Background: an optimization exercise with open tools, aiming at small area, a short achievable clock period and few clock cycles. Do not read the settings as production practice. Function was checked by simulation only, so behaviour that the tests miss may differ from the original. Not every run is shown, and edits may drop behaviour that the tests do not exercise.

===== config.mk =====
export PLATFORM = sky130hd
export DESIGN_NAME = JAM
export DESIGN_NICKNAME = JAM
export VERILOG_FILES = /design/flow/design.v
export SDC_FILE = /design/flow/constraint.sdc
export NUM_CORES = 4
export LEC_CHECK = 0
export CAP_MARGIN = 20
export CORE_MARGIN = 2
export CORE_UTILIZATION = 40
export SETUP_SLACK_MARGIN = 4.5
export SLEW_MARGIN = 20

===== constraint.sdc =====
create_clock -name core_clock -period 8.0 [get_ports {CLK}]
set_input_delay 1.6000 -clock core_clock [delete_from_list [all_inputs] [get_ports {CLK}]]
set_output_delay 1.6000 -clock core_clock [all_outputs]
set_load 0.01 [all_outputs]

===== design.v =====
module JAM (
input CLK,
input RST,
output reg [2:0] W,
output reg [2:0] J,
input [6:0] Cost,
output reg [3:0] MatchCount,
output reg [9:0] MinCost,
output reg Valid );
reg [6:0] C;         
reg pv;              
reg fin;             
reg [9:0] ac0; reg [3:0] an0;
reg [9:0] ac1; reg [3:0] an1;
reg [9:0] ac2; reg [3:0] an2;
reg [9:0] ac3; reg [3:0] an3;
reg [9:0] ac4; reg [3:0] an4;
reg [9:0] ac5; reg [3:0] an5;
reg [9:0] ac6; reg [3:0] an6;
reg [9:0] ac7; reg [3:0] an7;
reg [8:0] ac8; reg [3:0] an8;
reg [8:0] ac9; reg [3:0] an9;
reg [8:0] ac10; reg [3:0] an10;
reg [8:0] ac11; reg [3:0] an11;
reg [8:0] ac12; reg [3:0] an12;
reg [8:0] ac13; reg [3:0] an13;
reg [8:0] ac14; reg [3:0] an14;
reg [8:0] ac15; reg [3:0] an15;
reg [9:0] ac16; reg [3:0] an16;
reg [9:0] ac17; reg [3:0] an17;
reg [9:0] ac18; reg [3:0] an18;
reg [9:0] ac19; reg [3:0] an19;
reg [9:0] ac20; reg [3:0] an20;
reg [9:0] ac21; reg [3:0] an21;
reg [9:0] ac22; reg [3:0] an22;
reg [9:0] ac23; reg [3:0] an23;
reg [9:0] ac24; reg [3:0] an24;
reg [9:0] ac25; reg [3:0] an25;
reg [9:0] ac26; reg [3:0] an26;
reg [9:0] ac27; reg [3:0] an27;
reg [9:0] ac28; reg [3:0] an28;
reg [9:0] ac29; reg [3:0] an29;
reg [9:0] ac30; reg [3:0] an30;
reg [9:0] ac31; reg [3:0] an31;
reg [8:0] ac32; reg [3:0] an32;
reg [8:0] ac33; reg [3:0] an33;
reg [8:0] ac34; reg [3:0] an34;
reg [8:0] ac35; reg [3:0] an35;
reg [8:0] ac36; reg [3:0] an36;
reg [8:0] ac37; reg [3:0] an37;
reg [8:0] ac38; reg [3:0] an38;
reg [8:0] ac39; reg [3:0] an39;
reg [8:0] ac40; reg [3:0] an40;
reg [8:0] ac41; reg [3:0] an41;
reg [8:0] ac42; reg [3:0] an42;
reg [8:0] ac43; reg [3:0] an43;
reg [8:0] ac44; reg [3:0] an44;
reg [8:0] ac45; reg [3:0] an45;
reg [8:0] ac46; reg [3:0] an46;
reg [8:0] ac47; reg [3:0] an47;
reg [8:0] ac48; reg [3:0] an48;
reg [8:0] ac49; reg [3:0] an49;
reg [8:0] ac50; reg [3:0] an50;
reg [8:0] ac51; reg [3:0] an51;
reg [8:0] ac52; reg [3:0] an52;
reg [8:0] ac53; reg [3:0] an53;
reg [8:0] ac54; reg [3:0] an54;
reg [8:0] ac55; reg [3:0] an55;
reg [8:0] ac56; reg [3:0] an56;
reg [8:0] ac57; reg [3:0] an57;
reg [8:0] ac58; reg [3:0] an58;
reg [8:0] ac59; reg [3:0] an59;
reg [8:0] ac60; reg [3:0] an60;
reg [8:0] ac61; reg [3:0] an61;
reg [8:0] ac62; reg [3:0] an62;
reg [8:0] ac63; reg [3:0] an63;
reg [9:0] ac64; reg [3:0] an64;
reg [9:0] ac65; reg [3:0] an65;
reg [9:0] ac66; reg [3:0] an66;
reg [9:0] ac67; reg [3:0] an67;
reg [8:0] ac68; reg [3:0] an68;
reg [8:0] ac69; reg [3:0] an69;
reg [9:0] bc0; reg [3:0] bn0;
reg [9:0] bc1; reg [3:0] bn1;
reg [9:0] bc2; reg [3:0] bn2;
reg [9:0] bc3; reg [3:0] bn3;
reg [9:0] bc4; reg [3:0] bn4;
reg [9:0] bc5; reg [3:0] bn5;
reg [9:0] bc6; reg [3:0] bn6;
reg [9:0] bc7; reg [3:0] bn7;
reg [9:0] bc8; reg [3:0] bn8;
reg [9:0] bc9; reg [3:0] bn9;
reg [9:0] bc10; reg [3:0] bn10;
reg [9:0] bc11; reg [3:0] bn11;
reg [9:0] bc12; reg [3:0] bn12;
reg [9:0] bc13; reg [3:0] bn13;
reg [9:0] bc14; reg [3:0] bn14;
reg [9:0] bc15; reg [3:0] bn15;
reg [9:0] bc16; reg [3:0] bn16;
reg [9:0] bc17; reg [3:0] bn17;
reg [9:0] bc18; reg [3:0] bn18;
reg [9:0] bc19; reg [3:0] bn19;
reg [9:0] bc20; reg [3:0] bn20;
reg [9:0] bc21; reg [3:0] bn21;
reg [9:0] bc22; reg [3:0] bn22;
reg [9:0] bc23; reg [3:0] bn23;
reg [9:0] bc24; reg [3:0] bn24;
reg [9:0] bc25; reg [3:0] bn25;
reg [9:0] bc26; reg [3:0] bn26;
reg [9:0] bc27; reg [3:0] bn27;
reg [9:0] bc28; reg [3:0] bn28;
reg [9:0] bc29; reg [3:0] bn29;
reg [9:0] bc30; reg [3:0] bn30;
reg [9:0] bc31; reg [3:0] bn31;
reg [9:0] bc32; reg [3:0] bn32;
reg [9:0] bc33; reg [3:0] bn33;
reg [9:0] bc34; reg [3:0] bn34;
reg [9:0] bc35; reg [3:0] bn35;
reg [9:0] bc36; reg [3:0] bn36;
reg [9:0] bc37; reg [3:0] bn37;
reg [9:0] bc38; reg [3:0] bn38;
reg [9:0] bc39; reg [3:0] bn39;
reg [9:0] bc40; reg [3:0] bn40;
reg [9:0] bc41; reg [3:0] bn41;
reg [9:0] bc42; reg [3:0] bn42;
reg [9:0] bc43; reg [3:0] bn43;
reg [9:0] bc44; reg [3:0] bn44;
reg [9:0] bc45; reg [3:0] bn45;
reg [9:0] bc46; reg [3:0] bn46;
reg [9:0] bc47; reg [3:0] bn47;
reg [9:0] bc48; reg [3:0] bn48;
reg [9:0] bc49; reg [3:0] bn49;
reg [9:0] bc50; reg [3:0] bn50;
reg [9:0] bc51; reg [3:0] bn51;
reg [9:0] bc52; reg [3:0] bn52;
reg [9:0] bc53; reg [3:0] bn53;
reg [9:0] bc54; reg [3:0] bn54;
reg [9:0] bc55; reg [3:0] bn55;
wire [5:0] nxt = {W,J} + 6'd1;
wire pv_n = ({W,J} == 6'd0) ? (~pv & ~Valid) : pv;
wire [7:0] rs_n = pv_n ? (8'd1 << W) : 8'd0;    
wire [7:0] tl_n = 8'hff << J;                   
reg [2:0] g_l0;   
reg [3:0] ss_l0;   
reg fst_l0;   
wire [9:0] sc_l0 = ({10{ss_l0[0]}} & bc32) | ({10{ss_l0[1]}} & 10'd0) | ({10{ss_l0[2]}} & ac67) | ({10{ss_l0[3]}} & bc37);
wire [3:0] sn_l0 = ({4{ss_l0[0]}} & bn32) | ({4{ss_l0[1]}} & 4'd1) | ({4{ss_l0[2]}} & an67) | ({4{ss_l0[3]}} & bn37);
wire [9:0] dc_l0 = ({10{g_l0[0]}} & ac30) | ({10{g_l0[1]}} & bc33) | ({10{g_l0[2]}} & MinCost);
wire [3:0] dn_l0 = ({4{g_l0[0]}} & an30) | ({4{g_l0[1]}} & bn33) | ({4{g_l0[2]}} & MatchCount);
wire [9:0] sum_l0 = sc_l0 + C;
wire [9:0] x_l0 = sc_l0 ^ {3'd0,C} ^ ~dc_l0;
wire [9:0] y_l0 = (sc_l0 & {3'd0,C}) | (sc_l0 & ~dc_l0) | ({3'd0,C} & ~dc_l0);
wire [10:0] a_l0 = {1'b0,x_l0} + {y_l0,1'b1};
wire lt_l0 = ~a_l0[10];
wire eq_l0 = &(x_l0 ^ {y_l0[8:0],1'b0}) & ~y_l0[9];
wire tk_l0 = fst_l0 | lt_l0;
wire [3:0] ns_l0 = dn_l0 + sn_l0;
reg [1:0] g_l1;   
reg [2:0] ss_l1;   
reg fst_l1;   
wire [9:0] sc_l1 = ({10{ss_l1[0]}} & bc34) | ({10{ss_l1[1]}} & bc13) | ({10{ss_l1[2]}} & ac2);
wire [3:0] sn_l1 = ({4{ss_l1[0]}} & bn34) | ({4{ss_l1[1]}} & bn13) | ({4{ss_l1[2]}} & an2);
wire [9:0] dc_l1 = ({10{g_l1[0]}} & ac31) | ({10{g_l1[1]}} & bc34);
wire [3:0] dn_l1 = ({4{g_l1[0]}} & an31) | ({4{g_l1[1]}} & bn34);
wire [9:0] sum_l1 = sc_l1 + C;
wire [9:0] x_l1 = sc_l1 ^ {3'd0,C} ^ ~dc_l1;
wire [9:0] y_l1 = (sc_l1 & {3'd0,C}) | (sc_l1 & ~dc_l1) | ({3'd0,C} & ~dc_l1);
wire [10:0] a_l1 = {1'b0,x_l1} + {y_l1,1'b1};
wire lt_l1 = ~a_l1[10];
wire eq_l1 = &(x_l1 ^ {y_l1[8:0],1'b0}) & ~y_l1[9];
wire tk_l1 = fst_l1 | lt_l1;
wire [3:0] ns_l1 = dn_l1 + sn_l1;
reg [1:0] g_l2;   
reg [2:0] ss_l2;   
reg fst_l2;   
wire [9:0] sc_l2 = ({10{ss_l2[0]}} & bc39) | ({10{ss_l2[1]}} & bc40) | ({10{ss_l2[2]}} & ac27);
wire [3:0] sn_l2 = ({4{ss_l2[0]}} & bn39) | ({4{ss_l2[1]}} & bn40) | ({4{ss_l2[2]}} & an27);
wire [9:0] dc_l2 = ({10{g_l2[0]}} & ac16) | ({10{g_l2[1]}} & bc38);
wire [3:0] dn_l2 = ({4{g_l2[0]}} & an16) | ({4{g_l2[1]}} & bn38);
wire [9:0] sum_l2 = sc_l2 + C;
wire [9:0] x_l2 = sc_l2 ^ {3'd0,C} ^ ~dc_l2;
wire [9:0] y_l2 = (sc_l2 & {3'd0,C}) | (sc_l2 & ~dc_l2) | ({3'd0,C} & ~dc_l2);
wire [10:0] a_l2 = {1'b0,x_l2} + {y_l2,1'b1};
wire lt_l2 = ~a_l2[10];
wire eq_l2 = &(x_l2 ^ {y_l2[8:0],1'b0}) & ~y_l2[9];
wire tk_l2 = fst_l2 | lt_l2;
wire [3:0] ns_l2 = dn_l2 + sn_l2;
reg [1:0] g_l3;   
reg [3:0] ss_l3;   
reg fst_l3;   
wire [9:0] sc_l3 = ({10{ss_l3[0]}} & bc35) | ({10{ss_l3[1]}} & bc44) | ({10{ss_l3[2]}} & {1'd0,ac8}) | ({10{ss_l3[3]}} & ac20);
wire [3:0] sn_l3 = ({4{ss_l3[0]}} & bn35) | ({4{ss_l3[1]}} & bn44) | ({4{ss_l3[2]}} & an8) | ({4{ss_l3[3]}} & an20);
wire [9:0] dc_l3 = ({10{g_l3[0]}} & ac18) | ({10{g_l3[1]}} & bc35);
wire [3:0] dn_l3 = ({4{g_l3[0]}} & an18) | ({4{g_l3[1]}} & bn35);
wire [9:0] sum_l3 = sc_l3 + C;
wire [9:0] x_l3 = sc_l3 ^ {3'd0,C} ^ ~dc_l3;
wire [9:0] y_l3 = (sc_l3 & {3'd0,C}) | (sc_l3 & ~dc_l3) | ({3'd0,C} & ~dc_l3);
wire [10:0] a_l3 = {1'b0,x_l3} + {y_l3,1'b1};
wire lt_l3 = ~a_l3[10];
wire eq_l3 = &(x_l3 ^ {y_l3[8:0],1'b0}) & ~y_l3[9];
wire tk_l3 = fst_l3 | lt_l3;
wire [3:0] ns_l3 = dn_l3 + sn_l3;
reg [1:0] g_l4;   
reg [1:0] ss_l4;   
reg fst_l4;   
wire [9:0] sc_l4 = ({10{ss_l4[0]}} & bc36) | ({10{ss_l4[1]}} & ac22);
wire [3:0] sn_l4 = ({4{ss_l4[0]}} & bn36) | ({4{ss_l4[1]}} & an22);
wire [9:0] dc_l4 = ({10{g_l4[0]}} & ac1) | ({10{g_l4[1]}} & bc39);
wire [3:0] dn_l4 = ({4{g_l4[0]}} & an1) | ({4{g_l4[1]}} & bn39);
wire [9:0] sum_l4 = sc_l4 + C;
wire [9:0] x_l4 = sc_l4 ^ {3'd0,C} ^ ~dc_l4;
wire [9:0] y_l4 = (sc_l4 & {3'd0,C}) | (sc_l4 & ~dc_l4) | ({3'd0,C} & ~dc_l4);
wire [10:0] a_l4 = {1'b0,x_l4} + {y_l4,1'b1};
wire lt_l4 = ~a_l4[10];
wire eq_l4 = &(x_l4 ^ {y_l4[8:0],1'b0}) & ~y_l4[9];
wire tk_l4 = fst_l4 | lt_l4;
wire [3:0] ns_l4 = dn_l4 + sn_l4;
reg [1:0] g_l5;   
reg [3:0] ss_l5;   
reg fst_l5;   
wire [9:0] sc_l5 = ({10{ss_l5[0]}} & bc38) | ({10{ss_l5[1]}} & bc9) | ({10{ss_l5[2]}} & ac17) | ({10{ss_l5[3]}} & {1'd0,ac13});
wire [3:0] sn_l5 = ({4{ss_l5[0]}} & bn38) | ({4{ss_l5[1]}} & bn9) | ({4{ss_l5[2]}} & an17) | ({4{ss_l5[3]}} & an13);
wire [9:0] dc_l5 = ({10{g_l5[0]}} & ac6) | ({10{g_l5[1]}} & bc24);
wire [3:0] dn_l5 = ({4{g_l5[0]}} & an6) | ({4{g_l5[1]}} & bn24);
wire [9:0] sum_l5 = sc_l5 + C;
wire [9:0] x_l5 = sc_l5 ^ {3'd0,C} ^ ~dc_l5;
wire [9:0] y_l5 = (sc_l5 & {3'd0,C}) | (sc_l5 & ~dc_l5) | ({3'd0,C} & ~dc_l5);
wire [10:0] a_l5 = {1'b0,x_l5} + {y_l5,1'b1};
wire lt_l5 = ~a_l5[10];
wire eq_l5 = &(x_l5 ^ {y_l5[8:0],1'b0}) & ~y_l5[9];
wire tk_l5 = fst_l5 | lt_l5;
wire [3:0] ns_l5 = dn_l5 + sn_l5;
reg [1:0] g_l6;   
reg [2:0] ss_l6;   
reg fst_l6;   
wire [9:0] sc_l6 = ({10{ss_l6[0]}} & bc37) | ({10{ss_l6[1]}} & ac24) | ({10{ss_l6[2]}} & {1'd0,ac52});
wire [3:0] sn_l6 = ({4{ss_l6[0]}} & bn37) | ({4{ss_l6[1]}} & an24) | ({4{ss_l6[2]}} & an52);
wire [9:0] dc_l6 = ({10{g_l6[0]}} & ac64) | ({10{g_l6[1]}} & bc25);
wire [3:0] dn_l6 = ({4{g_l6[0]}} & an64) | ({4{g_l6[1]}} & bn25);
wire [9:0] sum_l6 = sc_l6 + C;
wire [9:0] x_l6 = sc_l6 ^ {3'd0,C} ^ ~dc_l6;
wire [9:0] y_l6 = (sc_l6 & {3'd0,C}) | (sc_l6 & ~dc_l6) | ({3'd0,C} & ~dc_l6);
wire [10:0] a_l6 = {1'b0,x_l6} + {y_l6,1'b1};
wire lt_l6 = ~a_l6[10];
wire eq_l6 = &(x_l6 ^ {y_l6[8:0],1'b0}) & ~y_l6[9];
wire tk_l6 = fst_l6 | lt_l6;
wire [3:0] ns_l6 = dn_l6 + sn_l6;
reg [1:0] g_l7;   
reg [1:0] ss_l7;   
reg fst_l7;   
wire [9:0] sc_l7 = ({10{ss_l7[0]}} & bc7) | ({10{ss_l7[1]}} & ac29);
wire [3:0] sn_l7 = ({4{ss_l7[0]}} & bn7) | ({4{ss_l7[1]}} & an29);
wire [9:0] dc_l7 = ({10{g_l7[0]}} & ac24) | ({10{g_l7[1]}} & bc31);
wire [3:0] dn_l7 = ({4{g_l7[0]}} & an24) | ({4{g_l7[1]}} & bn31);
wire [9:0] sum_l7 = sc_l7 + C;
wire [9:0] x_l7 = sc_l7 ^ {3'd0,C} ^ ~dc_l7;
wire [9:0] y_l7 = (sc_l7 & {3'd0,C}) | (sc_l7 & ~dc_l7) | ({3'd0,C} & ~dc_l7);
wire [10:0] a_l7 = {1'b0,x_l7} + {y_l7,1'b1};
wire lt_l7 = ~a_l7[10];
wire eq_l7 = &(x_l7 ^ {y_l7[8:0],1'b0}) & ~y_l7[9];
wire tk_l7 = fst_l7 | lt_l7;
wire [3:0] ns_l7 = dn_l7 + sn_l7;
reg [1:0] g_l8;   
reg [1:0] ss_l8;   
reg fst_l8;   
wire [9:0] sc_l8 = ({10{ss_l8[0]}} & bc29) | ({10{ss_l8[1]}} & ac25);
wire [3:0] sn_l8 = ({4{ss_l8[0]}} & bn29) | ({4{ss_l8[1]}} & an25);
wire [9:0] dc_l8 = ({10{g_l8[0]}} & ac28) | ({10{g_l8[1]}} & bc48);
wire [3:0] dn_l8 = ({4{g_l8[0]}} & an28) | ({4{g_l8[1]}} & bn48);
wire [9:0] sum_l8 = sc_l8 + C;
wire [9:0] x_l8 = sc_l8 ^ {3'd0,C} ^ ~dc_l8;
wire [9:0] y_l8 = (sc_l8 & {3'd0,C}) | (sc_l8 & ~dc_l8) | ({3'd0,C} & ~dc_l8);
wire [10:0] a_l8 = {1'b0,x_l8} + {y_l8,1'b1};
wire lt_l8 = ~a_l8[10];
wire eq_l8 = &(x_l8 ^ {y_l8[8:0],1'b0}) & ~y_l8[9];
wire tk_l8 = fst_l8 | lt_l8;
wire [3:0] ns_l8 = dn_l8 + sn_l8;
reg [1:0] g_l9;   
reg [1:0] ss_l9;   
reg fst_l9;   
wire [9:0] sc_l9 = ({10{ss_l9[0]}} & bc18) | ({10{ss_l9[1]}} & ac23);
wire [3:0] sn_l9 = ({4{ss_l9[0]}} & bn18) | ({4{ss_l9[1]}} & an23);
wire [9:0] dc_l9 = ({10{g_l9[0]}} & ac17) | ({10{g_l9[1]}} & bc53);
wire [3:0] dn_l9 = ({4{g_l9[0]}} & an17) | ({4{g_l9[1]}} & bn53);
wire [9:0] sum_l9 = sc_l9 + C;
wire [9:0] x_l9 = sc_l9 ^ {3'd0,C} ^ ~dc_l9;
wire [9:0] y_l9 = (sc_l9 & {3'd0,C}) | (sc_l9 & ~dc_l9) | ({3'd0,C} & ~dc_l9);
wire [10:0] a_l9 = {1'b0,x_l9} + {y_l9,1'b1};
wire lt_l9 = ~a_l9[10];
wire eq_l9 = &(x_l9 ^ {y_l9[8:0],1'b0}) & ~y_l9[9];
wire tk_l9 = fst_l9 | lt_l9;
wire [3:0] ns_l9 = dn_l9 + sn_l9;
reg [1:0] g_l10;   
reg [2:0] ss_l10;   
reg fst_l10;   
wire [9:0] sc_l10 = ({10{ss_l10[0]}} & bc28) | ({10{ss_l10[1]}} & ac7) | ({10{ss_l10[2]}} & {1'd0,ac58});
wire [3:0] sn_l10 = ({4{ss_l10[0]}} & bn28) | ({4{ss_l10[1]}} & an7) | ({4{ss_l10[2]}} & an58);
wire [9:0] dc_l10 = ({10{g_l10[0]}} & ac21) | ({10{g_l10[1]}} & bc54);
wire [3:0] dn_l10 = ({4{g_l10[0]}} & an21) | ({4{g_l10[1]}} & bn54);
wire [9:0] sum_l10 = sc_l10 + C;
wire [9:0] x_l10 = sc_l10 ^ {3'd0,C} ^ ~dc_l10;
wire [9:0] y_l10 = (sc_l10 & {3'd0,C}) | (sc_l10 & ~dc_l10) | ({3'd0,C} & ~dc_l10);
wire [10:0] a_l10 = {1'b0,x_l10} + {y_l10,1'b1};
wire lt_l10 = ~a_l10[10];
wire eq_l10 = &(x_l10 ^ {y_l10[8:0],1'b0}) & ~y_l10[9];
wire tk_l10 = fst_l10 | lt_l10;
wire [3:0] ns_l10 = dn_l10 + sn_l10;
reg [1:0] g_l11;   
reg [2:0] ss_l11;   
reg fst_l11;   
wire [9:0] sc_l11 = ({10{ss_l11[0]}} & bc50) | ({10{ss_l11[1]}} & ac28) | ({10{ss_l11[2]}} & {1'd0,ac48});
wire [3:0] sn_l11 = ({4{ss_l11[0]}} & bn50) | ({4{ss_l11[1]}} & an28) | ({4{ss_l11[2]}} & an48);
wire [9:0] dc_l11 = ({10{g_l11[0]}} & ac3) | ({10{g_l11[1]}} & bc3);
wire [3:0] dn_l11 = ({4{g_l11[0]}} & an3) | ({4{g_l11[1]}} & bn3);
wire [9:0] sum_l11 = sc_l11 + C;
wire [9:0] x_l11 = sc_l11 ^ {3'd0,C} ^ ~dc_l11;
wire [9:0] y_l11 = (sc_l11 & {3'd0,C}) | (sc_l11 & ~dc_l11) | ({3'd0,C} & ~dc_l11);
wire [10:0] a_l11 = {1'b0,x_l11} + {y_l11,1'b1};
wire lt_l11 = ~a_l11[10];
wire eq_l11 = &(x_l11 ^ {y_l11[8:0],1'b0}) & ~y_l11[9];
wire tk_l11 = fst_l11 | lt_l11;
wire [3:0] ns_l11 = dn_l11 + sn_l11;
reg [1:0] g_l12;   
reg [1:0] ss_l12;   
reg fst_l12;   
wire [9:0] sc_l12 = ({10{ss_l12[0]}} & bc23) | ({10{ss_l12[1]}} & ac0);
wire [3:0] sn_l12 = ({4{ss_l12[0]}} & bn23) | ({4{ss_l12[1]}} & an0);
wire [9:0] dc_l12 = ({10{g_l12[0]}} & ac7) | ({10{g_l12[1]}} & bc5);
wire [3:0] dn_l12 = ({4{g_l12[0]}} & an7) | ({4{g_l12[1]}} & bn5);
wire [9:0] sum_l12 = sc_l12 + C;
wire [9:0] x_l12 = sc_l12 ^ {3'd0,C} ^ ~dc_l12;
wire [9:0] y_l12 = (sc_l12 & {3'd0,C}) | (sc_l12 & ~dc_l12) | ({3'd0,C} & ~dc_l12);
wire [10:0] a_l12 = {1'b0,x_l12} + {y_l12,1'b1};
wire lt_l12 = ~a_l12[10];
wire eq_l12 = &(x_l12 ^ {y_l12[8:0],1'b0}) & ~y_l12[9];
wire tk_l12 = fst_l12 | lt_l12;
wire [3:0] ns_l12 = dn_l12 + sn_l12;
reg [1:0] g_l13;   
reg [1:0] ss_l13;   
reg fst_l13;   
wire [9:0] sc_l13 = ({10{ss_l13[0]}} & bc46) | ({10{ss_l13[1]}} & ac19);
wire [3:0] sn_l13 = ({4{ss_l13[0]}} & bn46) | ({4{ss_l13[1]}} & an19);
wire [9:0] dc_l13 = ({10{g_l13[0]}} & ac65) | ({10{g_l13[1]}} & bc6);
wire [3:0] dn_l13 = ({4{g_l13[0]}} & an65) | ({4{g_l13[1]}} & bn6);
wire [9:0] sum_l13 = sc_l13 + C;
wire [9:0] x_l13 = sc_l13 ^ {3'd0,C} ^ ~dc_l13;
wire [9:0] y_l13 = (sc_l13 & {3'd0,C}) | (sc_l13 & ~dc_l13) | ({3'd0,C} & ~dc_l13);
wire [10:0] a_l13 = {1'b0,x_l13} + {y_l13,1'b1};
wire lt_l13 = ~a_l13[10];
wire eq_l13 = &(x_l13 ^ {y_l13[8:0],1'b0}) & ~y_l13[9];
wire tk_l13 = fst_l13 | lt_l13;
wire [3:0] ns_l13 = dn_l13 + sn_l13;
reg [2:0] g_l14;   
reg [2:0] ss_l14;   
reg fst_l14;   
wire [9:0] sc_l14 = ({10{ss_l14[0]}} & bc27) | ({10{ss_l14[1]}} & bc0) | ({10{ss_l14[2]}} & {1'd0,ac34});
wire [3:0] sn_l14 = ({4{ss_l14[0]}} & bn27) | ({4{ss_l14[1]}} & bn0) | ({4{ss_l14[2]}} & an34);
wire [9:0] dc_l14 = ({10{g_l14[0]}} & ac25) | ({10{g_l14[1]}} & {1'd0,ac35}) | ({10{g_l14[2]}} & bc55);
wire [3:0] dn_l14 = ({4{g_l14[0]}} & an25) | ({4{g_l14[1]}} & an35) | ({4{g_l14[2]}} & bn55);
wire [9:0] sum_l14 = sc_l14 + C;
wire [9:0] x_l14 = sc_l14 ^ {3'd0,C} ^ ~dc_l14;
wire [9:0] y_l14 = (sc_l14 & {3'd0,C}) | (sc_l14 & ~dc_l14) | ({3'd0,C} & ~dc_l14);
wire [10:0] a_l14 = {1'b0,x_l14} + {y_l14,1'b1};
wire lt_l14 = ~a_l14[10];
wire eq_l14 = &(x_l14 ^ {y_l14[8:0],1'b0}) & ~y_l14[9];
wire tk_l14 = fst_l14 | lt_l14;
wire [3:0] ns_l14 = dn_l14 + sn_l14;
reg [2:0] g_l15;   
reg [2:0] ss_l15;   
reg fst_l15;   
wire [9:0] sc_l15 = ({10{ss_l15[0]}} & bc52) | ({10{ss_l15[1]}} & bc51) | ({10{ss_l15[2]}} & {1'd0,ac42});
wire [3:0] sn_l15 = ({4{ss_l15[0]}} & bn52) | ({4{ss_l15[1]}} & bn51) | ({4{ss_l15[2]}} & an42);
wire [9:0] dc_l15 = ({10{g_l15[0]}} & ac29) | ({10{g_l15[1]}} & {1'd0,ac38}) | ({10{g_l15[2]}} & bc0);
wire [3:0] dn_l15 = ({4{g_l15[0]}} & an29) | ({4{g_l15[1]}} & an38) | ({4{g_l15[2]}} & bn0);
wire [9:0] sum_l15 = sc_l15 + C;
wire [9:0] x_l15 = sc_l15 ^ {3'd0,C} ^ ~dc_l15;
wire [9:0] y_l15 = (sc_l15 & {3'd0,C}) | (sc_l15 & ~dc_l15) | ({3'd0,C} & ~dc_l15);
wire [10:0] a_l15 = {1'b0,x_l15} + {y_l15,1'b1};
wire lt_l15 = ~a_l15[10];
wire eq_l15 = &(x_l15 ^ {y_l15[8:0],1'b0}) & ~y_l15[9];
wire tk_l15 = fst_l15 | lt_l15;
wire [3:0] ns_l15 = dn_l15 + sn_l15;
reg [2:0] g_l16;   
reg [2:0] ss_l16;   
reg fst_l16;   
wire [9:0] sc_l16 = ({10{ss_l16[0]}} & bc49) | ({10{ss_l16[1]}} & bc47) | ({10{ss_l16[2]}} & {1'd0,ac39});
wire [3:0] sn_l16 = ({4{ss_l16[0]}} & bn49) | ({4{ss_l16[1]}} & bn47) | ({4{ss_l16[2]}} & an39);
wire [9:0] dc_l16 = ({10{g_l16[0]}} & ac19) | ({10{g_l16[1]}} & {1'd0,ac57}) | ({10{g_l16[2]}} & bc4);
wire [3:0] dn_l16 = ({4{g_l16[0]}} & an19) | ({4{g_l16[1]}} & an57) | ({4{g_l16[2]}} & bn4);
wire [9:0] sum_l16 = sc_l16 + C;
wire [9:0] x_l16 = sc_l16 ^ {3'd0,C} ^ ~dc_l16;
wire [9:0] y_l16 = (sc_l16 & {3'd0,C}) | (sc_l16 & ~dc_l16) | ({3'd0,C} & ~dc_l16);
wire [10:0] a_l16 = {1'b0,x_l16} + {y_l16,1'b1};
wire lt_l16 = ~a_l16[10];
wire eq_l16 = &(x_l16 ^ {y_l16[8:0],1'b0}) & ~y_l16[9];
wire tk_l16 = fst_l16 | lt_l16;
wire [3:0] ns_l16 = dn_l16 + sn_l16;
reg [2:0] g_l17;   
reg [2:0] ss_l17;   
reg fst_l17;   
wire [9:0] sc_l17 = ({10{ss_l17[0]}} & bc2) | ({10{ss_l17[1]}} & bc21) | ({10{ss_l17[2]}} & {1'd0,ac61});
wire [3:0] sn_l17 = ({4{ss_l17[0]}} & bn2) | ({4{ss_l17[1]}} & bn21) | ({4{ss_l17[2]}} & an61);
wire [9:0] dc_l17 = ({10{g_l17[0]}} & ac23) | ({10{g_l17[1]}} & {1'd0,ac59}) | ({10{g_l17[2]}} & bc43);
wire [3:0] dn_l17 = ({4{g_l17[0]}} & an23) | ({4{g_l17[1]}} & an59) | ({4{g_l17[2]}} & bn43);
wire [9:0] sum_l17 = sc_l17 + C;
wire [9:0] x_l17 = sc_l17 ^ {3'd0,C} ^ ~dc_l17;
wire [9:0] y_l17 = (sc_l17 & {3'd0,C}) | (sc_l17 & ~dc_l17) | ({3'd0,C} & ~dc_l17);
wire [10:0] a_l17 = {1'b0,x_l17} + {y_l17,1'b1};
wire lt_l17 = ~a_l17[10];
wire eq_l17 = &(x_l17 ^ {y_l17[8:0],1'b0}) & ~y_l17[9];
wire tk_l17 = fst_l17 | lt_l17;
wire [3:0] ns_l17 = dn_l17 + sn_l17;
reg [2:0] g_l18;   
reg [2:0] ss_l18;   
reg fst_l18;   
wire [9:0] sc_l18 = ({10{ss_l18[0]}} & bc21) | ({10{ss_l18[1]}} & bc15) | ({10{ss_l18[2]}} & {1'd0,ac55});
wire [3:0] sn_l18 = ({4{ss_l18[0]}} & bn21) | ({4{ss_l18[1]}} & bn15) | ({4{ss_l18[2]}} & an55);
wire [9:0] dc_l18 = ({10{g_l18[0]}} & ac0) | ({10{g_l18[1]}} & {1'd0,ac60}) | ({10{g_l18[2]}} & bc47);
wire [3:0] dn_l18 = ({4{g_l18[0]}} & an0) | ({4{g_l18[1]}} & an60) | ({4{g_l18[2]}} & bn47);
wire [9:0] sum_l18 = sc_l18 + C;
wire [9:0] x_l18 = sc_l18 ^ {3'd0,C} ^ ~dc_l18;
wire [9:0] y_l18 = (sc_l18 & {3'd0,C}) | (sc_l18 & ~dc_l18) | ({3'd0,C} & ~dc_l18);
wire [10:0] a_l18 = {1'b0,x_l18} + {y_l18,1'b1};
wire lt_l18 = ~a_l18[10];
wire eq_l18 = &(x_l18 ^ {y_l18[8:0],1'b0}) & ~y_l18[9];
wire tk_l18 = fst_l18 | lt_l18;
wire [3:0] ns_l18 = dn_l18 + sn_l18;
reg [2:0] g_l19;   
reg [1:0] ss_l19;   
reg fst_l19;   
wire [9:0] sc_l19 = ({10{ss_l19[0]}} & bc1) | ({10{ss_l19[1]}} & {1'd0,ac56});
wire [3:0] sn_l19 = ({4{ss_l19[0]}} & bn1) | ({4{ss_l19[1]}} & an56);
wire [9:0] dc_l19 = ({10{g_l19[0]}} & ac4) | ({10{g_l19[1]}} & {1'd0,ac63}) | ({10{g_l19[2]}} & bc11);
wire [3:0] dn_l19 = ({4{g_l19[0]}} & an4) | ({4{g_l19[1]}} & an63) | ({4{g_l19[2]}} & bn11);
wire [9:0] sum_l19 = sc_l19 + C;
wire [9:0] x_l19 = sc_l19 ^ {3'd0,C} ^ ~dc_l19;
wire [9:0] y_l19 = (sc_l19 & {3'd0,C}) | (sc_l19 & ~dc_l19) | ({3'd0,C} & ~dc_l19);
wire [10:0] a_l19 = {1'b0,x_l19} + {y_l19,1'b1};
wire lt_l19 = ~a_l19[10];
wire eq_l19 = &(x_l19 ^ {y_l19[8:0],1'b0}) & ~y_l19[9];
wire tk_l19 = fst_l19 | lt_l19;
wire [3:0] ns_l19 = dn_l19 + sn_l19;
reg [2:0] g_l20;   
reg [1:0] ss_l20;   
reg fst_l20;   
wire [9:0] sc_l20 = ({10{ss_l20[0]}} & bc8) | ({10{ss_l20[1]}} & {1'd0,ac54});
wire [3:0] sn_l20 = ({4{ss_l20[0]}} & bn8) | ({4{ss_l20[1]}} & an54);
wire [9:0] dc_l20 = ({10{g_l20[0]}} & ac66) | ({10{g_l20[1]}} & {1'd0,ac68}) | ({10{g_l20[2]}} & bc15);
wire [3:0] dn_l20 = ({4{g_l20[0]}} & an66) | ({4{g_l20[1]}} & an68) | ({4{g_l20[2]}} & bn15);
wire [9:0] sum_l20 = sc_l20 + C;
wire [9:0] x_l20 = sc_l20 ^ {3'd0,C} ^ ~dc_l20;
wire [9:0] y_l20 = (sc_l20 & {3'd0,C}) | (sc_l20 & ~dc_l20) | ({3'd0,C} & ~dc_l20);
wire [10:0] a_l20 = {1'b0,x_l20} + {y_l20,1'b1};
wire lt_l20 = ~a_l20[10];
wire eq_l20 = &(x_l20 ^ {y_l20[8:0],1'b0}) & ~y_l20[9];
wire tk_l20 = fst_l20 | lt_l20;
wire [3:0] ns_l20 = dn_l20 + sn_l20;
reg [1:0] g_l21;   
reg [1:0] ss_l21;   
reg fst_l21;   
wire [9:0] sc_l21 = ({10{ss_l21[0]}} & bc26) | ({10{ss_l21[1]}} & ac5);
wire [3:0] sn_l21 = ({4{ss_l21[0]}} & bn26) | ({4{ss_l21[1]}} & an5);
wire [9:0] dc_l21 = ({10{g_l21[0]}} & {1'd0,ac40}) | ({10{g_l21[1]}} & bc41);
wire [3:0] dn_l21 = ({4{g_l21[0]}} & an40) | ({4{g_l21[1]}} & bn41);
wire [9:0] sum_l21 = sc_l21 + C;
wire [9:0] x_l21 = sc_l21 ^ {3'd0,C} ^ ~dc_l21;
wire [9:0] y_l21 = (sc_l21 & {3'd0,C}) | (sc_l21 & ~dc_l21) | ({3'd0,C} & ~dc_l21);
wire [10:0] a_l21 = {1'b0,x_l21} + {y_l21,1'b1};
wire lt_l21 = ~a_l21[10];
wire eq_l21 = &(x_l21 ^ {y_l21[8:0],1'b0}) & ~y_l21[9];
wire tk_l21 = fst_l21 | lt_l21;
wire [3:0] ns_l21 = dn_l21 + sn_l21;
reg [1:0] g_l22;   
reg [2:0] ss_l22;   
reg fst_l22;   
wire [9:0] sc_l22 = ({10{ss_l22[0]}} & bc30) | ({10{ss_l22[1]}} & ac65) | ({10{ss_l22[2]}} & {1'd0,ac69});
wire [3:0] sn_l22 = ({4{ss_l22[0]}} & bn30) | ({4{ss_l22[1]}} & an65) | ({4{ss_l22[2]}} & an69);
wire [9:0] dc_l22 = ({10{g_l22[0]}} & {1'd0,ac45}) | ({10{g_l22[1]}} & bc42);
wire [3:0] dn_l22 = ({4{g_l22[0]}} & an45) | ({4{g_l22[1]}} & bn42);
wire [9:0] sum_l22 = sc_l22 + C;
wire [9:0] x_l22 = sc_l22 ^ {3'd0,C} ^ ~dc_l22;
wire [9:0] y_l22 = (sc_l22 & {3'd0,C}) | (sc_l22 & ~dc_l22) | ({3'd0,C} & ~dc_l22);
wire [10:0] a_l22 = {1'b0,x_l22} + {y_l22,1'b1};
wire lt_l22 = ~a_l22[10];
wire eq_l22 = &(x_l22 ^ {y_l22[8:0],1'b0}) & ~y_l22[9];
wire tk_l22 = fst_l22 | lt_l22;
wire [3:0] ns_l22 = dn_l22 + sn_l22;
reg [1:0] g_l23;   
reg [1:0] ss_l23;   
reg fst_l23;   
wire [9:0] sc_l23 = ({10{ss_l23[0]}} & bc4) | ({10{ss_l23[1]}} & ac26);
wire [3:0] sn_l23 = ({4{ss_l23[0]}} & bn4) | ({4{ss_l23[1]}} & an26);
wire [9:0] dc_l23 = ({10{g_l23[0]}} & {1'd0,ac46}) | ({10{g_l23[1]}} & bc45);
wire [3:0] dn_l23 = ({4{g_l23[0]}} & an46) | ({4{g_l23[1]}} & bn45);
wire [9:0] sum_l23 = sc_l23 + C;
wire [9:0] x_l23 = sc_l23 ^ {3'd0,C} ^ ~dc_l23;
wire [9:0] y_l23 = (sc_l23 & {3'd0,C}) | (sc_l23 & ~dc_l23) | ({3'd0,C} & ~dc_l23);
wire [10:0] a_l23 = {1'b0,x_l23} + {y_l23,1'b1};
wire lt_l23 = ~a_l23[10];
wire eq_l23 = &(x_l23 ^ {y_l23[8:0],1'b0}) & ~y_l23[9];
wire tk_l23 = fst_l23 | lt_l23;
wire [3:0] ns_l23 = dn_l23 + sn_l23;
reg [1:0] g_l24;   
reg [2:0] ss_l24;   
reg fst_l24;   
wire [9:0] sc_l24 = ({10{ss_l24[0]}} & bc55) | ({10{ss_l24[1]}} & ac22) | ({10{ss_l24[2]}} & {1'd0,ac10});
wire [3:0] sn_l24 = ({4{ss_l24[0]}} & bn55) | ({4{ss_l24[1]}} & an22) | ({4{ss_l24[2]}} & an10);
wire [9:0] dc_l24 = ({10{g_l24[0]}} & {1'd0,ac47}) | ({10{g_l24[1]}} & bc10);
wire [3:0] dn_l24 = ({4{g_l24[0]}} & an47) | ({4{g_l24[1]}} & bn10);
wire [9:0] sum_l24 = sc_l24 + C;
wire [9:0] x_l24 = sc_l24 ^ {3'd0,C} ^ ~dc_l24;
wire [9:0] y_l24 = (sc_l24 & {3'd0,C}) | (sc_l24 & ~dc_l24) | ({3'd0,C} & ~dc_l24);
wire [10:0] a_l24 = {1'b0,x_l24} + {y_l24,1'b1};
wire lt_l24 = ~a_l24[10];
wire eq_l24 = &(x_l24 ^ {y_l24[8:0],1'b0}) & ~y_l24[9];
wire tk_l24 = fst_l24 | lt_l24;
wire [3:0] ns_l24 = dn_l24 + sn_l24;
reg [1:0] g_l25;   
reg [1:0] ss_l25;   
reg fst_l25;   
wire [9:0] sc_l25 = ({10{ss_l25[0]}} & bc52) | ({10{ss_l25[1]}} & ac66);
wire [3:0] sn_l25 = ({4{ss_l25[0]}} & bn52) | ({4{ss_l25[1]}} & an66);
wire [9:0] dc_l25 = ({10{g_l25[0]}} & {1'd0,ac49}) | ({10{g_l25[1]}} & bc12);
wire [3:0] dn_l25 = ({4{g_l25[0]}} & an49) | ({4{g_l25[1]}} & bn12);
wire [9:0] sum_l25 = sc_l25 + C;
wire [9:0] x_l25 = sc_l25 ^ {3'd0,C} ^ ~dc_l25;
wire [9:0] y_l25 = (sc_l25 & {3'd0,C}) | (sc_l25 & ~dc_l25) | ({3'd0,C} & ~dc_l25);
wire [10:0] a_l25 = {1'b0,x_l25} + {y_l25,1'b1};
wire lt_l25 = ~a_l25[10];
wire eq_l25 = &(x_l25 ^ {y_l25[8:0],1'b0}) & ~y_l25[9];
wire tk_l25 = fst_l25 | lt_l25;
wire [3:0] ns_l25 = dn_l25 + sn_l25;
reg [1:0] g_l26;   
reg [1:0] ss_l26;   
reg fst_l26;   
wire [9:0] sc_l26 = ({10{ss_l26[0]}} & bc11) | ({10{ss_l26[1]}} & ac20);
wire [3:0] sn_l26 = ({4{ss_l26[0]}} & bn11) | ({4{ss_l26[1]}} & an20);
wire [9:0] dc_l26 = ({10{g_l26[0]}} & {1'd0,ac50}) | ({10{g_l26[1]}} & bc14);
wire [3:0] dn_l26 = ({4{g_l26[0]}} & an50) | ({4{g_l26[1]}} & bn14);
wire [9:0] sum_l26 = sc_l26 + C;
wire [9:0] x_l26 = sc_l26 ^ {3'd0,C} ^ ~dc_l26;
wire [9:0] y_l26 = (sc_l26 & {3'd0,C}) | (sc_l26 & ~dc_l26) | ({3'd0,C} & ~dc_l26);
wire [10:0] a_l26 = {1'b0,x_l26} + {y_l26,1'b1};
wire lt_l26 = ~a_l26[10];
wire eq_l26 = &(x_l26 ^ {y_l26[8:0],1'b0}) & ~y_l26[9];
wire tk_l26 = fst_l26 | lt_l26;
wire [3:0] ns_l26 = dn_l26 + sn_l26;
reg [1:0] g_l27;   
reg [1:0] ss_l27;   
reg fst_l27;   
wire [9:0] sc_l27 = ({10{ss_l27[0]}} & bc43) | ({10{ss_l27[1]}} & ac4);
wire [3:0] sn_l27 = ({4{ss_l27[0]}} & bn43) | ({4{ss_l27[1]}} & an4);
wire [9:0] dc_l27 = ({10{g_l27[0]}} & {1'd0,ac51}) | ({10{g_l27[1]}} & bc17);
wire [3:0] dn_l27 = ({4{g_l27[0]}} & an51) | ({4{g_l27[1]}} & bn17);
wire [9:0] sum_l27 = sc_l27 + C;
wire [9:0] x_l27 = sc_l27 ^ {3'd0,C} ^ ~dc_l27;
wire [9:0] y_l27 = (sc_l27 & {3'd0,C}) | (sc_l27 & ~dc_l27) | ({3'd0,C} & ~dc_l27);
wire [10:0] a_l27 = {1'b0,x_l27} + {y_l27,1'b1};
wire lt_l27 = ~a_l27[10];
wire eq_l27 = &(x_l27 ^ {y_l27[8:0],1'b0}) & ~y_l27[9];
wire tk_l27 = fst_l27 | lt_l27;
wire [3:0] ns_l27 = dn_l27 + sn_l27;
reg [1:0] g_l28;   
reg [2:0] ss_l28;   
reg fst_l28;   
wire [9:0] sc_l28 = ({10{ss_l28[0]}} & bc27) | ({10{ss_l28[1]}} & ac3) | ({10{ss_l28[2]}} & {1'd0,ac62});
wire [3:0] sn_l28 = ({4{ss_l28[0]}} & bn27) | ({4{ss_l28[1]}} & an3) | ({4{ss_l28[2]}} & an62);
wire [9:0] dc_l28 = ({10{g_l28[0]}} & {1'd0,ac53}) | ({10{g_l28[1]}} & bc19);
wire [3:0] dn_l28 = ({4{g_l28[0]}} & an53) | ({4{g_l28[1]}} & bn19);
wire [9:0] sum_l28 = sc_l28 + C;
wire [9:0] x_l28 = sc_l28 ^ {3'd0,C} ^ ~dc_l28;
wire [9:0] y_l28 = (sc_l28 & {3'd0,C}) | (sc_l28 & ~dc_l28) | ({3'd0,C} & ~dc_l28);
wire [10:0] a_l28 = {1'b0,x_l28} + {y_l28,1'b1};
wire lt_l28 = ~a_l28[10];
wire eq_l28 = &(x_l28 ^ {y_l28[8:0],1'b0}) & ~y_l28[9];
wire tk_l28 = fst_l28 | lt_l28;
wire [3:0] ns_l28 = dn_l28 + sn_l28;
reg [1:0] g_l29;   
reg [2:0] ss_l29;   
reg fst_l29;   
wire [9:0] sc_l29 = ({10{ss_l29[0]}} & bc2) | ({10{ss_l29[1]}} & ac21) | ({10{ss_l29[2]}} & {1'd0,ac9});
wire [3:0] sn_l29 = ({4{ss_l29[0]}} & bn2) | ({4{ss_l29[1]}} & an21) | ({4{ss_l29[2]}} & an9);
wire [9:0] dc_l29 = ({10{g_l29[0]}} & {1'd0,ac11}) | ({10{g_l29[1]}} & bc22);
wire [3:0] dn_l29 = ({4{g_l29[0]}} & an11) | ({4{g_l29[1]}} & bn22);
wire [9:0] sum_l29 = sc_l29 + C;
wire [9:0] x_l29 = sc_l29 ^ {3'd0,C} ^ ~dc_l29;
wire [9:0] y_l29 = (sc_l29 & {3'd0,C}) | (sc_l29 & ~dc_l29) | ({3'd0,C} & ~dc_l29);
wire [10:0] a_l29 = {1'b0,x_l29} + {y_l29,1'b1};
wire lt_l29 = ~a_l29[10];
wire eq_l29 = &(x_l29 ^ {y_l29[8:0],1'b0}) & ~y_l29[9];
wire tk_l29 = fst_l29 | lt_l29;
wire [3:0] ns_l29 = dn_l29 + sn_l29;
reg [2:0] g_l30;   
reg [2:0] ss_l30;   
reg fst_l30;   
wire [9:0] sc_l30 = ({10{ss_l30[0]}} & bc39) | ({10{ss_l30[1]}} & ac5) | ({10{ss_l30[2]}} & {1'd0,ac37});
wire [3:0] sn_l30 = ({4{ss_l30[0]}} & bn39) | ({4{ss_l30[1]}} & an5) | ({4{ss_l30[2]}} & an37);
wire [9:0] dc_l30 = ({10{g_l30[0]}} & {1'd0,ac12}) | ({10{g_l30[1]}} & bc32) | ({10{g_l30[2]}} & bc16);
wire [3:0] dn_l30 = ({4{g_l30[0]}} & an12) | ({4{g_l30[1]}} & bn32) | ({4{g_l30[2]}} & bn16);
wire [9:0] sum_l30 = sc_l30 + C;
wire [9:0] x_l30 = sc_l30 ^ {3'd0,C} ^ ~dc_l30;
wire [9:0] y_l30 = (sc_l30 & {3'd0,C}) | (sc_l30 & ~dc_l30) | ({3'd0,C} & ~dc_l30);
wire [10:0] a_l30 = {1'b0,x_l30} + {y_l30,1'b1};
wire lt_l30 = ~a_l30[10];
wire eq_l30 = &(x_l30 ^ {y_l30[8:0],1'b0}) & ~y_l30[9];
wire tk_l30 = fst_l30 | lt_l30;
wire [3:0] ns_l30 = dn_l30 + sn_l30;
reg [2:0] g_l31;   
reg [2:0] ss_l31;   
reg fst_l31;   
wire [9:0] sc_l31 = ({10{ss_l31[0]}} & bc44) | ({10{ss_l31[1]}} & ac26) | ({10{ss_l31[2]}} & {1'd0,ac36});
wire [3:0] sn_l31 = ({4{ss_l31[0]}} & bn44) | ({4{ss_l31[1]}} & an26) | ({4{ss_l31[2]}} & an36);
wire [9:0] dc_l31 = ({10{g_l31[0]}} & {1'd0,ac14}) | ({10{g_l31[1]}} & bc36) | ({10{g_l31[2]}} & bc20);
wire [3:0] dn_l31 = ({4{g_l31[0]}} & an14) | ({4{g_l31[1]}} & bn36) | ({4{g_l31[2]}} & bn20);
wire [9:0] sum_l31 = sc_l31 + C;
wire [9:0] x_l31 = sc_l31 ^ {3'd0,C} ^ ~dc_l31;
wire [9:0] y_l31 = (sc_l31 & {3'd0,C}) | (sc_l31 & ~dc_l31) | ({3'd0,C} & ~dc_l31);
wire [10:0] a_l31 = {1'b0,x_l31} + {y_l31,1'b1};
wire lt_l31 = ~a_l31[10];
wire eq_l31 = &(x_l31 ^ {y_l31[8:0],1'b0}) & ~y_l31[9];
wire tk_l31 = fst_l31 | lt_l31;
wire [3:0] ns_l31 = dn_l31 + sn_l31;
reg [1:0] g_l32;   
reg [1:0] ss_l32;   
reg fst_l32;   
wire [9:0] sc_l32 = ({10{ss_l32[0]}} & bc49) | ({10{ss_l32[1]}} & {1'd0,ac41});
wire [3:0] sn_l32 = ({4{ss_l32[0]}} & bn49) | ({4{ss_l32[1]}} & an41);
wire [9:0] dc_l32 = ({10{g_l32[0]}} & {1'd0,ac15}) | ({10{g_l32[1]}} & bc26);
wire [3:0] dn_l32 = ({4{g_l32[0]}} & an15) | ({4{g_l32[1]}} & bn26);
wire [9:0] sum_l32 = sc_l32 + C;
wire [9:0] x_l32 = sc_l32 ^ {3'd0,C} ^ ~dc_l32;
wire [9:0] y_l32 = (sc_l32 & {3'd0,C}) | (sc_l32 & ~dc_l32) | ({3'd0,C} & ~dc_l32);
wire [10:0] a_l32 = {1'b0,x_l32} + {y_l32,1'b1};
wire lt_l32 = ~a_l32[10];
wire eq_l32 = &(x_l32 ^ {y_l32[8:0],1'b0}) & ~y_l32[9];
wire tk_l32 = fst_l32 | lt_l32;
wire [3:0] ns_l32 = dn_l32 + sn_l32;
reg [1:0] g_l33;   
reg [1:0] ss_l33;   
reg fst_l33;   
wire [9:0] sc_l33 = ({10{ss_l33[0]}} & bc16) | ({10{ss_l33[1]}} & {1'd0,ac44});
wire [3:0] sn_l33 = ({4{ss_l33[0]}} & bn16) | ({4{ss_l33[1]}} & an44);
wire [9:0] dc_l33 = ({10{g_l33[0]}} & {1'd0,ac32}) | ({10{g_l33[1]}} & bc30);
wire [3:0] dn_l33 = ({4{g_l33[0]}} & an32) | ({4{g_l33[1]}} & bn30);
wire [9:0] sum_l33 = sc_l33 + C;
wire [9:0] x_l33 = sc_l33 ^ {3'd0,C} ^ ~dc_l33;
wire [9:0] y_l33 = (sc_l33 & {3'd0,C}) | (sc_l33 & ~dc_l33) | ({3'd0,C} & ~dc_l33);
wire [10:0] a_l33 = {1'b0,x_l33} + {y_l33,1'b1};
wire lt_l33 = ~a_l33[10];
wire eq_l33 = &(x_l33 ^ {y_l33[8:0],1'b0}) & ~y_l33[9];
wire tk_l33 = fst_l33 | lt_l33;
wire [3:0] ns_l33 = dn_l33 + sn_l33;
reg [1:0] g_l34;   
reg [1:0] ss_l34;   
reg fst_l34;   
wire [9:0] sc_l34 = ({10{ss_l34[0]}} & bc20) | ({10{ss_l34[1]}} & {1'd0,ac43});
wire [3:0] sn_l34 = ({4{ss_l34[0]}} & bn20) | ({4{ss_l34[1]}} & an43);
wire [9:0] dc_l34 = ({10{g_l34[0]}} & {1'd0,ac33}) | ({10{g_l34[1]}} & bc51);
wire [3:0] dn_l34 = ({4{g_l34[0]}} & an33) | ({4{g_l34[1]}} & bn51);
wire [9:0] sum_l34 = sc_l34 + C;
wire [9:0] x_l34 = sc_l34 ^ {3'd0,C} ^ ~dc_l34;
wire [9:0] y_l34 = (sc_l34 & {3'd0,C}) | (sc_l34 & ~dc_l34) | ({3'd0,C} & ~dc_l34);
wire [10:0] a_l34 = {1'b0,x_l34} + {y_l34,1'b1};
wire lt_l34 = ~a_l34[10];
wire eq_l34 = &(x_l34 ^ {y_l34[8:0],1'b0}) & ~y_l34[9];
wire tk_l34 = fst_l34 | lt_l34;
wire [3:0] ns_l34 = dn_l34 + sn_l34;
always @(posedge CLK) begin
  ac1 <= (g_l18[0] & tk_l18) ? sum_l18 : ac0;
  an1 <= (g_l18[0] & tk_l18) ? sn_l18 : (g_l18[0] & eq_l18) ? ns_l18 : an0;
  ac2 <= (g_l4[0] & tk_l4) ? sum_l4 : ac1;
  an2 <= (g_l4[0] & tk_l4) ? sn_l4 : (g_l4[0] & eq_l4) ? ns_l4 : an1;
  ac3 <= ac2; an3 <= an2;
  ac4 <= (g_l11[0] & tk_l11) ? sum_l11 : ac3;
  an4 <= (g_l11[0] & tk_l11) ? sn_l11 : (g_l11[0] & eq_l11) ? ns_l11 : an3;
  ac5 <= (g_l19[0] & tk_l19) ? sum_l19 : ac4;
  an5 <= (g_l19[0] & tk_l19) ? sn_l19 : (g_l19[0] & eq_l19) ? ns_l19 : an4;
  ac6 <= ac5; an6 <= an5;
  ac7 <= (g_l5[0] & tk_l5) ? sum_l5 : ac6;
  an7 <= (g_l5[0] & tk_l5) ? sn_l5 : (g_l5[0] & eq_l5) ? ns_l5 : an6;
  ac0 <= (g_l12[0] & tk_l12) ? sum_l12 : ac7;
  an0 <= (g_l12[0] & tk_l12) ? sn_l12 : (g_l12[0] & eq_l12) ? ns_l12 : an7;
  ac9 <= ac8; an9 <= an8;
  ac10 <= ac9; an10 <= an9;
  ac11 <= ac10; an11 <= an10;
  ac12 <= (g_l29[0] & tk_l29) ? sum_l29 : ac11;
  an12 <= (g_l29[0] & tk_l29) ? sn_l29 : (g_l29[0] & eq_l29) ? ns_l29 : an11;
  ac13 <= (g_l30[0] & tk_l30) ? sum_l30 : ac12;
  an13 <= (g_l30[0] & tk_l30) ? sn_l30 : (g_l30[0] & eq_l30) ? ns_l30 : an12;
  ac14 <= ac13; an14 <= an13;
  ac15 <= (g_l31[0] & tk_l31) ? sum_l31 : ac14;
  an15 <= (g_l31[0] & tk_l31) ? sn_l31 : (g_l31[0] & eq_l31) ? ns_l31 : an14;
  ac8 <= (g_l32[0] & tk_l32) ? sum_l32 : ac15;
  an8 <= (g_l32[0] & tk_l32) ? sn_l32 : (g_l32[0] & eq_l32) ? ns_l32 : an15;
  ac17 <= (g_l2[0] & tk_l2) ? sum_l2 : ac16;
  an17 <= (g_l2[0] & tk_l2) ? sn_l2 : (g_l2[0] & eq_l2) ? ns_l2 : an16;
  ac18 <= (g_l9[0] & tk_l9) ? sum_l9 : ac17;
  an18 <= (g_l9[0] & tk_l9) ? sn_l9 : (g_l9[0] & eq_l9) ? ns_l9 : an17;
  ac19 <= (g_l3[0] & tk_l3) ? sum_l3 : ac18;
  an19 <= (g_l3[0] & tk_l3) ? sn_l3 : (g_l3[0] & eq_l3) ? ns_l3 : an18;
  ac20 <= (g_l16[0] & tk_l16) ? sum_l16 : ac19;
  an20 <= (g_l16[0] & tk_l16) ? sn_l16 : (g_l16[0] & eq_l16) ? ns_l16 : an19;
  ac21 <= ac20; an21 <= an20;
  ac22 <= (g_l10[0] & tk_l10) ? sum_l10 : ac21;
  an22 <= (g_l10[0] & tk_l10) ? sn_l10 : (g_l10[0] & eq_l10) ? ns_l10 : an21;
  ac23 <= ac22; an23 <= an22;
  ac16 <= (g_l17[0] & tk_l17) ? sum_l17 : ac23;
  an16 <= (g_l17[0] & tk_l17) ? sn_l17 : (g_l17[0] & eq_l17) ? ns_l17 : an23;
  ac25 <= (g_l7[0] & tk_l7) ? sum_l7 : ac24;
  an25 <= (g_l7[0] & tk_l7) ? sn_l7 : (g_l7[0] & eq_l7) ? ns_l7 : an24;
  ac26 <= (g_l14[0] & tk_l14) ? sum_l14 : ac25;
  an26 <= (g_l14[0] & tk_l14) ? sn_l14 : (g_l14[0] & eq_l14) ? ns_l14 : an25;
  ac27 <= ac26; an27 <= an26;
  ac28 <= ac27; an28 <= an27;
  ac29 <= (g_l8[0] & tk_l8) ? sum_l8 : ac28;
  an29 <= (g_l8[0] & tk_l8) ? sn_l8 : (g_l8[0] & eq_l8) ? ns_l8 : an28;
  ac30 <= (g_l15[0] & tk_l15) ? sum_l15 : ac29;
  an30 <= (g_l15[0] & tk_l15) ? sn_l15 : (g_l15[0] & eq_l15) ? ns_l15 : an29;
  ac31 <= (g_l0[0] & tk_l0) ? sum_l0 : ac30;
  an31 <= (g_l0[0] & tk_l0) ? sn_l0 : (g_l0[0] & eq_l0) ? ns_l0 : an30;
  ac24 <= (g_l1[0] & tk_l1) ? sum_l1 : ac31;
  an24 <= (g_l1[0] & tk_l1) ? sn_l1 : (g_l1[0] & eq_l1) ? ns_l1 : an31;
  ac33 <= (g_l33[0] & tk_l33) ? sum_l33 : ac32;
  an33 <= (g_l33[0] & tk_l33) ? sn_l33 : (g_l33[0] & eq_l33) ? ns_l33 : an32;
  ac34 <= (g_l34[0] & tk_l34) ? sum_l34 : ac33;
  an34 <= (g_l34[0] & tk_l34) ? sn_l34 : (g_l34[0] & eq_l34) ? ns_l34 : an33;
  ac35 <= ac34; an35 <= an34;
  ac36 <= (g_l14[1] & tk_l14) ? sum_l14 : ac35;
  an36 <= (g_l14[1] & tk_l14) ? sn_l14 : (g_l14[1] & eq_l14) ? ns_l14 : an35;
  ac37 <= ac36; an37 <= an36;
  ac38 <= ac37; an38 <= an37;
  ac39 <= (g_l15[1] & tk_l15) ? sum_l15 : ac38;
  an39 <= (g_l15[1] & tk_l15) ? sn_l15 : (g_l15[1] & eq_l15) ? ns_l15 : an38;
  ac32 <= ac39; an32 <= an39;
  ac41 <= (g_l21[0] & tk_l21) ? sum_l21 : ac40;
  an41 <= (g_l21[0] & tk_l21) ? sn_l21 : (g_l21[0] & eq_l21) ? ns_l21 : an40;
  ac42 <= ac41; an42 <= an41;
  ac43 <= ac42; an43 <= an42;
  ac44 <= ac43; an44 <= an43;
  ac45 <= ac44; an45 <= an44;
  ac46 <= (g_l22[0] & tk_l22) ? sum_l22 : ac45;
  an46 <= (g_l22[0] & tk_l22) ? sn_l22 : (g_l22[0] & eq_l22) ? ns_l22 : an45;
  ac47 <= (g_l23[0] & tk_l23) ? sum_l23 : ac46;
  an47 <= (g_l23[0] & tk_l23) ? sn_l23 : (g_l23[0] & eq_l23) ? ns_l23 : an46;
  ac40 <= (g_l24[0] & tk_l24) ? sum_l24 : ac47;
  an40 <= (g_l24[0] & tk_l24) ? sn_l24 : (g_l24[0] & eq_l24) ? ns_l24 : an47;
  ac49 <= ac48; an49 <= an48;
  ac50 <= (g_l25[0] & tk_l25) ? sum_l25 : ac49;
  an50 <= (g_l25[0] & tk_l25) ? sn_l25 : (g_l25[0] & eq_l25) ? ns_l25 : an49;
  ac51 <= (g_l26[0] & tk_l26) ? sum_l26 : ac50;
  an51 <= (g_l26[0] & tk_l26) ? sn_l26 : (g_l26[0] & eq_l26) ? ns_l26 : an50;
  ac52 <= (g_l27[0] & tk_l27) ? sum_l27 : ac51;
  an52 <= (g_l27[0] & tk_l27) ? sn_l27 : (g_l27[0] & eq_l27) ? ns_l27 : an51;
  ac53 <= ac52; an53 <= an52;
  ac54 <= (g_l28[0] & tk_l28) ? sum_l28 : ac53;
  an54 <= (g_l28[0] & tk_l28) ? sn_l28 : (g_l28[0] & eq_l28) ? ns_l28 : an53;
  ac55 <= ac54; an55 <= an54;
  ac48 <= ac55; an48 <= an55;
  ac57 <= ac56; an57 <= an56;
  ac58 <= (g_l16[1] & tk_l16) ? sum_l16 : ac57;
  an58 <= (g_l16[1] & tk_l16) ? sn_l16 : (g_l16[1] & eq_l16) ? ns_l16 : an57;
  ac59 <= ac58; an59 <= an58;
  ac60 <= (g_l17[1] & tk_l17) ? sum_l17 : ac59;
  an60 <= (g_l17[1] & tk_l17) ? sn_l17 : (g_l17[1] & eq_l17) ? ns_l17 : an59;
  ac61 <= (g_l18[1] & tk_l18) ? sum_l18 : ac60;
  an61 <= (g_l18[1] & tk_l18) ? sn_l18 : (g_l18[1] & eq_l18) ? ns_l18 : an60;
  ac62 <= ac61; an62 <= an61;
  ac63 <= ac62; an63 <= an62;
  ac56 <= (g_l19[1] & tk_l19) ? sum_l19 : ac63;
  an56 <= (g_l19[1] & tk_l19) ? sn_l19 : (g_l19[1] & eq_l19) ? ns_l19 : an63;
  ac65 <= (g_l6[0] & tk_l6) ? sum_l6 : ac64;
  an65 <= (g_l6[0] & tk_l6) ? sn_l6 : (g_l6[0] & eq_l6) ? ns_l6 : an64;
  ac66 <= (g_l13[0] & tk_l13) ? sum_l13 : ac65;
  an66 <= (g_l13[0] & tk_l13) ? sn_l13 : (g_l13[0] & eq_l13) ? ns_l13 : an65;
  ac67 <= (g_l20[0] & tk_l20) ? sum_l20 : ac66;
  an67 <= (g_l20[0] & tk_l20) ? sn_l20 : (g_l20[0] & eq_l20) ? ns_l20 : an66;
  ac64 <= ac67; an64 <= an67;
  ac69 <= (g_l20[1] & tk_l20) ? sum_l20 : ac68;
  an69 <= (g_l20[1] & tk_l20) ? sn_l20 : (g_l20[1] & eq_l20) ? ns_l20 : an68;
  ac68 <= ac69; an68 <= an69;
  bc1 <= (g_l15[2] & tk_l15) ? sum_l15 : bc0;
  bn1 <= (g_l15[2] & tk_l15) ? sn_l15 : (g_l15[2] & eq_l15) ? ns_l15 : bn0;
  bc2 <= bc1; bn2 <= bn1;
  bc3 <= bc2; bn3 <= bn2;
  bc4 <= (g_l11[1] & tk_l11) ? sum_l11 : bc3;
  bn4 <= (g_l11[1] & tk_l11) ? sn_l11 : (g_l11[1] & eq_l11) ? ns_l11 : bn3;
  bc5 <= (g_l16[2] & tk_l16) ? sum_l16 : bc4;
  bn5 <= (g_l16[2] & tk_l16) ? sn_l16 : (g_l16[2] & eq_l16) ? ns_l16 : bn4;
  bc6 <= (g_l12[1] & tk_l12) ? sum_l12 : bc5;
  bn6 <= (g_l12[1] & tk_l12) ? sn_l12 : (g_l12[1] & eq_l12) ? ns_l12 : bn5;
  bc7 <= (g_l13[1] & tk_l13) ? sum_l13 : bc6;
  bn7 <= (g_l13[1] & tk_l13) ? sn_l13 : (g_l13[1] & eq_l13) ? ns_l13 : bn6;
  bc0 <= bc7; bn0 <= bn7;
  bc9 <= bc8; bn9 <= bn8;
  bc10 <= bc9; bn10 <= bn9;
  bc11 <= (g_l24[1] & tk_l24) ? sum_l24 : bc10;
  bn11 <= (g_l24[1] & tk_l24) ? sn_l24 : (g_l24[1] & eq_l24) ? ns_l24 : bn10;
  bc12 <= (g_l19[2] & tk_l19) ? sum_l19 : bc11;
  bn12 <= (g_l19[2] & tk_l19) ? sn_l19 : (g_l19[2] & eq_l19) ? ns_l19 : bn11;
  bc13 <= (g_l25[1] & tk_l25) ? sum_l25 : bc12;
  bn13 <= (g_l25[1] & tk_l25) ? sn_l25 : (g_l25[1] & eq_l25) ? ns_l25 : bn12;
  bc14 <= bc13; bn14 <= bn13;
  bc15 <= (g_l26[1] & tk_l26) ? sum_l26 : bc14;
  bn15 <= (g_l26[1] & tk_l26) ? sn_l26 : (g_l26[1] & eq_l26) ? ns_l26 : bn14;
  bc8 <= (g_l20[2] & tk_l20) ? sum_l20 : bc15;
  bn8 <= (g_l20[2] & tk_l20) ? sn_l20 : (g_l20[2] & eq_l20) ? ns_l20 : bn15;
  bc17 <= (g_l30[2] & tk_l30) ? sum_l30 : bc16;
  bn17 <= (g_l30[2] & tk_l30) ? sn_l30 : (g_l30[2] & eq_l30) ? ns_l30 : bn16;
  bc18 <= (g_l27[1] & tk_l27) ? sum_l27 : bc17;
  bn18 <= (g_l27[1] & tk_l27) ? sn_l27 : (g_l27[1] & eq_l27) ? ns_l27 : bn17;
  bc19 <= bc18; bn19 <= bn18;
  bc20 <= (g_l28[1] & tk_l28) ? sum_l28 : bc19;
  bn20 <= (g_l28[1] & tk_l28) ? sn_l28 : (g_l28[1] & eq_l28) ? ns_l28 : bn19;
  bc21 <= (g_l31[2] & tk_l31) ? sum_l31 : bc20;
  bn21 <= (g_l31[2] & tk_l31) ? sn_l31 : (g_l31[2] & eq_l31) ? ns_l31 : bn20;
  bc22 <= bc21; bn22 <= bn21;
  bc23 <= (g_l29[1] & tk_l29) ? sum_l29 : bc22;
  bn23 <= (g_l29[1] & tk_l29) ? sn_l29 : (g_l29[1] & eq_l29) ? ns_l29 : bn22;
  bc16 <= bc23; bn16 <= bn23;
  bc25 <= (g_l5[1] & tk_l5) ? sum_l5 : bc24;
  bn25 <= (g_l5[1] & tk_l5) ? sn_l5 : (g_l5[1] & eq_l5) ? ns_l5 : bn24;
  bc26 <= (g_l6[1] & tk_l6) ? sum_l6 : bc25;
  bn26 <= (g_l6[1] & tk_l6) ? sn_l6 : (g_l6[1] & eq_l6) ? ns_l6 : bn25;
  bc27 <= (g_l32[1] & tk_l32) ? sum_l32 : bc26;
  bn27 <= (g_l32[1] & tk_l32) ? sn_l32 : (g_l32[1] & eq_l32) ? ns_l32 : bn26;
  bc28 <= bc27; bn28 <= bn27;
  bc29 <= bc28; bn29 <= bn28;
  bc30 <= bc29; bn30 <= bn29;
  bc31 <= (g_l33[1] & tk_l33) ? sum_l33 : bc30;
  bn31 <= (g_l33[1] & tk_l33) ? sn_l33 : (g_l33[1] & eq_l33) ? ns_l33 : bn30;
  bc24 <= (g_l7[1] & tk_l7) ? sum_l7 : bc31;
  bn24 <= (g_l7[1] & tk_l7) ? sn_l7 : (g_l7[1] & eq_l7) ? ns_l7 : bn31;
  bc33 <= (g_l30[1] & tk_l30) ? sum_l30 : bc32;
  bn33 <= (g_l30[1] & tk_l30) ? sn_l30 : (g_l30[1] & eq_l30) ? ns_l30 : bn32;
  bc34 <= (g_l0[1] & tk_l0) ? sum_l0 : bc33;
  bn34 <= (g_l0[1] & tk_l0) ? sn_l0 : (g_l0[1] & eq_l0) ? ns_l0 : bn33;
  bc35 <= (g_l1[1] & tk_l1) ? sum_l1 : bc34;
  bn35 <= (g_l1[1] & tk_l1) ? sn_l1 : (g_l1[1] & eq_l1) ? ns_l1 : bn34;
  bc36 <= (g_l3[1] & tk_l3) ? sum_l3 : bc35;
  bn36 <= (g_l3[1] & tk_l3) ? sn_l3 : (g_l3[1] & eq_l3) ? ns_l3 : bn35;
  bc37 <= (g_l31[1] & tk_l31) ? sum_l31 : bc36;
  bn37 <= (g_l31[1] & tk_l31) ? sn_l31 : (g_l31[1] & eq_l31) ? ns_l31 : bn36;
  bc38 <= bc37; bn38 <= bn37;
  bc39 <= (g_l2[1] & tk_l2) ? sum_l2 : bc38;
  bn39 <= (g_l2[1] & tk_l2) ? sn_l2 : (g_l2[1] & eq_l2) ? ns_l2 : bn38;
  bc32 <= (g_l4[1] & tk_l4) ? sum_l4 : bc39;
  bn32 <= (g_l4[1] & tk_l4) ? sn_l4 : (g_l4[1] & eq_l4) ? ns_l4 : bn39;
  bc41 <= bc40; bn41 <= bn40;
  bc42 <= (g_l21[1] & tk_l21) ? sum_l21 : bc41;
  bn42 <= (g_l21[1] & tk_l21) ? sn_l21 : (g_l21[1] & eq_l21) ? ns_l21 : bn41;
  bc43 <= (g_l22[1] & tk_l22) ? sum_l22 : bc42;
  bn43 <= (g_l22[1] & tk_l22) ? sn_l22 : (g_l22[1] & eq_l22) ? ns_l22 : bn42;
  bc44 <= (g_l17[2] & tk_l17) ? sum_l17 : bc43;
  bn44 <= (g_l17[2] & tk_l17) ? sn_l17 : (g_l17[2] & eq_l17) ? ns_l17 : bn43;
  bc45 <= bc44; bn45 <= bn44;
  bc46 <= (g_l23[1] & tk_l23) ? sum_l23 : bc45;
  bn46 <= (g_l23[1] & tk_l23) ? sn_l23 : (g_l23[1] & eq_l23) ? ns_l23 : bn45;
  bc47 <= bc46; bn47 <= bn46;
  bc40 <= (g_l18[2] & tk_l18) ? sum_l18 : bc47;
  bn40 <= (g_l18[2] & tk_l18) ? sn_l18 : (g_l18[2] & eq_l18) ? ns_l18 : bn47;
  bc49 <= (g_l8[1] & tk_l8) ? sum_l8 : bc48;
  bn49 <= (g_l8[1] & tk_l8) ? sn_l8 : (g_l8[1] & eq_l8) ? ns_l8 : bn48;
  bc50 <= bc49; bn50 <= bn49;
  bc51 <= bc50; bn51 <= bn50;
  bc52 <= (g_l34[1] & tk_l34) ? sum_l34 : bc51;
  bn52 <= (g_l34[1] & tk_l34) ? sn_l34 : (g_l34[1] & eq_l34) ? ns_l34 : bn51;
  bc53 <= bc52; bn53 <= bn52;
  bc54 <= (g_l9[1] & tk_l9) ? sum_l9 : bc53;
  bn54 <= (g_l9[1] & tk_l9) ? sn_l9 : (g_l9[1] & eq_l9) ? ns_l9 : bn53;
  bc55 <= (g_l10[1] & tk_l10) ? sum_l10 : bc54;
  bn55 <= (g_l10[1] & tk_l10) ? sn_l10 : (g_l10[1] & eq_l10) ? ns_l10 : bn54;
  bc48 <= (g_l14[2] & tk_l14) ? sum_l14 : bc55;
  bn48 <= (g_l14[2] & tk_l14) ? sn_l14 : (g_l14[2] & eq_l14) ? ns_l14 : bn55;
end
always @(posedge CLK or posedge RST) begin
  if (RST) begin
    W <= 3'd0; J <= 3'd0; C <= 7'd0; pv <= 1'b0; fin <= 1'b0;
    Valid <= 1'b0; MinCost <= 10'd0; MatchCount <= 4'd0;
    g_l0 <= 0; fst_l0 <= 1'b0; ss_l0 <= 0;
    g_l1 <= 0; fst_l1 <= 1'b0; ss_l1 <= 0;
    g_l2 <= 0; fst_l2 <= 1'b0; ss_l2 <= 0;
    g_l3 <= 0; fst_l3 <= 1'b0; ss_l3 <= 0;
    g_l4 <= 0; fst_l4 <= 1'b0; ss_l4 <= 0;
    g_l5 <= 0; fst_l5 <= 1'b0; ss_l5 <= 0;
    g_l6 <= 0; fst_l6 <= 1'b0; ss_l6 <= 0;
    g_l7 <= 0; fst_l7 <= 1'b0; ss_l7 <= 0;
    g_l8 <= 0; fst_l8 <= 1'b0; ss_l8 <= 0;
    g_l9 <= 0; fst_l9 <= 1'b0; ss_l9 <= 0;
    g_l10 <= 0; fst_l10 <= 1'b0; ss_l10 <= 0;
    g_l11 <= 0; fst_l11 <= 1'b0; ss_l11 <= 0;
    g_l12 <= 0; fst_l12 <= 1'b0; ss_l12 <= 0;
    g_l13 <= 0; fst_l13 <= 1'b0; ss_l13 <= 0;
    g_l14 <= 0; fst_l14 <= 1'b0; ss_l14 <= 0;
    g_l15 <= 0; fst_l15 <= 1'b0; ss_l15 <= 0;
    g_l16 <= 0; fst_l16 <= 1'b0; ss_l16 <= 0;
    g_l17 <= 0; fst_l17 <= 1'b0; ss_l17 <= 0;
    g_l18 <= 0; fst_l18 <= 1'b0; ss_l18 <= 0;
    g_l19 <= 0; fst_l19 <= 1'b0; ss_l19 <= 0;
    g_l20 <= 0; fst_l20 <= 1'b0; ss_l20 <= 0;
    g_l21 <= 0; fst_l21 <= 1'b0; ss_l21 <= 0;
    g_l22 <= 0; fst_l22 <= 1'b0; ss_l22 <= 0;
    g_l23 <= 0; fst_l23 <= 1'b0; ss_l23 <= 0;
    g_l24 <= 0; fst_l24 <= 1'b0; ss_l24 <= 0;
    g_l25 <= 0; fst_l25 <= 1'b0; ss_l25 <= 0;
    g_l26 <= 0; fst_l26 <= 1'b0; ss_l26 <= 0;
    g_l27 <= 0; fst_l27 <= 1'b0; ss_l27 <= 0;
    g_l28 <= 0; fst_l28 <= 1'b0; ss_l28 <= 0;
    g_l29 <= 0; fst_l29 <= 1'b0; ss_l29 <= 0;
    g_l30 <= 0; fst_l30 <= 1'b0; ss_l30 <= 0;
    g_l31 <= 0; fst_l31 <= 1'b0; ss_l31 <= 0;
    g_l32 <= 0; fst_l32 <= 1'b0; ss_l32 <= 0;
    g_l33 <= 0; fst_l33 <= 1'b0; ss_l33 <= 0;
    g_l34 <= 0; fst_l34 <= 1'b0; ss_l34 <= 0;
  end else begin
    C <= Cost;
    {W,J} <= nxt;
    pv <= pv_n;
    fin <= pv_n & ({W,J} == 6'd63);
    g_l0[0] <= rs_n[1] | rs_n[3] | rs_n[5];
    g_l0[1] <= rs_n[0] | rs_n[2] | rs_n[4] | rs_n[6];
    g_l0[2] <= rs_n[7];
    ss_l0[0] <= rs_n[1] | rs_n[3] | rs_n[5];
    ss_l0[1] <= rs_n[0];
    ss_l0[2] <= rs_n[2] | rs_n[4] | rs_n[6];
    ss_l0[3] <= rs_n[7];
    fst_l0 <= (rs_n[1] & tl_n[6]) | (rs_n[3] & tl_n[1]) | (rs_n[5] & tl_n[0]) | (rs_n[0] & tl_n[7]) | (rs_n[2] & tl_n[2]) | (rs_n[4] & tl_n[1]) | (rs_n[6] & tl_n[0]) | (rs_n[7] & (J == 3'd0));
    g_l1[0] <= rs_n[1] | rs_n[3] | rs_n[5];
    g_l1[1] <= rs_n[2] | rs_n[4] | rs_n[6];
    ss_l1[0] <= rs_n[1];
    ss_l1[1] <= rs_n[3] | rs_n[5];
    ss_l1[2] <= rs_n[2] | rs_n[4] | rs_n[6];
    fst_l1 <= (rs_n[1] & tl_n[0]) | (rs_n[3] & tl_n[0]) | (rs_n[5] & tl_n[0]) | (rs_n[2] & tl_n[0]) | (rs_n[4] & tl_n[0]) | (rs_n[6] & tl_n[0]);
    g_l2[0] <= rs_n[1] | rs_n[3] | rs_n[5];
    g_l2[1] <= rs_n[2] | rs_n[4] | rs_n[6];
    ss_l2[0] <= rs_n[1];
    ss_l2[1] <= rs_n[3] | rs_n[5];
    ss_l2[2] <= rs_n[2] | rs_n[4] | rs_n[6];
    fst_l2 <= (rs_n[1] & tl_n[5]) | (rs_n[3] & tl_n[2]) | (rs_n[5] & tl_n[0]) | (rs_n[2] & tl_n[3]) | (rs_n[4] & tl_n[2]) | (rs_n[6] & tl_n[1]);
    g_l3[0] <= rs_n[1] | rs_n[3] | rs_n[5];
    g_l3[1] <= rs_n[4] | rs_n[6];
    ss_l3[0] <= rs_n[1] | rs_n[3];
    ss_l3[1] <= rs_n[5];
    ss_l3[2] <= rs_n[4];
    ss_l3[3] <= rs_n[6];
    fst_l3 <= (rs_n[1] & tl_n[1]) | (rs_n[3] & tl_n[0]) | (rs_n[5] & tl_n[0]) | (rs_n[4] & tl_n[0]) | (rs_n[6] & tl_n[0]);
    g_l4[0] <= rs_n[1] | rs_n[3] | rs_n[5];
    g_l4[1] <= rs_n[4] | rs_n[6];
    ss_l4[0] <= rs_n[1] | rs_n[3] | rs_n[5];
    ss_l4[1] <= rs_n[4] | rs_n[6];
    fst_l4 <= (rs_n[1] & tl_n[2]) | (rs_n[3] & tl_n[1]) | (rs_n[5] & tl_n[0]) | (rs_n[4] & tl_n[0]) | (rs_n[6] & tl_n[0]);
    g_l5[0] <= rs_n[1] | rs_n[3] | rs_n[5];
    g_l5[1] <= rs_n[2] | rs_n[4];
    ss_l5[0] <= rs_n[1];
    ss_l5[1] <= rs_n[3] | rs_n[5];
    ss_l5[2] <= rs_n[2];
    ss_l5[3] <= rs_n[4];
    fst_l5 <= (rs_n[1] & tl_n[4]) | (rs_n[3] & tl_n[2]) | (rs_n[5] & tl_n[1]) | (rs_n[2] & tl_n[0]) | (rs_n[4] & tl_n[0]);
    g_l6[0] <= rs_n[1] | rs_n[3] | rs_n[5];
    g_l6[1] <= rs_n[2] | rs_n[4];
    ss_l6[0] <= rs_n[1] | rs_n[3] | rs_n[5];
    ss_l6[1] <= rs_n[2];
    ss_l6[2] <= rs_n[4];
    fst_l6 <= (rs_n[1] & tl_n[3]) | (rs_n[3] & tl_n[2]) | (rs_n[5] & tl_n[1]) | (rs_n[2] & tl_n[0]) | (rs_n[4] & tl_n[0]);
    g_l7[0] <= rs_n[3] | rs_n[5];
    g_l7[1] <= rs_n[2] | rs_n[4];
    ss_l7[0] <= rs_n[3] | rs_n[5];
    ss_l7[1] <= rs_n[2] | rs_n[4];
    fst_l7 <= (rs_n[3] & tl_n[0]) | (rs_n[5] & tl_n[0]) | (rs_n[2] & tl_n[5]) | (rs_n[4] & tl_n[0]);
    g_l8[0] <= rs_n[3] | rs_n[5];
    g_l8[1] <= rs_n[2] | rs_n[4];
    ss_l8[0] <= rs_n[3] | rs_n[5];
    ss_l8[1] <= rs_n[2] | rs_n[4];
    fst_l8 <= (rs_n[3] & tl_n[3]) | (rs_n[5] & tl_n[2]) | (rs_n[2] & tl_n[1]) | (rs_n[4] & tl_n[0]);
    g_l9[0] <= rs_n[3] | rs_n[5];
    g_l9[1] <= rs_n[2] | rs_n[4];
    ss_l9[0] <= rs_n[3] | rs_n[5];
    ss_l9[1] <= rs_n[2] | rs_n[4];
    fst_l9 <= (rs_n[3] & tl_n[0]) | (rs_n[5] & tl_n[0]) | (rs_n[2] & tl_n[4]) | (rs_n[4] & tl_n[1]);
    g_l10[0] <= rs_n[3] | rs_n[5];
    g_l10[1] <= rs_n[2] | rs_n[4];
    ss_l10[0] <= rs_n[3] | rs_n[5];
    ss_l10[1] <= rs_n[2];
    ss_l10[2] <= rs_n[4];
    fst_l10 <= (rs_n[3] & tl_n[2]) | (rs_n[5] & tl_n[1]) | (rs_n[2] & tl_n[0]) | (rs_n[4] & tl_n[0]);
    g_l11[0] <= rs_n[3] | rs_n[5];
    g_l11[1] <= rs_n[2] | rs_n[4];
    ss_l11[0] <= rs_n[3] | rs_n[5];
    ss_l11[1] <= rs_n[2];
    ss_l11[2] <= rs_n[4];
    fst_l11 <= (rs_n[3] & tl_n[1]) | (rs_n[5] & tl_n[1]) | (rs_n[2] & tl_n[4]) | (rs_n[4] & tl_n[2]);
    g_l12[0] <= rs_n[3] | rs_n[5];
    g_l12[1] <= rs_n[2] | rs_n[4];
    ss_l12[0] <= rs_n[3] | rs_n[5];
    ss_l12[1] <= rs_n[2] | rs_n[4];
    fst_l12 <= (rs_n[3] & tl_n[0]) | (rs_n[5] & tl_n[0]) | (rs_n[2] & tl_n[1]) | (rs_n[4] & tl_n[0]);
    g_l13[0] <= rs_n[3] | rs_n[5];
    g_l13[1] <= rs_n[2] | rs_n[4];
    ss_l13[0] <= rs_n[3] | rs_n[5];
    ss_l13[1] <= rs_n[2] | rs_n[4];
    fst_l13 <= (rs_n[3] & tl_n[0]) | (rs_n[5] & tl_n[0]) | (rs_n[2] & tl_n[0]) | (rs_n[4] & tl_n[0]);
    g_l14[0] <= rs_n[5];
    g_l14[1] <= rs_n[3];
    g_l14[2] <= rs_n[4];
    ss_l14[0] <= rs_n[5];
    ss_l14[1] <= rs_n[3];
    ss_l14[2] <= rs_n[4];
    fst_l14 <= (rs_n[5] & tl_n[0]) | (rs_n[3] & tl_n[1]) | (rs_n[4] & tl_n[0]);
    g_l15[0] <= rs_n[5];
    g_l15[1] <= rs_n[3];
    g_l15[2] <= rs_n[4];
    ss_l15[0] <= rs_n[5];
    ss_l15[1] <= rs_n[3];
    ss_l15[2] <= rs_n[4];
    fst_l15 <= (rs_n[5] & tl_n[0]) | (rs_n[3] & tl_n[2]) | (rs_n[4] & tl_n[1]);
    g_l16[0] <= rs_n[5];
    g_l16[1] <= rs_n[3];
    g_l16[2] <= rs_n[4];
    ss_l16[0] <= rs_n[5];
    ss_l16[1] <= rs_n[3];
    ss_l16[2] <= rs_n[4];
    fst_l16 <= (rs_n[5] & tl_n[0]) | (rs_n[3] & tl_n[1]) | (rs_n[4] & tl_n[0]);
    g_l17[0] <= rs_n[5];
    g_l17[1] <= rs_n[3];
    g_l17[2] <= rs_n[4];
    ss_l17[0] <= rs_n[5];
    ss_l17[1] <= rs_n[3];
    ss_l17[2] <= rs_n[4];
    fst_l17 <= (rs_n[5] & tl_n[1]) | (rs_n[3] & tl_n[1]) | (rs_n[4] & tl_n[0]);
    g_l18[0] <= rs_n[5];
    g_l18[1] <= rs_n[3];
    g_l18[2] <= rs_n[4];
    ss_l18[0] <= rs_n[5];
    ss_l18[1] <= rs_n[3];
    ss_l18[2] <= rs_n[4];
    fst_l18 <= (rs_n[5] & tl_n[0]) | (rs_n[3] & tl_n[0]) | (rs_n[4] & tl_n[1]);
    g_l19[0] <= rs_n[5];
    g_l19[1] <= rs_n[3];
    g_l19[2] <= rs_n[4];
    ss_l19[0] <= rs_n[5] | rs_n[3];
    ss_l19[1] <= rs_n[4];
    fst_l19 <= (rs_n[5] & tl_n[0]) | (rs_n[3] & tl_n[2]) | (rs_n[4] & tl_n[0]);
    g_l20[0] <= rs_n[5];
    g_l20[1] <= rs_n[3];
    g_l20[2] <= rs_n[4];
    ss_l20[0] <= rs_n[5] | rs_n[3];
    ss_l20[1] <= rs_n[4];
    fst_l20 <= (rs_n[5] & tl_n[0]) | (rs_n[3] & tl_n[1]) | (rs_n[4] & tl_n[0]);
    g_l21[0] <= rs_n[3];
    g_l21[1] <= rs_n[2] | rs_n[4];
    ss_l21[0] <= rs_n[3];
    ss_l21[1] <= rs_n[2] | rs_n[4];
    fst_l21 <= (rs_n[3] & tl_n[0]) | (rs_n[2] & tl_n[3]) | (rs_n[4] & tl_n[1]);
    g_l22[0] <= rs_n[3];
    g_l22[1] <= rs_n[2] | rs_n[4];
    ss_l22[0] <= rs_n[3];
    ss_l22[1] <= rs_n[2];
    ss_l22[2] <= rs_n[4];
    fst_l22 <= (rs_n[3] & tl_n[4]) | (rs_n[2] & tl_n[0]) | (rs_n[4] & tl_n[0]);
    g_l23[0] <= rs_n[3];
    g_l23[1] <= rs_n[2] | rs_n[4];
    ss_l23[0] <= rs_n[3];
    ss_l23[1] <= rs_n[2] | rs_n[4];
    fst_l23 <= (rs_n[3] & tl_n[0]) | (rs_n[2] & tl_n[2]) | (rs_n[4] & tl_n[1]);
    g_l24[0] <= rs_n[3];
    g_l24[1] <= rs_n[2] | rs_n[4];
    ss_l24[0] <= rs_n[3];
    ss_l24[1] <= rs_n[2];
    ss_l24[2] <= rs_n[4];
    fst_l24 <= (rs_n[3] & tl_n[0]) | (rs_n[2] & tl_n[3]) | (rs_n[4] & tl_n[2]);
    g_l25[0] <= rs_n[3];
    g_l25[1] <= rs_n[2] | rs_n[4];
    ss_l25[0] <= rs_n[3];
    ss_l25[1] <= rs_n[2] | rs_n[4];
    fst_l25 <= (rs_n[3] & tl_n[3]) | (rs_n[2] & tl_n[1]) | (rs_n[4] & tl_n[0]);
    g_l26[0] <= rs_n[3];
    g_l26[1] <= rs_n[2] | rs_n[4];
    ss_l26[0] <= rs_n[3];
    ss_l26[1] <= rs_n[2] | rs_n[4];
    fst_l26 <= (rs_n[3] & tl_n[0]) | (rs_n[2] & tl_n[1]) | (rs_n[4] & tl_n[1]);
    g_l27[0] <= rs_n[3];
    g_l27[1] <= rs_n[2] | rs_n[4];
    ss_l27[0] <= rs_n[3];
    ss_l27[1] <= rs_n[2] | rs_n[4];
    fst_l27 <= (rs_n[3] & tl_n[0]) | (rs_n[2] & tl_n[2]) | (rs_n[4] & tl_n[0]);
    g_l28[0] <= rs_n[3];
    g_l28[1] <= rs_n[2] | rs_n[4];
    ss_l28[0] <= rs_n[3];
    ss_l28[1] <= rs_n[2];
    ss_l28[2] <= rs_n[4];
    fst_l28 <= (rs_n[3] & tl_n[1]) | (rs_n[2] & tl_n[1]) | (rs_n[4] & tl_n[1]);
    g_l29[0] <= rs_n[3];
    g_l29[1] <= rs_n[2] | rs_n[4];
    ss_l29[0] <= rs_n[3];
    ss_l29[1] <= rs_n[2];
    ss_l29[2] <= rs_n[4];
    fst_l29 <= (rs_n[3] & tl_n[3]) | (rs_n[2] & tl_n[2]) | (rs_n[4] & tl_n[1]);
    g_l30[0] <= rs_n[3];
    g_l30[1] <= rs_n[6];
    g_l30[2] <= rs_n[4];
    ss_l30[0] <= rs_n[3];
    ss_l30[1] <= rs_n[6];
    ss_l30[2] <= rs_n[4];
    fst_l30 <= (rs_n[3] & tl_n[0]) | (rs_n[6] & tl_n[0]) | (rs_n[4] & tl_n[1]);
    g_l31[0] <= rs_n[3];
    g_l31[1] <= rs_n[6];
    g_l31[2] <= rs_n[4];
    ss_l31[0] <= rs_n[3];
    ss_l31[1] <= rs_n[6];
    ss_l31[2] <= rs_n[4];
    fst_l31 <= (rs_n[3] & tl_n[1]) | (rs_n[6] & tl_n[0]) | (rs_n[4] & tl_n[0]);
    g_l32[0] <= rs_n[3];
    g_l32[1] <= rs_n[4];
    ss_l32[0] <= rs_n[3];
    ss_l32[1] <= rs_n[4];
    fst_l32 <= (rs_n[3] & tl_n[0]) | (rs_n[4] & tl_n[0]);
    g_l33[0] <= rs_n[3];
    g_l33[1] <= rs_n[4];
    ss_l33[0] <= rs_n[3];
    ss_l33[1] <= rs_n[4];
    fst_l33 <= (rs_n[3] & tl_n[1]) | (rs_n[4] & tl_n[3]);
    g_l34[0] <= rs_n[3];
    g_l34[1] <= rs_n[4];
    ss_l34[0] <= rs_n[3];
    ss_l34[1] <= rs_n[4];
    fst_l34 <= (rs_n[3] & tl_n[0]) | (rs_n[4] & tl_n[2]);
    if (~Valid) begin
      if (g_l0[2] & tk_l0) MinCost <= sum_l0;
      if (g_l0[2] & tk_l0) MatchCount <= sn_l0; else if (g_l0[2] & eq_l0) MatchCount <= ns_l0;
      if (fin) Valid <= 1'b1;
    end
  end
end
endmodule

===== run.sh =====
#!/bin/bash
# synth_recipe.tcl (not shown) runs the flow's synth.tcl, then flattens the netlist and writes it again
# the make line also repeats each setting of config.mk as NAME=value (left out here)
make -C /OpenROAD-flow-scripts/flow DESIGN_CONFIG=/design/flow/config.mk WORK_HOME=/design/flow/orfs CLKGATE_MAP_FILE= SYNTH_SCRIPT=/design/flow/synth_recipe.tcl finish

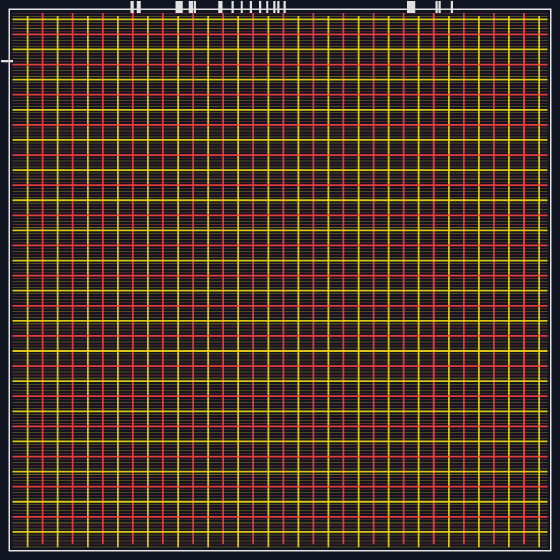
(run_1/pdn.png)
Pins as bars on the die edge.
Key: VDD = red; VSS = yellow
35 straps on met5. 30 signal pins sit on the boundary.

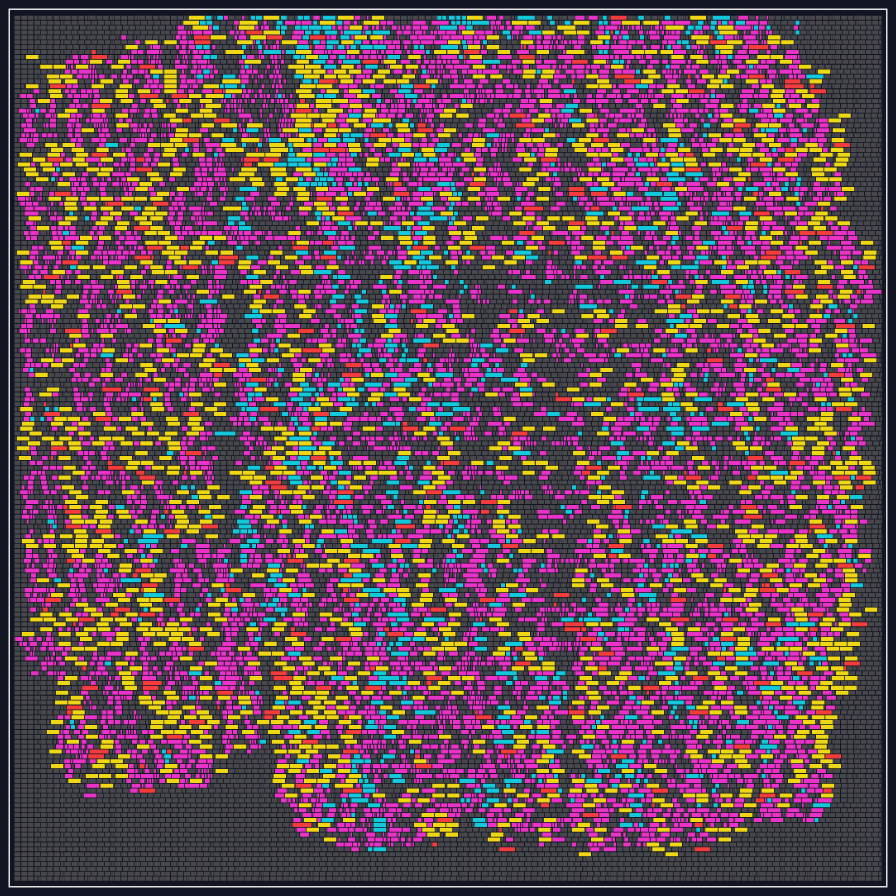
(run_1/cell_classes.png)
Fill, decap, tap and diode cells in gray.
Key: other buffers and delay cells = cyan [cells 1036]; flip-flops = yellow [cells 1800]; all other logic = magenta [cells 6367]; clock drivers and dummy loads = red [cells 369]
design area: 0.1246 mm^2
utilization after layout: 53.65%

==> parameters.txt, run 1 <==
Parameter                              Value

Critical path
  Worst EP required    8.76 ns
  Worst setup path start    ss_l3[2]
  Critical Path End    bc37[0]
  Reg-to-reg startpoint    ss_l3[2]
  Worst-path cell with the longest stage delay    sky130_fd_sc_hd__a222oi_1
  Cell-by-cell trace of the critical path    buf_12 > buf_12 > a222oi_1 > inv_1 > buf_6 > ha_4 > ha_4 > nand4_1 > nor3_2 > a211o_1 > nor3b_2 > mux2_4 > nor2_4 > buf_12 > mux2_2
  Start-to-end type of the worst setup path    reg -> reg
  Maximum fanout encountered on the critical timing path    50
  Most prevalent standard cell on the critical path    sky130_fd_sc_hd__buf_12
  Startpoint type of the worst setup path    register
  End of the worst register-to-register path    bc37[0]
  Kind of end point of the critical path    register
  Critical Path AT    5.36 ns
  Largest stage delay on the critical path    1.10 ns
  Worst reg-to-reg path cell count    15
  Flop2flop setup slack    3.40 ns

CTS
  Buffers from clock root to sink, at most    3
  Clock insertion delay at the later pin of the skew report    0.88 ns
  Hold Buf Count CTS    0
  Reg clk slew, reported paths    0.07 ns
  Clock Sinks    1800
  Number of post-CTS setup repair buffers    667
  TritonCTS clock tree    built

Place
  Placed wire-length estimate after detailed placement    388600 um
  Dpl cells    11.36k
  Placer congestion estimate    1.095
  Post-placement cell area    0.09912 mm^2
  # port buffers    29

Min path
  Endpoint of the worst hold path    ac35[7]
  HP Class    reg -> reg
  Worst hold path startpoint    ac34[7]

STA
  Max-slew headroom    13.06%
  Final-layout setup total negative slack    0 ns
  Final Hold Vio Count    0
  Final max-slew violation count    0
  Highest Clock Rate    217.4 MHz
  Worst Max-Slew Pin Slew    1.304 ns

Floorplan
  Top-Level Pins    30
  Die Span Y    487.1 um
  Die area    0.2373 mm^2
  X dimension of the die    487.1 um

Logic synthesis
  YS warnings    1
  Share of the synthesized netlist area taken by xor and xnor gates    3.441%
  Post-synthesis mux area share    15.23%
  Cell count after synthesis    8559
  Most used standard cell by instance count after synthesis    sky130_fd_sc_hd__dfxtp_1
  Asr flop ratio synth    4.333%
  Share of the synthesized area in the top cell type    36.92%
  Share of the yosys chip area belonging to registers    39.01%
  Fraction of the mapped netlist area in adder cells    17.14%
  Netlist Area Pre-Place    0.09337 mm^2
  Post-synth cell types    72
  Leading area contributor after synthesis    sky130_fd_sc_hd__dfxtp_1
  Ys flop type    sky130_fd_sc_hd__dfxtp_1
  Net count after synthesis    9657
  Combinational family with the most area after synthesis    adder cells
  Top cells by count, synth    sky130_fd_sc_hd__dfxtp_1, sky130_fd_sc_hd__ha_1, sky130_fd_sc_hd__mux2_2
  Number of enable-type register cells in the synthesized netlist    0
  Post-synthesis sequential element count    1800

Global routing
  Number of antenna violations at the first check in global routing    36
  Remaining global-route overflow    0
  Global router's overall resource usage    44.10%
  Vias in the first global route    78.34k
  Maximum number of pins on one net before global-route repair    75

Layout
  Synthesis-to-layout area growth    33.48%
  Net count, final    10.50k
  Most common cell after layout, fill and taps aside    sky130_fd_sc_hd__dfxtp_1
  Most frequent cells in the layout    sky130_fd_sc_hd__dfxtp_1, sky130_fd_sc_hd__ha_1, sky130_fd_sc_hd__mux2_4
  Share of final-layout standard cells stronger than drive strength 1    31.25%

Detailed routing
  Number of DRC markers after the initial detailed-route iteration    12.30k
  Via count    81.04k
  First-pass DRT Iterations    10
  Routed Antenna Nets    0
  Via-per-instance ratio    6.400

Run
  Count of maximum capacitance violations    0

Run status
  Status    complete, no violations
Testbench counts for the RTL of run 1, summed over its fixed seeds: cycles 3,120.
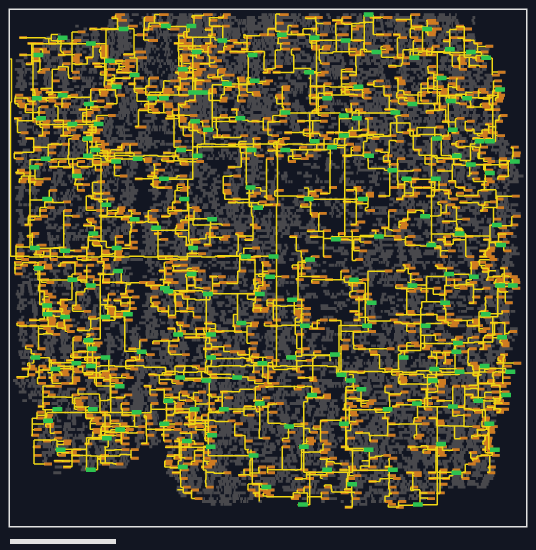
(run_1/clock_map.png)
The bar under the picture is 100 um long.
Key: clock wires = yellow [length 25.3 mm]; cells driving clock nets = green [count 200]; flip-flops = orange [count 1800]
There are 201 routed clock nets. Position of the flops: spread over the die.

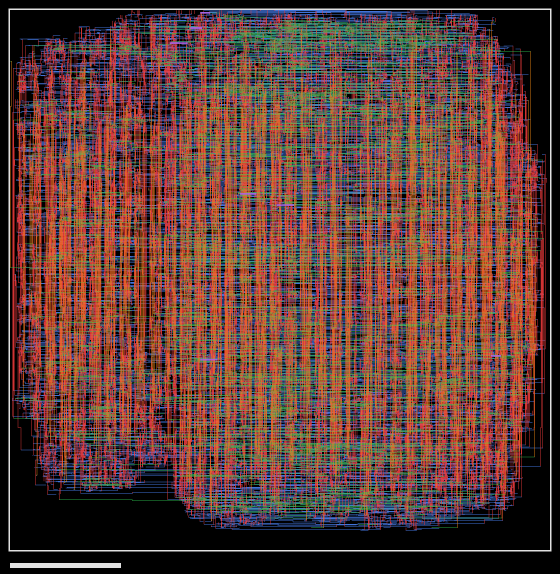
(run_1/metal_stack.png)
The bar under the picture is 100 um long.
Key: met2 = red [wire length 212 mm]; met5 = purple [wire length 79.1 um]; met3 = green [wire length 61.1 mm]; met1 = blue [wire length 200 mm]; met4 = orange [wire length 67.5 mm]
routed len/inst: 42.75 um
total detailed-routing wirelength: 541300 um

## run 1: metal layers
metal | global-route usage [%] | share of wire [%]
met3 | 12.17 | 11
met5 | 0.06124 | 0.015
met4 | 43.74 | 12
met2 | 60.86 | 39
met1 | 54.16 | 37
## run 1: stage by stage
step	hold slack, ns	worst slack (ns)
3_3_place_gp	0.3325	2.223
3_5_place_dp	0.3367	2.459
4_1_cts	0.3491	3.680
5_1_grt	0.3524	3.413
2_1_floorplan	0.3236	2.985
6_report	0.3411	3.399
## run 1: critical path, delay by kind of cell (launching register included)
family / cells / cell delay, ns
buf+inv: 5 / 0.86
mux: 2 / 0.66
compound gates: 2 / 1.26
fa+ha+maj: 2 / 0.51
simple gates: 4 / 0.52
flops: 1 / 0.54
## run 1: final cells by class
| type | count | area, um^2 |
|---|---|---|
| Sequential cell | 1800 | 36510 |
| Clock inverter | 93 | 1227 |
| Inverter | 528 | 1997 |
| Tap cell | 3043 | 3807 |
| Fill cell | 19640 | 107700 |
| Antenna cell | 47 | 117.6 |
| Multi-Input combinational cell | 5839 | 61350 |
| Timing Repair Buffer | 1036 | 13860 |
| Clock buffer | 276 | 5766 |
==> run_1/final_ir_drop.png <==
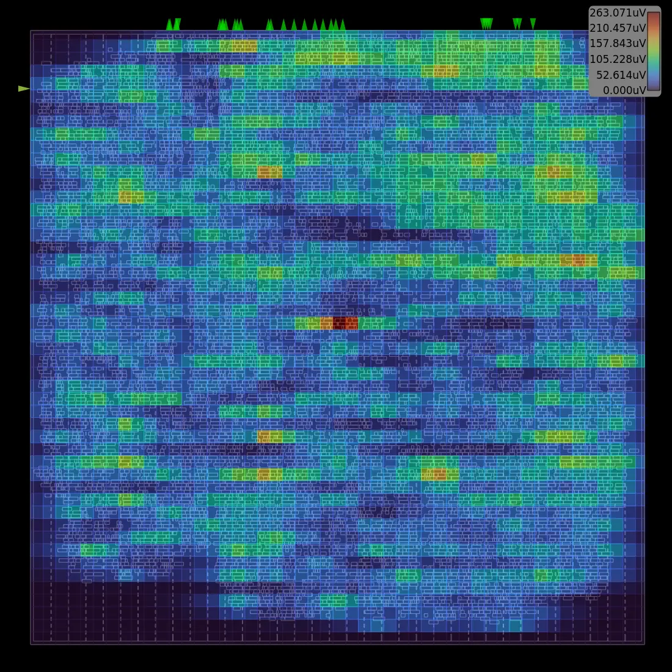

==> run 2: a larger rewrite; changed files in full <==
==> design.v <==
module JAM (
input CLK,
input RST,
output reg [2:0] W,
output reg [2:0] J,
input [6:0] Cost,
output reg [3:0] MatchCount,
output reg [9:0] MinCost,
output reg Valid );
reg [6:0] C;         
reg [2:0] t;         
reg run;             
reg r0;              
reg fin1, fin2;      
reg [9:0] ac0; reg [3:0] an0;
reg [9:0] ac1; reg [3:0] an1;
reg [9:0] ac2; reg [3:0] an2;
reg [9:0] ac3; reg [3:0] an3;
reg [9:0] ac4; reg [3:0] an4;
reg [9:0] ac5; reg [3:0] an5;
reg [9:0] ac6; reg [3:0] an6;
reg [9:0] ac7; reg [3:0] an7;
reg [8:0] ac8; reg [3:0] an8;
reg [8:0] ac9; reg [3:0] an9;
reg [8:0] ac10; reg [3:0] an10;
reg [8:0] ac11; reg [3:0] an11;
reg [8:0] ac12; reg [3:0] an12;
reg [8:0] ac13; reg [3:0] an13;
reg [8:0] ac14; reg [3:0] an14;
reg [8:0] ac15; reg [3:0] an15;
reg [8:0] ac16; reg [3:0] an16;
reg [8:0] ac17; reg [3:0] an17;
reg [8:0] ac18; reg [3:0] an18;
reg [8:0] ac19; reg [3:0] an19;
reg [8:0] ac20; reg [3:0] an20;
reg [8:0] ac21; reg [3:0] an21;
reg [8:0] ac22; reg [3:0] an22;
reg [8:0] ac23; reg [3:0] an23;
reg [8:0] ac24; reg [3:0] an24;
reg [8:0] ac25; reg [3:0] an25;
reg [8:0] ac26; reg [3:0] an26;
reg [8:0] ac27; reg [3:0] an27;
reg [8:0] ac28; reg [3:0] an28;
reg [8:0] ac29; reg [3:0] an29;
reg [8:0] ac30; reg [3:0] an30;
reg [8:0] ac31; reg [3:0] an31;
reg [8:0] ac32; reg [3:0] an32;
reg [8:0] ac33; reg [3:0] an33;
reg [8:0] ac34; reg [3:0] an34;
reg [8:0] ac35; reg [3:0] an35;
reg [8:0] ac36; reg [3:0] an36;
reg [8:0] ac37; reg [3:0] an37;
reg [8:0] ac38; reg [3:0] an38;
reg [8:0] ac39; reg [3:0] an39;
reg [9:0] ac40; reg [3:0] an40;
reg [9:0] ac41; reg [3:0] an41;
reg [9:0] ac42; reg [3:0] an42;
reg [9:0] ac43; reg [3:0] an43;
reg [9:0] ac44; reg [3:0] an44;
reg [9:0] ac45; reg [3:0] an45;
reg [9:0] ac46; reg [3:0] an46;
reg [9:0] ac47; reg [3:0] an47;
reg [9:0] ac48; reg [3:0] an48;
reg [9:0] ac49; reg [3:0] an49;
reg [9:0] ac50; reg [3:0] an50;
reg [9:0] ac51; reg [3:0] an51;
reg [9:0] ac52; reg [3:0] an52;
reg [9:0] ac53; reg [3:0] an53;
reg [9:0] ac54; reg [3:0] an54;
reg [9:0] ac55; reg [3:0] an55;
reg [8:0] ac56; reg [3:0] an56;
reg [8:0] ac57; reg [3:0] an57;
reg [8:0] ac58; reg [3:0] an58;
reg [8:0] ac59; reg [3:0] an59;
reg [8:0] ac60; reg [3:0] an60;
reg [8:0] ac61; reg [3:0] an61;
reg [8:0] ac62; reg [3:0] an62;
reg [8:0] ac63; reg [3:0] an63;
reg [9:0] ac64; reg [3:0] an64;
reg [9:0] ac65; reg [3:0] an65;
reg [9:0] ac66; reg [3:0] an66;
reg [9:0] ac67; reg [3:0] an67;
reg [8:0] ac68; reg [3:0] an68;
reg [8:0] ac69; reg [3:0] an69;
reg [9:0] bc0; reg [3:0] bn0;
reg [9:0] bc1; reg [3:0] bn1;
reg [9:0] bc2; reg [3:0] bn2;
reg [9:0] bc3; reg [3:0] bn3;
reg [9:0] bc4; reg [3:0] bn4;
reg [9:0] bc5; reg [3:0] bn5;
reg [9:0] bc6; reg [3:0] bn6;
reg [9:0] bc7; reg [3:0] bn7;
reg [9:0] bc8; reg [3:0] bn8;
reg [9:0] bc9; reg [3:0] bn9;
reg [9:0] bc10; reg [3:0] bn10;
reg [9:0] bc11; reg [3:0] bn11;
reg [9:0] bc12; reg [3:0] bn12;
reg [9:0] bc13; reg [3:0] bn13;
reg [9:0] bc14; reg [3:0] bn14;
reg [9:0] bc15; reg [3:0] bn15;
reg [9:0] bc16; reg [3:0] bn16;
reg [9:0] bc17; reg [3:0] bn17;
reg [9:0] bc18; reg [3:0] bn18;
reg [9:0] bc19; reg [3:0] bn19;
reg [9:0] bc20; reg [3:0] bn20;
reg [9:0] bc21; reg [3:0] bn21;
reg [9:0] bc22; reg [3:0] bn22;
reg [9:0] bc23; reg [3:0] bn23;
reg [9:0] bc24; reg [3:0] bn24;
reg [9:0] bc25; reg [3:0] bn25;
reg [9:0] bc26; reg [3:0] bn26;
reg [9:0] bc27; reg [3:0] bn27;
reg [9:0] bc28; reg [3:0] bn28;
reg [9:0] bc29; reg [3:0] bn29;
reg [9:0] bc30; reg [3:0] bn30;
reg [9:0] bc31; reg [3:0] bn31;
reg [9:0] bc32; reg [3:0] bn32;
reg [9:0] bc33; reg [3:0] bn33;
reg [9:0] bc34; reg [3:0] bn34;
reg [9:0] bc35; reg [3:0] bn35;
reg [9:0] bc36; reg [3:0] bn36;
reg [9:0] bc37; reg [3:0] bn37;
reg [9:0] bc38; reg [3:0] bn38;
reg [9:0] bc39; reg [3:0] bn39;
reg [9:0] bc40; reg [3:0] bn40;
reg [9:0] bc41; reg [3:0] bn41;
reg [9:0] bc42; reg [3:0] bn42;
reg [9:0] bc43; reg [3:0] bn43;
reg [9:0] bc44; reg [3:0] bn44;
reg [9:0] bc45; reg [3:0] bn45;
reg [9:0] bc46; reg [3:0] bn46;
reg [9:0] bc47; reg [3:0] bn47;
reg [9:0] bc48; reg [3:0] bn48;
reg [9:0] bc49; reg [3:0] bn49;
reg [9:0] bc50; reg [3:0] bn50;
reg [9:0] bc51; reg [3:0] bn51;
reg [9:0] bc52; reg [3:0] bn52;
reg [9:0] bc53; reg [3:0] bn53;
reg [9:0] bc54; reg [3:0] bn54;
reg [9:0] bc55; reg [3:0] bn55;
wire rd = run;                                   
wire [7:0] rs_n = rd ? (8'd1 << W) : 8'd0;        
wire [7:0] tl_n = 8'hff << t[2:0];               
reg [2:0] g1_l0, g2_l0;   
reg [2:0] ss_l0;   
reg f2_l0;   
reg [9:0] s2_l0;   
reg f1_l0;
wire [9:0] sc_l0 = ({10{ss_l0[0]}} & bc55) | ({10{ss_l0[1]}} & ac51) | ({10{ss_l0[2]}} & bc31);
reg [2:0] ss2_l0;   
wire [3:0] n2_l0 = ({4{ss2_l0[0]}} & bn48) | ({4{ss2_l0[1]}} & an52) | ({4{ss2_l0[2]}} & bn24);   
wire [9:0] dc_l0 = ({10{g2_l0[0]}} & ac41) | ({10{g2_l0[1]}} & bc26) | ({10{g2_l0[2]}} & MinCost) | {10{f2_l0}};
wire [3:0] dn_l0 = ({4{g2_l0[0]}} & an41) | ({4{g2_l0[1]}} & bn26) | ({4{g2_l0[2]}} & MatchCount);
wire lt_l0 = s2_l0 < dc_l0;    
wire eq_l0 = s2_l0 == dc_l0;
wire [3:0] ns_l0 = dn_l0 + n2_l0;
reg [1:0] g1_l1, g2_l1;   
reg [4:0] ss_l1;   
reg f2_l1;   
reg [9:0] s2_l1;   
reg f1_l1;
wire [9:0] sc_l1 = ({10{ss_l1[0]}} & bc49) | ({10{ss_l1[1]}} & bc46) | ({10{ss_l1[2]}} & ac66) | ({10{ss_l1[3]}} & {1'd0,ac69}) | ({10{ss_l1[4]}} & ac64);
reg [4:0] ss2_l1;   
wire [3:0] n2_l1 = ({4{ss2_l1[0]}} & bn50) | ({4{ss2_l1[1]}} & bn47) | ({4{ss2_l1[2]}} & an67) | ({4{ss2_l1[3]}} & an68) | ({4{ss2_l1[4]}} & an65);   
wire [9:0] dc_l1 = ({10{g2_l1[0]}} & ac42) | ({10{g2_l1[1]}} & bc27) | {10{f2_l1}};
wire [3:0] dn_l1 = ({4{g2_l1[0]}} & an42) | ({4{g2_l1[1]}} & bn27);
wire lt_l1 = s2_l1 < dc_l1;    
wire eq_l1 = s2_l1 == dc_l1;
wire [3:0] ns_l1 = dn_l1 + n2_l1;
reg [1:0] g1_l2, g2_l2;   
reg [2:0] ss_l2;   
reg f2_l2;   
reg [9:0] s2_l2;   
reg f1_l2;
wire [9:0] sc_l2 = ({10{ss_l2[0]}} & bc53) | ({10{ss_l2[1]}} & bc42) | ({10{ss_l2[2]}} & ac45);
reg [2:0] ss2_l2;   
wire [3:0] n2_l2 = ({4{ss2_l2[0]}} & bn54) | ({4{ss2_l2[1]}} & bn43) | ({4{ss2_l2[2]}} & an46);   
wire [9:0] dc_l2 = ({10{g2_l2[0]}} & ac52) | ({10{g2_l2[1]}} & bc30) | {10{f2_l2}};
wire [3:0] dn_l2 = ({4{g2_l2[0]}} & an52) | ({4{g2_l2[1]}} & bn30);
wire lt_l2 = s2_l2 < dc_l2;    
wire eq_l2 = s2_l2 == dc_l2;
wire [3:0] ns_l2 = dn_l2 + n2_l2;
reg [1:0] g1_l3, g2_l3;   
reg [2:0] ss_l3;   
reg f2_l3;   
reg [9:0] s2_l3;   
reg f1_l3;
wire [9:0] sc_l3 = ({10{ss_l3[0]}} & bc51) | ({10{ss_l3[1]}} & {1'd0,ac9}) | ({10{ss_l3[2]}} & ac48);
reg [2:0] ss2_l3;   
wire [3:0] n2_l3 = ({4{ss2_l3[0]}} & bn52) | ({4{ss2_l3[1]}} & an10) | ({4{ss2_l3[2]}} & an49);   
wire [9:0] dc_l3 = ({10{g2_l3[0]}} & ac55) | ({10{g2_l3[1]}} & bc28) | {10{f2_l3}};
wire [3:0] dn_l3 = ({4{g2_l3[0]}} & an55) | ({4{g2_l3[1]}} & bn28);
wire lt_l3 = s2_l3 < dc_l3;    
wire eq_l3 = s2_l3 == dc_l3;
wire [3:0] ns_l3 = dn_l3 + n2_l3;
reg [1:0] g1_l4, g2_l4;   
reg [2:0] ss_l4;   
reg f2_l4;   
reg [9:0] s2_l4;   
reg f1_l4;
wire [9:0] sc_l4 = ({10{ss_l4[0]}} & bc52) | ({10{ss_l4[1]}} & {1'd0,ac19}) | ({10{ss_l4[2]}} & ac46);
reg [2:0] ss2_l4;   
wire [3:0] n2_l4 = ({4{ss2_l4[0]}} & bn53) | ({4{ss2_l4[1]}} & an20) | ({4{ss2_l4[2]}} & an47);   
wire [9:0] dc_l4 = ({10{g2_l4[0]}} & ac65) | ({10{g2_l4[1]}} & bc24) | {10{f2_l4}};
wire [3:0] dn_l4 = ({4{g2_l4[0]}} & an65) | ({4{g2_l4[1]}} & bn24);
wire lt_l4 = s2_l4 < dc_l4;    
wire eq_l4 = s2_l4 == dc_l4;
wire [3:0] ns_l4 = dn_l4 + n2_l4;
reg [1:0] g1_l5, g2_l5;   
reg [1:0] ss_l5;   
reg f2_l5;   
reg [9:0] s2_l5;   
reg f1_l5;
wire [9:0] sc_l5 = ({10{ss_l5[0]}} & bc3) | ({10{ss_l5[1]}} & ac48);
reg [1:0] ss2_l5;   
wire [3:0] n2_l5 = ({4{ss2_l5[0]}} & bn4) | ({4{ss2_l5[1]}} & an49);   
wire [9:0] dc_l5 = ({10{g2_l5[0]}} & ac43) | ({10{g2_l5[1]}} & bc49) | {10{f2_l5}};
wire [3:0] dn_l5 = ({4{g2_l5[0]}} & an43) | ({4{g2_l5[1]}} & bn49);
wire lt_l5 = s2_l5 < dc_l5;    
wire eq_l5 = s2_l5 == dc_l5;
wire [3:0] ns_l5 = dn_l5 + n2_l5;
reg [1:0] g1_l6, g2_l6;   
reg [1:0] ss_l6;   
reg f2_l6;   
reg [9:0] s2_l6;   
reg f1_l6;
wire [9:0] sc_l6 = ({10{ss_l6[0]}} & bc21) | ({10{ss_l6[1]}} & ac46);
reg [1:0] ss2_l6;   
wire [3:0] n2_l6 = ({4{ss2_l6[0]}} & bn22) | ({4{ss2_l6[1]}} & an47);   
wire [9:0] dc_l6 = ({10{g2_l6[0]}} & ac47) | ({10{g2_l6[1]}} & bc53) | {10{f2_l6}};
wire [3:0] dn_l6 = ({4{g2_l6[0]}} & an47) | ({4{g2_l6[1]}} & bn53);
wire lt_l6 = s2_l6 < dc_l6;    
wire eq_l6 = s2_l6 == dc_l6;
wire [3:0] ns_l6 = dn_l6 + n2_l6;
reg [1:0] g1_l7, g2_l7;   
reg [1:0] ss_l7;   
reg f2_l7;   
reg [9:0] s2_l7;   
reg f1_l7;
wire [9:0] sc_l7 = ({10{ss_l7[0]}} & bc9) | ({10{ss_l7[1]}} & ac64);
reg [1:0] ss2_l7;   
wire [3:0] n2_l7 = ({4{ss2_l7[0]}} & bn10) | ({4{ss2_l7[1]}} & an65);   
wire [9:0] dc_l7 = ({10{g2_l7[0]}} & ac49) | ({10{g2_l7[1]}} & bc48) | {10{f2_l7}};
wire [3:0] dn_l7 = ({4{g2_l7[0]}} & an49) | ({4{g2_l7[1]}} & bn48);
wire lt_l7 = s2_l7 < dc_l7;    
wire eq_l7 = s2_l7 == dc_l7;
wire [3:0] ns_l7 = dn_l7 + n2_l7;
reg [1:0] g1_l8, g2_l8;   
reg [2:0] ss_l8;   
reg f2_l8;   
reg [9:0] s2_l8;   
reg f1_l8;
wire [9:0] sc_l8 = ({10{ss_l8[0]}} & bc37) | ({10{ss_l8[1]}} & ac43) | ({10{ss_l8[2]}} & {1'd0,ac16});
reg [2:0] ss2_l8;   
wire [3:0] n2_l8 = ({4{ss2_l8[0]}} & bn38) | ({4{ss2_l8[1]}} & an44) | ({4{ss2_l8[2]}} & an17);   
wire [9:0] dc_l8 = ({10{g2_l8[0]}} & ac53) | ({10{g2_l8[1]}} & bc17) | {10{f2_l8}};
wire [3:0] dn_l8 = ({4{g2_l8[0]}} & an53) | ({4{g2_l8[1]}} & bn17);
wire lt_l8 = s2_l8 < dc_l8;    
wire eq_l8 = s2_l8 == dc_l8;
wire [3:0] ns_l8 = dn_l8 + n2_l8;
reg [1:0] g1_l9, g2_l9;   
reg [1:0] ss_l9;   
reg f2_l9;   
reg [9:0] s2_l9;   
reg f1_l9;
wire [9:0] sc_l9 = ({10{ss_l9[0]}} & bc31) | ({10{ss_l9[1]}} & ac40);
reg [1:0] ss2_l9;   
wire [3:0] n2_l9 = ({4{ss2_l9[0]}} & bn24) | ({4{ss2_l9[1]}} & an41);   
wire [9:0] dc_l9 = ({10{g2_l9[0]}} & ac66) | ({10{g2_l9[1]}} & bc23) | {10{f2_l9}};
wire [3:0] dn_l9 = ({4{g2_l9[0]}} & an66) | ({4{g2_l9[1]}} & bn23);
wire lt_l9 = s2_l9 < dc_l9;    
wire eq_l9 = s2_l9 == dc_l9;
wire [3:0] ns_l9 = dn_l9 + n2_l9;
reg [1:0] g1_l10, g2_l10;   
reg [1:0] ss_l10;   
reg f2_l10;   
reg [9:0] s2_l10;   
reg f1_l10;
wire [9:0] sc_l10 = ({10{ss_l10[0]}} & bc20) | ({10{ss_l10[1]}} & {1'd0,ac27});
reg [1:0] ss2_l10;   
wire [3:0] n2_l10 = ({4{ss2_l10[0]}} & bn21) | ({4{ss2_l10[1]}} & an28);   
wire [9:0] dc_l10 = ({10{g2_l10[0]}} & ac3) | ({10{g2_l10[1]}} & bc16) | {10{f2_l10}};
wire [3:0] dn_l10 = ({4{g2_l10[0]}} & an3) | ({4{g2_l10[1]}} & bn16);
wire lt_l10 = s2_l10 < dc_l10;    
wire eq_l10 = s2_l10 == dc_l10;
wire [3:0] ns_l10 = dn_l10 + n2_l10;
reg [1:0] g1_l11, g2_l11;   
reg [2:0] ss_l11;   
reg f2_l11;   
reg [9:0] s2_l11;   
reg f1_l11;
wire [9:0] sc_l11 = ({10{ss_l11[0]}} & bc25) | ({10{ss_l11[1]}} & {1'd0,ac25}) | ({10{ss_l11[2]}} & ac5);
reg [2:0] ss2_l11;   
wire [3:0] n2_l11 = ({4{ss2_l11[0]}} & bn26) | ({4{ss2_l11[1]}} & an26) | ({4{ss2_l11[2]}} & an6);   
wire [9:0] dc_l11 = ({10{g2_l11[0]}} & ac6) | ({10{g2_l11[1]}} & bc12) | {10{f2_l11}};
wire [3:0] dn_l11 = ({4{g2_l11[0]}} & an6) | ({4{g2_l11[1]}} & bn12);
wire lt_l11 = s2_l11 < dc_l11;    
wire eq_l11 = s2_l11 == dc_l11;
wire [3:0] ns_l11 = dn_l11 + n2_l11;
reg [1:0] g1_l12, g2_l12;   
reg [2:0] ss_l12;   
reg f2_l12;   
reg [9:0] s2_l12;   
reg f1_l12;
wire [9:0] sc_l12 = ({10{ss_l12[0]}} & bc32) | ({10{ss_l12[1]}} & ac53) | ({10{ss_l12[2]}} & {1'd0,ac14});
reg [2:0] ss2_l12;   
wire [3:0] n2_l12 = ({4{ss2_l12[0]}} & bn33) | ({4{ss2_l12[1]}} & an54) | ({4{ss2_l12[2]}} & an15);   
wire [9:0] dc_l12 = ({10{g2_l12[0]}} & ac7) | ({10{g2_l12[1]}} & bc13) | {10{f2_l12}};
wire [3:0] dn_l12 = ({4{g2_l12[0]}} & an7) | ({4{g2_l12[1]}} & bn13);
wire lt_l12 = s2_l12 < dc_l12;    
wire eq_l12 = s2_l12 == dc_l12;
wire [3:0] ns_l12 = dn_l12 + n2_l12;
reg [1:0] g1_l13, g2_l13;   
reg [2:0] ss_l13;   
reg f2_l13;   
reg [9:0] s2_l13;   
reg f1_l13;
wire [9:0] sc_l13 = ({10{ss_l13[0]}} & bc50) | ({10{ss_l13[1]}} & bc29) | ({10{ss_l13[2]}} & ac44);
reg [2:0] ss2_l13;   
wire [3:0] n2_l13 = ({4{ss2_l13[0]}} & bn51) | ({4{ss2_l13[1]}} & bn30) | ({4{ss2_l13[2]}} & an45);   
wire [9:0] dc_l13 = ({10{g2_l13[0]}} & ac0) | ({10{g2_l13[1]}} & bc15) | {10{f2_l13}};
wire [3:0] dn_l13 = ({4{g2_l13[0]}} & an0) | ({4{g2_l13[1]}} & bn15);
wire lt_l13 = s2_l13 < dc_l13;    
wire eq_l13 = s2_l13 == dc_l13;
wire [3:0] ns_l13 = dn_l13 + n2_l13;
reg [1:0] g1_l14, g2_l14;   
reg [1:0] ss_l14;   
reg f2_l14;   
reg [9:0] s2_l14;   
reg f1_l14;
wire [9:0] sc_l14 = ({10{ss_l14[0]}} & bc54) | ({10{ss_l14[1]}} & ac54);
reg [1:0] ss2_l14;   
wire [3:0] n2_l14 = ({4{ss2_l14[0]}} & bn55) | ({4{ss2_l14[1]}} & an55);   
wire [9:0] dc_l14 = ({10{g2_l14[0]}} & {1'd0,ac26}) | ({10{g2_l14[1]}} & bc1) | {10{f2_l14}};
wire [3:0] dn_l14 = ({4{g2_l14[0]}} & an26) | ({4{g2_l14[1]}} & bn1);
wire lt_l14 = s2_l14 < dc_l14;    
wire eq_l14 = s2_l14 == dc_l14;
wire [3:0] ns_l14 = dn_l14 + n2_l14;
reg [1:0] g1_l15, g2_l15;   
reg [3:0] ss_l15;   
reg f2_l15;   
reg [9:0] s2_l15;   
reg f1_l15;
wire [9:0] sc_l15 = ({10{ss_l15[0]}} & bc50) | ({10{ss_l15[1]}} & bc29) | ({10{ss_l15[2]}} & {1'd0,ac29}) | ({10{ss_l15[3]}} & ac1);
reg [3:0] ss2_l15;   
wire [3:0] n2_l15 = ({4{ss2_l15[0]}} & bn51) | ({4{ss2_l15[1]}} & bn30) | ({4{ss2_l15[2]}} & an30) | ({4{ss2_l15[3]}} & an2);   
wire [9:0] dc_l15 = ({10{g2_l15[0]}} & {1'd0,ac28}) | ({10{g2_l15[1]}} & bc2) | {10{f2_l15}};
wire [3:0] dn_l15 = ({4{g2_l15[0]}} & an28) | ({4{g2_l15[1]}} & bn2);
wire lt_l15 = s2_l15 < dc_l15;    
wire eq_l15 = s2_l15 == dc_l15;
wire [3:0] ns_l15 = dn_l15 + n2_l15;
reg [2:0] g1_l16, g2_l16;   
reg [2:0] ss_l16;   
reg f2_l16;   
reg [9:0] s2_l16;   
reg f1_l16;
wire [9:0] sc_l16 = ({10{ss_l16[0]}} & bc19) | ({10{ss_l16[1]}} & bc34) | ({10{ss_l16[2]}} & {1'd0,ac59});
reg [2:0] ss2_l16;   
wire [3:0] n2_l16 = ({4{ss2_l16[0]}} & bn20) | ({4{ss2_l16[1]}} & bn35) | ({4{ss2_l16[2]}} & an60);   
wire [9:0] dc_l16 = ({10{g2_l16[0]}} & ac44) | ({10{g2_l16[1]}} & {1'd0,ac36}) | ({10{g2_l16[2]}} & bc22) | {10{f2_l16}};
wire [3:0] dn_l16 = ({4{g2_l16[0]}} & an44) | ({4{g2_l16[1]}} & an36) | ({4{g2_l16[2]}} & bn22);
wire lt_l16 = s2_l16 < dc_l16;    
wire eq_l16 = s2_l16 == dc_l16;
wire [3:0] ns_l16 = dn_l16 + n2_l16;
reg [2:0] g1_l17, g2_l17;   
reg [2:0] ss_l17;   
reg f2_l17;   
reg [9:0] s2_l17;   
reg f1_l17;
wire [9:0] sc_l17 = ({10{ss_l17[0]}} & bc11) | ({10{ss_l17[1]}} & bc4) | ({10{ss_l17[2]}} & {1'd0,ac58});
reg [2:0] ss2_l17;   
wire [3:0] n2_l17 = ({4{ss2_l17[0]}} & bn12) | ({4{ss2_l17[1]}} & bn5) | ({4{ss2_l17[2]}} & an59);   
wire [9:0] dc_l17 = ({10{g2_l17[0]}} & ac40) | ({10{g2_l17[1]}} & {1'd0,ac38}) | ({10{g2_l17[2]}} & bc10) | {10{f2_l17}};
wire [3:0] dn_l17 = ({4{g2_l17[0]}} & an40) | ({4{g2_l17[1]}} & an38) | ({4{g2_l17[2]}} & bn10);
wire lt_l17 = s2_l17 < dc_l17;    
wire eq_l17 = s2_l17 == dc_l17;
wire [3:0] ns_l17 = dn_l17 + n2_l17;
reg [2:0] g1_l18, g2_l18;   
reg [1:0] ss_l18;   
reg f2_l18;   
reg [9:0] s2_l18;   
reg f1_l18;
wire [9:0] sc_l18 = ({10{ss_l18[0]}} & bc5) | ({10{ss_l18[1]}} & {1'd0,ac37});
reg [1:0] ss2_l18;   
wire [3:0] n2_l18 = ({4{ss2_l18[0]}} & bn6) | ({4{ss2_l18[1]}} & an38);   
wire [9:0] dc_l18 = ({10{g2_l18[0]}} & ac50) | ({10{g2_l18[1]}} & {1'd0,ac11}) | ({10{g2_l18[2]}} & bc14) | {10{f2_l18}};
wire [3:0] dn_l18 = ({4{g2_l18[0]}} & an50) | ({4{g2_l18[1]}} & an11) | ({4{g2_l18[2]}} & bn14);
wire lt_l18 = s2_l18 < dc_l18;    
wire eq_l18 = s2_l18 == dc_l18;
wire [3:0] ns_l18 = dn_l18 + n2_l18;
reg [2:0] g1_l19, g2_l19;   
reg [2:0] ss_l19;   
reg f2_l19;   
reg [9:0] s2_l19;   
reg f1_l19;
wire [9:0] sc_l19 = ({10{ss_l19[0]}} & bc35) | ({10{ss_l19[1]}} & bc24) | ({10{ss_l19[2]}} & {1'd0,ac57});
reg [2:0] ss2_l19;   
wire [3:0] n2_l19 = ({4{ss2_l19[0]}} & bn36) | ({4{ss2_l19[1]}} & bn25) | ({4{ss2_l19[2]}} & an58);   
wire [9:0] dc_l19 = ({10{g2_l19[0]}} & ac54) | ({10{g2_l19[1]}} & {1'd0,ac13}) | ({10{g2_l19[2]}} & bc4) | {10{f2_l19}};
wire [3:0] dn_l19 = ({4{g2_l19[0]}} & an54) | ({4{g2_l19[1]}} & an13) | ({4{g2_l19[2]}} & bn4);
wire lt_l19 = s2_l19 < dc_l19;    
wire eq_l19 = s2_l19 == dc_l19;
wire [3:0] ns_l19 = dn_l19 + n2_l19;
reg [2:0] g1_l20, g2_l20;   
reg [2:0] ss_l20;   
reg f2_l20;   
reg [9:0] s2_l20;   
reg f1_l20;
wire [9:0] sc_l20 = ({10{ss_l20[0]}} & bc41) | ({10{ss_l20[1]}} & bc35) | ({10{ss_l20[2]}} & {1'd0,ac34});
reg [2:0] ss2_l20;   
wire [3:0] n2_l20 = ({4{ss2_l20[0]}} & bn42) | ({4{ss2_l20[1]}} & bn36) | ({4{ss2_l20[2]}} & an35);   
wire [9:0] dc_l20 = ({10{g2_l20[0]}} & ac67) | ({10{g2_l20[1]}} & {1'd0,ac15}) | ({10{g2_l20[2]}} & bc0) | {10{f2_l20}};
wire [3:0] dn_l20 = ({4{g2_l20[0]}} & an67) | ({4{g2_l20[1]}} & an15) | ({4{g2_l20[2]}} & bn0);
wire lt_l20 = s2_l20 < dc_l20;    
wire eq_l20 = s2_l20 == dc_l20;
wire [3:0] ns_l20 = dn_l20 + n2_l20;
reg [2:0] g1_l21, g2_l21;   
reg [2:0] ss_l21;   
reg f2_l21;   
reg [9:0] s2_l21;   
reg f1_l21;
wire [9:0] sc_l21 = ({10{ss_l21[0]}} & bc8) | ({10{ss_l21[1]}} & bc40) | ({10{ss_l21[2]}} & {1'd0,ac12});
reg [2:0] ss2_l21;   
wire [3:0] n2_l21 = ({4{ss2_l21[0]}} & bn9) | ({4{ss2_l21[1]}} & bn41) | ({4{ss2_l21[2]}} & an13);   
wire [9:0] dc_l21 = ({10{g2_l21[0]}} & ac1) | ({10{g2_l21[1]}} & {1'd0,ac8}) | ({10{g2_l21[2]}} & bc44) | {10{f2_l21}};
wire [3:0] dn_l21 = ({4{g2_l21[0]}} & an1) | ({4{g2_l21[1]}} & an8) | ({4{g2_l21[2]}} & bn44);
wire lt_l21 = s2_l21 < dc_l21;    
wire eq_l21 = s2_l21 == dc_l21;
wire [3:0] ns_l21 = dn_l21 + n2_l21;
reg [2:0] g1_l22, g2_l22;   
reg [2:0] ss_l22;   
reg f2_l22;   
reg [9:0] s2_l22;   
reg f1_l22;
wire [9:0] sc_l22 = ({10{ss_l22[0]}} & bc6) | ({10{ss_l22[1]}} & bc41) | ({10{ss_l22[2]}} & {1'd0,ac18});
reg [2:0] ss2_l22;   
wire [3:0] n2_l22 = ({4{ss2_l22[0]}} & bn7) | ({4{ss2_l22[1]}} & bn42) | ({4{ss2_l22[2]}} & an19);   
wire [9:0] dc_l22 = ({10{g2_l22[0]}} & ac5) | ({10{g2_l22[1]}} & {1'd0,ac68}) | ({10{g2_l22[2]}} & bc40) | {10{f2_l22}};
wire [3:0] dn_l22 = ({4{g2_l22[0]}} & an5) | ({4{g2_l22[1]}} & an68) | ({4{g2_l22[2]}} & bn40);
wire lt_l22 = s2_l22 < dc_l22;    
wire eq_l22 = s2_l22 == dc_l22;
wire [3:0] ns_l22 = dn_l22 + n2_l22;
reg [1:0] g1_l23, g2_l23;   
reg [2:0] ss_l23;   
reg f2_l23;   
reg [9:0] s2_l23;   
reg f1_l23;
wire [9:0] sc_l23 = ({10{ss_l23[0]}} & bc6) | ({10{ss_l23[1]}} & ac47) | ({10{ss_l23[2]}} & {1'd0,ac20});
reg [2:0] ss2_l23;   
wire [3:0] n2_l23 = ({4{ss2_l23[0]}} & bn7) | ({4{ss2_l23[1]}} & an40) | ({4{ss2_l23[2]}} & an21);   
wire [9:0] dc_l23 = ({10{g2_l23[0]}} & {1'd0,ac25}) | ({10{g2_l23[1]}} & bc7) | {10{f2_l23}};
wire [3:0] dn_l23 = ({4{g2_l23[0]}} & an25) | ({4{g2_l23[1]}} & bn7);
wire lt_l23 = s2_l23 < dc_l23;    
wire eq_l23 = s2_l23 == dc_l23;
wire [3:0] ns_l23 = dn_l23 + n2_l23;
reg [1:0] g1_l24, g2_l24;   
reg [1:0] ss_l24;   
reg f2_l24;   
reg [9:0] s2_l24;   
reg f1_l24;
wire [9:0] sc_l24 = ({10{ss_l24[0]}} & bc8) | ({10{ss_l24[1]}} & {1'd0,ac24});
reg [1:0] ss2_l24;   
wire [3:0] n2_l24 = ({4{ss2_l24[0]}} & bn9) | ({4{ss2_l24[1]}} & an25);   
wire [9:0] dc_l24 = ({10{g2_l24[0]}} & {1'd0,ac29}) | ({10{g2_l24[1]}} & bc43) | {10{f2_l24}};
wire [3:0] dn_l24 = ({4{g2_l24[0]}} & an29) | ({4{g2_l24[1]}} & bn43);
wire lt_l24 = s2_l24 < dc_l24;    
wire eq_l24 = s2_l24 == dc_l24;
wire [3:0] ns_l24 = dn_l24 + n2_l24;
reg [1:0] g1_l25, g2_l25;   
reg [1:0] ss_l25;   
reg f2_l25;   
reg [9:0] s2_l25;   
reg f1_l25;
wire [9:0] sc_l25 = ({10{ss_l25[0]}} & bc22) | ({10{ss_l25[1]}} & ac67);
reg [1:0] ss2_l25;   
wire [3:0] n2_l25 = ({4{ss2_l25[0]}} & bn23) | ({4{ss2_l25[1]}} & an64);   
wire [9:0] dc_l25 = ({10{g2_l25[0]}} & {1'd0,ac60}) | ({10{g2_l25[1]}} & bc45) | {10{f2_l25}};
wire [3:0] dn_l25 = ({4{g2_l25[0]}} & an60) | ({4{g2_l25[1]}} & bn45);
wire lt_l25 = s2_l25 < dc_l25;    
wire eq_l25 = s2_l25 == dc_l25;
wire [3:0] ns_l25 = dn_l25 + n2_l25;
reg [1:0] g1_l26, g2_l26;   
reg [2:0] ss_l26;   
reg f2_l26;   
reg [9:0] s2_l26;   
reg f1_l26;
wire [9:0] sc_l26 = ({10{ss_l26[0]}} & bc0) | ({10{ss_l26[1]}} & {1'd0,ac30}) | ({10{ss_l26[2]}} & ac2);
reg [2:0] ss2_l26;   
wire [3:0] n2_l26 = ({4{ss2_l26[0]}} & bn1) | ({4{ss2_l26[1]}} & an31) | ({4{ss2_l26[2]}} & an3);   
wire [9:0] dc_l26 = ({10{g2_l26[0]}} & {1'd0,ac61}) | ({10{g2_l26[1]}} & bc47) | {10{f2_l26}};
wire [3:0] dn_l26 = ({4{g2_l26[0]}} & an61) | ({4{g2_l26[1]}} & bn47);
wire lt_l26 = s2_l26 < dc_l26;    
wire eq_l26 = s2_l26 == dc_l26;
wire [3:0] ns_l26 = dn_l26 + n2_l26;
reg [1:0] g1_l27, g2_l27;   
reg [2:0] ss_l27;   
reg f2_l27;   
reg [9:0] s2_l27;   
reg f1_l27;
wire [9:0] sc_l27 = ({10{ss_l27[0]}} & bc14) | ({10{ss_l27[1]}} & ac49) | ({10{ss_l27[2]}} & {1'd0,ac10});
reg [2:0] ss2_l27;   
wire [3:0] n2_l27 = ({4{ss2_l27[0]}} & bn15) | ({4{ss2_l27[1]}} & an50) | ({4{ss2_l27[2]}} & an11);   
wire [9:0] dc_l27 = ({10{g2_l27[0]}} & {1'd0,ac62}) | ({10{g2_l27[1]}} & bc33) | {10{f2_l27}};
wire [3:0] dn_l27 = ({4{g2_l27[0]}} & an62) | ({4{g2_l27[1]}} & bn33);
wire lt_l27 = s2_l27 < dc_l27;    
wire eq_l27 = s2_l27 == dc_l27;
wire [3:0] ns_l27 = dn_l27 + n2_l27;
reg [1:0] g1_l28, g2_l28;   
reg [1:0] ss_l28;   
reg f2_l28;   
reg [9:0] s2_l28;   
reg f1_l28;
wire [9:0] sc_l28 = ({10{ss_l28[0]}} & bc18) | ({10{ss_l28[1]}} & {1'd0,ac31});
reg [1:0] ss2_l28;   
wire [3:0] n2_l28 = ({4{ss2_l28[0]}} & bn19) | ({4{ss2_l28[1]}} & an24);   
wire [9:0] dc_l28 = ({10{g2_l28[0]}} & {1'd0,ac63}) | ({10{g2_l28[1]}} & bc36) | {10{f2_l28}};
wire [3:0] dn_l28 = ({4{g2_l28[0]}} & an63) | ({4{g2_l28[1]}} & bn36);
wire lt_l28 = s2_l28 < dc_l28;    
wire eq_l28 = s2_l28 == dc_l28;
wire [3:0] ns_l28 = dn_l28 + n2_l28;
reg [1:0] g1_l29, g2_l29;   
reg [1:0] ss_l29;   
reg f2_l29;   
reg [9:0] s2_l29;   
reg f1_l29;
wire [9:0] sc_l29 = ({10{ss_l29[0]}} & bc19) | ({10{ss_l29[1]}} & ac50);
reg [1:0] ss2_l29;   
wire [3:0] n2_l29 = ({4{ss2_l29[0]}} & bn20) | ({4{ss2_l29[1]}} & an51);   
wire [9:0] dc_l29 = ({10{g2_l29[0]}} & {1'd0,ac17}) | ({10{g2_l29[1]}} & bc39) | {10{f2_l29}};
wire [3:0] dn_l29 = ({4{g2_l29[0]}} & an17) | ({4{g2_l29[1]}} & bn39);
wire lt_l29 = s2_l29 < dc_l29;    
wire eq_l29 = s2_l29 == dc_l29;
wire [3:0] ns_l29 = dn_l29 + n2_l29;
reg [2:0] g1_l30, g2_l30;   
reg [2:0] ss_l30;   
reg f2_l30;   
reg [9:0] s2_l30;   
reg f1_l30;
wire [9:0] sc_l30 = ({10{ss_l30[0]}} & bc11) | ({10{ss_l30[1]}} & ac4) | ({10{ss_l30[2]}} & {1'd0,ac39});
reg [2:0] ss2_l30;   
wire [3:0] n2_l30 = ({4{ss2_l30[0]}} & bn12) | ({4{ss2_l30[1]}} & an5) | ({4{ss2_l30[2]}} & an32);   
wire [9:0] dc_l30 = ({10{g2_l30[0]}} & {1'd0,ac21}) | ({10{g2_l30[1]}} & bc25) | ({10{g2_l30[2]}} & bc34) | {10{f2_l30}};
wire [3:0] dn_l30 = ({4{g2_l30[0]}} & an21) | ({4{g2_l30[1]}} & bn25) | ({4{g2_l30[2]}} & bn34);
wire lt_l30 = s2_l30 < dc_l30;    
wire eq_l30 = s2_l30 == dc_l30;
wire [3:0] ns_l30 = dn_l30 + n2_l30;
reg [2:0] g1_l31, g2_l31;   
reg [2:0] ss_l31;   
reg f2_l31;   
reg [9:0] s2_l31;   
reg f1_l31;
wire [9:0] sc_l31 = ({10{ss_l31[0]}} & bc44) | ({10{ss_l31[1]}} & ac2) | ({10{ss_l31[2]}} & {1'd0,ac32});
reg [2:0] ss2_l31;   
wire [3:0] n2_l31 = ({4{ss2_l31[0]}} & bn45) | ({4{ss2_l31[1]}} & an3) | ({4{ss2_l31[2]}} & an33);   
wire [9:0] dc_l31 = ({10{g2_l31[0]}} & {1'd0,ac22}) | ({10{g2_l31[1]}} & bc29) | ({10{g2_l31[2]}} & bc38) | {10{f2_l31}};
wire [3:0] dn_l31 = ({4{g2_l31[0]}} & an22) | ({4{g2_l31[1]}} & bn29) | ({4{g2_l31[2]}} & bn38);
wire lt_l31 = s2_l31 < dc_l31;    
wire eq_l31 = s2_l31 == dc_l31;
wire [3:0] ns_l31 = dn_l31 + n2_l31;
reg [1:0] g1_l32, g2_l32;   
reg [1:0] ss_l32;   
reg f2_l32;   
reg [9:0] s2_l32;   
reg f1_l32;
wire [9:0] sc_l32 = ({10{ss_l32[0]}} & bc28) | ({10{ss_l32[1]}} & {1'd0,ac30});
reg [1:0] ss2_l32;   
wire [3:0] n2_l32 = ({4{ss2_l32[0]}} & bn29) | ({4{ss2_l32[1]}} & an31);   
wire [9:0] dc_l32 = ({10{g2_l32[0]}} & {1'd0,ac23}) | ({10{g2_l32[1]}} & bc50) | {10{f2_l32}};
wire [3:0] dn_l32 = ({4{g2_l32[0]}} & an23) | ({4{g2_l32[1]}} & bn50);
wire lt_l32 = s2_l32 < dc_l32;    
wire eq_l32 = s2_l32 == dc_l32;
wire [3:0] ns_l32 = dn_l32 + n2_l32;
reg [1:0] g1_l33, g2_l33;   
reg [1:0] ss_l33;   
reg f2_l33;   
reg [9:0] s2_l33;   
reg f1_l33;
wire [9:0] sc_l33 = ({10{ss_l33[0]}} & bc10) | ({10{ss_l33[1]}} & ac4);
reg [1:0] ss2_l33;   
wire [3:0] n2_l33 = ({4{ss2_l33[0]}} & bn11) | ({4{ss2_l33[1]}} & an5);   
wire [9:0] dc_l33 = ({10{g2_l33[0]}} & {1'd0,ac33}) | ({10{g2_l33[1]}} & bc54) | {10{f2_l33}};
wire [3:0] dn_l33 = ({4{g2_l33[0]}} & an33) | ({4{g2_l33[1]}} & bn54);
wire lt_l33 = s2_l33 < dc_l33;    
wire eq_l33 = s2_l33 == dc_l33;
wire [3:0] ns_l33 = dn_l33 + n2_l33;
reg [1:0] g1_l34, g2_l34;   
reg [1:0] ss_l34;   
reg f2_l34;   
reg [9:0] s2_l34;   
reg f1_l34;
wire [9:0] sc_l34 = ({10{ss_l34[0]}} & bc38) | ({10{ss_l34[1]}} & {1'd0,ac56});
reg [1:0] ss2_l34;   
wire [3:0] n2_l34 = ({4{ss2_l34[0]}} & bn39) | ({4{ss2_l34[1]}} & an57);   
wire [9:0] dc_l34 = ({10{g2_l34[0]}} & {1'd0,ac35}) | ({10{g2_l34[1]}} & bc18) | {10{f2_l34}};
wire [3:0] dn_l34 = ({4{g2_l34[0]}} & an35) | ({4{g2_l34[1]}} & bn18);
wire lt_l34 = s2_l34 < dc_l34;    
wire eq_l34 = s2_l34 == dc_l34;
wire [3:0] ns_l34 = dn_l34 + n2_l34;
always @(posedge CLK) begin
  g1_l0[0] <= rs_n[1] | rs_n[3] | rs_n[5];
  g1_l0[1] <= rs_n[2] | rs_n[4] | rs_n[6];
  g1_l0[2] <= rs_n[7];
  g2_l0 <= g1_l0;
  ss_l0[0] <= rs_n[1] | rs_n[3] | rs_n[5];
  ss_l0[1] <= rs_n[2] | rs_n[4] | rs_n[6];
  ss_l0[2] <= rs_n[7];
  f1_l0 <= (rs_n[1] & tl_n[6]) | (rs_n[3] & tl_n[1]) | (rs_n[5] & tl_n[0]) | (rs_n[2] & tl_n[3]) | (rs_n[4] & tl_n[1]) | (rs_n[6] & tl_n[0]) | (rs_n[7] & tl_n[0]);
  f2_l0 <= f1_l0;
  s2_l0 <= sc_l0 + C;
  ss2_l0 <= ss_l0;
  g1_l1[0] <= rs_n[1] | rs_n[3] | rs_n[5];
  g1_l1[1] <= rs_n[2] | rs_n[4] | rs_n[6];
  g2_l1 <= g1_l1;
  ss_l1[0] <= rs_n[1];
  ss_l1[1] <= rs_n[3] | rs_n[5];
  ss_l1[2] <= rs_n[2];
  ss_l1[3] <= rs_n[4];
  ss_l1[4] <= rs_n[6];
  f1_l1 <= (rs_n[1] & tl_n[0]) | (rs_n[3] & tl_n[0]) | (rs_n[5] & tl_n[0]) | (rs_n[2] & tl_n[0]) | (rs_n[4] & tl_n[0]) | (rs_n[6] & tl_n[0]);
  f2_l1 <= f1_l1;
  s2_l1 <= sc_l1 + C;
  ss2_l1 <= ss_l1;
  g1_l2[0] <= rs_n[1] | rs_n[3] | rs_n[5];
  g1_l2[1] <= rs_n[2] | rs_n[4] | rs_n[6];
  g2_l2 <= g1_l2;
  ss_l2[0] <= rs_n[1];
  ss_l2[1] <= rs_n[3] | rs_n[5];
  ss_l2[2] <= rs_n[2] | rs_n[4] | rs_n[6];
  f1_l2 <= (rs_n[1] & tl_n[4]) | (rs_n[3] & tl_n[2]) | (rs_n[5] & tl_n[1]) | (rs_n[2] & tl_n[2]) | (rs_n[4] & tl_n[1]) | (rs_n[6] & tl_n[0]);
  f2_l2 <= f1_l2;
  s2_l2 <= sc_l2 + C;
  ss2_l2 <= ss_l2;
  g1_l3[0] <= rs_n[1] | rs_n[3] | rs_n[5];
  g1_l3[1] <= rs_n[4] | rs_n[6];
  g2_l3 <= g1_l3;
  ss_l3[0] <= rs_n[1] | rs_n[3] | rs_n[5];
  ss_l3[1] <= rs_n[4];
  ss_l3[2] <= rs_n[6];
  f1_l3 <= (rs_n[1] & tl_n[2]) | (rs_n[3] & tl_n[1]) | (rs_n[5] & tl_n[0]) | (rs_n[4] & tl_n[0]) | (rs_n[6] & tl_n[0]);
  f2_l3 <= f1_l3;
  s2_l3 <= sc_l3 + C;
  ss2_l3 <= ss_l3;
  g1_l4[0] <= rs_n[1] | rs_n[3] | rs_n[5];
  g1_l4[1] <= rs_n[4] | rs_n[6];
  g2_l4 <= g1_l4;
  ss_l4[0] <= rs_n[1] | rs_n[3] | rs_n[5];
  ss_l4[1] <= rs_n[4];
  ss_l4[2] <= rs_n[6];
  f1_l4 <= (rs_n[1] & tl_n[3]) | (rs_n[3] & tl_n[2]) | (rs_n[5] & tl_n[1]) | (rs_n[4] & tl_n[1]) | (rs_n[6] & tl_n[1]);
  f2_l4 <= f1_l4;
  s2_l4 <= sc_l4 + C;
  ss2_l4 <= ss_l4;
  g1_l5[0] <= rs_n[3] | rs_n[5];
  g1_l5[1] <= rs_n[2] | rs_n[4];
  g2_l5 <= g1_l5;
  ss_l5[0] <= rs_n[3] | rs_n[5];
  ss_l5[1] <= rs_n[2] | rs_n[4];
  f1_l5 <= (rs_n[3] & tl_n[0]) | (rs_n[5] & tl_n[0]) | (rs_n[2] & tl_n[0]) | (rs_n[4] & tl_n[0]);
  f2_l5 <= f1_l5;
  s2_l5 <= sc_l5 + C;
  ss2_l5 <= ss_l5;
  g1_l6[0] <= rs_n[3] | rs_n[5];
  g1_l6[1] <= rs_n[2] | rs_n[4];
  g2_l6 <= g1_l6;
  ss_l6[0] <= rs_n[3] | rs_n[5];
  ss_l6[1] <= rs_n[2] | rs_n[4];
  f1_l6 <= (rs_n[3] & tl_n[3]) | (rs_n[5] & tl_n[2]) | (rs_n[2] & tl_n[3]) | (rs_n[4] & tl_n[2]);
  f2_l6 <= f1_l6;
  s2_l6 <= sc_l6 + C;
  ss2_l6 <= ss_l6;
  g1_l7[0] <= rs_n[3] | rs_n[5];
  g1_l7[1] <= rs_n[2] | rs_n[4];
  g2_l7 <= g1_l7;
  ss_l7[0] <= rs_n[3] | rs_n[5];
  ss_l7[1] <= rs_n[2] | rs_n[4];
  f1_l7 <= (rs_n[3] & tl_n[1]) | (rs_n[5] & tl_n[1]) | (rs_n[2] & tl_n[2]) | (rs_n[4] & tl_n[1]);
  f2_l7 <= f1_l7;
  s2_l7 <= sc_l7 + C;
  ss2_l7 <= ss_l7;
  g1_l8[0] <= rs_n[3] | rs_n[5];
  g1_l8[1] <= rs_n[2] | rs_n[4];
  g2_l8 <= g1_l8;
  ss_l8[0] <= rs_n[3] | rs_n[5];
  ss_l8[1] <= rs_n[2];
  ss_l8[2] <= rs_n[4];
  f1_l8 <= (rs_n[3] & tl_n[0]) | (rs_n[5] & tl_n[0]) | (rs_n[2] & tl_n[0]) | (rs_n[4] & tl_n[0]);
  f2_l8 <= f1_l8;
  s2_l8 <= sc_l8 + C;
  ss2_l8 <= ss_l8;
  g1_l9[0] <= rs_n[3] | rs_n[5];
  g1_l9[1] <= rs_n[2] | rs_n[4];
  g2_l9 <= g1_l9;
  ss_l9[0] <= rs_n[3] | rs_n[5];
  ss_l9[1] <= rs_n[2] | rs_n[4];
  f1_l9 <= (rs_n[3] & tl_n[0]) | (rs_n[5] & tl_n[0]) | (rs_n[2] & tl_n[5]) | (rs_n[4] & tl_n[0]);
  f2_l9 <= f1_l9;
  s2_l9 <= sc_l9 + C;
  ss2_l9 <= ss_l9;
  g1_l10[0] <= rs_n[3] | rs_n[5];
  g1_l10[1] <= rs_n[2] | rs_n[4];
  g2_l10 <= g1_l10;
  ss_l10[0] <= rs_n[3] | rs_n[5];
  ss_l10[1] <= rs_n[2] | rs_n[4];
  f1_l10 <= (rs_n[3] & tl_n[2]) | (rs_n[5] & tl_n[1]) | (rs_n[2] & tl_n[0]) | (rs_n[4] & tl_n[0]);
  f2_l10 <= f1_l10;
  s2_l10 <= sc_l10 + C;
  ss2_l10 <= ss_l10;
  g1_l11[0] <= rs_n[3] | rs_n[5];
  g1_l11[1] <= rs_n[2] | rs_n[4];
  g2_l11 <= g1_l11;
  ss_l11[0] <= rs_n[3] | rs_n[5];
  ss_l11[1] <= rs_n[2];
  ss_l11[2] <= rs_n[4];
  f1_l11 <= (rs_n[3] & tl_n[2]) | (rs_n[5] & tl_n[0]) | (rs_n[2] & tl_n[4]) | (rs_n[4] & tl_n[1]);
  f2_l11 <= f1_l11;
  s2_l11 <= sc_l11 + C;
  ss2_l11 <= ss_l11;
  g1_l12[0] <= rs_n[3] | rs_n[5];
  g1_l12[1] <= rs_n[2] | rs_n[4];
  g2_l12 <= g1_l12;
  ss_l12[0] <= rs_n[3] | rs_n[5];
  ss_l12[1] <= rs_n[2];
  ss_l12[2] <= rs_n[4];
  f1_l12 <= (rs_n[3] & tl_n[0]) | (rs_n[5] & tl_n[0]) | (rs_n[2] & tl_n[0]) | (rs_n[4] & tl_n[0]);
  f2_l12 <= f1_l12;
  s2_l12 <= sc_l12 + C;
  ss2_l12 <= ss_l12;
  g1_l13[0] <= rs_n[3] | rs_n[5];
  g1_l13[1] <= rs_n[2] | rs_n[4];
  g2_l13 <= g1_l13;
  ss_l13[0] <= rs_n[3];
  ss_l13[1] <= rs_n[5];
  ss_l13[2] <= rs_n[2] | rs_n[4];
  f1_l13 <= (rs_n[3] & tl_n[0]) | (rs_n[5] & tl_n[0]) | (rs_n[2] & tl_n[1]) | (rs_n[4] & tl_n[0]);
  f2_l13 <= f1_l13;
  s2_l13 <= sc_l13 + C;
  ss2_l13 <= ss_l13;
  g1_l14[0] <= rs_n[1] | rs_n[3];
  g1_l14[1] <= rs_n[2] | rs_n[4];
  g2_l14 <= g1_l14;
  ss_l14[0] <= rs_n[1] | rs_n[3];
  ss_l14[1] <= rs_n[2] | rs_n[4];
  f1_l14 <= (rs_n[1] & tl_n[5]) | (rs_n[3] & tl_n[0]) | (rs_n[2] & tl_n[1]) | (rs_n[4] & tl_n[0]);
  f2_l14 <= f1_l14;
  s2_l14 <= sc_l14 + C;
  ss2_l14 <= ss_l14;
  g1_l15[0] <= rs_n[1] | rs_n[3];
  g1_l15[1] <= rs_n[2] | rs_n[4];
  g2_l15 <= g1_l15;
  ss_l15[0] <= rs_n[1];
  ss_l15[1] <= rs_n[3];
  ss_l15[2] <= rs_n[2];
  ss_l15[3] <= rs_n[4];
  f1_l15 <= (rs_n[1] & tl_n[1]) | (rs_n[3] & tl_n[1]) | (rs_n[2] & tl_n[0]) | (rs_n[4] & tl_n[0]);
  f2_l15 <= f1_l15;
  s2_l15 <= sc_l15 + C;
  ss2_l15 <= ss_l15;
  g1_l16[0] <= rs_n[5];
  g1_l16[1] <= rs_n[3];
  g1_l16[2] <= rs_n[4];
  g2_l16 <= g1_l16;
  ss_l16[0] <= rs_n[5];
  ss_l16[1] <= rs_n[3];
  ss_l16[2] <= rs_n[4];
  f1_l16 <= (rs_n[5] & tl_n[0]) | (rs_n[3] & tl_n[0]) | (rs_n[4] & tl_n[3]);
  f2_l16 <= f1_l16;
  s2_l16 <= sc_l16 + C;
  ss2_l16 <= ss_l16;
  g1_l17[0] <= rs_n[5];
  g1_l17[1] <= rs_n[3];
  g1_l17[2] <= rs_n[4];
  g2_l17 <= g1_l17;
  ss_l17[0] <= rs_n[5];
  ss_l17[1] <= rs_n[3];
  ss_l17[2] <= rs_n[4];
  f1_l17 <= (rs_n[5] & tl_n[0]) | (rs_n[3] & tl_n[1]) | (rs_n[4] & tl_n[2]);
  f2_l17 <= f1_l17;
  s2_l17 <= sc_l17 + C;
  ss2_l17 <= ss_l17;
  g1_l18[0] <= rs_n[5];
  g1_l18[1] <= rs_n[3];
  g1_l18[2] <= rs_n[4];
  g2_l18 <= g1_l18;
  ss_l18[0] <= rs_n[5] | rs_n[3];
  ss_l18[1] <= rs_n[4];
  f1_l18 <= (rs_n[5] & tl_n[0]) | (rs_n[3] & tl_n[2]) | (rs_n[4] & tl_n[0]);
  f2_l18 <= f1_l18;
  s2_l18 <= sc_l18 + C;
  ss2_l18 <= ss_l18;
  g1_l19[0] <= rs_n[5];
  g1_l19[1] <= rs_n[3];
  g1_l19[2] <= rs_n[4];
  g2_l19 <= g1_l19;
  ss_l19[0] <= rs_n[5];
  ss_l19[1] <= rs_n[3];
  ss_l19[2] <= rs_n[4];
  f1_l19 <= (rs_n[5] & tl_n[0]) | (rs_n[3] & tl_n[1]) | (rs_n[4] & tl_n[1]);
  f2_l19 <= f1_l19;
  s2_l19 <= sc_l19 + C;
  ss2_l19 <= ss_l19;
  g1_l20[0] <= rs_n[5];
  g1_l20[1] <= rs_n[3];
  g1_l20[2] <= rs_n[4];
  g2_l20 <= g1_l20;
  ss_l20[0] <= rs_n[5];
  ss_l20[1] <= rs_n[3];
  ss_l20[2] <= rs_n[4];
  f1_l20 <= (rs_n[5] & tl_n[0]) | (rs_n[3] & tl_n[1]) | (rs_n[4] & tl_n[0]);
  f2_l20 <= f1_l20;
  s2_l20 <= sc_l20 + C;
  ss2_l20 <= ss_l20;
  g1_l21[0] <= rs_n[5];
  g1_l21[1] <= rs_n[3];
  g1_l21[2] <= rs_n[4];
  g2_l21 <= g1_l21;
  ss_l21[0] <= rs_n[5];
  ss_l21[1] <= rs_n[3];
  ss_l21[2] <= rs_n[4];
  f1_l21 <= (rs_n[5] & tl_n[0]) | (rs_n[3] & tl_n[0]) | (rs_n[4] & tl_n[0]);
  f2_l21 <= f1_l21;
  s2_l21 <= sc_l21 + C;
  ss2_l21 <= ss_l21;
  g1_l22[0] <= rs_n[5];
  g1_l22[1] <= rs_n[3];
  g1_l22[2] <= rs_n[4];
  g2_l22 <= g1_l22;
  ss_l22[0] <= rs_n[5];
  ss_l22[1] <= rs_n[3];
  ss_l22[2] <= rs_n[4];
  f1_l22 <= (rs_n[5] & tl_n[1]) | (rs_n[3] & tl_n[1]) | (rs_n[4] & tl_n[0]);
  f2_l22 <= f1_l22;
  s2_l22 <= sc_l22 + C;
  ss2_l22 <= ss_l22;
  g1_l23[0] <= rs_n[3];
  g1_l23[1] <= rs_n[2] | rs_n[4];
  g2_l23 <= g1_l23;
  ss_l23[0] <= rs_n[3];
  ss_l23[1] <= rs_n[2];
  ss_l23[2] <= rs_n[4];
  f1_l23 <= (rs_n[3] & tl_n[3]) | (rs_n[2] & tl_n[4]) | (rs_n[4] & tl_n[2]);
  f2_l23 <= f1_l23;
  s2_l23 <= sc_l23 + C;
  ss2_l23 <= ss_l23;
  g1_l24[0] <= rs_n[3];
  g1_l24[1] <= rs_n[2] | rs_n[4];
  g2_l24 <= g1_l24;
  ss_l24[0] <= rs_n[3];
  ss_l24[1] <= rs_n[2] | rs_n[4];
  f1_l24 <= (rs_n[3] & tl_n[0]) | (rs_n[2] & tl_n[3]) | (rs_n[4] & tl_n[2]);
  f2_l24 <= f1_l24;
  s2_l24 <= sc_l24 + C;
  ss2_l24 <= ss_l24;
  g1_l25[0] <= rs_n[3];
  g1_l25[1] <= rs_n[2] | rs_n[4];
  g2_l25 <= g1_l25;
  ss_l25[0] <= rs_n[3];
  ss_l25[1] <= rs_n[2] | rs_n[4];
  f1_l25 <= (rs_n[3] & tl_n[4]) | (rs_n[2] & tl_n[1]) | (rs_n[4] & tl_n[0]);
  f2_l25 <= f1_l25;
  s2_l25 <= sc_l25 + C;
  ss2_l25 <= ss_l25;
  g1_l26[0] <= rs_n[3];
  g1_l26[1] <= rs_n[2] | rs_n[4];
  g2_l26 <= g1_l26;
  ss_l26[0] <= rs_n[3];
  ss_l26[1] <= rs_n[2];
  ss_l26[2] <= rs_n[4];
  f1_l26 <= (rs_n[3] & tl_n[0]) | (rs_n[2] & tl_n[1]) | (rs_n[4] & tl_n[1]);
  f2_l26 <= f1_l26;
  s2_l26 <= sc_l26 + C;
  ss2_l26 <= ss_l26;
  g1_l27[0] <= rs_n[3];
  g1_l27[1] <= rs_n[2] | rs_n[4];
  g2_l27 <= g1_l27;
  ss_l27[0] <= rs_n[3];
  ss_l27[1] <= rs_n[2];
  ss_l27[2] <= rs_n[4];
  f1_l27 <= (rs_n[3] & tl_n[0]) | (rs_n[2] & tl_n[1]) | (rs_n[4] & tl_n[1]);
  f2_l27 <= f1_l27;
  s2_l27 <= sc_l27 + C;
  ss2_l27 <= ss_l27;
  g1_l28[0] <= rs_n[3];
  g1_l28[1] <= rs_n[2] | rs_n[4];
  g2_l28 <= g1_l28;
  ss_l28[0] <= rs_n[3];
  ss_l28[1] <= rs_n[2] | rs_n[4];
  f1_l28 <= (rs_n[3] & tl_n[0]) | (rs_n[2] & tl_n[2]) | (rs_n[4] & tl_n[1]);
  f2_l28 <= f1_l28;
  s2_l28 <= sc_l28 + C;
  ss2_l28 <= ss_l28;
  g1_l29[0] <= rs_n[3];
  g1_l29[1] <= rs_n[2] | rs_n[4];
  g2_l29 <= g1_l29;
  ss_l29[0] <= rs_n[3];
  ss_l29[1] <= rs_n[2] | rs_n[4];
  f1_l29 <= (rs_n[3] & tl_n[1]) | (rs_n[2] & tl_n[2]) | (rs_n[4] & tl_n[0]);
  f2_l29 <= f1_l29;
  s2_l29 <= sc_l29 + C;
  ss2_l29 <= ss_l29;
  g1_l30[0] <= rs_n[3];
  g1_l30[1] <= rs_n[6];
  g1_l30[2] <= rs_n[4];
  g2_l30 <= g1_l30;
  ss_l30[0] <= rs_n[3];
  ss_l30[1] <= rs_n[6];
  ss_l30[2] <= rs_n[4];
  f1_l30 <= (rs_n[3] & tl_n[3]) | (rs_n[6] & tl_n[0]) | (rs_n[4] & tl_n[0]);
  f2_l30 <= f1_l30;
  s2_l30 <= sc_l30 + C;
  ss2_l30 <= ss_l30;
  g1_l31[0] <= rs_n[3];
  g1_l31[1] <= rs_n[6];
  g1_l31[2] <= rs_n[4];
  g2_l31 <= g1_l31;
  ss_l31[0] <= rs_n[3];
  ss_l31[1] <= rs_n[6];
  ss_l31[2] <= rs_n[4];
  f1_l31 <= (rs_n[3] & tl_n[0]) | (rs_n[6] & tl_n[0]) | (rs_n[4] & tl_n[1]);
  f2_l31 <= f1_l31;
  s2_l31 <= sc_l31 + C;
  ss2_l31 <= ss_l31;
  g1_l32[0] <= rs_n[3];
  g1_l32[1] <= rs_n[4];
  g2_l32 <= g1_l32;
  ss_l32[0] <= rs_n[3];
  ss_l32[1] <= rs_n[4];
  f1_l32 <= (rs_n[3] & tl_n[0]) | (rs_n[4] & tl_n[0]);
  f2_l32 <= f1_l32;
  s2_l32 <= sc_l32 + C;
  ss2_l32 <= ss_l32;
  g1_l33[0] <= rs_n[3];
  g1_l33[1] <= rs_n[4];
  g2_l33 <= g1_l33;
  ss_l33[0] <= rs_n[3];
  ss_l33[1] <= rs_n[4];
  f1_l33 <= (rs_n[3] & tl_n[2]) | (rs_n[4] & tl_n[0]);
  f2_l33 <= f1_l33;
  s2_l33 <= sc_l33 + C;
  ss2_l33 <= ss_l33;
  g1_l34[0] <= rs_n[3];
  g1_l34[1] <= rs_n[4];
  g2_l34 <= g1_l34;
  ss_l34[0] <= rs_n[3];
  ss_l34[1] <= rs_n[4];
  f1_l34 <= (rs_n[3] & tl_n[1]) | (rs_n[4] & tl_n[0]);
  f2_l34 <= f1_l34;
  s2_l34 <= sc_l34 + C;
  ss2_l34 <= ss_l34;
  ac1 <= (g2_l13[0] & lt_l13) ? s2_l13 : ac0;
  an1 <= (g2_l13[0] & lt_l13) ? n2_l13 : (g2_l13[0] & eq_l13) ? ns_l13 : an0;
  ac2 <= (g2_l21[0] & lt_l21) ? s2_l21 : ac1;
  an2 <= (g2_l21[0] & lt_l21) ? n2_l21 : (g2_l21[0] & eq_l21) ? ns_l21 : an1;
  ac3 <= ac2;
  an3 <= an2;
  ac4 <= (g2_l10[0] & lt_l10) ? s2_l10 : ac3;
  an4 <= (g2_l10[0] & lt_l10) ? n2_l10 : (g2_l10[0] & eq_l10) ? ns_l10 : an3;
  ac5 <= ac4;
  an5 <= an4;
  ac6 <= (g2_l22[0] & lt_l22) ? s2_l22 : ac5;
  an6 <= (g2_l22[0] & lt_l22) ? n2_l22 : (g2_l22[0] & eq_l22) ? ns_l22 : an5;
  ac7 <= (g2_l11[0] & lt_l11) ? s2_l11 : ac6;
  an7 <= (g2_l11[0] & lt_l11) ? n2_l11 : (g2_l11[0] & eq_l11) ? ns_l11 : an6;
  ac0 <= (g2_l12[0] & lt_l12) ? s2_l12 : ac7;
  an0 <= (g2_l12[0] & lt_l12) ? n2_l12 : (g2_l12[0] & eq_l12) ? ns_l12 : an7;
  ac9 <= (g2_l21[1] & lt_l21) ? s2_l21 : ac8;
  an9 <= (g2_l21[1] & lt_l21) ? n2_l21 : (g2_l21[1] & eq_l21) ? ns_l21 : an8;
  ac10 <= ac9;
  an10 <= an9;
  ac11 <= ac10;
  an11 <= an10;
  ac12 <= (g2_l18[1] & lt_l18) ? s2_l18 : ac11;
  an12 <= (g2_l18[1] & lt_l18) ? n2_l18 : (g2_l18[1] & eq_l18) ? ns_l18 : an11;
  ac13 <= ac12;
  an13 <= an12;
  ac14 <= (g2_l19[1] & lt_l19) ? s2_l19 : ac13;
  an14 <= (g2_l19[1] & lt_l19) ? n2_l19 : (g2_l19[1] & eq_l19) ? ns_l19 : an13;
  ac15 <= ac14;
  an15 <= an14;
  ac8 <= (g2_l20[1] & lt_l20) ? s2_l20 : ac15;
  an8 <= (g2_l20[1] & lt_l20) ? n2_l20 : (g2_l20[1] & eq_l20) ? ns_l20 : an15;
  ac17 <= ac16;
  an17 <= an16;
  ac18 <= (g2_l29[0] & lt_l29) ? s2_l29 : ac17;
  an18 <= (g2_l29[0] & lt_l29) ? n2_l29 : (g2_l29[0] & eq_l29) ? ns_l29 : an17;
  ac19 <= ac18;
  an19 <= an18;
  ac20 <= ac19;
  an20 <= an19;
  ac21 <= ac20;
  an21 <= an20;
  ac22 <= (g2_l30[0] & lt_l30) ? s2_l30 : ac21;
  an22 <= (g2_l30[0] & lt_l30) ? n2_l30 : (g2_l30[0] & eq_l30) ? ns_l30 : an21;
  ac23 <= (g2_l31[0] & lt_l31) ? s2_l31 : ac22;
  an23 <= (g2_l31[0] & lt_l31) ? n2_l31 : (g2_l31[0] & eq_l31) ? ns_l31 : an22;
  ac16 <= (g2_l32[0] & lt_l32) ? s2_l32 : ac23;
  an16 <= (g2_l32[0] & lt_l32) ? n2_l32 : (g2_l32[0] & eq_l32) ? ns_l32 : an23;
  ac25 <= ac24;
  an25 <= an24;
  ac26 <= (g2_l23[0] & lt_l23) ? s2_l23 : ac25;
  an26 <= (g2_l23[0] & lt_l23) ? n2_l23 : (g2_l23[0] & eq_l23) ? ns_l23 : an25;
  ac27 <= (g2_l14[0] & lt_l14) ? s2_l14 : ac26;
  an27 <= (g2_l14[0] & lt_l14) ? n2_l14 : (g2_l14[0] & eq_l14) ? ns_l14 : an26;
  ac28 <= ac27;
  an28 <= an27;
  ac29 <= (g2_l15[0] & lt_l15) ? s2_l15 : ac28;
  an29 <= (g2_l15[0] & lt_l15) ? n2_l15 : (g2_l15[0] & eq_l15) ? ns_l15 : an28;
  ac30 <= (g2_l24[0] & lt_l24) ? s2_l24 : ac29;
  an30 <= (g2_l24[0] & lt_l24) ? n2_l24 : (g2_l24[0] & eq_l24) ? ns_l24 : an29;
  ac31 <= ac30;
  an31 <= an30;
  ac24 <= ac31;
  an24 <= an31;
  ac33 <= ac32;
  an33 <= an32;
  ac34 <= (g2_l33[0] & lt_l33) ? s2_l33 : ac33;
  an34 <= (g2_l33[0] & lt_l33) ? n2_l33 : (g2_l33[0] & eq_l33) ? ns_l33 : an33;
  ac35 <= ac34;
  an35 <= an34;
  ac36 <= (g2_l34[0] & lt_l34) ? s2_l34 : ac35;
  an36 <= (g2_l34[0] & lt_l34) ? n2_l34 : (g2_l34[0] & eq_l34) ? ns_l34 : an35;
  ac37 <= (g2_l16[1] & lt_l16) ? s2_l16 : ac36;
  an37 <= (g2_l16[1] & lt_l16) ? n2_l16 : (g2_l16[1] & eq_l16) ? ns_l16 : an36;
  ac38 <= ac37;
  an38 <= an37;
  ac39 <= (g2_l17[1] & lt_l17) ? s2_l17 : ac38;
  an39 <= (g2_l17[1] & lt_l17) ? n2_l17 : (g2_l17[1] & eq_l17) ? ns_l17 : an38;
  ac32 <= ac39;
  an32 <= an39;
  ac41 <= (g2_l17[0] & lt_l17) ? s2_l17 : ac40;
  an41 <= (g2_l17[0] & lt_l17) ? n2_l17 : (g2_l17[0] & eq_l17) ? ns_l17 : an40;
  ac42 <= (g2_l0[0] & lt_l0) ? s2_l0 : ac41;
  an42 <= (g2_l0[0] & lt_l0) ? n2_l0 : (g2_l0[0] & eq_l0) ? ns_l0 : an41;
  ac43 <= (g2_l1[0] & lt_l1) ? s2_l1 : ac42;
  an43 <= (g2_l1[0] & lt_l1) ? n2_l1 : (g2_l1[0] & eq_l1) ? ns_l1 : an42;
  ac44 <= (g2_l5[0] & lt_l5) ? s2_l5 : ac43;
  an44 <= (g2_l5[0] & lt_l5) ? n2_l5 : (g2_l5[0] & eq_l5) ? ns_l5 : an43;
  ac45 <= (g2_l16[0] & lt_l16) ? s2_l16 : ac44;
  an45 <= (g2_l16[0] & lt_l16) ? n2_l16 : (g2_l16[0] & eq_l16) ? ns_l16 : an44;
  ac46 <= ac45;
  an46 <= an45;
  ac47 <= ac46;
  an47 <= an46;
  ac40 <= (g2_l6[0] & lt_l6) ? s2_l6 : ac47;
  an40 <= (g2_l6[0] & lt_l6) ? n2_l6 : (g2_l6[0] & eq_l6) ? ns_l6 : an47;
  ac49 <= ac48;
  an49 <= an48;
  ac50 <= (g2_l7[0] & lt_l7) ? s2_l7 : ac49;
  an50 <= (g2_l7[0] & lt_l7) ? n2_l7 : (g2_l7[0] & eq_l7) ? ns_l7 : an49;
  ac51 <= (g2_l18[0] & lt_l18) ? s2_l18 : ac50;
  an51 <= (g2_l18[0] & lt_l18) ? n2_l18 : (g2_l18[0] & eq_l18) ? ns_l18 : an50;
  ac52 <= ac51;
  an52 <= an51;
  ac53 <= (g2_l2[0] & lt_l2) ? s2_l2 : ac52;
  an53 <= (g2_l2[0] & lt_l2) ? n2_l2 : (g2_l2[0] & eq_l2) ? ns_l2 : an52;
  ac54 <= (g2_l8[0] & lt_l8) ? s2_l8 : ac53;
  an54 <= (g2_l8[0] & lt_l8) ? n2_l8 : (g2_l8[0] & eq_l8) ? ns_l8 : an53;
  ac55 <= (g2_l19[0] & lt_l19) ? s2_l19 : ac54;
  an55 <= (g2_l19[0] & lt_l19) ? n2_l19 : (g2_l19[0] & eq_l19) ? ns_l19 : an54;
  ac48 <= (g2_l3[0] & lt_l3) ? s2_l3 : ac55;
  an48 <= (g2_l3[0] & lt_l3) ? n2_l3 : (g2_l3[0] & eq_l3) ? ns_l3 : an55;
  ac57 <= ac56;
  an57 <= an56;
  ac58 <= ac57;
  an58 <= an57;
  ac59 <= ac58;
  an59 <= an58;
  ac60 <= ac59;
  an60 <= an59;
  ac61 <= (g2_l25[0] & lt_l25) ? s2_l25 : ac60;
  an61 <= (g2_l25[0] & lt_l25) ? n2_l25 : (g2_l25[0] & eq_l25) ? ns_l25 : an60;
  ac62 <= (g2_l26[0] & lt_l26) ? s2_l26 : ac61;
  an62 <= (g2_l26[0] & lt_l26) ? n2_l26 : (g2_l26[0] & eq_l26) ? ns_l26 : an61;
  ac63 <= (g2_l27[0] & lt_l27) ? s2_l27 : ac62;
  an63 <= (g2_l27[0] & lt_l27) ? n2_l27 : (g2_l27[0] & eq_l27) ? ns_l27 : an62;
  ac56 <= (g2_l28[0] & lt_l28) ? s2_l28 : ac63;
  an56 <= (g2_l28[0] & lt_l28) ? n2_l28 : (g2_l28[0] & eq_l28) ? ns_l28 : an63;
  ac65 <= ac64;
  an65 <= an64;
  ac66 <= (g2_l4[0] & lt_l4) ? s2_l4 : ac65;
  an66 <= (g2_l4[0] & lt_l4) ? n2_l4 : (g2_l4[0] & eq_l4) ? ns_l4 : an65;
  ac67 <= (g2_l9[0] & lt_l9) ? s2_l9 : ac66;
  an67 <= (g2_l9[0] & lt_l9) ? n2_l9 : (g2_l9[0] & eq_l9) ? ns_l9 : an66;
  ac64 <= (g2_l20[0] & lt_l20) ? s2_l20 : ac67;
  an64 <= (g2_l20[0] & lt_l20) ? n2_l20 : (g2_l20[0] & eq_l20) ? ns_l20 : an67;
  ac69 <= (g2_l22[1] & lt_l22) ? s2_l22 : ac68;
  an69 <= (g2_l22[1] & lt_l22) ? n2_l22 : (g2_l22[1] & eq_l22) ? ns_l22 : an68;
  ac68 <= ac69;
  an68 <= an69;
  bc1 <= (g2_l20[2] & lt_l20) ? s2_l20 : bc0;
  bn1 <= (g2_l20[2] & lt_l20) ? n2_l20 : (g2_l20[2] & eq_l20) ? ns_l20 : bn0;
  bc2 <= (g2_l14[1] & lt_l14) ? s2_l14 : bc1;
  bn2 <= (g2_l14[1] & lt_l14) ? n2_l14 : (g2_l14[1] & eq_l14) ? ns_l14 : bn1;
  bc3 <= (g2_l15[1] & lt_l15) ? s2_l15 : bc2;
  bn3 <= (g2_l15[1] & lt_l15) ? n2_l15 : (g2_l15[1] & eq_l15) ? ns_l15 : bn2;
  bc4 <= bc3;
  bn4 <= bn3;
  bc5 <= (g2_l19[2] & lt_l19) ? s2_l19 : bc4;
  bn5 <= (g2_l19[2] & lt_l19) ? n2_l19 : (g2_l19[2] & eq_l19) ? ns_l19 : bn4;
  bc6 <= bc5;
  bn6 <= bn5;
  bc7 <= bc6;
  bn7 <= bn6;
  bc0 <= (g2_l23[1] & lt_l23) ? s2_l23 : bc7;
  bn0 <= (g2_l23[1] & lt_l23) ? n2_l23 : (g2_l23[1] & eq_l23) ? ns_l23 : bn7;
  bc9 <= bc8;
  bn9 <= bn8;
  bc10 <= bc9;
  bn10 <= bn9;
  bc11 <= (g2_l17[2] & lt_l17) ? s2_l17 : bc10;
  bn11 <= (g2_l17[2] & lt_l17) ? n2_l17 : (g2_l17[2] & eq_l17) ? ns_l17 : bn10;
  bc12 <= bc11;
  bn12 <= bn11;
  bc13 <= (g2_l11[1] & lt_l11) ? s2_l11 : bc12;
  bn13 <= (g2_l11[1] & lt_l11) ? n2_l11 : (g2_l11[1] & eq_l11) ? ns_l11 : bn12;
  bc14 <= (g2_l12[1] & lt_l12) ? s2_l12 : bc13;
  bn14 <= (g2_l12[1] & lt_l12) ? n2_l12 : (g2_l12[1] & eq_l12) ? ns_l12 : bn13;
  bc15 <= (g2_l18[2] & lt_l18) ? s2_l18 : bc14;
  bn15 <= (g2_l18[2] & lt_l18) ? n2_l18 : (g2_l18[2] & eq_l18) ? ns_l18 : bn14;
  bc8 <= (g2_l13[1] & lt_l13) ? s2_l13 : bc15;
  bn8 <= (g2_l13[1] & lt_l13) ? n2_l13 : (g2_l13[1] & eq_l13) ? ns_l13 : bn15;
  bc17 <= (g2_l10[1] & lt_l10) ? s2_l10 : bc16;
  bn17 <= (g2_l10[1] & lt_l10) ? n2_l10 : (g2_l10[1] & eq_l10) ? ns_l10 : bn16;
  bc18 <= (g2_l8[1] & lt_l8) ? s2_l8 : bc17;
  bn18 <= (g2_l8[1] & lt_l8) ? n2_l8 : (g2_l8[1] & eq_l8) ? ns_l8 : bn17;
  bc19 <= (g2_l34[1] & lt_l34) ? s2_l34 : bc18;
  bn19 <= (g2_l34[1] & lt_l34) ? n2_l34 : (g2_l34[1] & eq_l34) ? ns_l34 : bn18;
  bc20 <= bc19;
  bn20 <= bn19;
  bc21 <= bc20;
  bn21 <= bn20;
  bc22 <= bc21;
  bn22 <= bn21;
  bc23 <= (g2_l16[2] & lt_l16) ? s2_l16 : bc22;
  bn23 <= (g2_l16[2] & lt_l16) ? n2_l16 : (g2_l16[2] & eq_l16) ? ns_l16 : bn22;
  bc16 <= (g2_l9[1] & lt_l9) ? s2_l9 : bc23;
  bn16 <= (g2_l9[1] & lt_l9) ? n2_l9 : (g2_l9[1] & eq_l9) ? ns_l9 : bn23;
  bc25 <= (g2_l4[1] & lt_l4) ? s2_l4 : bc24;
  bn25 <= (g2_l4[1] & lt_l4) ? n2_l4 : (g2_l4[1] & eq_l4) ? ns_l4 : bn24;
  bc26 <= (g2_l30[1] & lt_l30) ? s2_l30 : bc25;
  bn26 <= (g2_l30[1] & lt_l30) ? n2_l30 : (g2_l30[1] & eq_l30) ? ns_l30 : bn25;
  bc27 <= (g2_l0[1] & lt_l0) ? s2_l0 : bc26;
  bn27 <= (g2_l0[1] & lt_l0) ? n2_l0 : (g2_l0[1] & eq_l0) ? ns_l0 : bn26;
  bc28 <= (g2_l1[1] & lt_l1) ? s2_l1 : bc27;
  bn28 <= (g2_l1[1] & lt_l1) ? n2_l1 : (g2_l1[1] & eq_l1) ? ns_l1 : bn27;
  bc29 <= (g2_l3[1] & lt_l3) ? s2_l3 : bc28;
  bn29 <= (g2_l3[1] & lt_l3) ? n2_l3 : (g2_l3[1] & eq_l3) ? ns_l3 : bn28;
  bc30 <= (g2_l31[1] & lt_l31) ? s2_l31 : bc29;
  bn30 <= (g2_l31[1] & lt_l31) ? n2_l31 : (g2_l31[1] & eq_l31) ? ns_l31 : bn29;
  bc31 <= (g2_l2[1] & lt_l2) ? s2_l2 : bc30;
  bn31 <= (g2_l2[1] & lt_l2) ? n2_l2 : (g2_l2[1] & eq_l2) ? ns_l2 : bn30;
  bc24 <= bc31;
  bn24 <= bn31;
  bc33 <= bc32;
  bn33 <= bn32;
  bc34 <= (g2_l27[1] & lt_l27) ? s2_l27 : bc33;
  bn34 <= (g2_l27[1] & lt_l27) ? n2_l27 : (g2_l27[1] & eq_l27) ? ns_l27 : bn33;
  bc35 <= (g2_l30[2] & lt_l30) ? s2_l30 : bc34;
  bn35 <= (g2_l30[2] & lt_l30) ? n2_l30 : (g2_l30[2] & eq_l30) ? ns_l30 : bn34;
  bc36 <= bc35;
  bn36 <= bn35;
  bc37 <= (g2_l28[1] & lt_l28) ? s2_l28 : bc36;
  bn37 <= (g2_l28[1] & lt_l28) ? n2_l28 : (g2_l28[1] & eq_l28) ? ns_l28 : bn36;
  bc38 <= bc37;
  bn38 <= bn37;
  bc39 <= (g2_l31[2] & lt_l31) ? s2_l31 : bc38;
  bn39 <= (g2_l31[2] & lt_l31) ? n2_l31 : (g2_l31[2] & eq_l31) ? ns_l31 : bn38;
  bc32 <= (g2_l29[1] & lt_l29) ? s2_l29 : bc39;
  bn32 <= (g2_l29[1] & lt_l29) ? n2_l29 : (g2_l29[1] & eq_l29) ? ns_l29 : bn39;
  bc41 <= (g2_l22[2] & lt_l22) ? s2_l22 : bc40;
  bn41 <= (g2_l22[2] & lt_l22) ? n2_l22 : (g2_l22[2] & eq_l22) ? ns_l22 : bn40;
  bc42 <= bc41;
  bn42 <= bn41;
  bc43 <= bc42;
  bn43 <= bn42;
  bc44 <= (g2_l24[1] & lt_l24) ? s2_l24 : bc43;
  bn44 <= (g2_l24[1] & lt_l24) ? n2_l24 : (g2_l24[1] & eq_l24) ? ns_l24 : bn43;
  bc45 <= (g2_l21[2] & lt_l21) ? s2_l21 : bc44;
  bn45 <= (g2_l21[2] & lt_l21) ? n2_l21 : (g2_l21[2] & eq_l21) ? ns_l21 : bn44;
  bc46 <= (g2_l25[1] & lt_l25) ? s2_l25 : bc45;
  bn46 <= (g2_l25[1] & lt_l25) ? n2_l25 : (g2_l25[1] & eq_l25) ? ns_l25 : bn45;
  bc47 <= bc46;
  bn47 <= bn46;
  bc40 <= (g2_l26[1] & lt_l26) ? s2_l26 : bc47;
  bn40 <= (g2_l26[1] & lt_l26) ? n2_l26 : (g2_l26[1] & eq_l26) ? ns_l26 : bn47;
  bc49 <= (g2_l7[1] & lt_l7) ? s2_l7 : bc48;
  bn49 <= (g2_l7[1] & lt_l7) ? n2_l7 : (g2_l7[1] & eq_l7) ? ns_l7 : bn48;
  bc50 <= (g2_l5[1] & lt_l5) ? s2_l5 : bc49;
  bn50 <= (g2_l5[1] & lt_l5) ? n2_l5 : (g2_l5[1] & eq_l5) ? ns_l5 : bn49;
  bc51 <= (g2_l32[1] & lt_l32) ? s2_l32 : bc50;
  bn51 <= (g2_l32[1] & lt_l32) ? n2_l32 : (g2_l32[1] & eq_l32) ? ns_l32 : bn50;
  bc52 <= bc51;
  bn52 <= bn51;
  bc53 <= bc52;
  bn53 <= bn52;
  bc54 <= (g2_l6[1] & lt_l6) ? s2_l6 : bc53;
  bn54 <= (g2_l6[1] & lt_l6) ? n2_l6 : (g2_l6[1] & eq_l6) ? ns_l6 : bn53;
  bc55 <= (g2_l33[1] & lt_l33) ? s2_l33 : bc54;
  bn55 <= (g2_l33[1] & lt_l33) ? n2_l33 : (g2_l33[1] & eq_l33) ? ns_l33 : bn54;
  bc48 <= r0 ? {3'd0,C} : bc55;
  bn48 <= r0 ? 4'd1 : bn55;
end
always @(posedge CLK or posedge RST) begin
  if (RST) begin
    W <= 3'd0; J <= 3'd0; t <= 3'd0; run <= 1'b1; C <= 7'd0; r0 <= 1'b0; fin1 <= 1'b0; fin2 <= 1'b0;
    Valid <= 1'b0; MinCost <= 10'd0; MatchCount <= 4'd0;
  end else begin
    C <= Cost;
    if (t != 3'd7) J <= J + 3'd1;
    t <= t + 3'd1;
    if (t == 3'd7) begin W <= W + 3'd1; if (W == 3'd7) run <= 1'b0; end
    r0 <= rd & (W == 3'd0);
    fin1 <= rd & (W == 3'd7) & (t == 3'd7);
    fin2 <= fin1;
    if (~Valid) begin
      if (g2_l0[2] & lt_l0) begin MinCost <= s2_l0; MatchCount <= n2_l0; end
      else if (g2_l0[2] & eq_l0) MatchCount <= ns_l0;
      if (fin2) Valid <= 1'b1;
    end
  end
end
endmodule
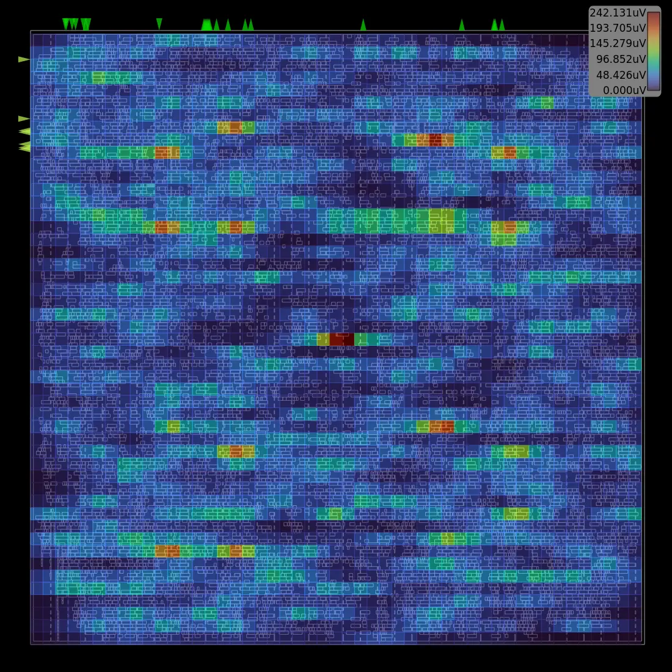
(run_2/final_ir_drop.png)

==> run 2 against run 1 <==
Against the previous run:
- still clean on timing, DRC and antenna
- non-clock buffer count shrank 713
- via count shrank 2.6%
- global-route usage shrank 0.46 points
- maximum frequency grew 30%
- setup slack gained 1.0 ns
- sequential cell count grew 397
- synthesized cell count grew 1.2%
- utilization shrank 7.1 points
- hold slack lost 0.020 ns
- sequential share of layout area grew 11 points
- first-iteration DRC count grew 5.6%
- largest cell class unchanged
- highest routed layer unchanged
==> parameters.txt, run 2 <==
Parameter                              Value

Logic synthesis
  Share of the yosys chip area belonging to registers    46.22% (+7.2 points)
  Post-synthesis sequential element count    2197 (+22%)
  Top cells by count, synth    sky130_fd_sc_hd__dfxtp_1, sky130_fd_sc_hd__mux2_2, sky130_fd_sc_hd__ha_1
  Combinational family with the most area after synthesis    compound AO/OA/AOI/OAI gates
  Net count after synthesis    9450 (-2.1%)
  YS warnings    1 (unchanged)
  Asr flop ratio synth    1.593% (-2.7 points)
  Leading area contributor after synthesis    sky130_fd_sc_hd__dfxtp_1
  Post-synth cell types    70 (-2.8%)
  Post-synthesis mux area share    14.41% (-0.82 points)
  Cell count after synthesis    8660 (+1.2%)
  Ys flop type    sky130_fd_sc_hd__dfxtp_1
  Netlist Area Pre-Place    0.09555 mm^2 (+2.3%)
  Most used standard cell by instance count after synthesis    sky130_fd_sc_hd__dfxtp_1
  Fraction of the mapped netlist area in adder cells    10.78% (-6.4 points)
  Share of the synthesized netlist area taken by xor and xnor gates    3.227% (-0.21 points)

Critical path
  Critical Path AT    4.35 ns (-1.01 ns)
  Worst reg-to-reg path cell count    8 (-7)
  Largest stage delay on the critical path    1.18 ns (+0.08 ns)
  Start-to-end type of the worst setup path    reg -> reg
  Cell-by-cell trace of the critical path    buf_12 > buf_6 > a222oi_1 > inv_1 > ha_1 > o41ai_2 > nor3_2 > xnor2_1
  Top cell family by delay on the critical path    compound AO/OA/AOI/OAI gates
  Count of buffer and inverter cells on the critical path    3 (-2)
  Flop2flop setup slack    4.45 ns (+1.05 ns)
  Worst setup path start    ss_l34[0]
  End of the worst register-to-register path    s2_l16[9]
  Worst EP required    8.80 ns (+0.04 ns)
  Critical Path End    s2_l16[9]
  Stages on the worst setup path    8 (-7)
  Reg-to-reg startpoint    ss_l34[0]
  Startpoint type of the worst setup path    register

Run
  Count of maximum capacitance violations    0 (unchanged)

Detailed routing
  First-pass DRT Iterations    12 (+2)
  Routed Antenna Nets    0 (unchanged)
  Number of DRC markers after the initial detailed-route iteration    12.99k (+5.6%)

Layout
  Multi-input combinational cell count    5560 (-4.8%)
  Clk_buf instances    299 (+8.3%)
  Synthesis-to-layout area growth    15.88%
  Largest contributor to cell area by class    multi-input gates
  Most common cell after layout, fill and taps aside    sky130_fd_sc_hd__dfxtp_1
  Net count, final    9580 (-8.8%)
  Logic inverters    473 (-10%)
  Number of ordinary and repair buffers in the finished layout    323 (-69%)
  FFs & Latches    2197 (+22%)
  Multi-input logic area    0.04841 mm^2 (-21%)
  Proportion of cell area occupied by registers    39.94% (+11 points)
  ANT cells    183 (+290%)
  Share of final-layout standard cells stronger than drive strength 1    18.55% (-13 points)
  Non-Clock Buffer Area Fraction    3.067% (-8.1 points)
  Clock buffers and inverters, area share    7.664% (+2.1 points)
  Most frequent cells in the layout    sky130_fd_sc_hd__dfxtp_1, sky130_fd_sc_hd__mux2_2, sky130_fd_sc_hd__ha_1
  Seq. cell area    0.04422 mm^2 (+21%)

STA
  Max-slew headroom    9.137% (-3.9 points)
  Fin Hold WS    0.3212 ns (-0.01988 ns)
  Final Hold Vio Count    0 (unchanged)
  Final max-slew violation count    0 (unchanged)
  Final-layout setup total negative slack    0 ns (unchanged)
  Worst Max-Slew Pin Slew    1.363 ns (+0.05890 ns)
  Highest Clock Rate    281.6 MHz (+30%)
  Setup violation total in the final timing report    0

Global routing
  Remaining global-route overflow    0 (unchanged)
  Maximum number of pins on one net before global-route repair    76 (+1.3%)
  Vias in the first global route    73.82k (-5.8%)
  Global router's overall resource usage    43.64% (-0.46 points)
  Number of antenna violations at the first check in global routing    127 (+250%)

Min path
  Endpoint of the worst hold path    g2_l4[1]
  Worst hold path startpoint    g1_l4[1]
  HP Class    reg -> reg

Place
  Placer congestion estimate    1.092 (-0.22%)
  Setup Slack @ Placement    3.294 ns (+0.8346 ns)
  # port buffers    29 (unchanged)
  Placed wire-length estimate after detailed placement    433700 um (+12%)

CTS
  Clock insertion delay at the later pin of the skew report    0.93 ns (+0.05 ns)
  Hold Buf Count CTS    0 (unchanged)
  Number of post-CTS setup repair buffers    36 (-95%)
  Clock Sinks    2197 (+22%)
  TritonCTS clock tree    built

Floorplan
  Top-Level Pins    30 (unchanged)
  X dimension of the die    492.7 um (+1.1%)
  Die area    0.2428 mm^2 (+2.3%)
  Well-tap cell count    3167 (+4.1%)

Run status
  Status    complete, no violations
Testbench counts for the RTL of run 2, summed over its fixed seeds: cycles 3,168.
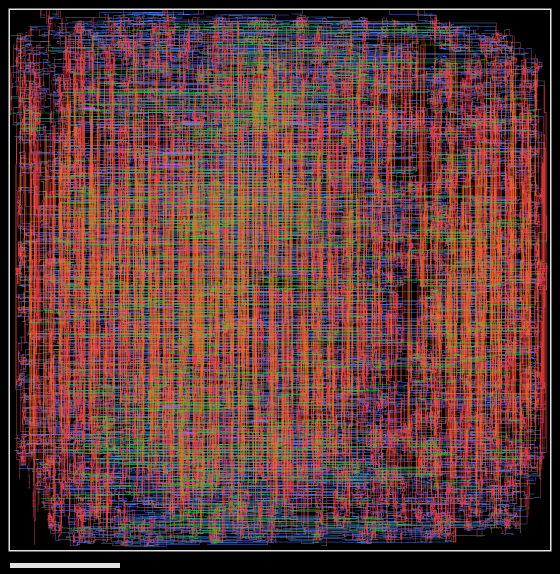
(run_2/metal_stack.png)
The bar under the picture is 100 um long.
Key: met5 = purple [wire length 119 um]; met3 = green [wire length 54.3 mm]; met1 = blue [wire length 208 mm]; met4 = orange [wire length 59.2 mm]; met2 = red [wire length 227 mm]
routed len/inst: 44.40 um
total detailed-routing wirelength: 548200 um
via count: 78.91k

-- run 2: layer usage --
metal / up-vias / wire length, um / GRT usage (%) / share of wire [%]
li1: 32630 / - / - / -
met1: 39450 / 207900 / 53.13 / 38
met2: 5360 / 226700 / 62.35 / 41
met3: 1453 / 54310 / 11.68 / 9.9
met4: 20 / 59170 / 40.45 / 11
met5: - / 118 / 0.2935 / 0.022
-- run 2: worst reg2reg max path, stage by stage, from the launching register on --
cell                       delay [ns]
sky130_fd_sc_hd__dfxtp_4         0.46
sky130_fd_sc_hd__buf_12          0.26
sky130_fd_sc_hd__buf_6           0.28
sky130_fd_sc_hd__a222oi_1        1.19
sky130_fd_sc_hd__inv_1           0.17
sky130_fd_sc_hd__ha_1            0.32
sky130_fd_sc_hd__o41ai_2         0.51
sky130_fd_sc_hd__nor3_2          0.11
sky130_fd_sc_hd__xnor2_1         0.14
-- run 2: metrics by stage --
step / cell area [um^2] / cells / util [%]
6_report: 110700 / 12350 / 46.59
4_1_cts: 109500 / 12120 / 46.10
5_1_grt: 110500 / 12260 / 46.50
3_3_place_gp: 99830 / 11620 / 42.01
3_5_place_dp: 99940 / 11630 / 42.06
2_1_floorplan: 95620 / 8660 / -
==> run_2/clock_map.png <==
The bar under the picture is 100 um long.
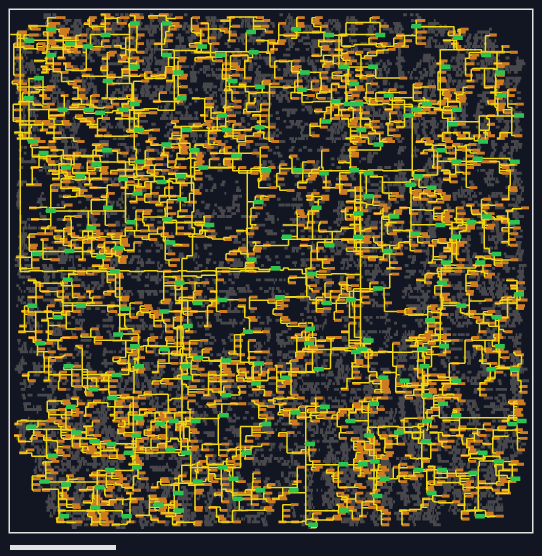

--- run 3: outline of the changes from run 2 ---
design.v: 1221 -> 1163 lines; modules unchanged: 0
  JAM: edited, 1221 -> 1163 lines
--- a/config.mk
+++ b/config.mk
@@ -9,4 +9,4 @@
 export CORE_MARGIN = 2
 export CORE_UTILIZATION = 40
-export SETUP_SLACK_MARGIN = 4.5
+export SETUP_SLACK_MARGIN = 4.8
 export SLEW_MARGIN = 20
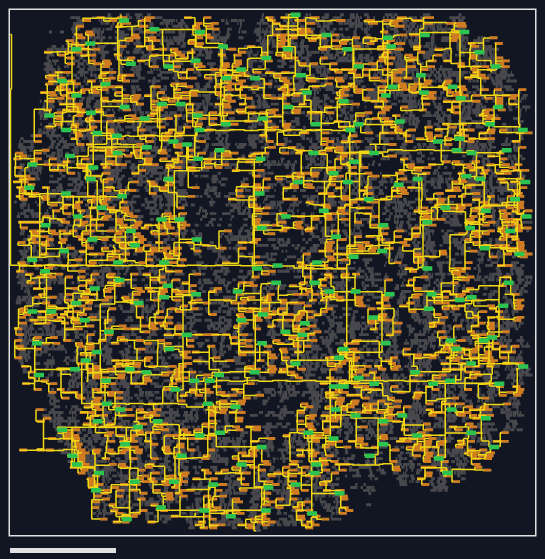
(run_3/clock_map.png)
The bar under the picture is 100 um long.
Key: clock wires = yellow [length 28.5 mm]; cells driving clock nets = green [count 234]; flip-flops = orange [count 2216]
There are 235 routed clock nets. Position of the flops: spread over the die.

==> run 3 against run 2 <==
Against the previous run:
- still clean on timing, DRC and antenna
- critical path type unchanged
- via count grew 7.2%
- die area up 1.1%
- critical path depth increased by 1
==> parameters.txt, run 3 <==
Parameter                              Value

STA
  Worst Max-Slew Pin Slew    1.379 ns (+0.01607 ns)
  Final Hold Vio Count    0 (unchanged)
  Post-layout minimum cycle time    3.464 ns
  Fin Hold WS    0.3095 ns (-0.01177 ns)
  Final-layout setup total negative slack    0 ns (unchanged)
  Highest Clock Rate    288.6 MHz (+2.5%)
  Max-slew headroom    7.940% (-1.2 points)
  Final max-slew violation count    0 (unchanged)
  Setup violation total in the final timing report    0 (unchanged)

Detailed routing
  Via count    84.55k (+7.2%)
  Routed met2 length    225600 um (-0.49%)
  Routed Antenna Nets    0 (unchanged)
  First-pass DRT Iterations    13 (+1)
  Wire length the detailed router placed on met1    210000 um (+1.0%)
  Total detailed-routing wirelength    577700 um (+5.4%)
  Routed len/inst    45.47 um (+2.4%)
  Number of DRC markers after the initial detailed-route iteration    15.63k (+20%)
  Topmost layer with routed signal wires    met5
  Met3 wirelength from detailed routing    73780 um (+36%)

Layout
  Synthesis-to-layout area growth    20.32%
  Most frequent cells in the layout    sky130_fd_sc_hd__dfxtp_1, sky130_fd_sc_hd__mux2_2, sky130_fd_sc_hd__ha_1
  Utilization after layout    48.36% (+1.8 points)
  Most common cell after layout, fill and taps aside    sky130_fd_sc_hd__dfxtp_1
  Finished Layout Cells    12.71k (+2.9%)
  Net count, final    10.00k (+4.4%)
  Share of final-layout standard cells stronger than drive strength 1    23.42% (+4.9 points)
  Design area    0.1162 mm^2 (+5.0%)

Place
  Setup Slack @ Placement    3.419 ns (+0.1253 ns)
  Dpl cells    11.78k (+1.3%)
  Placer congestion estimate    1.143 (+4.6%)
  Post-placement cell area    0.1007 mm^2 (+0.76%)
  Placed wire-length estimate after detailed placement    435400 um (+0.41%)
  # port buffers    29 (unchanged)

Critical path
  Stages on the worst setup path    9 (+1)
  Worst reg-to-reg path cell count    9 (+1)
  Worst-path cell with the longest stage delay    sky130_fd_sc_hd__a222oi_1
  End of the worst register-to-register path    s2_l13[9]
  Flop2flop setup slack    4.54 ns (+0.09 ns)
  Start-to-end type of the worst setup path    reg -> reg
  Critical Path AT    4.20 ns (-0.15 ns)
  Reg-to-reg startpoint    ss_l22[0]
  Kind of end point of the critical path    register
  Cell-by-cell trace of the critical path    buf_12 > buf_16 > a222oi_1 > buf_4 > inv_4 > ha_4 > or3_4 > o211ai_1 > xor2_2
  Startpoint type of the worst setup path    register
  Worst EP required    8.74 ns (-0.06 ns)
  Largest stage delay on the critical path    0.95 ns (-0.23 ns)
  Count of buffer and inverter cells on the critical path    4 (+1)
  Critical Path End    s2_l13[9]
  Top cell family by delay on the critical path    compound AO/OA/AOI/OAI gates
  Worst setup path start    ss_l22[0]

CTS
  Hold Buf Count CTS    0 (unchanged)
  TritonCTS clock tree    built
  Clock insertion delay at the later pin of the skew report    0.95 ns (+0.02 ns)
  Clock Sinks    2216 (+0.86%)
  Number of post-CTS setup repair buffers    208 (+480%)

Global routing
  Maximum number of pins on one net before global-route repair    89 (+17%)
  Vias in the first global route    76.67k (+3.9%)
  GR Layer Usage met3    16.13% (+4.5 points)
  Layer with the highest usage    met2
  Met2 GRT Util    60.97% (-1.4 points)
  Global router's overall resource usage    45.17% (+1.5 points)
  Remaining global-route overflow    0 (unchanged)
  Number of antenna violations at the first check in global routing    135 (+6.3%)
  Met1 routing resource usage after global routing    54.65% (+1.5 points)

Min path
  Worst hold path startpoint    an39[3]
  HP Class    reg -> reg
  Endpoint of the worst hold path    an32[3]

Logic synthesis
  Asr flop ratio synth    1.579% (-0.014 points)
  Leading area contributor after synthesis    sky130_fd_sc_hd__dfxtp_1
  Net count after synthesis    9615 (+1.7%)
  Post-synthesis sequential element count    2216 (+0.86%)
  Post-synth cell types    77 (+10%)
  Share of the yosys chip area belonging to registers    46.11% (-0.11 points)
  Netlist Area Pre-Place    0.09660 mm^2 (+1.1%)
  Ys flop type    sky130_fd_sc_hd__dfxtp_1
  Mean area per synthesized cell    10.95 um^2
  YS warnings    1 (unchanged)
  Top cells by count, synth    sky130_fd_sc_hd__dfxtp_1, sky130_fd_sc_hd__mux2_2, sky130_fd_sc_hd__ha_1
  Cell count after synthesis    8825 (+1.9%)
  Most used standard cell by instance count after synthesis    sky130_fd_sc_hd__dfxtp_1

Run
  Count of maximum capacitance violations    0 (unchanged)

Floorplan
  Die Span Y    495.4 um
  Top-Level Pins    30 (unchanged)
  Die area    0.2454 mm^2 (+1.1%)
  Core region area    0.2403 mm^2
  X dimension of the die    495.4 um (+0.54%)
  Initial Utilization    40.20%

Run status
  Status    complete, no violations
Testbench counts for the RTL of run 3, summed over its fixed seeds: cycles 3,168.
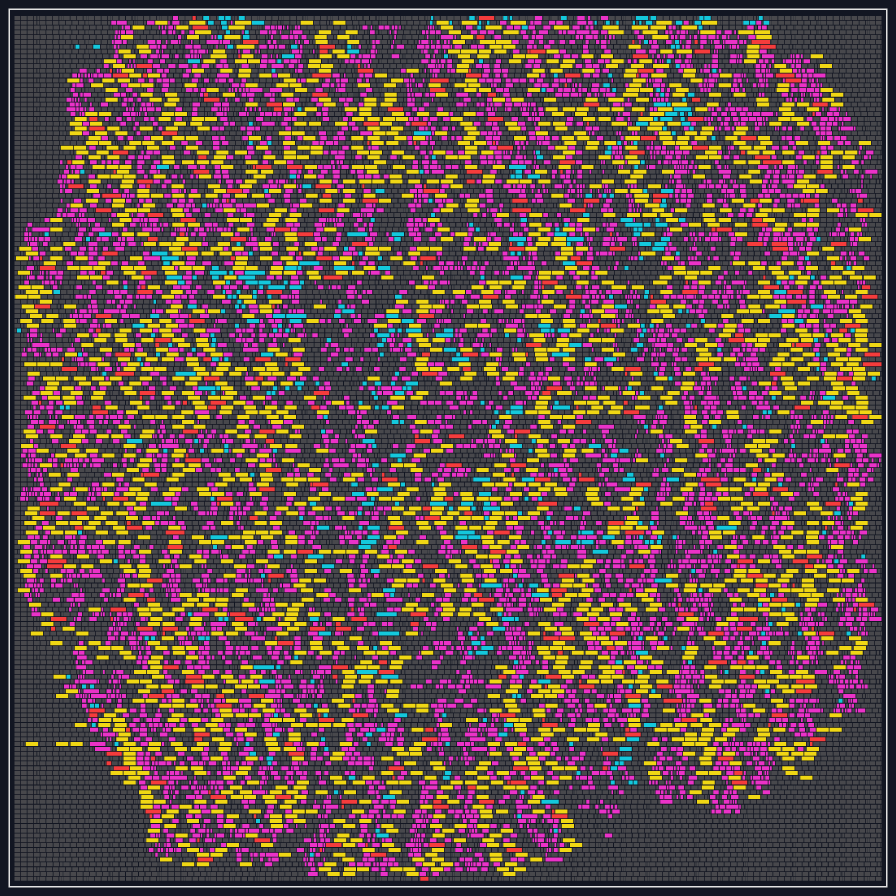
(run_3/cell_classes.png)
Fill, decap, tap and diode cells in gray.
Key: all other logic = magenta [cells 6190]; clock drivers and dummy loads = red [cells 437]; flip-flops = yellow [cells 2216]; other buffers and delay cells = cyan [cells 569]

-- run 3: cell types whose count changed after synthesis, moves of 37 or more --
cell	before	now
sky130_fd_sc_hd__mux2i_1	476	358
sky130_fd_sc_hd__and2_1	31	139
sky130_fd_sc_hd__a222oi_1	302	394
sky130_fd_sc_hd__a22o_1	261	181
sky130_fd_sc_hd__a211oi_1	102	39
sky130_fd_sc_hd__nor3_1	81	127
sky130_fd_sc_hd__inv_1	471	514
sky130_fd_sc_hd__or2_2	4	41
-- run 3: area by class of cell --
type	instances	area [um^2]	share of cell area (%)
sequential	2216	44680	38.44
clock buffer	325	6740	5.799
timing repair buffer	569	6715	5.778
clock inverter	112	1296	1.115
multi-input combinational	5676	50600	43.54
antenna	108	270.3	0.2325
inverter	514	1936	1.665
tap	3185	3985	3.429
-- run 3: cells by family (layout without fill, tap and decap cells) --
group	Yosys count	after routing	share of synthesized area (%)
compound gates	1970	1974	15.75
xor+xnor	340	340	3.083
fa+ha+maj	781	781	10.66
buf+inv	948	1520	3.940
flops	2216	2216	46.11
mux	1178	1178	13.27
other cells	0	108	0
simple gates	1392	1403	7.195
==> run_3/metal_stack.png <==
The bar under the picture is 100 um long.
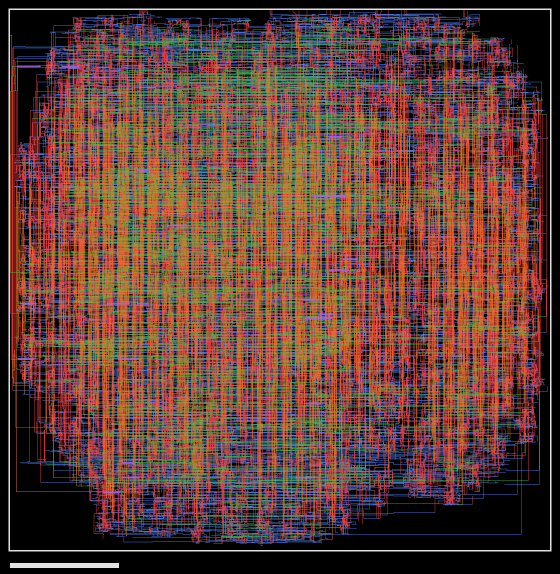

==> inputs of run 4 (changes only) <==
--- a/config.mk
+++ b/config.mk
@@ -9,3 +9,6 @@
 export CORE_MARGIN = 2
-export CORE_UTILIZATION = 40
+export CORE_UTILIZATION = 50
+export CTS_BUF_LIST = sky130_fd_sc_hd__clkbuf_16
+export CTS_CLUSTER_DIAMETER = 82
+export CTS_CLUSTER_SIZE = 20
 export SETUP_SLACK_MARGIN = 4.8
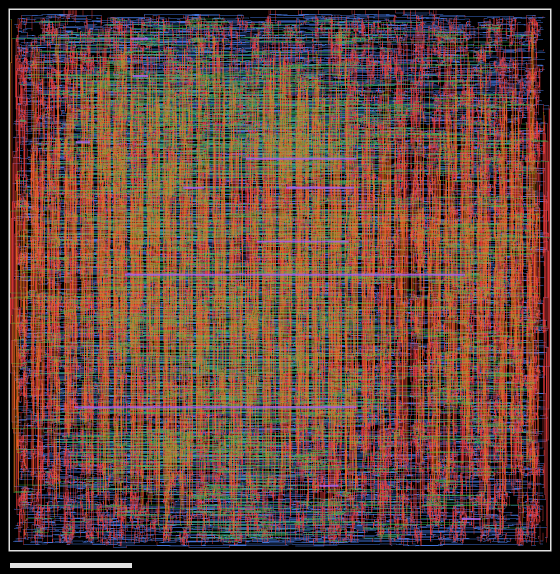
(run_4/metal_stack.png)
The bar under the picture is 100 um long.
Key: met3 = green [wire length 78.4 mm]; met2 = red [wire length 211 mm]; met5 = purple [wire length 802 um]; met1 = blue [wire length 186 mm]; met4 = orange [wire length 70.9 mm]

==> run 4 against run 3 <==
Against the previous run:
- setup slack lost 0.049 ns
- global-route usage is 7.9 points higher
- largest cell class unchanged
- sequential share of layout area increased by 1.8 points
- hold slack better by 0.0085 ns
- still clean
==> parameters.txt, run 4 <==
Parameter                              Value

Run status
  Status    complete, no violations

Critical path
  Top cell family by delay on the critical path    simple AND/OR/NAND/NOR gates
  Kind of end point of the critical path    register
  Worst setup path start    fg2_l32[0]
  Flop2flop setup slack    4.49 ns (-0.05 ns)
  Worst reg-to-reg path cell count    13 (+4)
  Worst-path cell with the longest stage delay    sky130_fd_sc_hd__dfxtp_4
  Largest stage delay on the critical path    0.37 ns (-0.58 ns)
  Count of buffer and inverter cells on the critical path    3 (-1)
  Reg-to-reg startpoint    fg2_l32[0]
  Cell-by-cell trace of the critical path    buf_12 > or2_4 > nor2_4 > and2_1 > ha_1 > and4_1 > and2_4 > a221o_1 > a21oi_4 > buf_6 > buf_6 > and2_4 > mux2_2
  Startpoint type of the worst setup path    register
  Critical Path AT    4.28 ns (+0.08 ns)
  Worst EP required    8.76 ns (+0.02 ns)
  End of the worst register-to-register path    ac2[4]
  Start-to-end type of the worst setup path    reg -> reg
  Critical Path End    ac2[4]
  Stages on the worst setup path    13 (+4)

Logic synthesis
  Asr flop ratio synth    1.579% (unchanged)
  Post-synth cell types    77 (unchanged)
  Ys flop type    sky130_fd_sc_hd__dfxtp_1
  Leading area contributor after synthesis    sky130_fd_sc_hd__dfxtp_1
  Number of enable-type register cells in the synthesized netlist    0
  Mean area per synthesized cell    10.95 um^2 (unchanged)
  Net count after synthesis    9615 (unchanged)
  Share of the yosys chip area belonging to registers    46.11% (unchanged)
  Cell count after synthesis    8825 (unchanged)
  Share of the synthesized area in the top cell type    45.20%
  Netlist Area Pre-Place    0.09660 mm^2 (unchanged)
  YS warnings    1 (unchanged)
  Top cells by count, synth    sky130_fd_sc_hd__dfxtp_1, sky130_fd_sc_hd__mux2_2, sky130_fd_sc_hd__ha_1
  Post-synthesis sequential element count    2216 (unchanged)
  Most used standard cell by instance count after synthesis    sky130_fd_sc_hd__dfxtp_1

Place
  Post-placement cell area    0.09972 mm^2 (-0.97%)
  Placed wire-length estimate after detailed placement    416100 um (-4.4%)
  Setup Slack @ Placement    3.030 ns (-0.3892 ns)
  Placer congestion estimate    1.154 (+0.92%)
  # port buffers    29 (unchanged)
  Dpl cells    11.12k (-5.6%)

Detailed routing
  DRC violation count after routing    0
  First-pass DRT Iterations    17 (+4)
  Routed Antenna Nets    0 (unchanged)
  Total detailed-routing wirelength    547000 um (-5.3%)
  Number of DRC markers after the initial detailed-route iteration    16.41k (+5.0%)
  Via count    84.31k (-0.28%)
  Routed len/inst    46.40 um (+2.0%)

STA
  Post-layout minimum cycle time    3.513 ns (+0.04851 ns)
  Highest Clock Rate    284.7 MHz (-1.4%)
  Final-layout setup total negative slack    0 ns (unchanged)
  Max-slew headroom    11.05% (+3.1 points)
  Final clock skew    0.04261 ns
  Fin Hold WS    0.3180 ns (+0.008548 ns)
  Final max-slew violation count    0 (unchanged)
  Final setup slack of the worst path    4.487 ns
  Final Hold Vio Count    0 (unchanged)
  Worst Max-Slew Pin Slew    1.334 ns (-0.04480 ns)
  Setup violation total in the final timing report    0 (unchanged)

Layout
  Utilization after layout    57.72% (+9.4 points)
  Share of final-layout standard cells stronger than drive strength 1    21.23% (-2.2 points)
  Synthesis-to-layout area growth    14.83%
  Most common cell after layout, fill and taps aside    sky130_fd_sc_hd__dfxtp_1
  Design area    0.1109 mm^2 (-4.6%)
  Finished Layout Cells    11.79k (-7.2%)
  Net count, final    9875 (-1.3%)
  Most frequent cells in the layout    sky130_fd_sc_hd__dfxtp_1, sky130_fd_sc_hd__mux2_2, sky130_fd_sc_hd__ha_1

CTS
  Buffers from clock root to sink, at most    3
  Resized cells post-CTS    341
  Clock insertion delay at the later pin of the skew report    0.90 ns (-0.05 ns)
  Clock Sinks    2216 (unchanged)
  Hold Buf Count CTS    0 (unchanged)
  Number of post-CTS setup repair buffers    189 (-9.1%)
  TritonCTS clock tree    built
  Buffer cell driving the clock tree root    sky130_fd_sc_hd__clkbuf_16

Min path
  HP Class    reg -> reg
  Endpoint of the worst hold path    an13[3]
  Worst hold path startpoint    an12[3]
  Worst hold path cell count    0

Global routing
  Remaining global-route overflow    0 (unchanged)
  First-pass GRT wire length    698900 um
  Number of antenna violations at the first check in global routing    104 (-23%)
  Maximum number of pins on one net before global-route repair    70 (-21%)
  Global router's overall resource usage    53.08% (+7.9 points)
  Vias in the first global route    76.59k (-0.11%)

Run
  Count of maximum capacitance violations    0 (unchanged)

Floorplan
  Core region area    0.1922 mm^2 (-20%)
  Die area    0.1967 mm^2 (-20%)
  Initial Utilization    50.26% (+10 points)
  Die Span Y    443.5 um (-10%)
  Top-Level Pins    30 (unchanged)
  X dimension of the die    443.5 um (-10%)
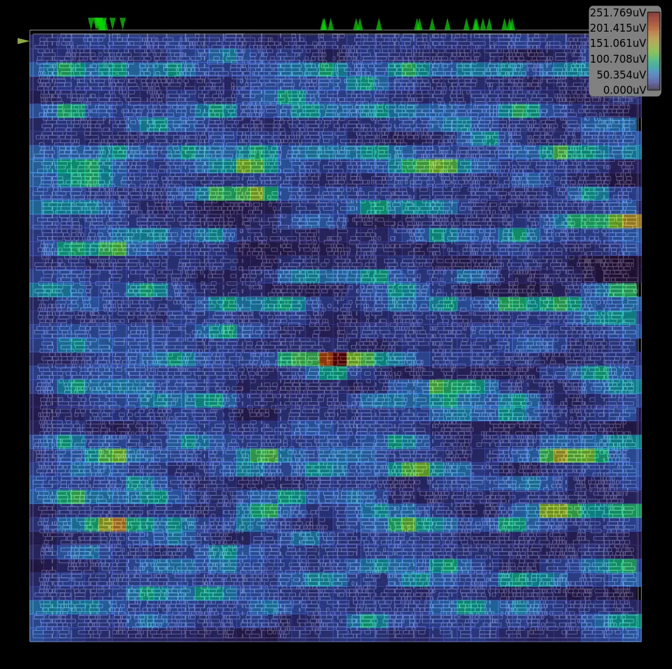
(run_4/final_ir_drop.png)

## run 4: metal layers
layer | global-route usage (%) | wire length [um] | vias up
li1 | - | - | 33300
met1 | 60.25 | 186400 | 41300
met2 | 72.20 | 210500 | 7376
met3 | 23.50 | 78440 | 2321
met4 | 53.46 | 70890 | 22
met5 | 0.4640 | 802 | -
## run 4: final cells by class
cell class / instances / area, um^2 / share of cell area (%)
diodes: 107 / 267.8 / 0.2414
clock buffers: 146 / 3654 / 3.294
clock inverters: 67 / 624.3 / 0.5629
inverters: 514 / 1937 / 1.746
multi-input cells: 5676 / 50600 / 45.62
flip-flops and latches: 2216 / 44690 / 40.29
well taps: 2526 / 3161 / 2.849
repair buffers: 538 / 5984 / 5.395
## run 4: cells by family after synthesis
| group | count (synthesis) | share of synthesized area [%] |
|---|---|---|
| AOI/OAI and AO/OA | 1970 | 15.75 |
| xor gates and xnor gates | 340 | 3.083 |
| adders and majority gates | 781 | 10.66 |
| buffers and inverters | 948 | 3.940 |
| DFF | 2216 | 46.11 |
| muxes | 1178 | 13.27 |
| and+or+nand+nor | 1392 | 7.195 |
==> run_4/clock_map.png <==
The bar under the picture is 100 um long.
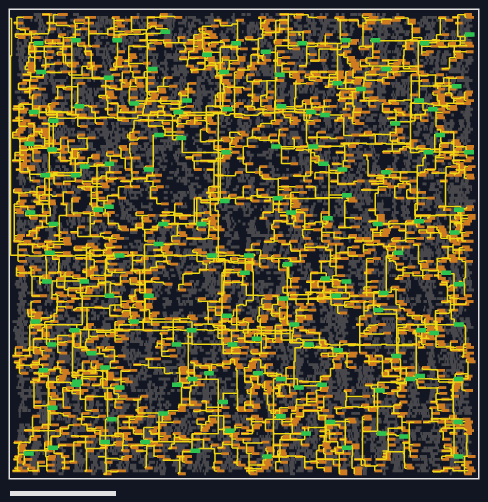

==> inputs of run 5 (changes only) <==
--- a/config.mk
+++ b/config.mk
@@ -13,3 +13,3 @@
 export CTS_CLUSTER_SIZE = 20
-export SETUP_SLACK_MARGIN = 4.8
+export SETUP_SLACK_MARGIN = 4.2
 export SLEW_MARGIN = 20
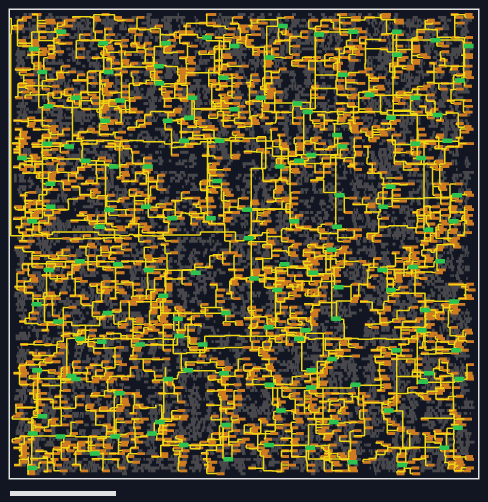
(run_5/clock_map.png)
The bar under the picture is 100 um long.
final clock skew: 0.03214 ns

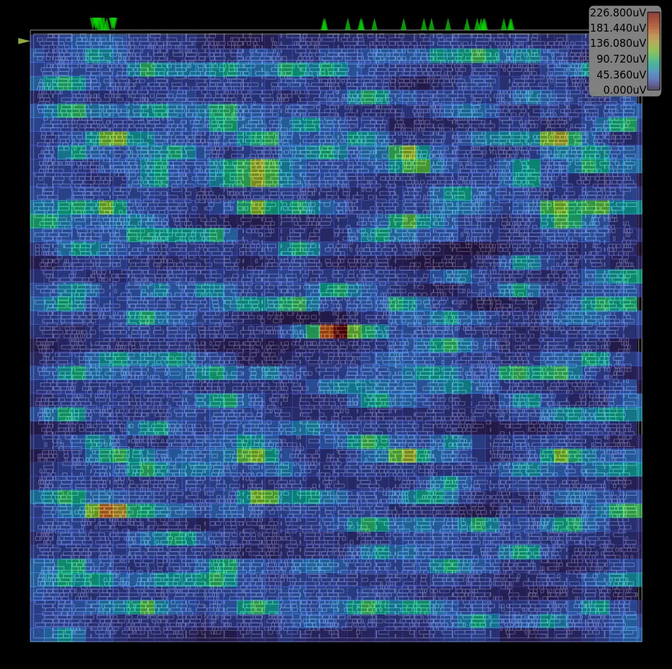
(run_5/final_ir_drop.png)

==> run 5 against run 4 <==
Against the previous run:
- still clean on timing, DRC and antenna
- clock skew fell by 0.010 ns
- global-route usage shrank 1.8 points
- non-clock buffer count is 299 lower
- hold slack better by 0.011 ns
- critical path type unchanged
==> parameters.txt, run 5 <==
Parameter                              Value

Place
  Dpl cells    11.12k (+0.0090%)
  Setup Slack @ Placement    3.398 ns (+0.3684 ns)
  Placer congestion estimate    1.134 (-1.7%)
  # port buffers    29 (unchanged)
  Placed wire-length estimate after detailed placement    415500 um (-0.13%)
  Post-placement cell area    0.09973 mm^2 (about the same)

Critical path
  Worst reg-to-reg path cell count    9 (-4)
  Top cell family by delay on the critical path    simple AND/OR/NAND/NOR gates
  Start-to-end type of the worst setup path    reg -> reg
  Largest stage delay on the critical path    0.72 ns (+0.35 ns)
  Kind of end point of the critical path    register
  Critical Path AT    4.67 ns (+0.39 ns)

Run status
  Status    complete, no violations

Logic synthesis
  Basic-gate share of the synthesized area counting and, or, nand and nor cells    7.195% (unchanged)
  Net count after synthesis    9615 (unchanged)
  Mean area per synthesized cell    10.95 um^2 (unchanged)
  YS warnings    1 (unchanged)
  Post-synthesis mux area share    13.27% (unchanged)
  Share of the yosys chip area belonging to registers    46.11% (unchanged)
  Fraction of the mapped netlist area in adder cells    10.66% (unchanged)
  Number of enable-type register cells in the synthesized netlist    0 (unchanged)
  Asr flop ratio synth    1.579% (unchanged)
  Combinational family with the most area after synthesis    compound AO/OA/AOI/OAI gates
  Post-synthesis sequential element count    2216 (unchanged)
  Post-synth cell types    77 (unchanged)
  Cell count after synthesis    8825 (unchanged)

Min path
  HP Class    reg -> reg
  Worst hold path cell count    0 (unchanged)

STA
  Fin Hold WS    0.3294 ns (+0.01142 ns)
  Final max-slew violation count    0 (unchanged)
  Worst Max-Slew Pin Slew    1.294 ns (-0.04019 ns)
  Final setup slack of the worst path    4.109 ns (-0.3784 ns)
  Setup violation total in the final timing report    0 (unchanged)

CTS
  Buffers from clock root to sink, at most    3 (unchanged)
  TritonCTS clock tree    built
  Hold Buf Count CTS    0 (unchanged)
  Clock Sinks    2216 (unchanged)
  Clock insertion delay at the later pin of the skew report    0.89 ns (about the same)
  Buffer cell driving the clock tree root    sky130_fd_sc_hd__clkbuf_16

Floorplan
  Die Span Y    443.5 um (unchanged)
  Top-Level Pins    30 (unchanged)
  Initial Utilization    50.26% (unchanged)
  X dimension of the die    443.5 um (unchanged)
  Die area    0.1967 mm^2 (unchanged)

Global routing
  Global router's overall resource usage    51.28% (-1.8 points)
  Maximum number of pins on one net before global-route repair    98 (+40%)

Detailed routing
  DRC violation count after routing    0 (unchanged)
  Wire length the detailed router placed on met1    183000 um (-1.8%)
  Routed Antenna Nets    0 (unchanged)
  Met3 wirelength from detailed routing    71170 um (-9.3%)
  Via count    81.01k (-3.9%)
  Number of DRC markers after the initial detailed-route iteration    15.50k (-5.6%)

Layout
  Most common cell after layout, fill and taps aside    sky130_fd_sc_hd__dfxtp_1
  Most frequent cells in the layout    sky130_fd_sc_hd__dfxtp_1, sky130_fd_sc_hd__mux2_2, sky130_fd_sc_hd__ha_1
  Share of final-layout standard cells stronger than drive strength 1    15.84% (-5.4 points)
  Synthesis-to-layout area growth    8.674%
  Net count, final    9563 (-3.2%)

Run
  Count of maximum capacitance violations    0 (unchanged)
-- run 5: cell counts after synthesis --
Identical to the previous run, type by type.
-- run 5: worst paths after layout --
path,start,to,slack (ns)
worst max-delay path,h2_l6[1],bc54[9],4.11
worst min-delay path,an37[1],an38[1],0.33
worst max register to register,h2_l6[1],bc54[9],4.11
worst min register to register,an37[1],an38[1],0.33
max in group asynchronous,RST,C[1],6.08
min in group asynchronous,RST,C[3],1.24
-- run 5: layer usage --
layer  vias up  global-route usage, %
li1      32580                      -
met5         -                 0.1709
met4        16                  52.07
met3      2034                  19.67
met1     39630                  60.48
met2      6750                  69.18
-- run 5: cell type report --
| cell class | instances | share of cell area (%) |
|---|---|---|
| antenna | 56 | 0.1335 |
| clock buffer | 144 | 3.433 |
| clock inverter | 67 | 0.5578 |
| inverter | 514 | 1.838 |
| multi-input combinational | 5661 | 46.40 |
| sequential | 2216 | 42.50 |
| tap | 2526 | 3.011 |
| timing repair buffer | 239 | 2.129 |
-- run 5: what timing repair did --
item | CTS | global route
buffers inserted | 18 | 15
resized for setup | 45 | 44
pin swaps | 2 | 3
hold endpoints to repair | 0 | 0
endpoints found under the setup margin | 476 | 354

## what the ideal ports hide
The results above use ideal ports. As a check the final layouts listed here were re-extracted and re-timed, cells and wires unchanged. Step 1 (the two cells are an assumption about what drives the block):
set clk [get_ports {CLK}]
set_driving_cell -lib_cell sky130_fd_sc_hd__clkbuf_16 $clk
set_driving_cell -lib_cell sky130_fd_sc_hd__buf_2 [delete_from_list [all_inputs] $clk]
Step 2 also shifts input and output timing later by t, the mid clock arrival at the registers, as if the neighbouring blocks saw the same clock. Slacks: ideal / step 1 / step 2; pairs: ideal / step 1.
run	t (ns)	setup slack, ns	hold slack, ns	worst setup path after step 2	slew at the worst register clock pin (ns)
run 1	0.966	3.399 / 3.399 / 3.399	0.341 / 0.341 / 0.341	register to register	0.07 / 0.07
run 2	1.020	4.449 / 4.443 / 4.449	0.321 / 0.321 / 0.321	register to register	0.07 / 0.07
run 3	1.030	4.536 / 4.536 / 4.536	0.309 / 0.309 / 0.309	register to register	0.07 / 0.07
run 4	0.986	4.487 / 4.487 / 4.487	0.318 / 0.318 / 0.318	register to register	0.09 / 0.09
run 5	0.950	4.109 / 4.109 / 4.109	0.329 / 0.329 / 0.329	register to register	0.10 / 0.10
After both steps setup and hold are still met in every run listed.
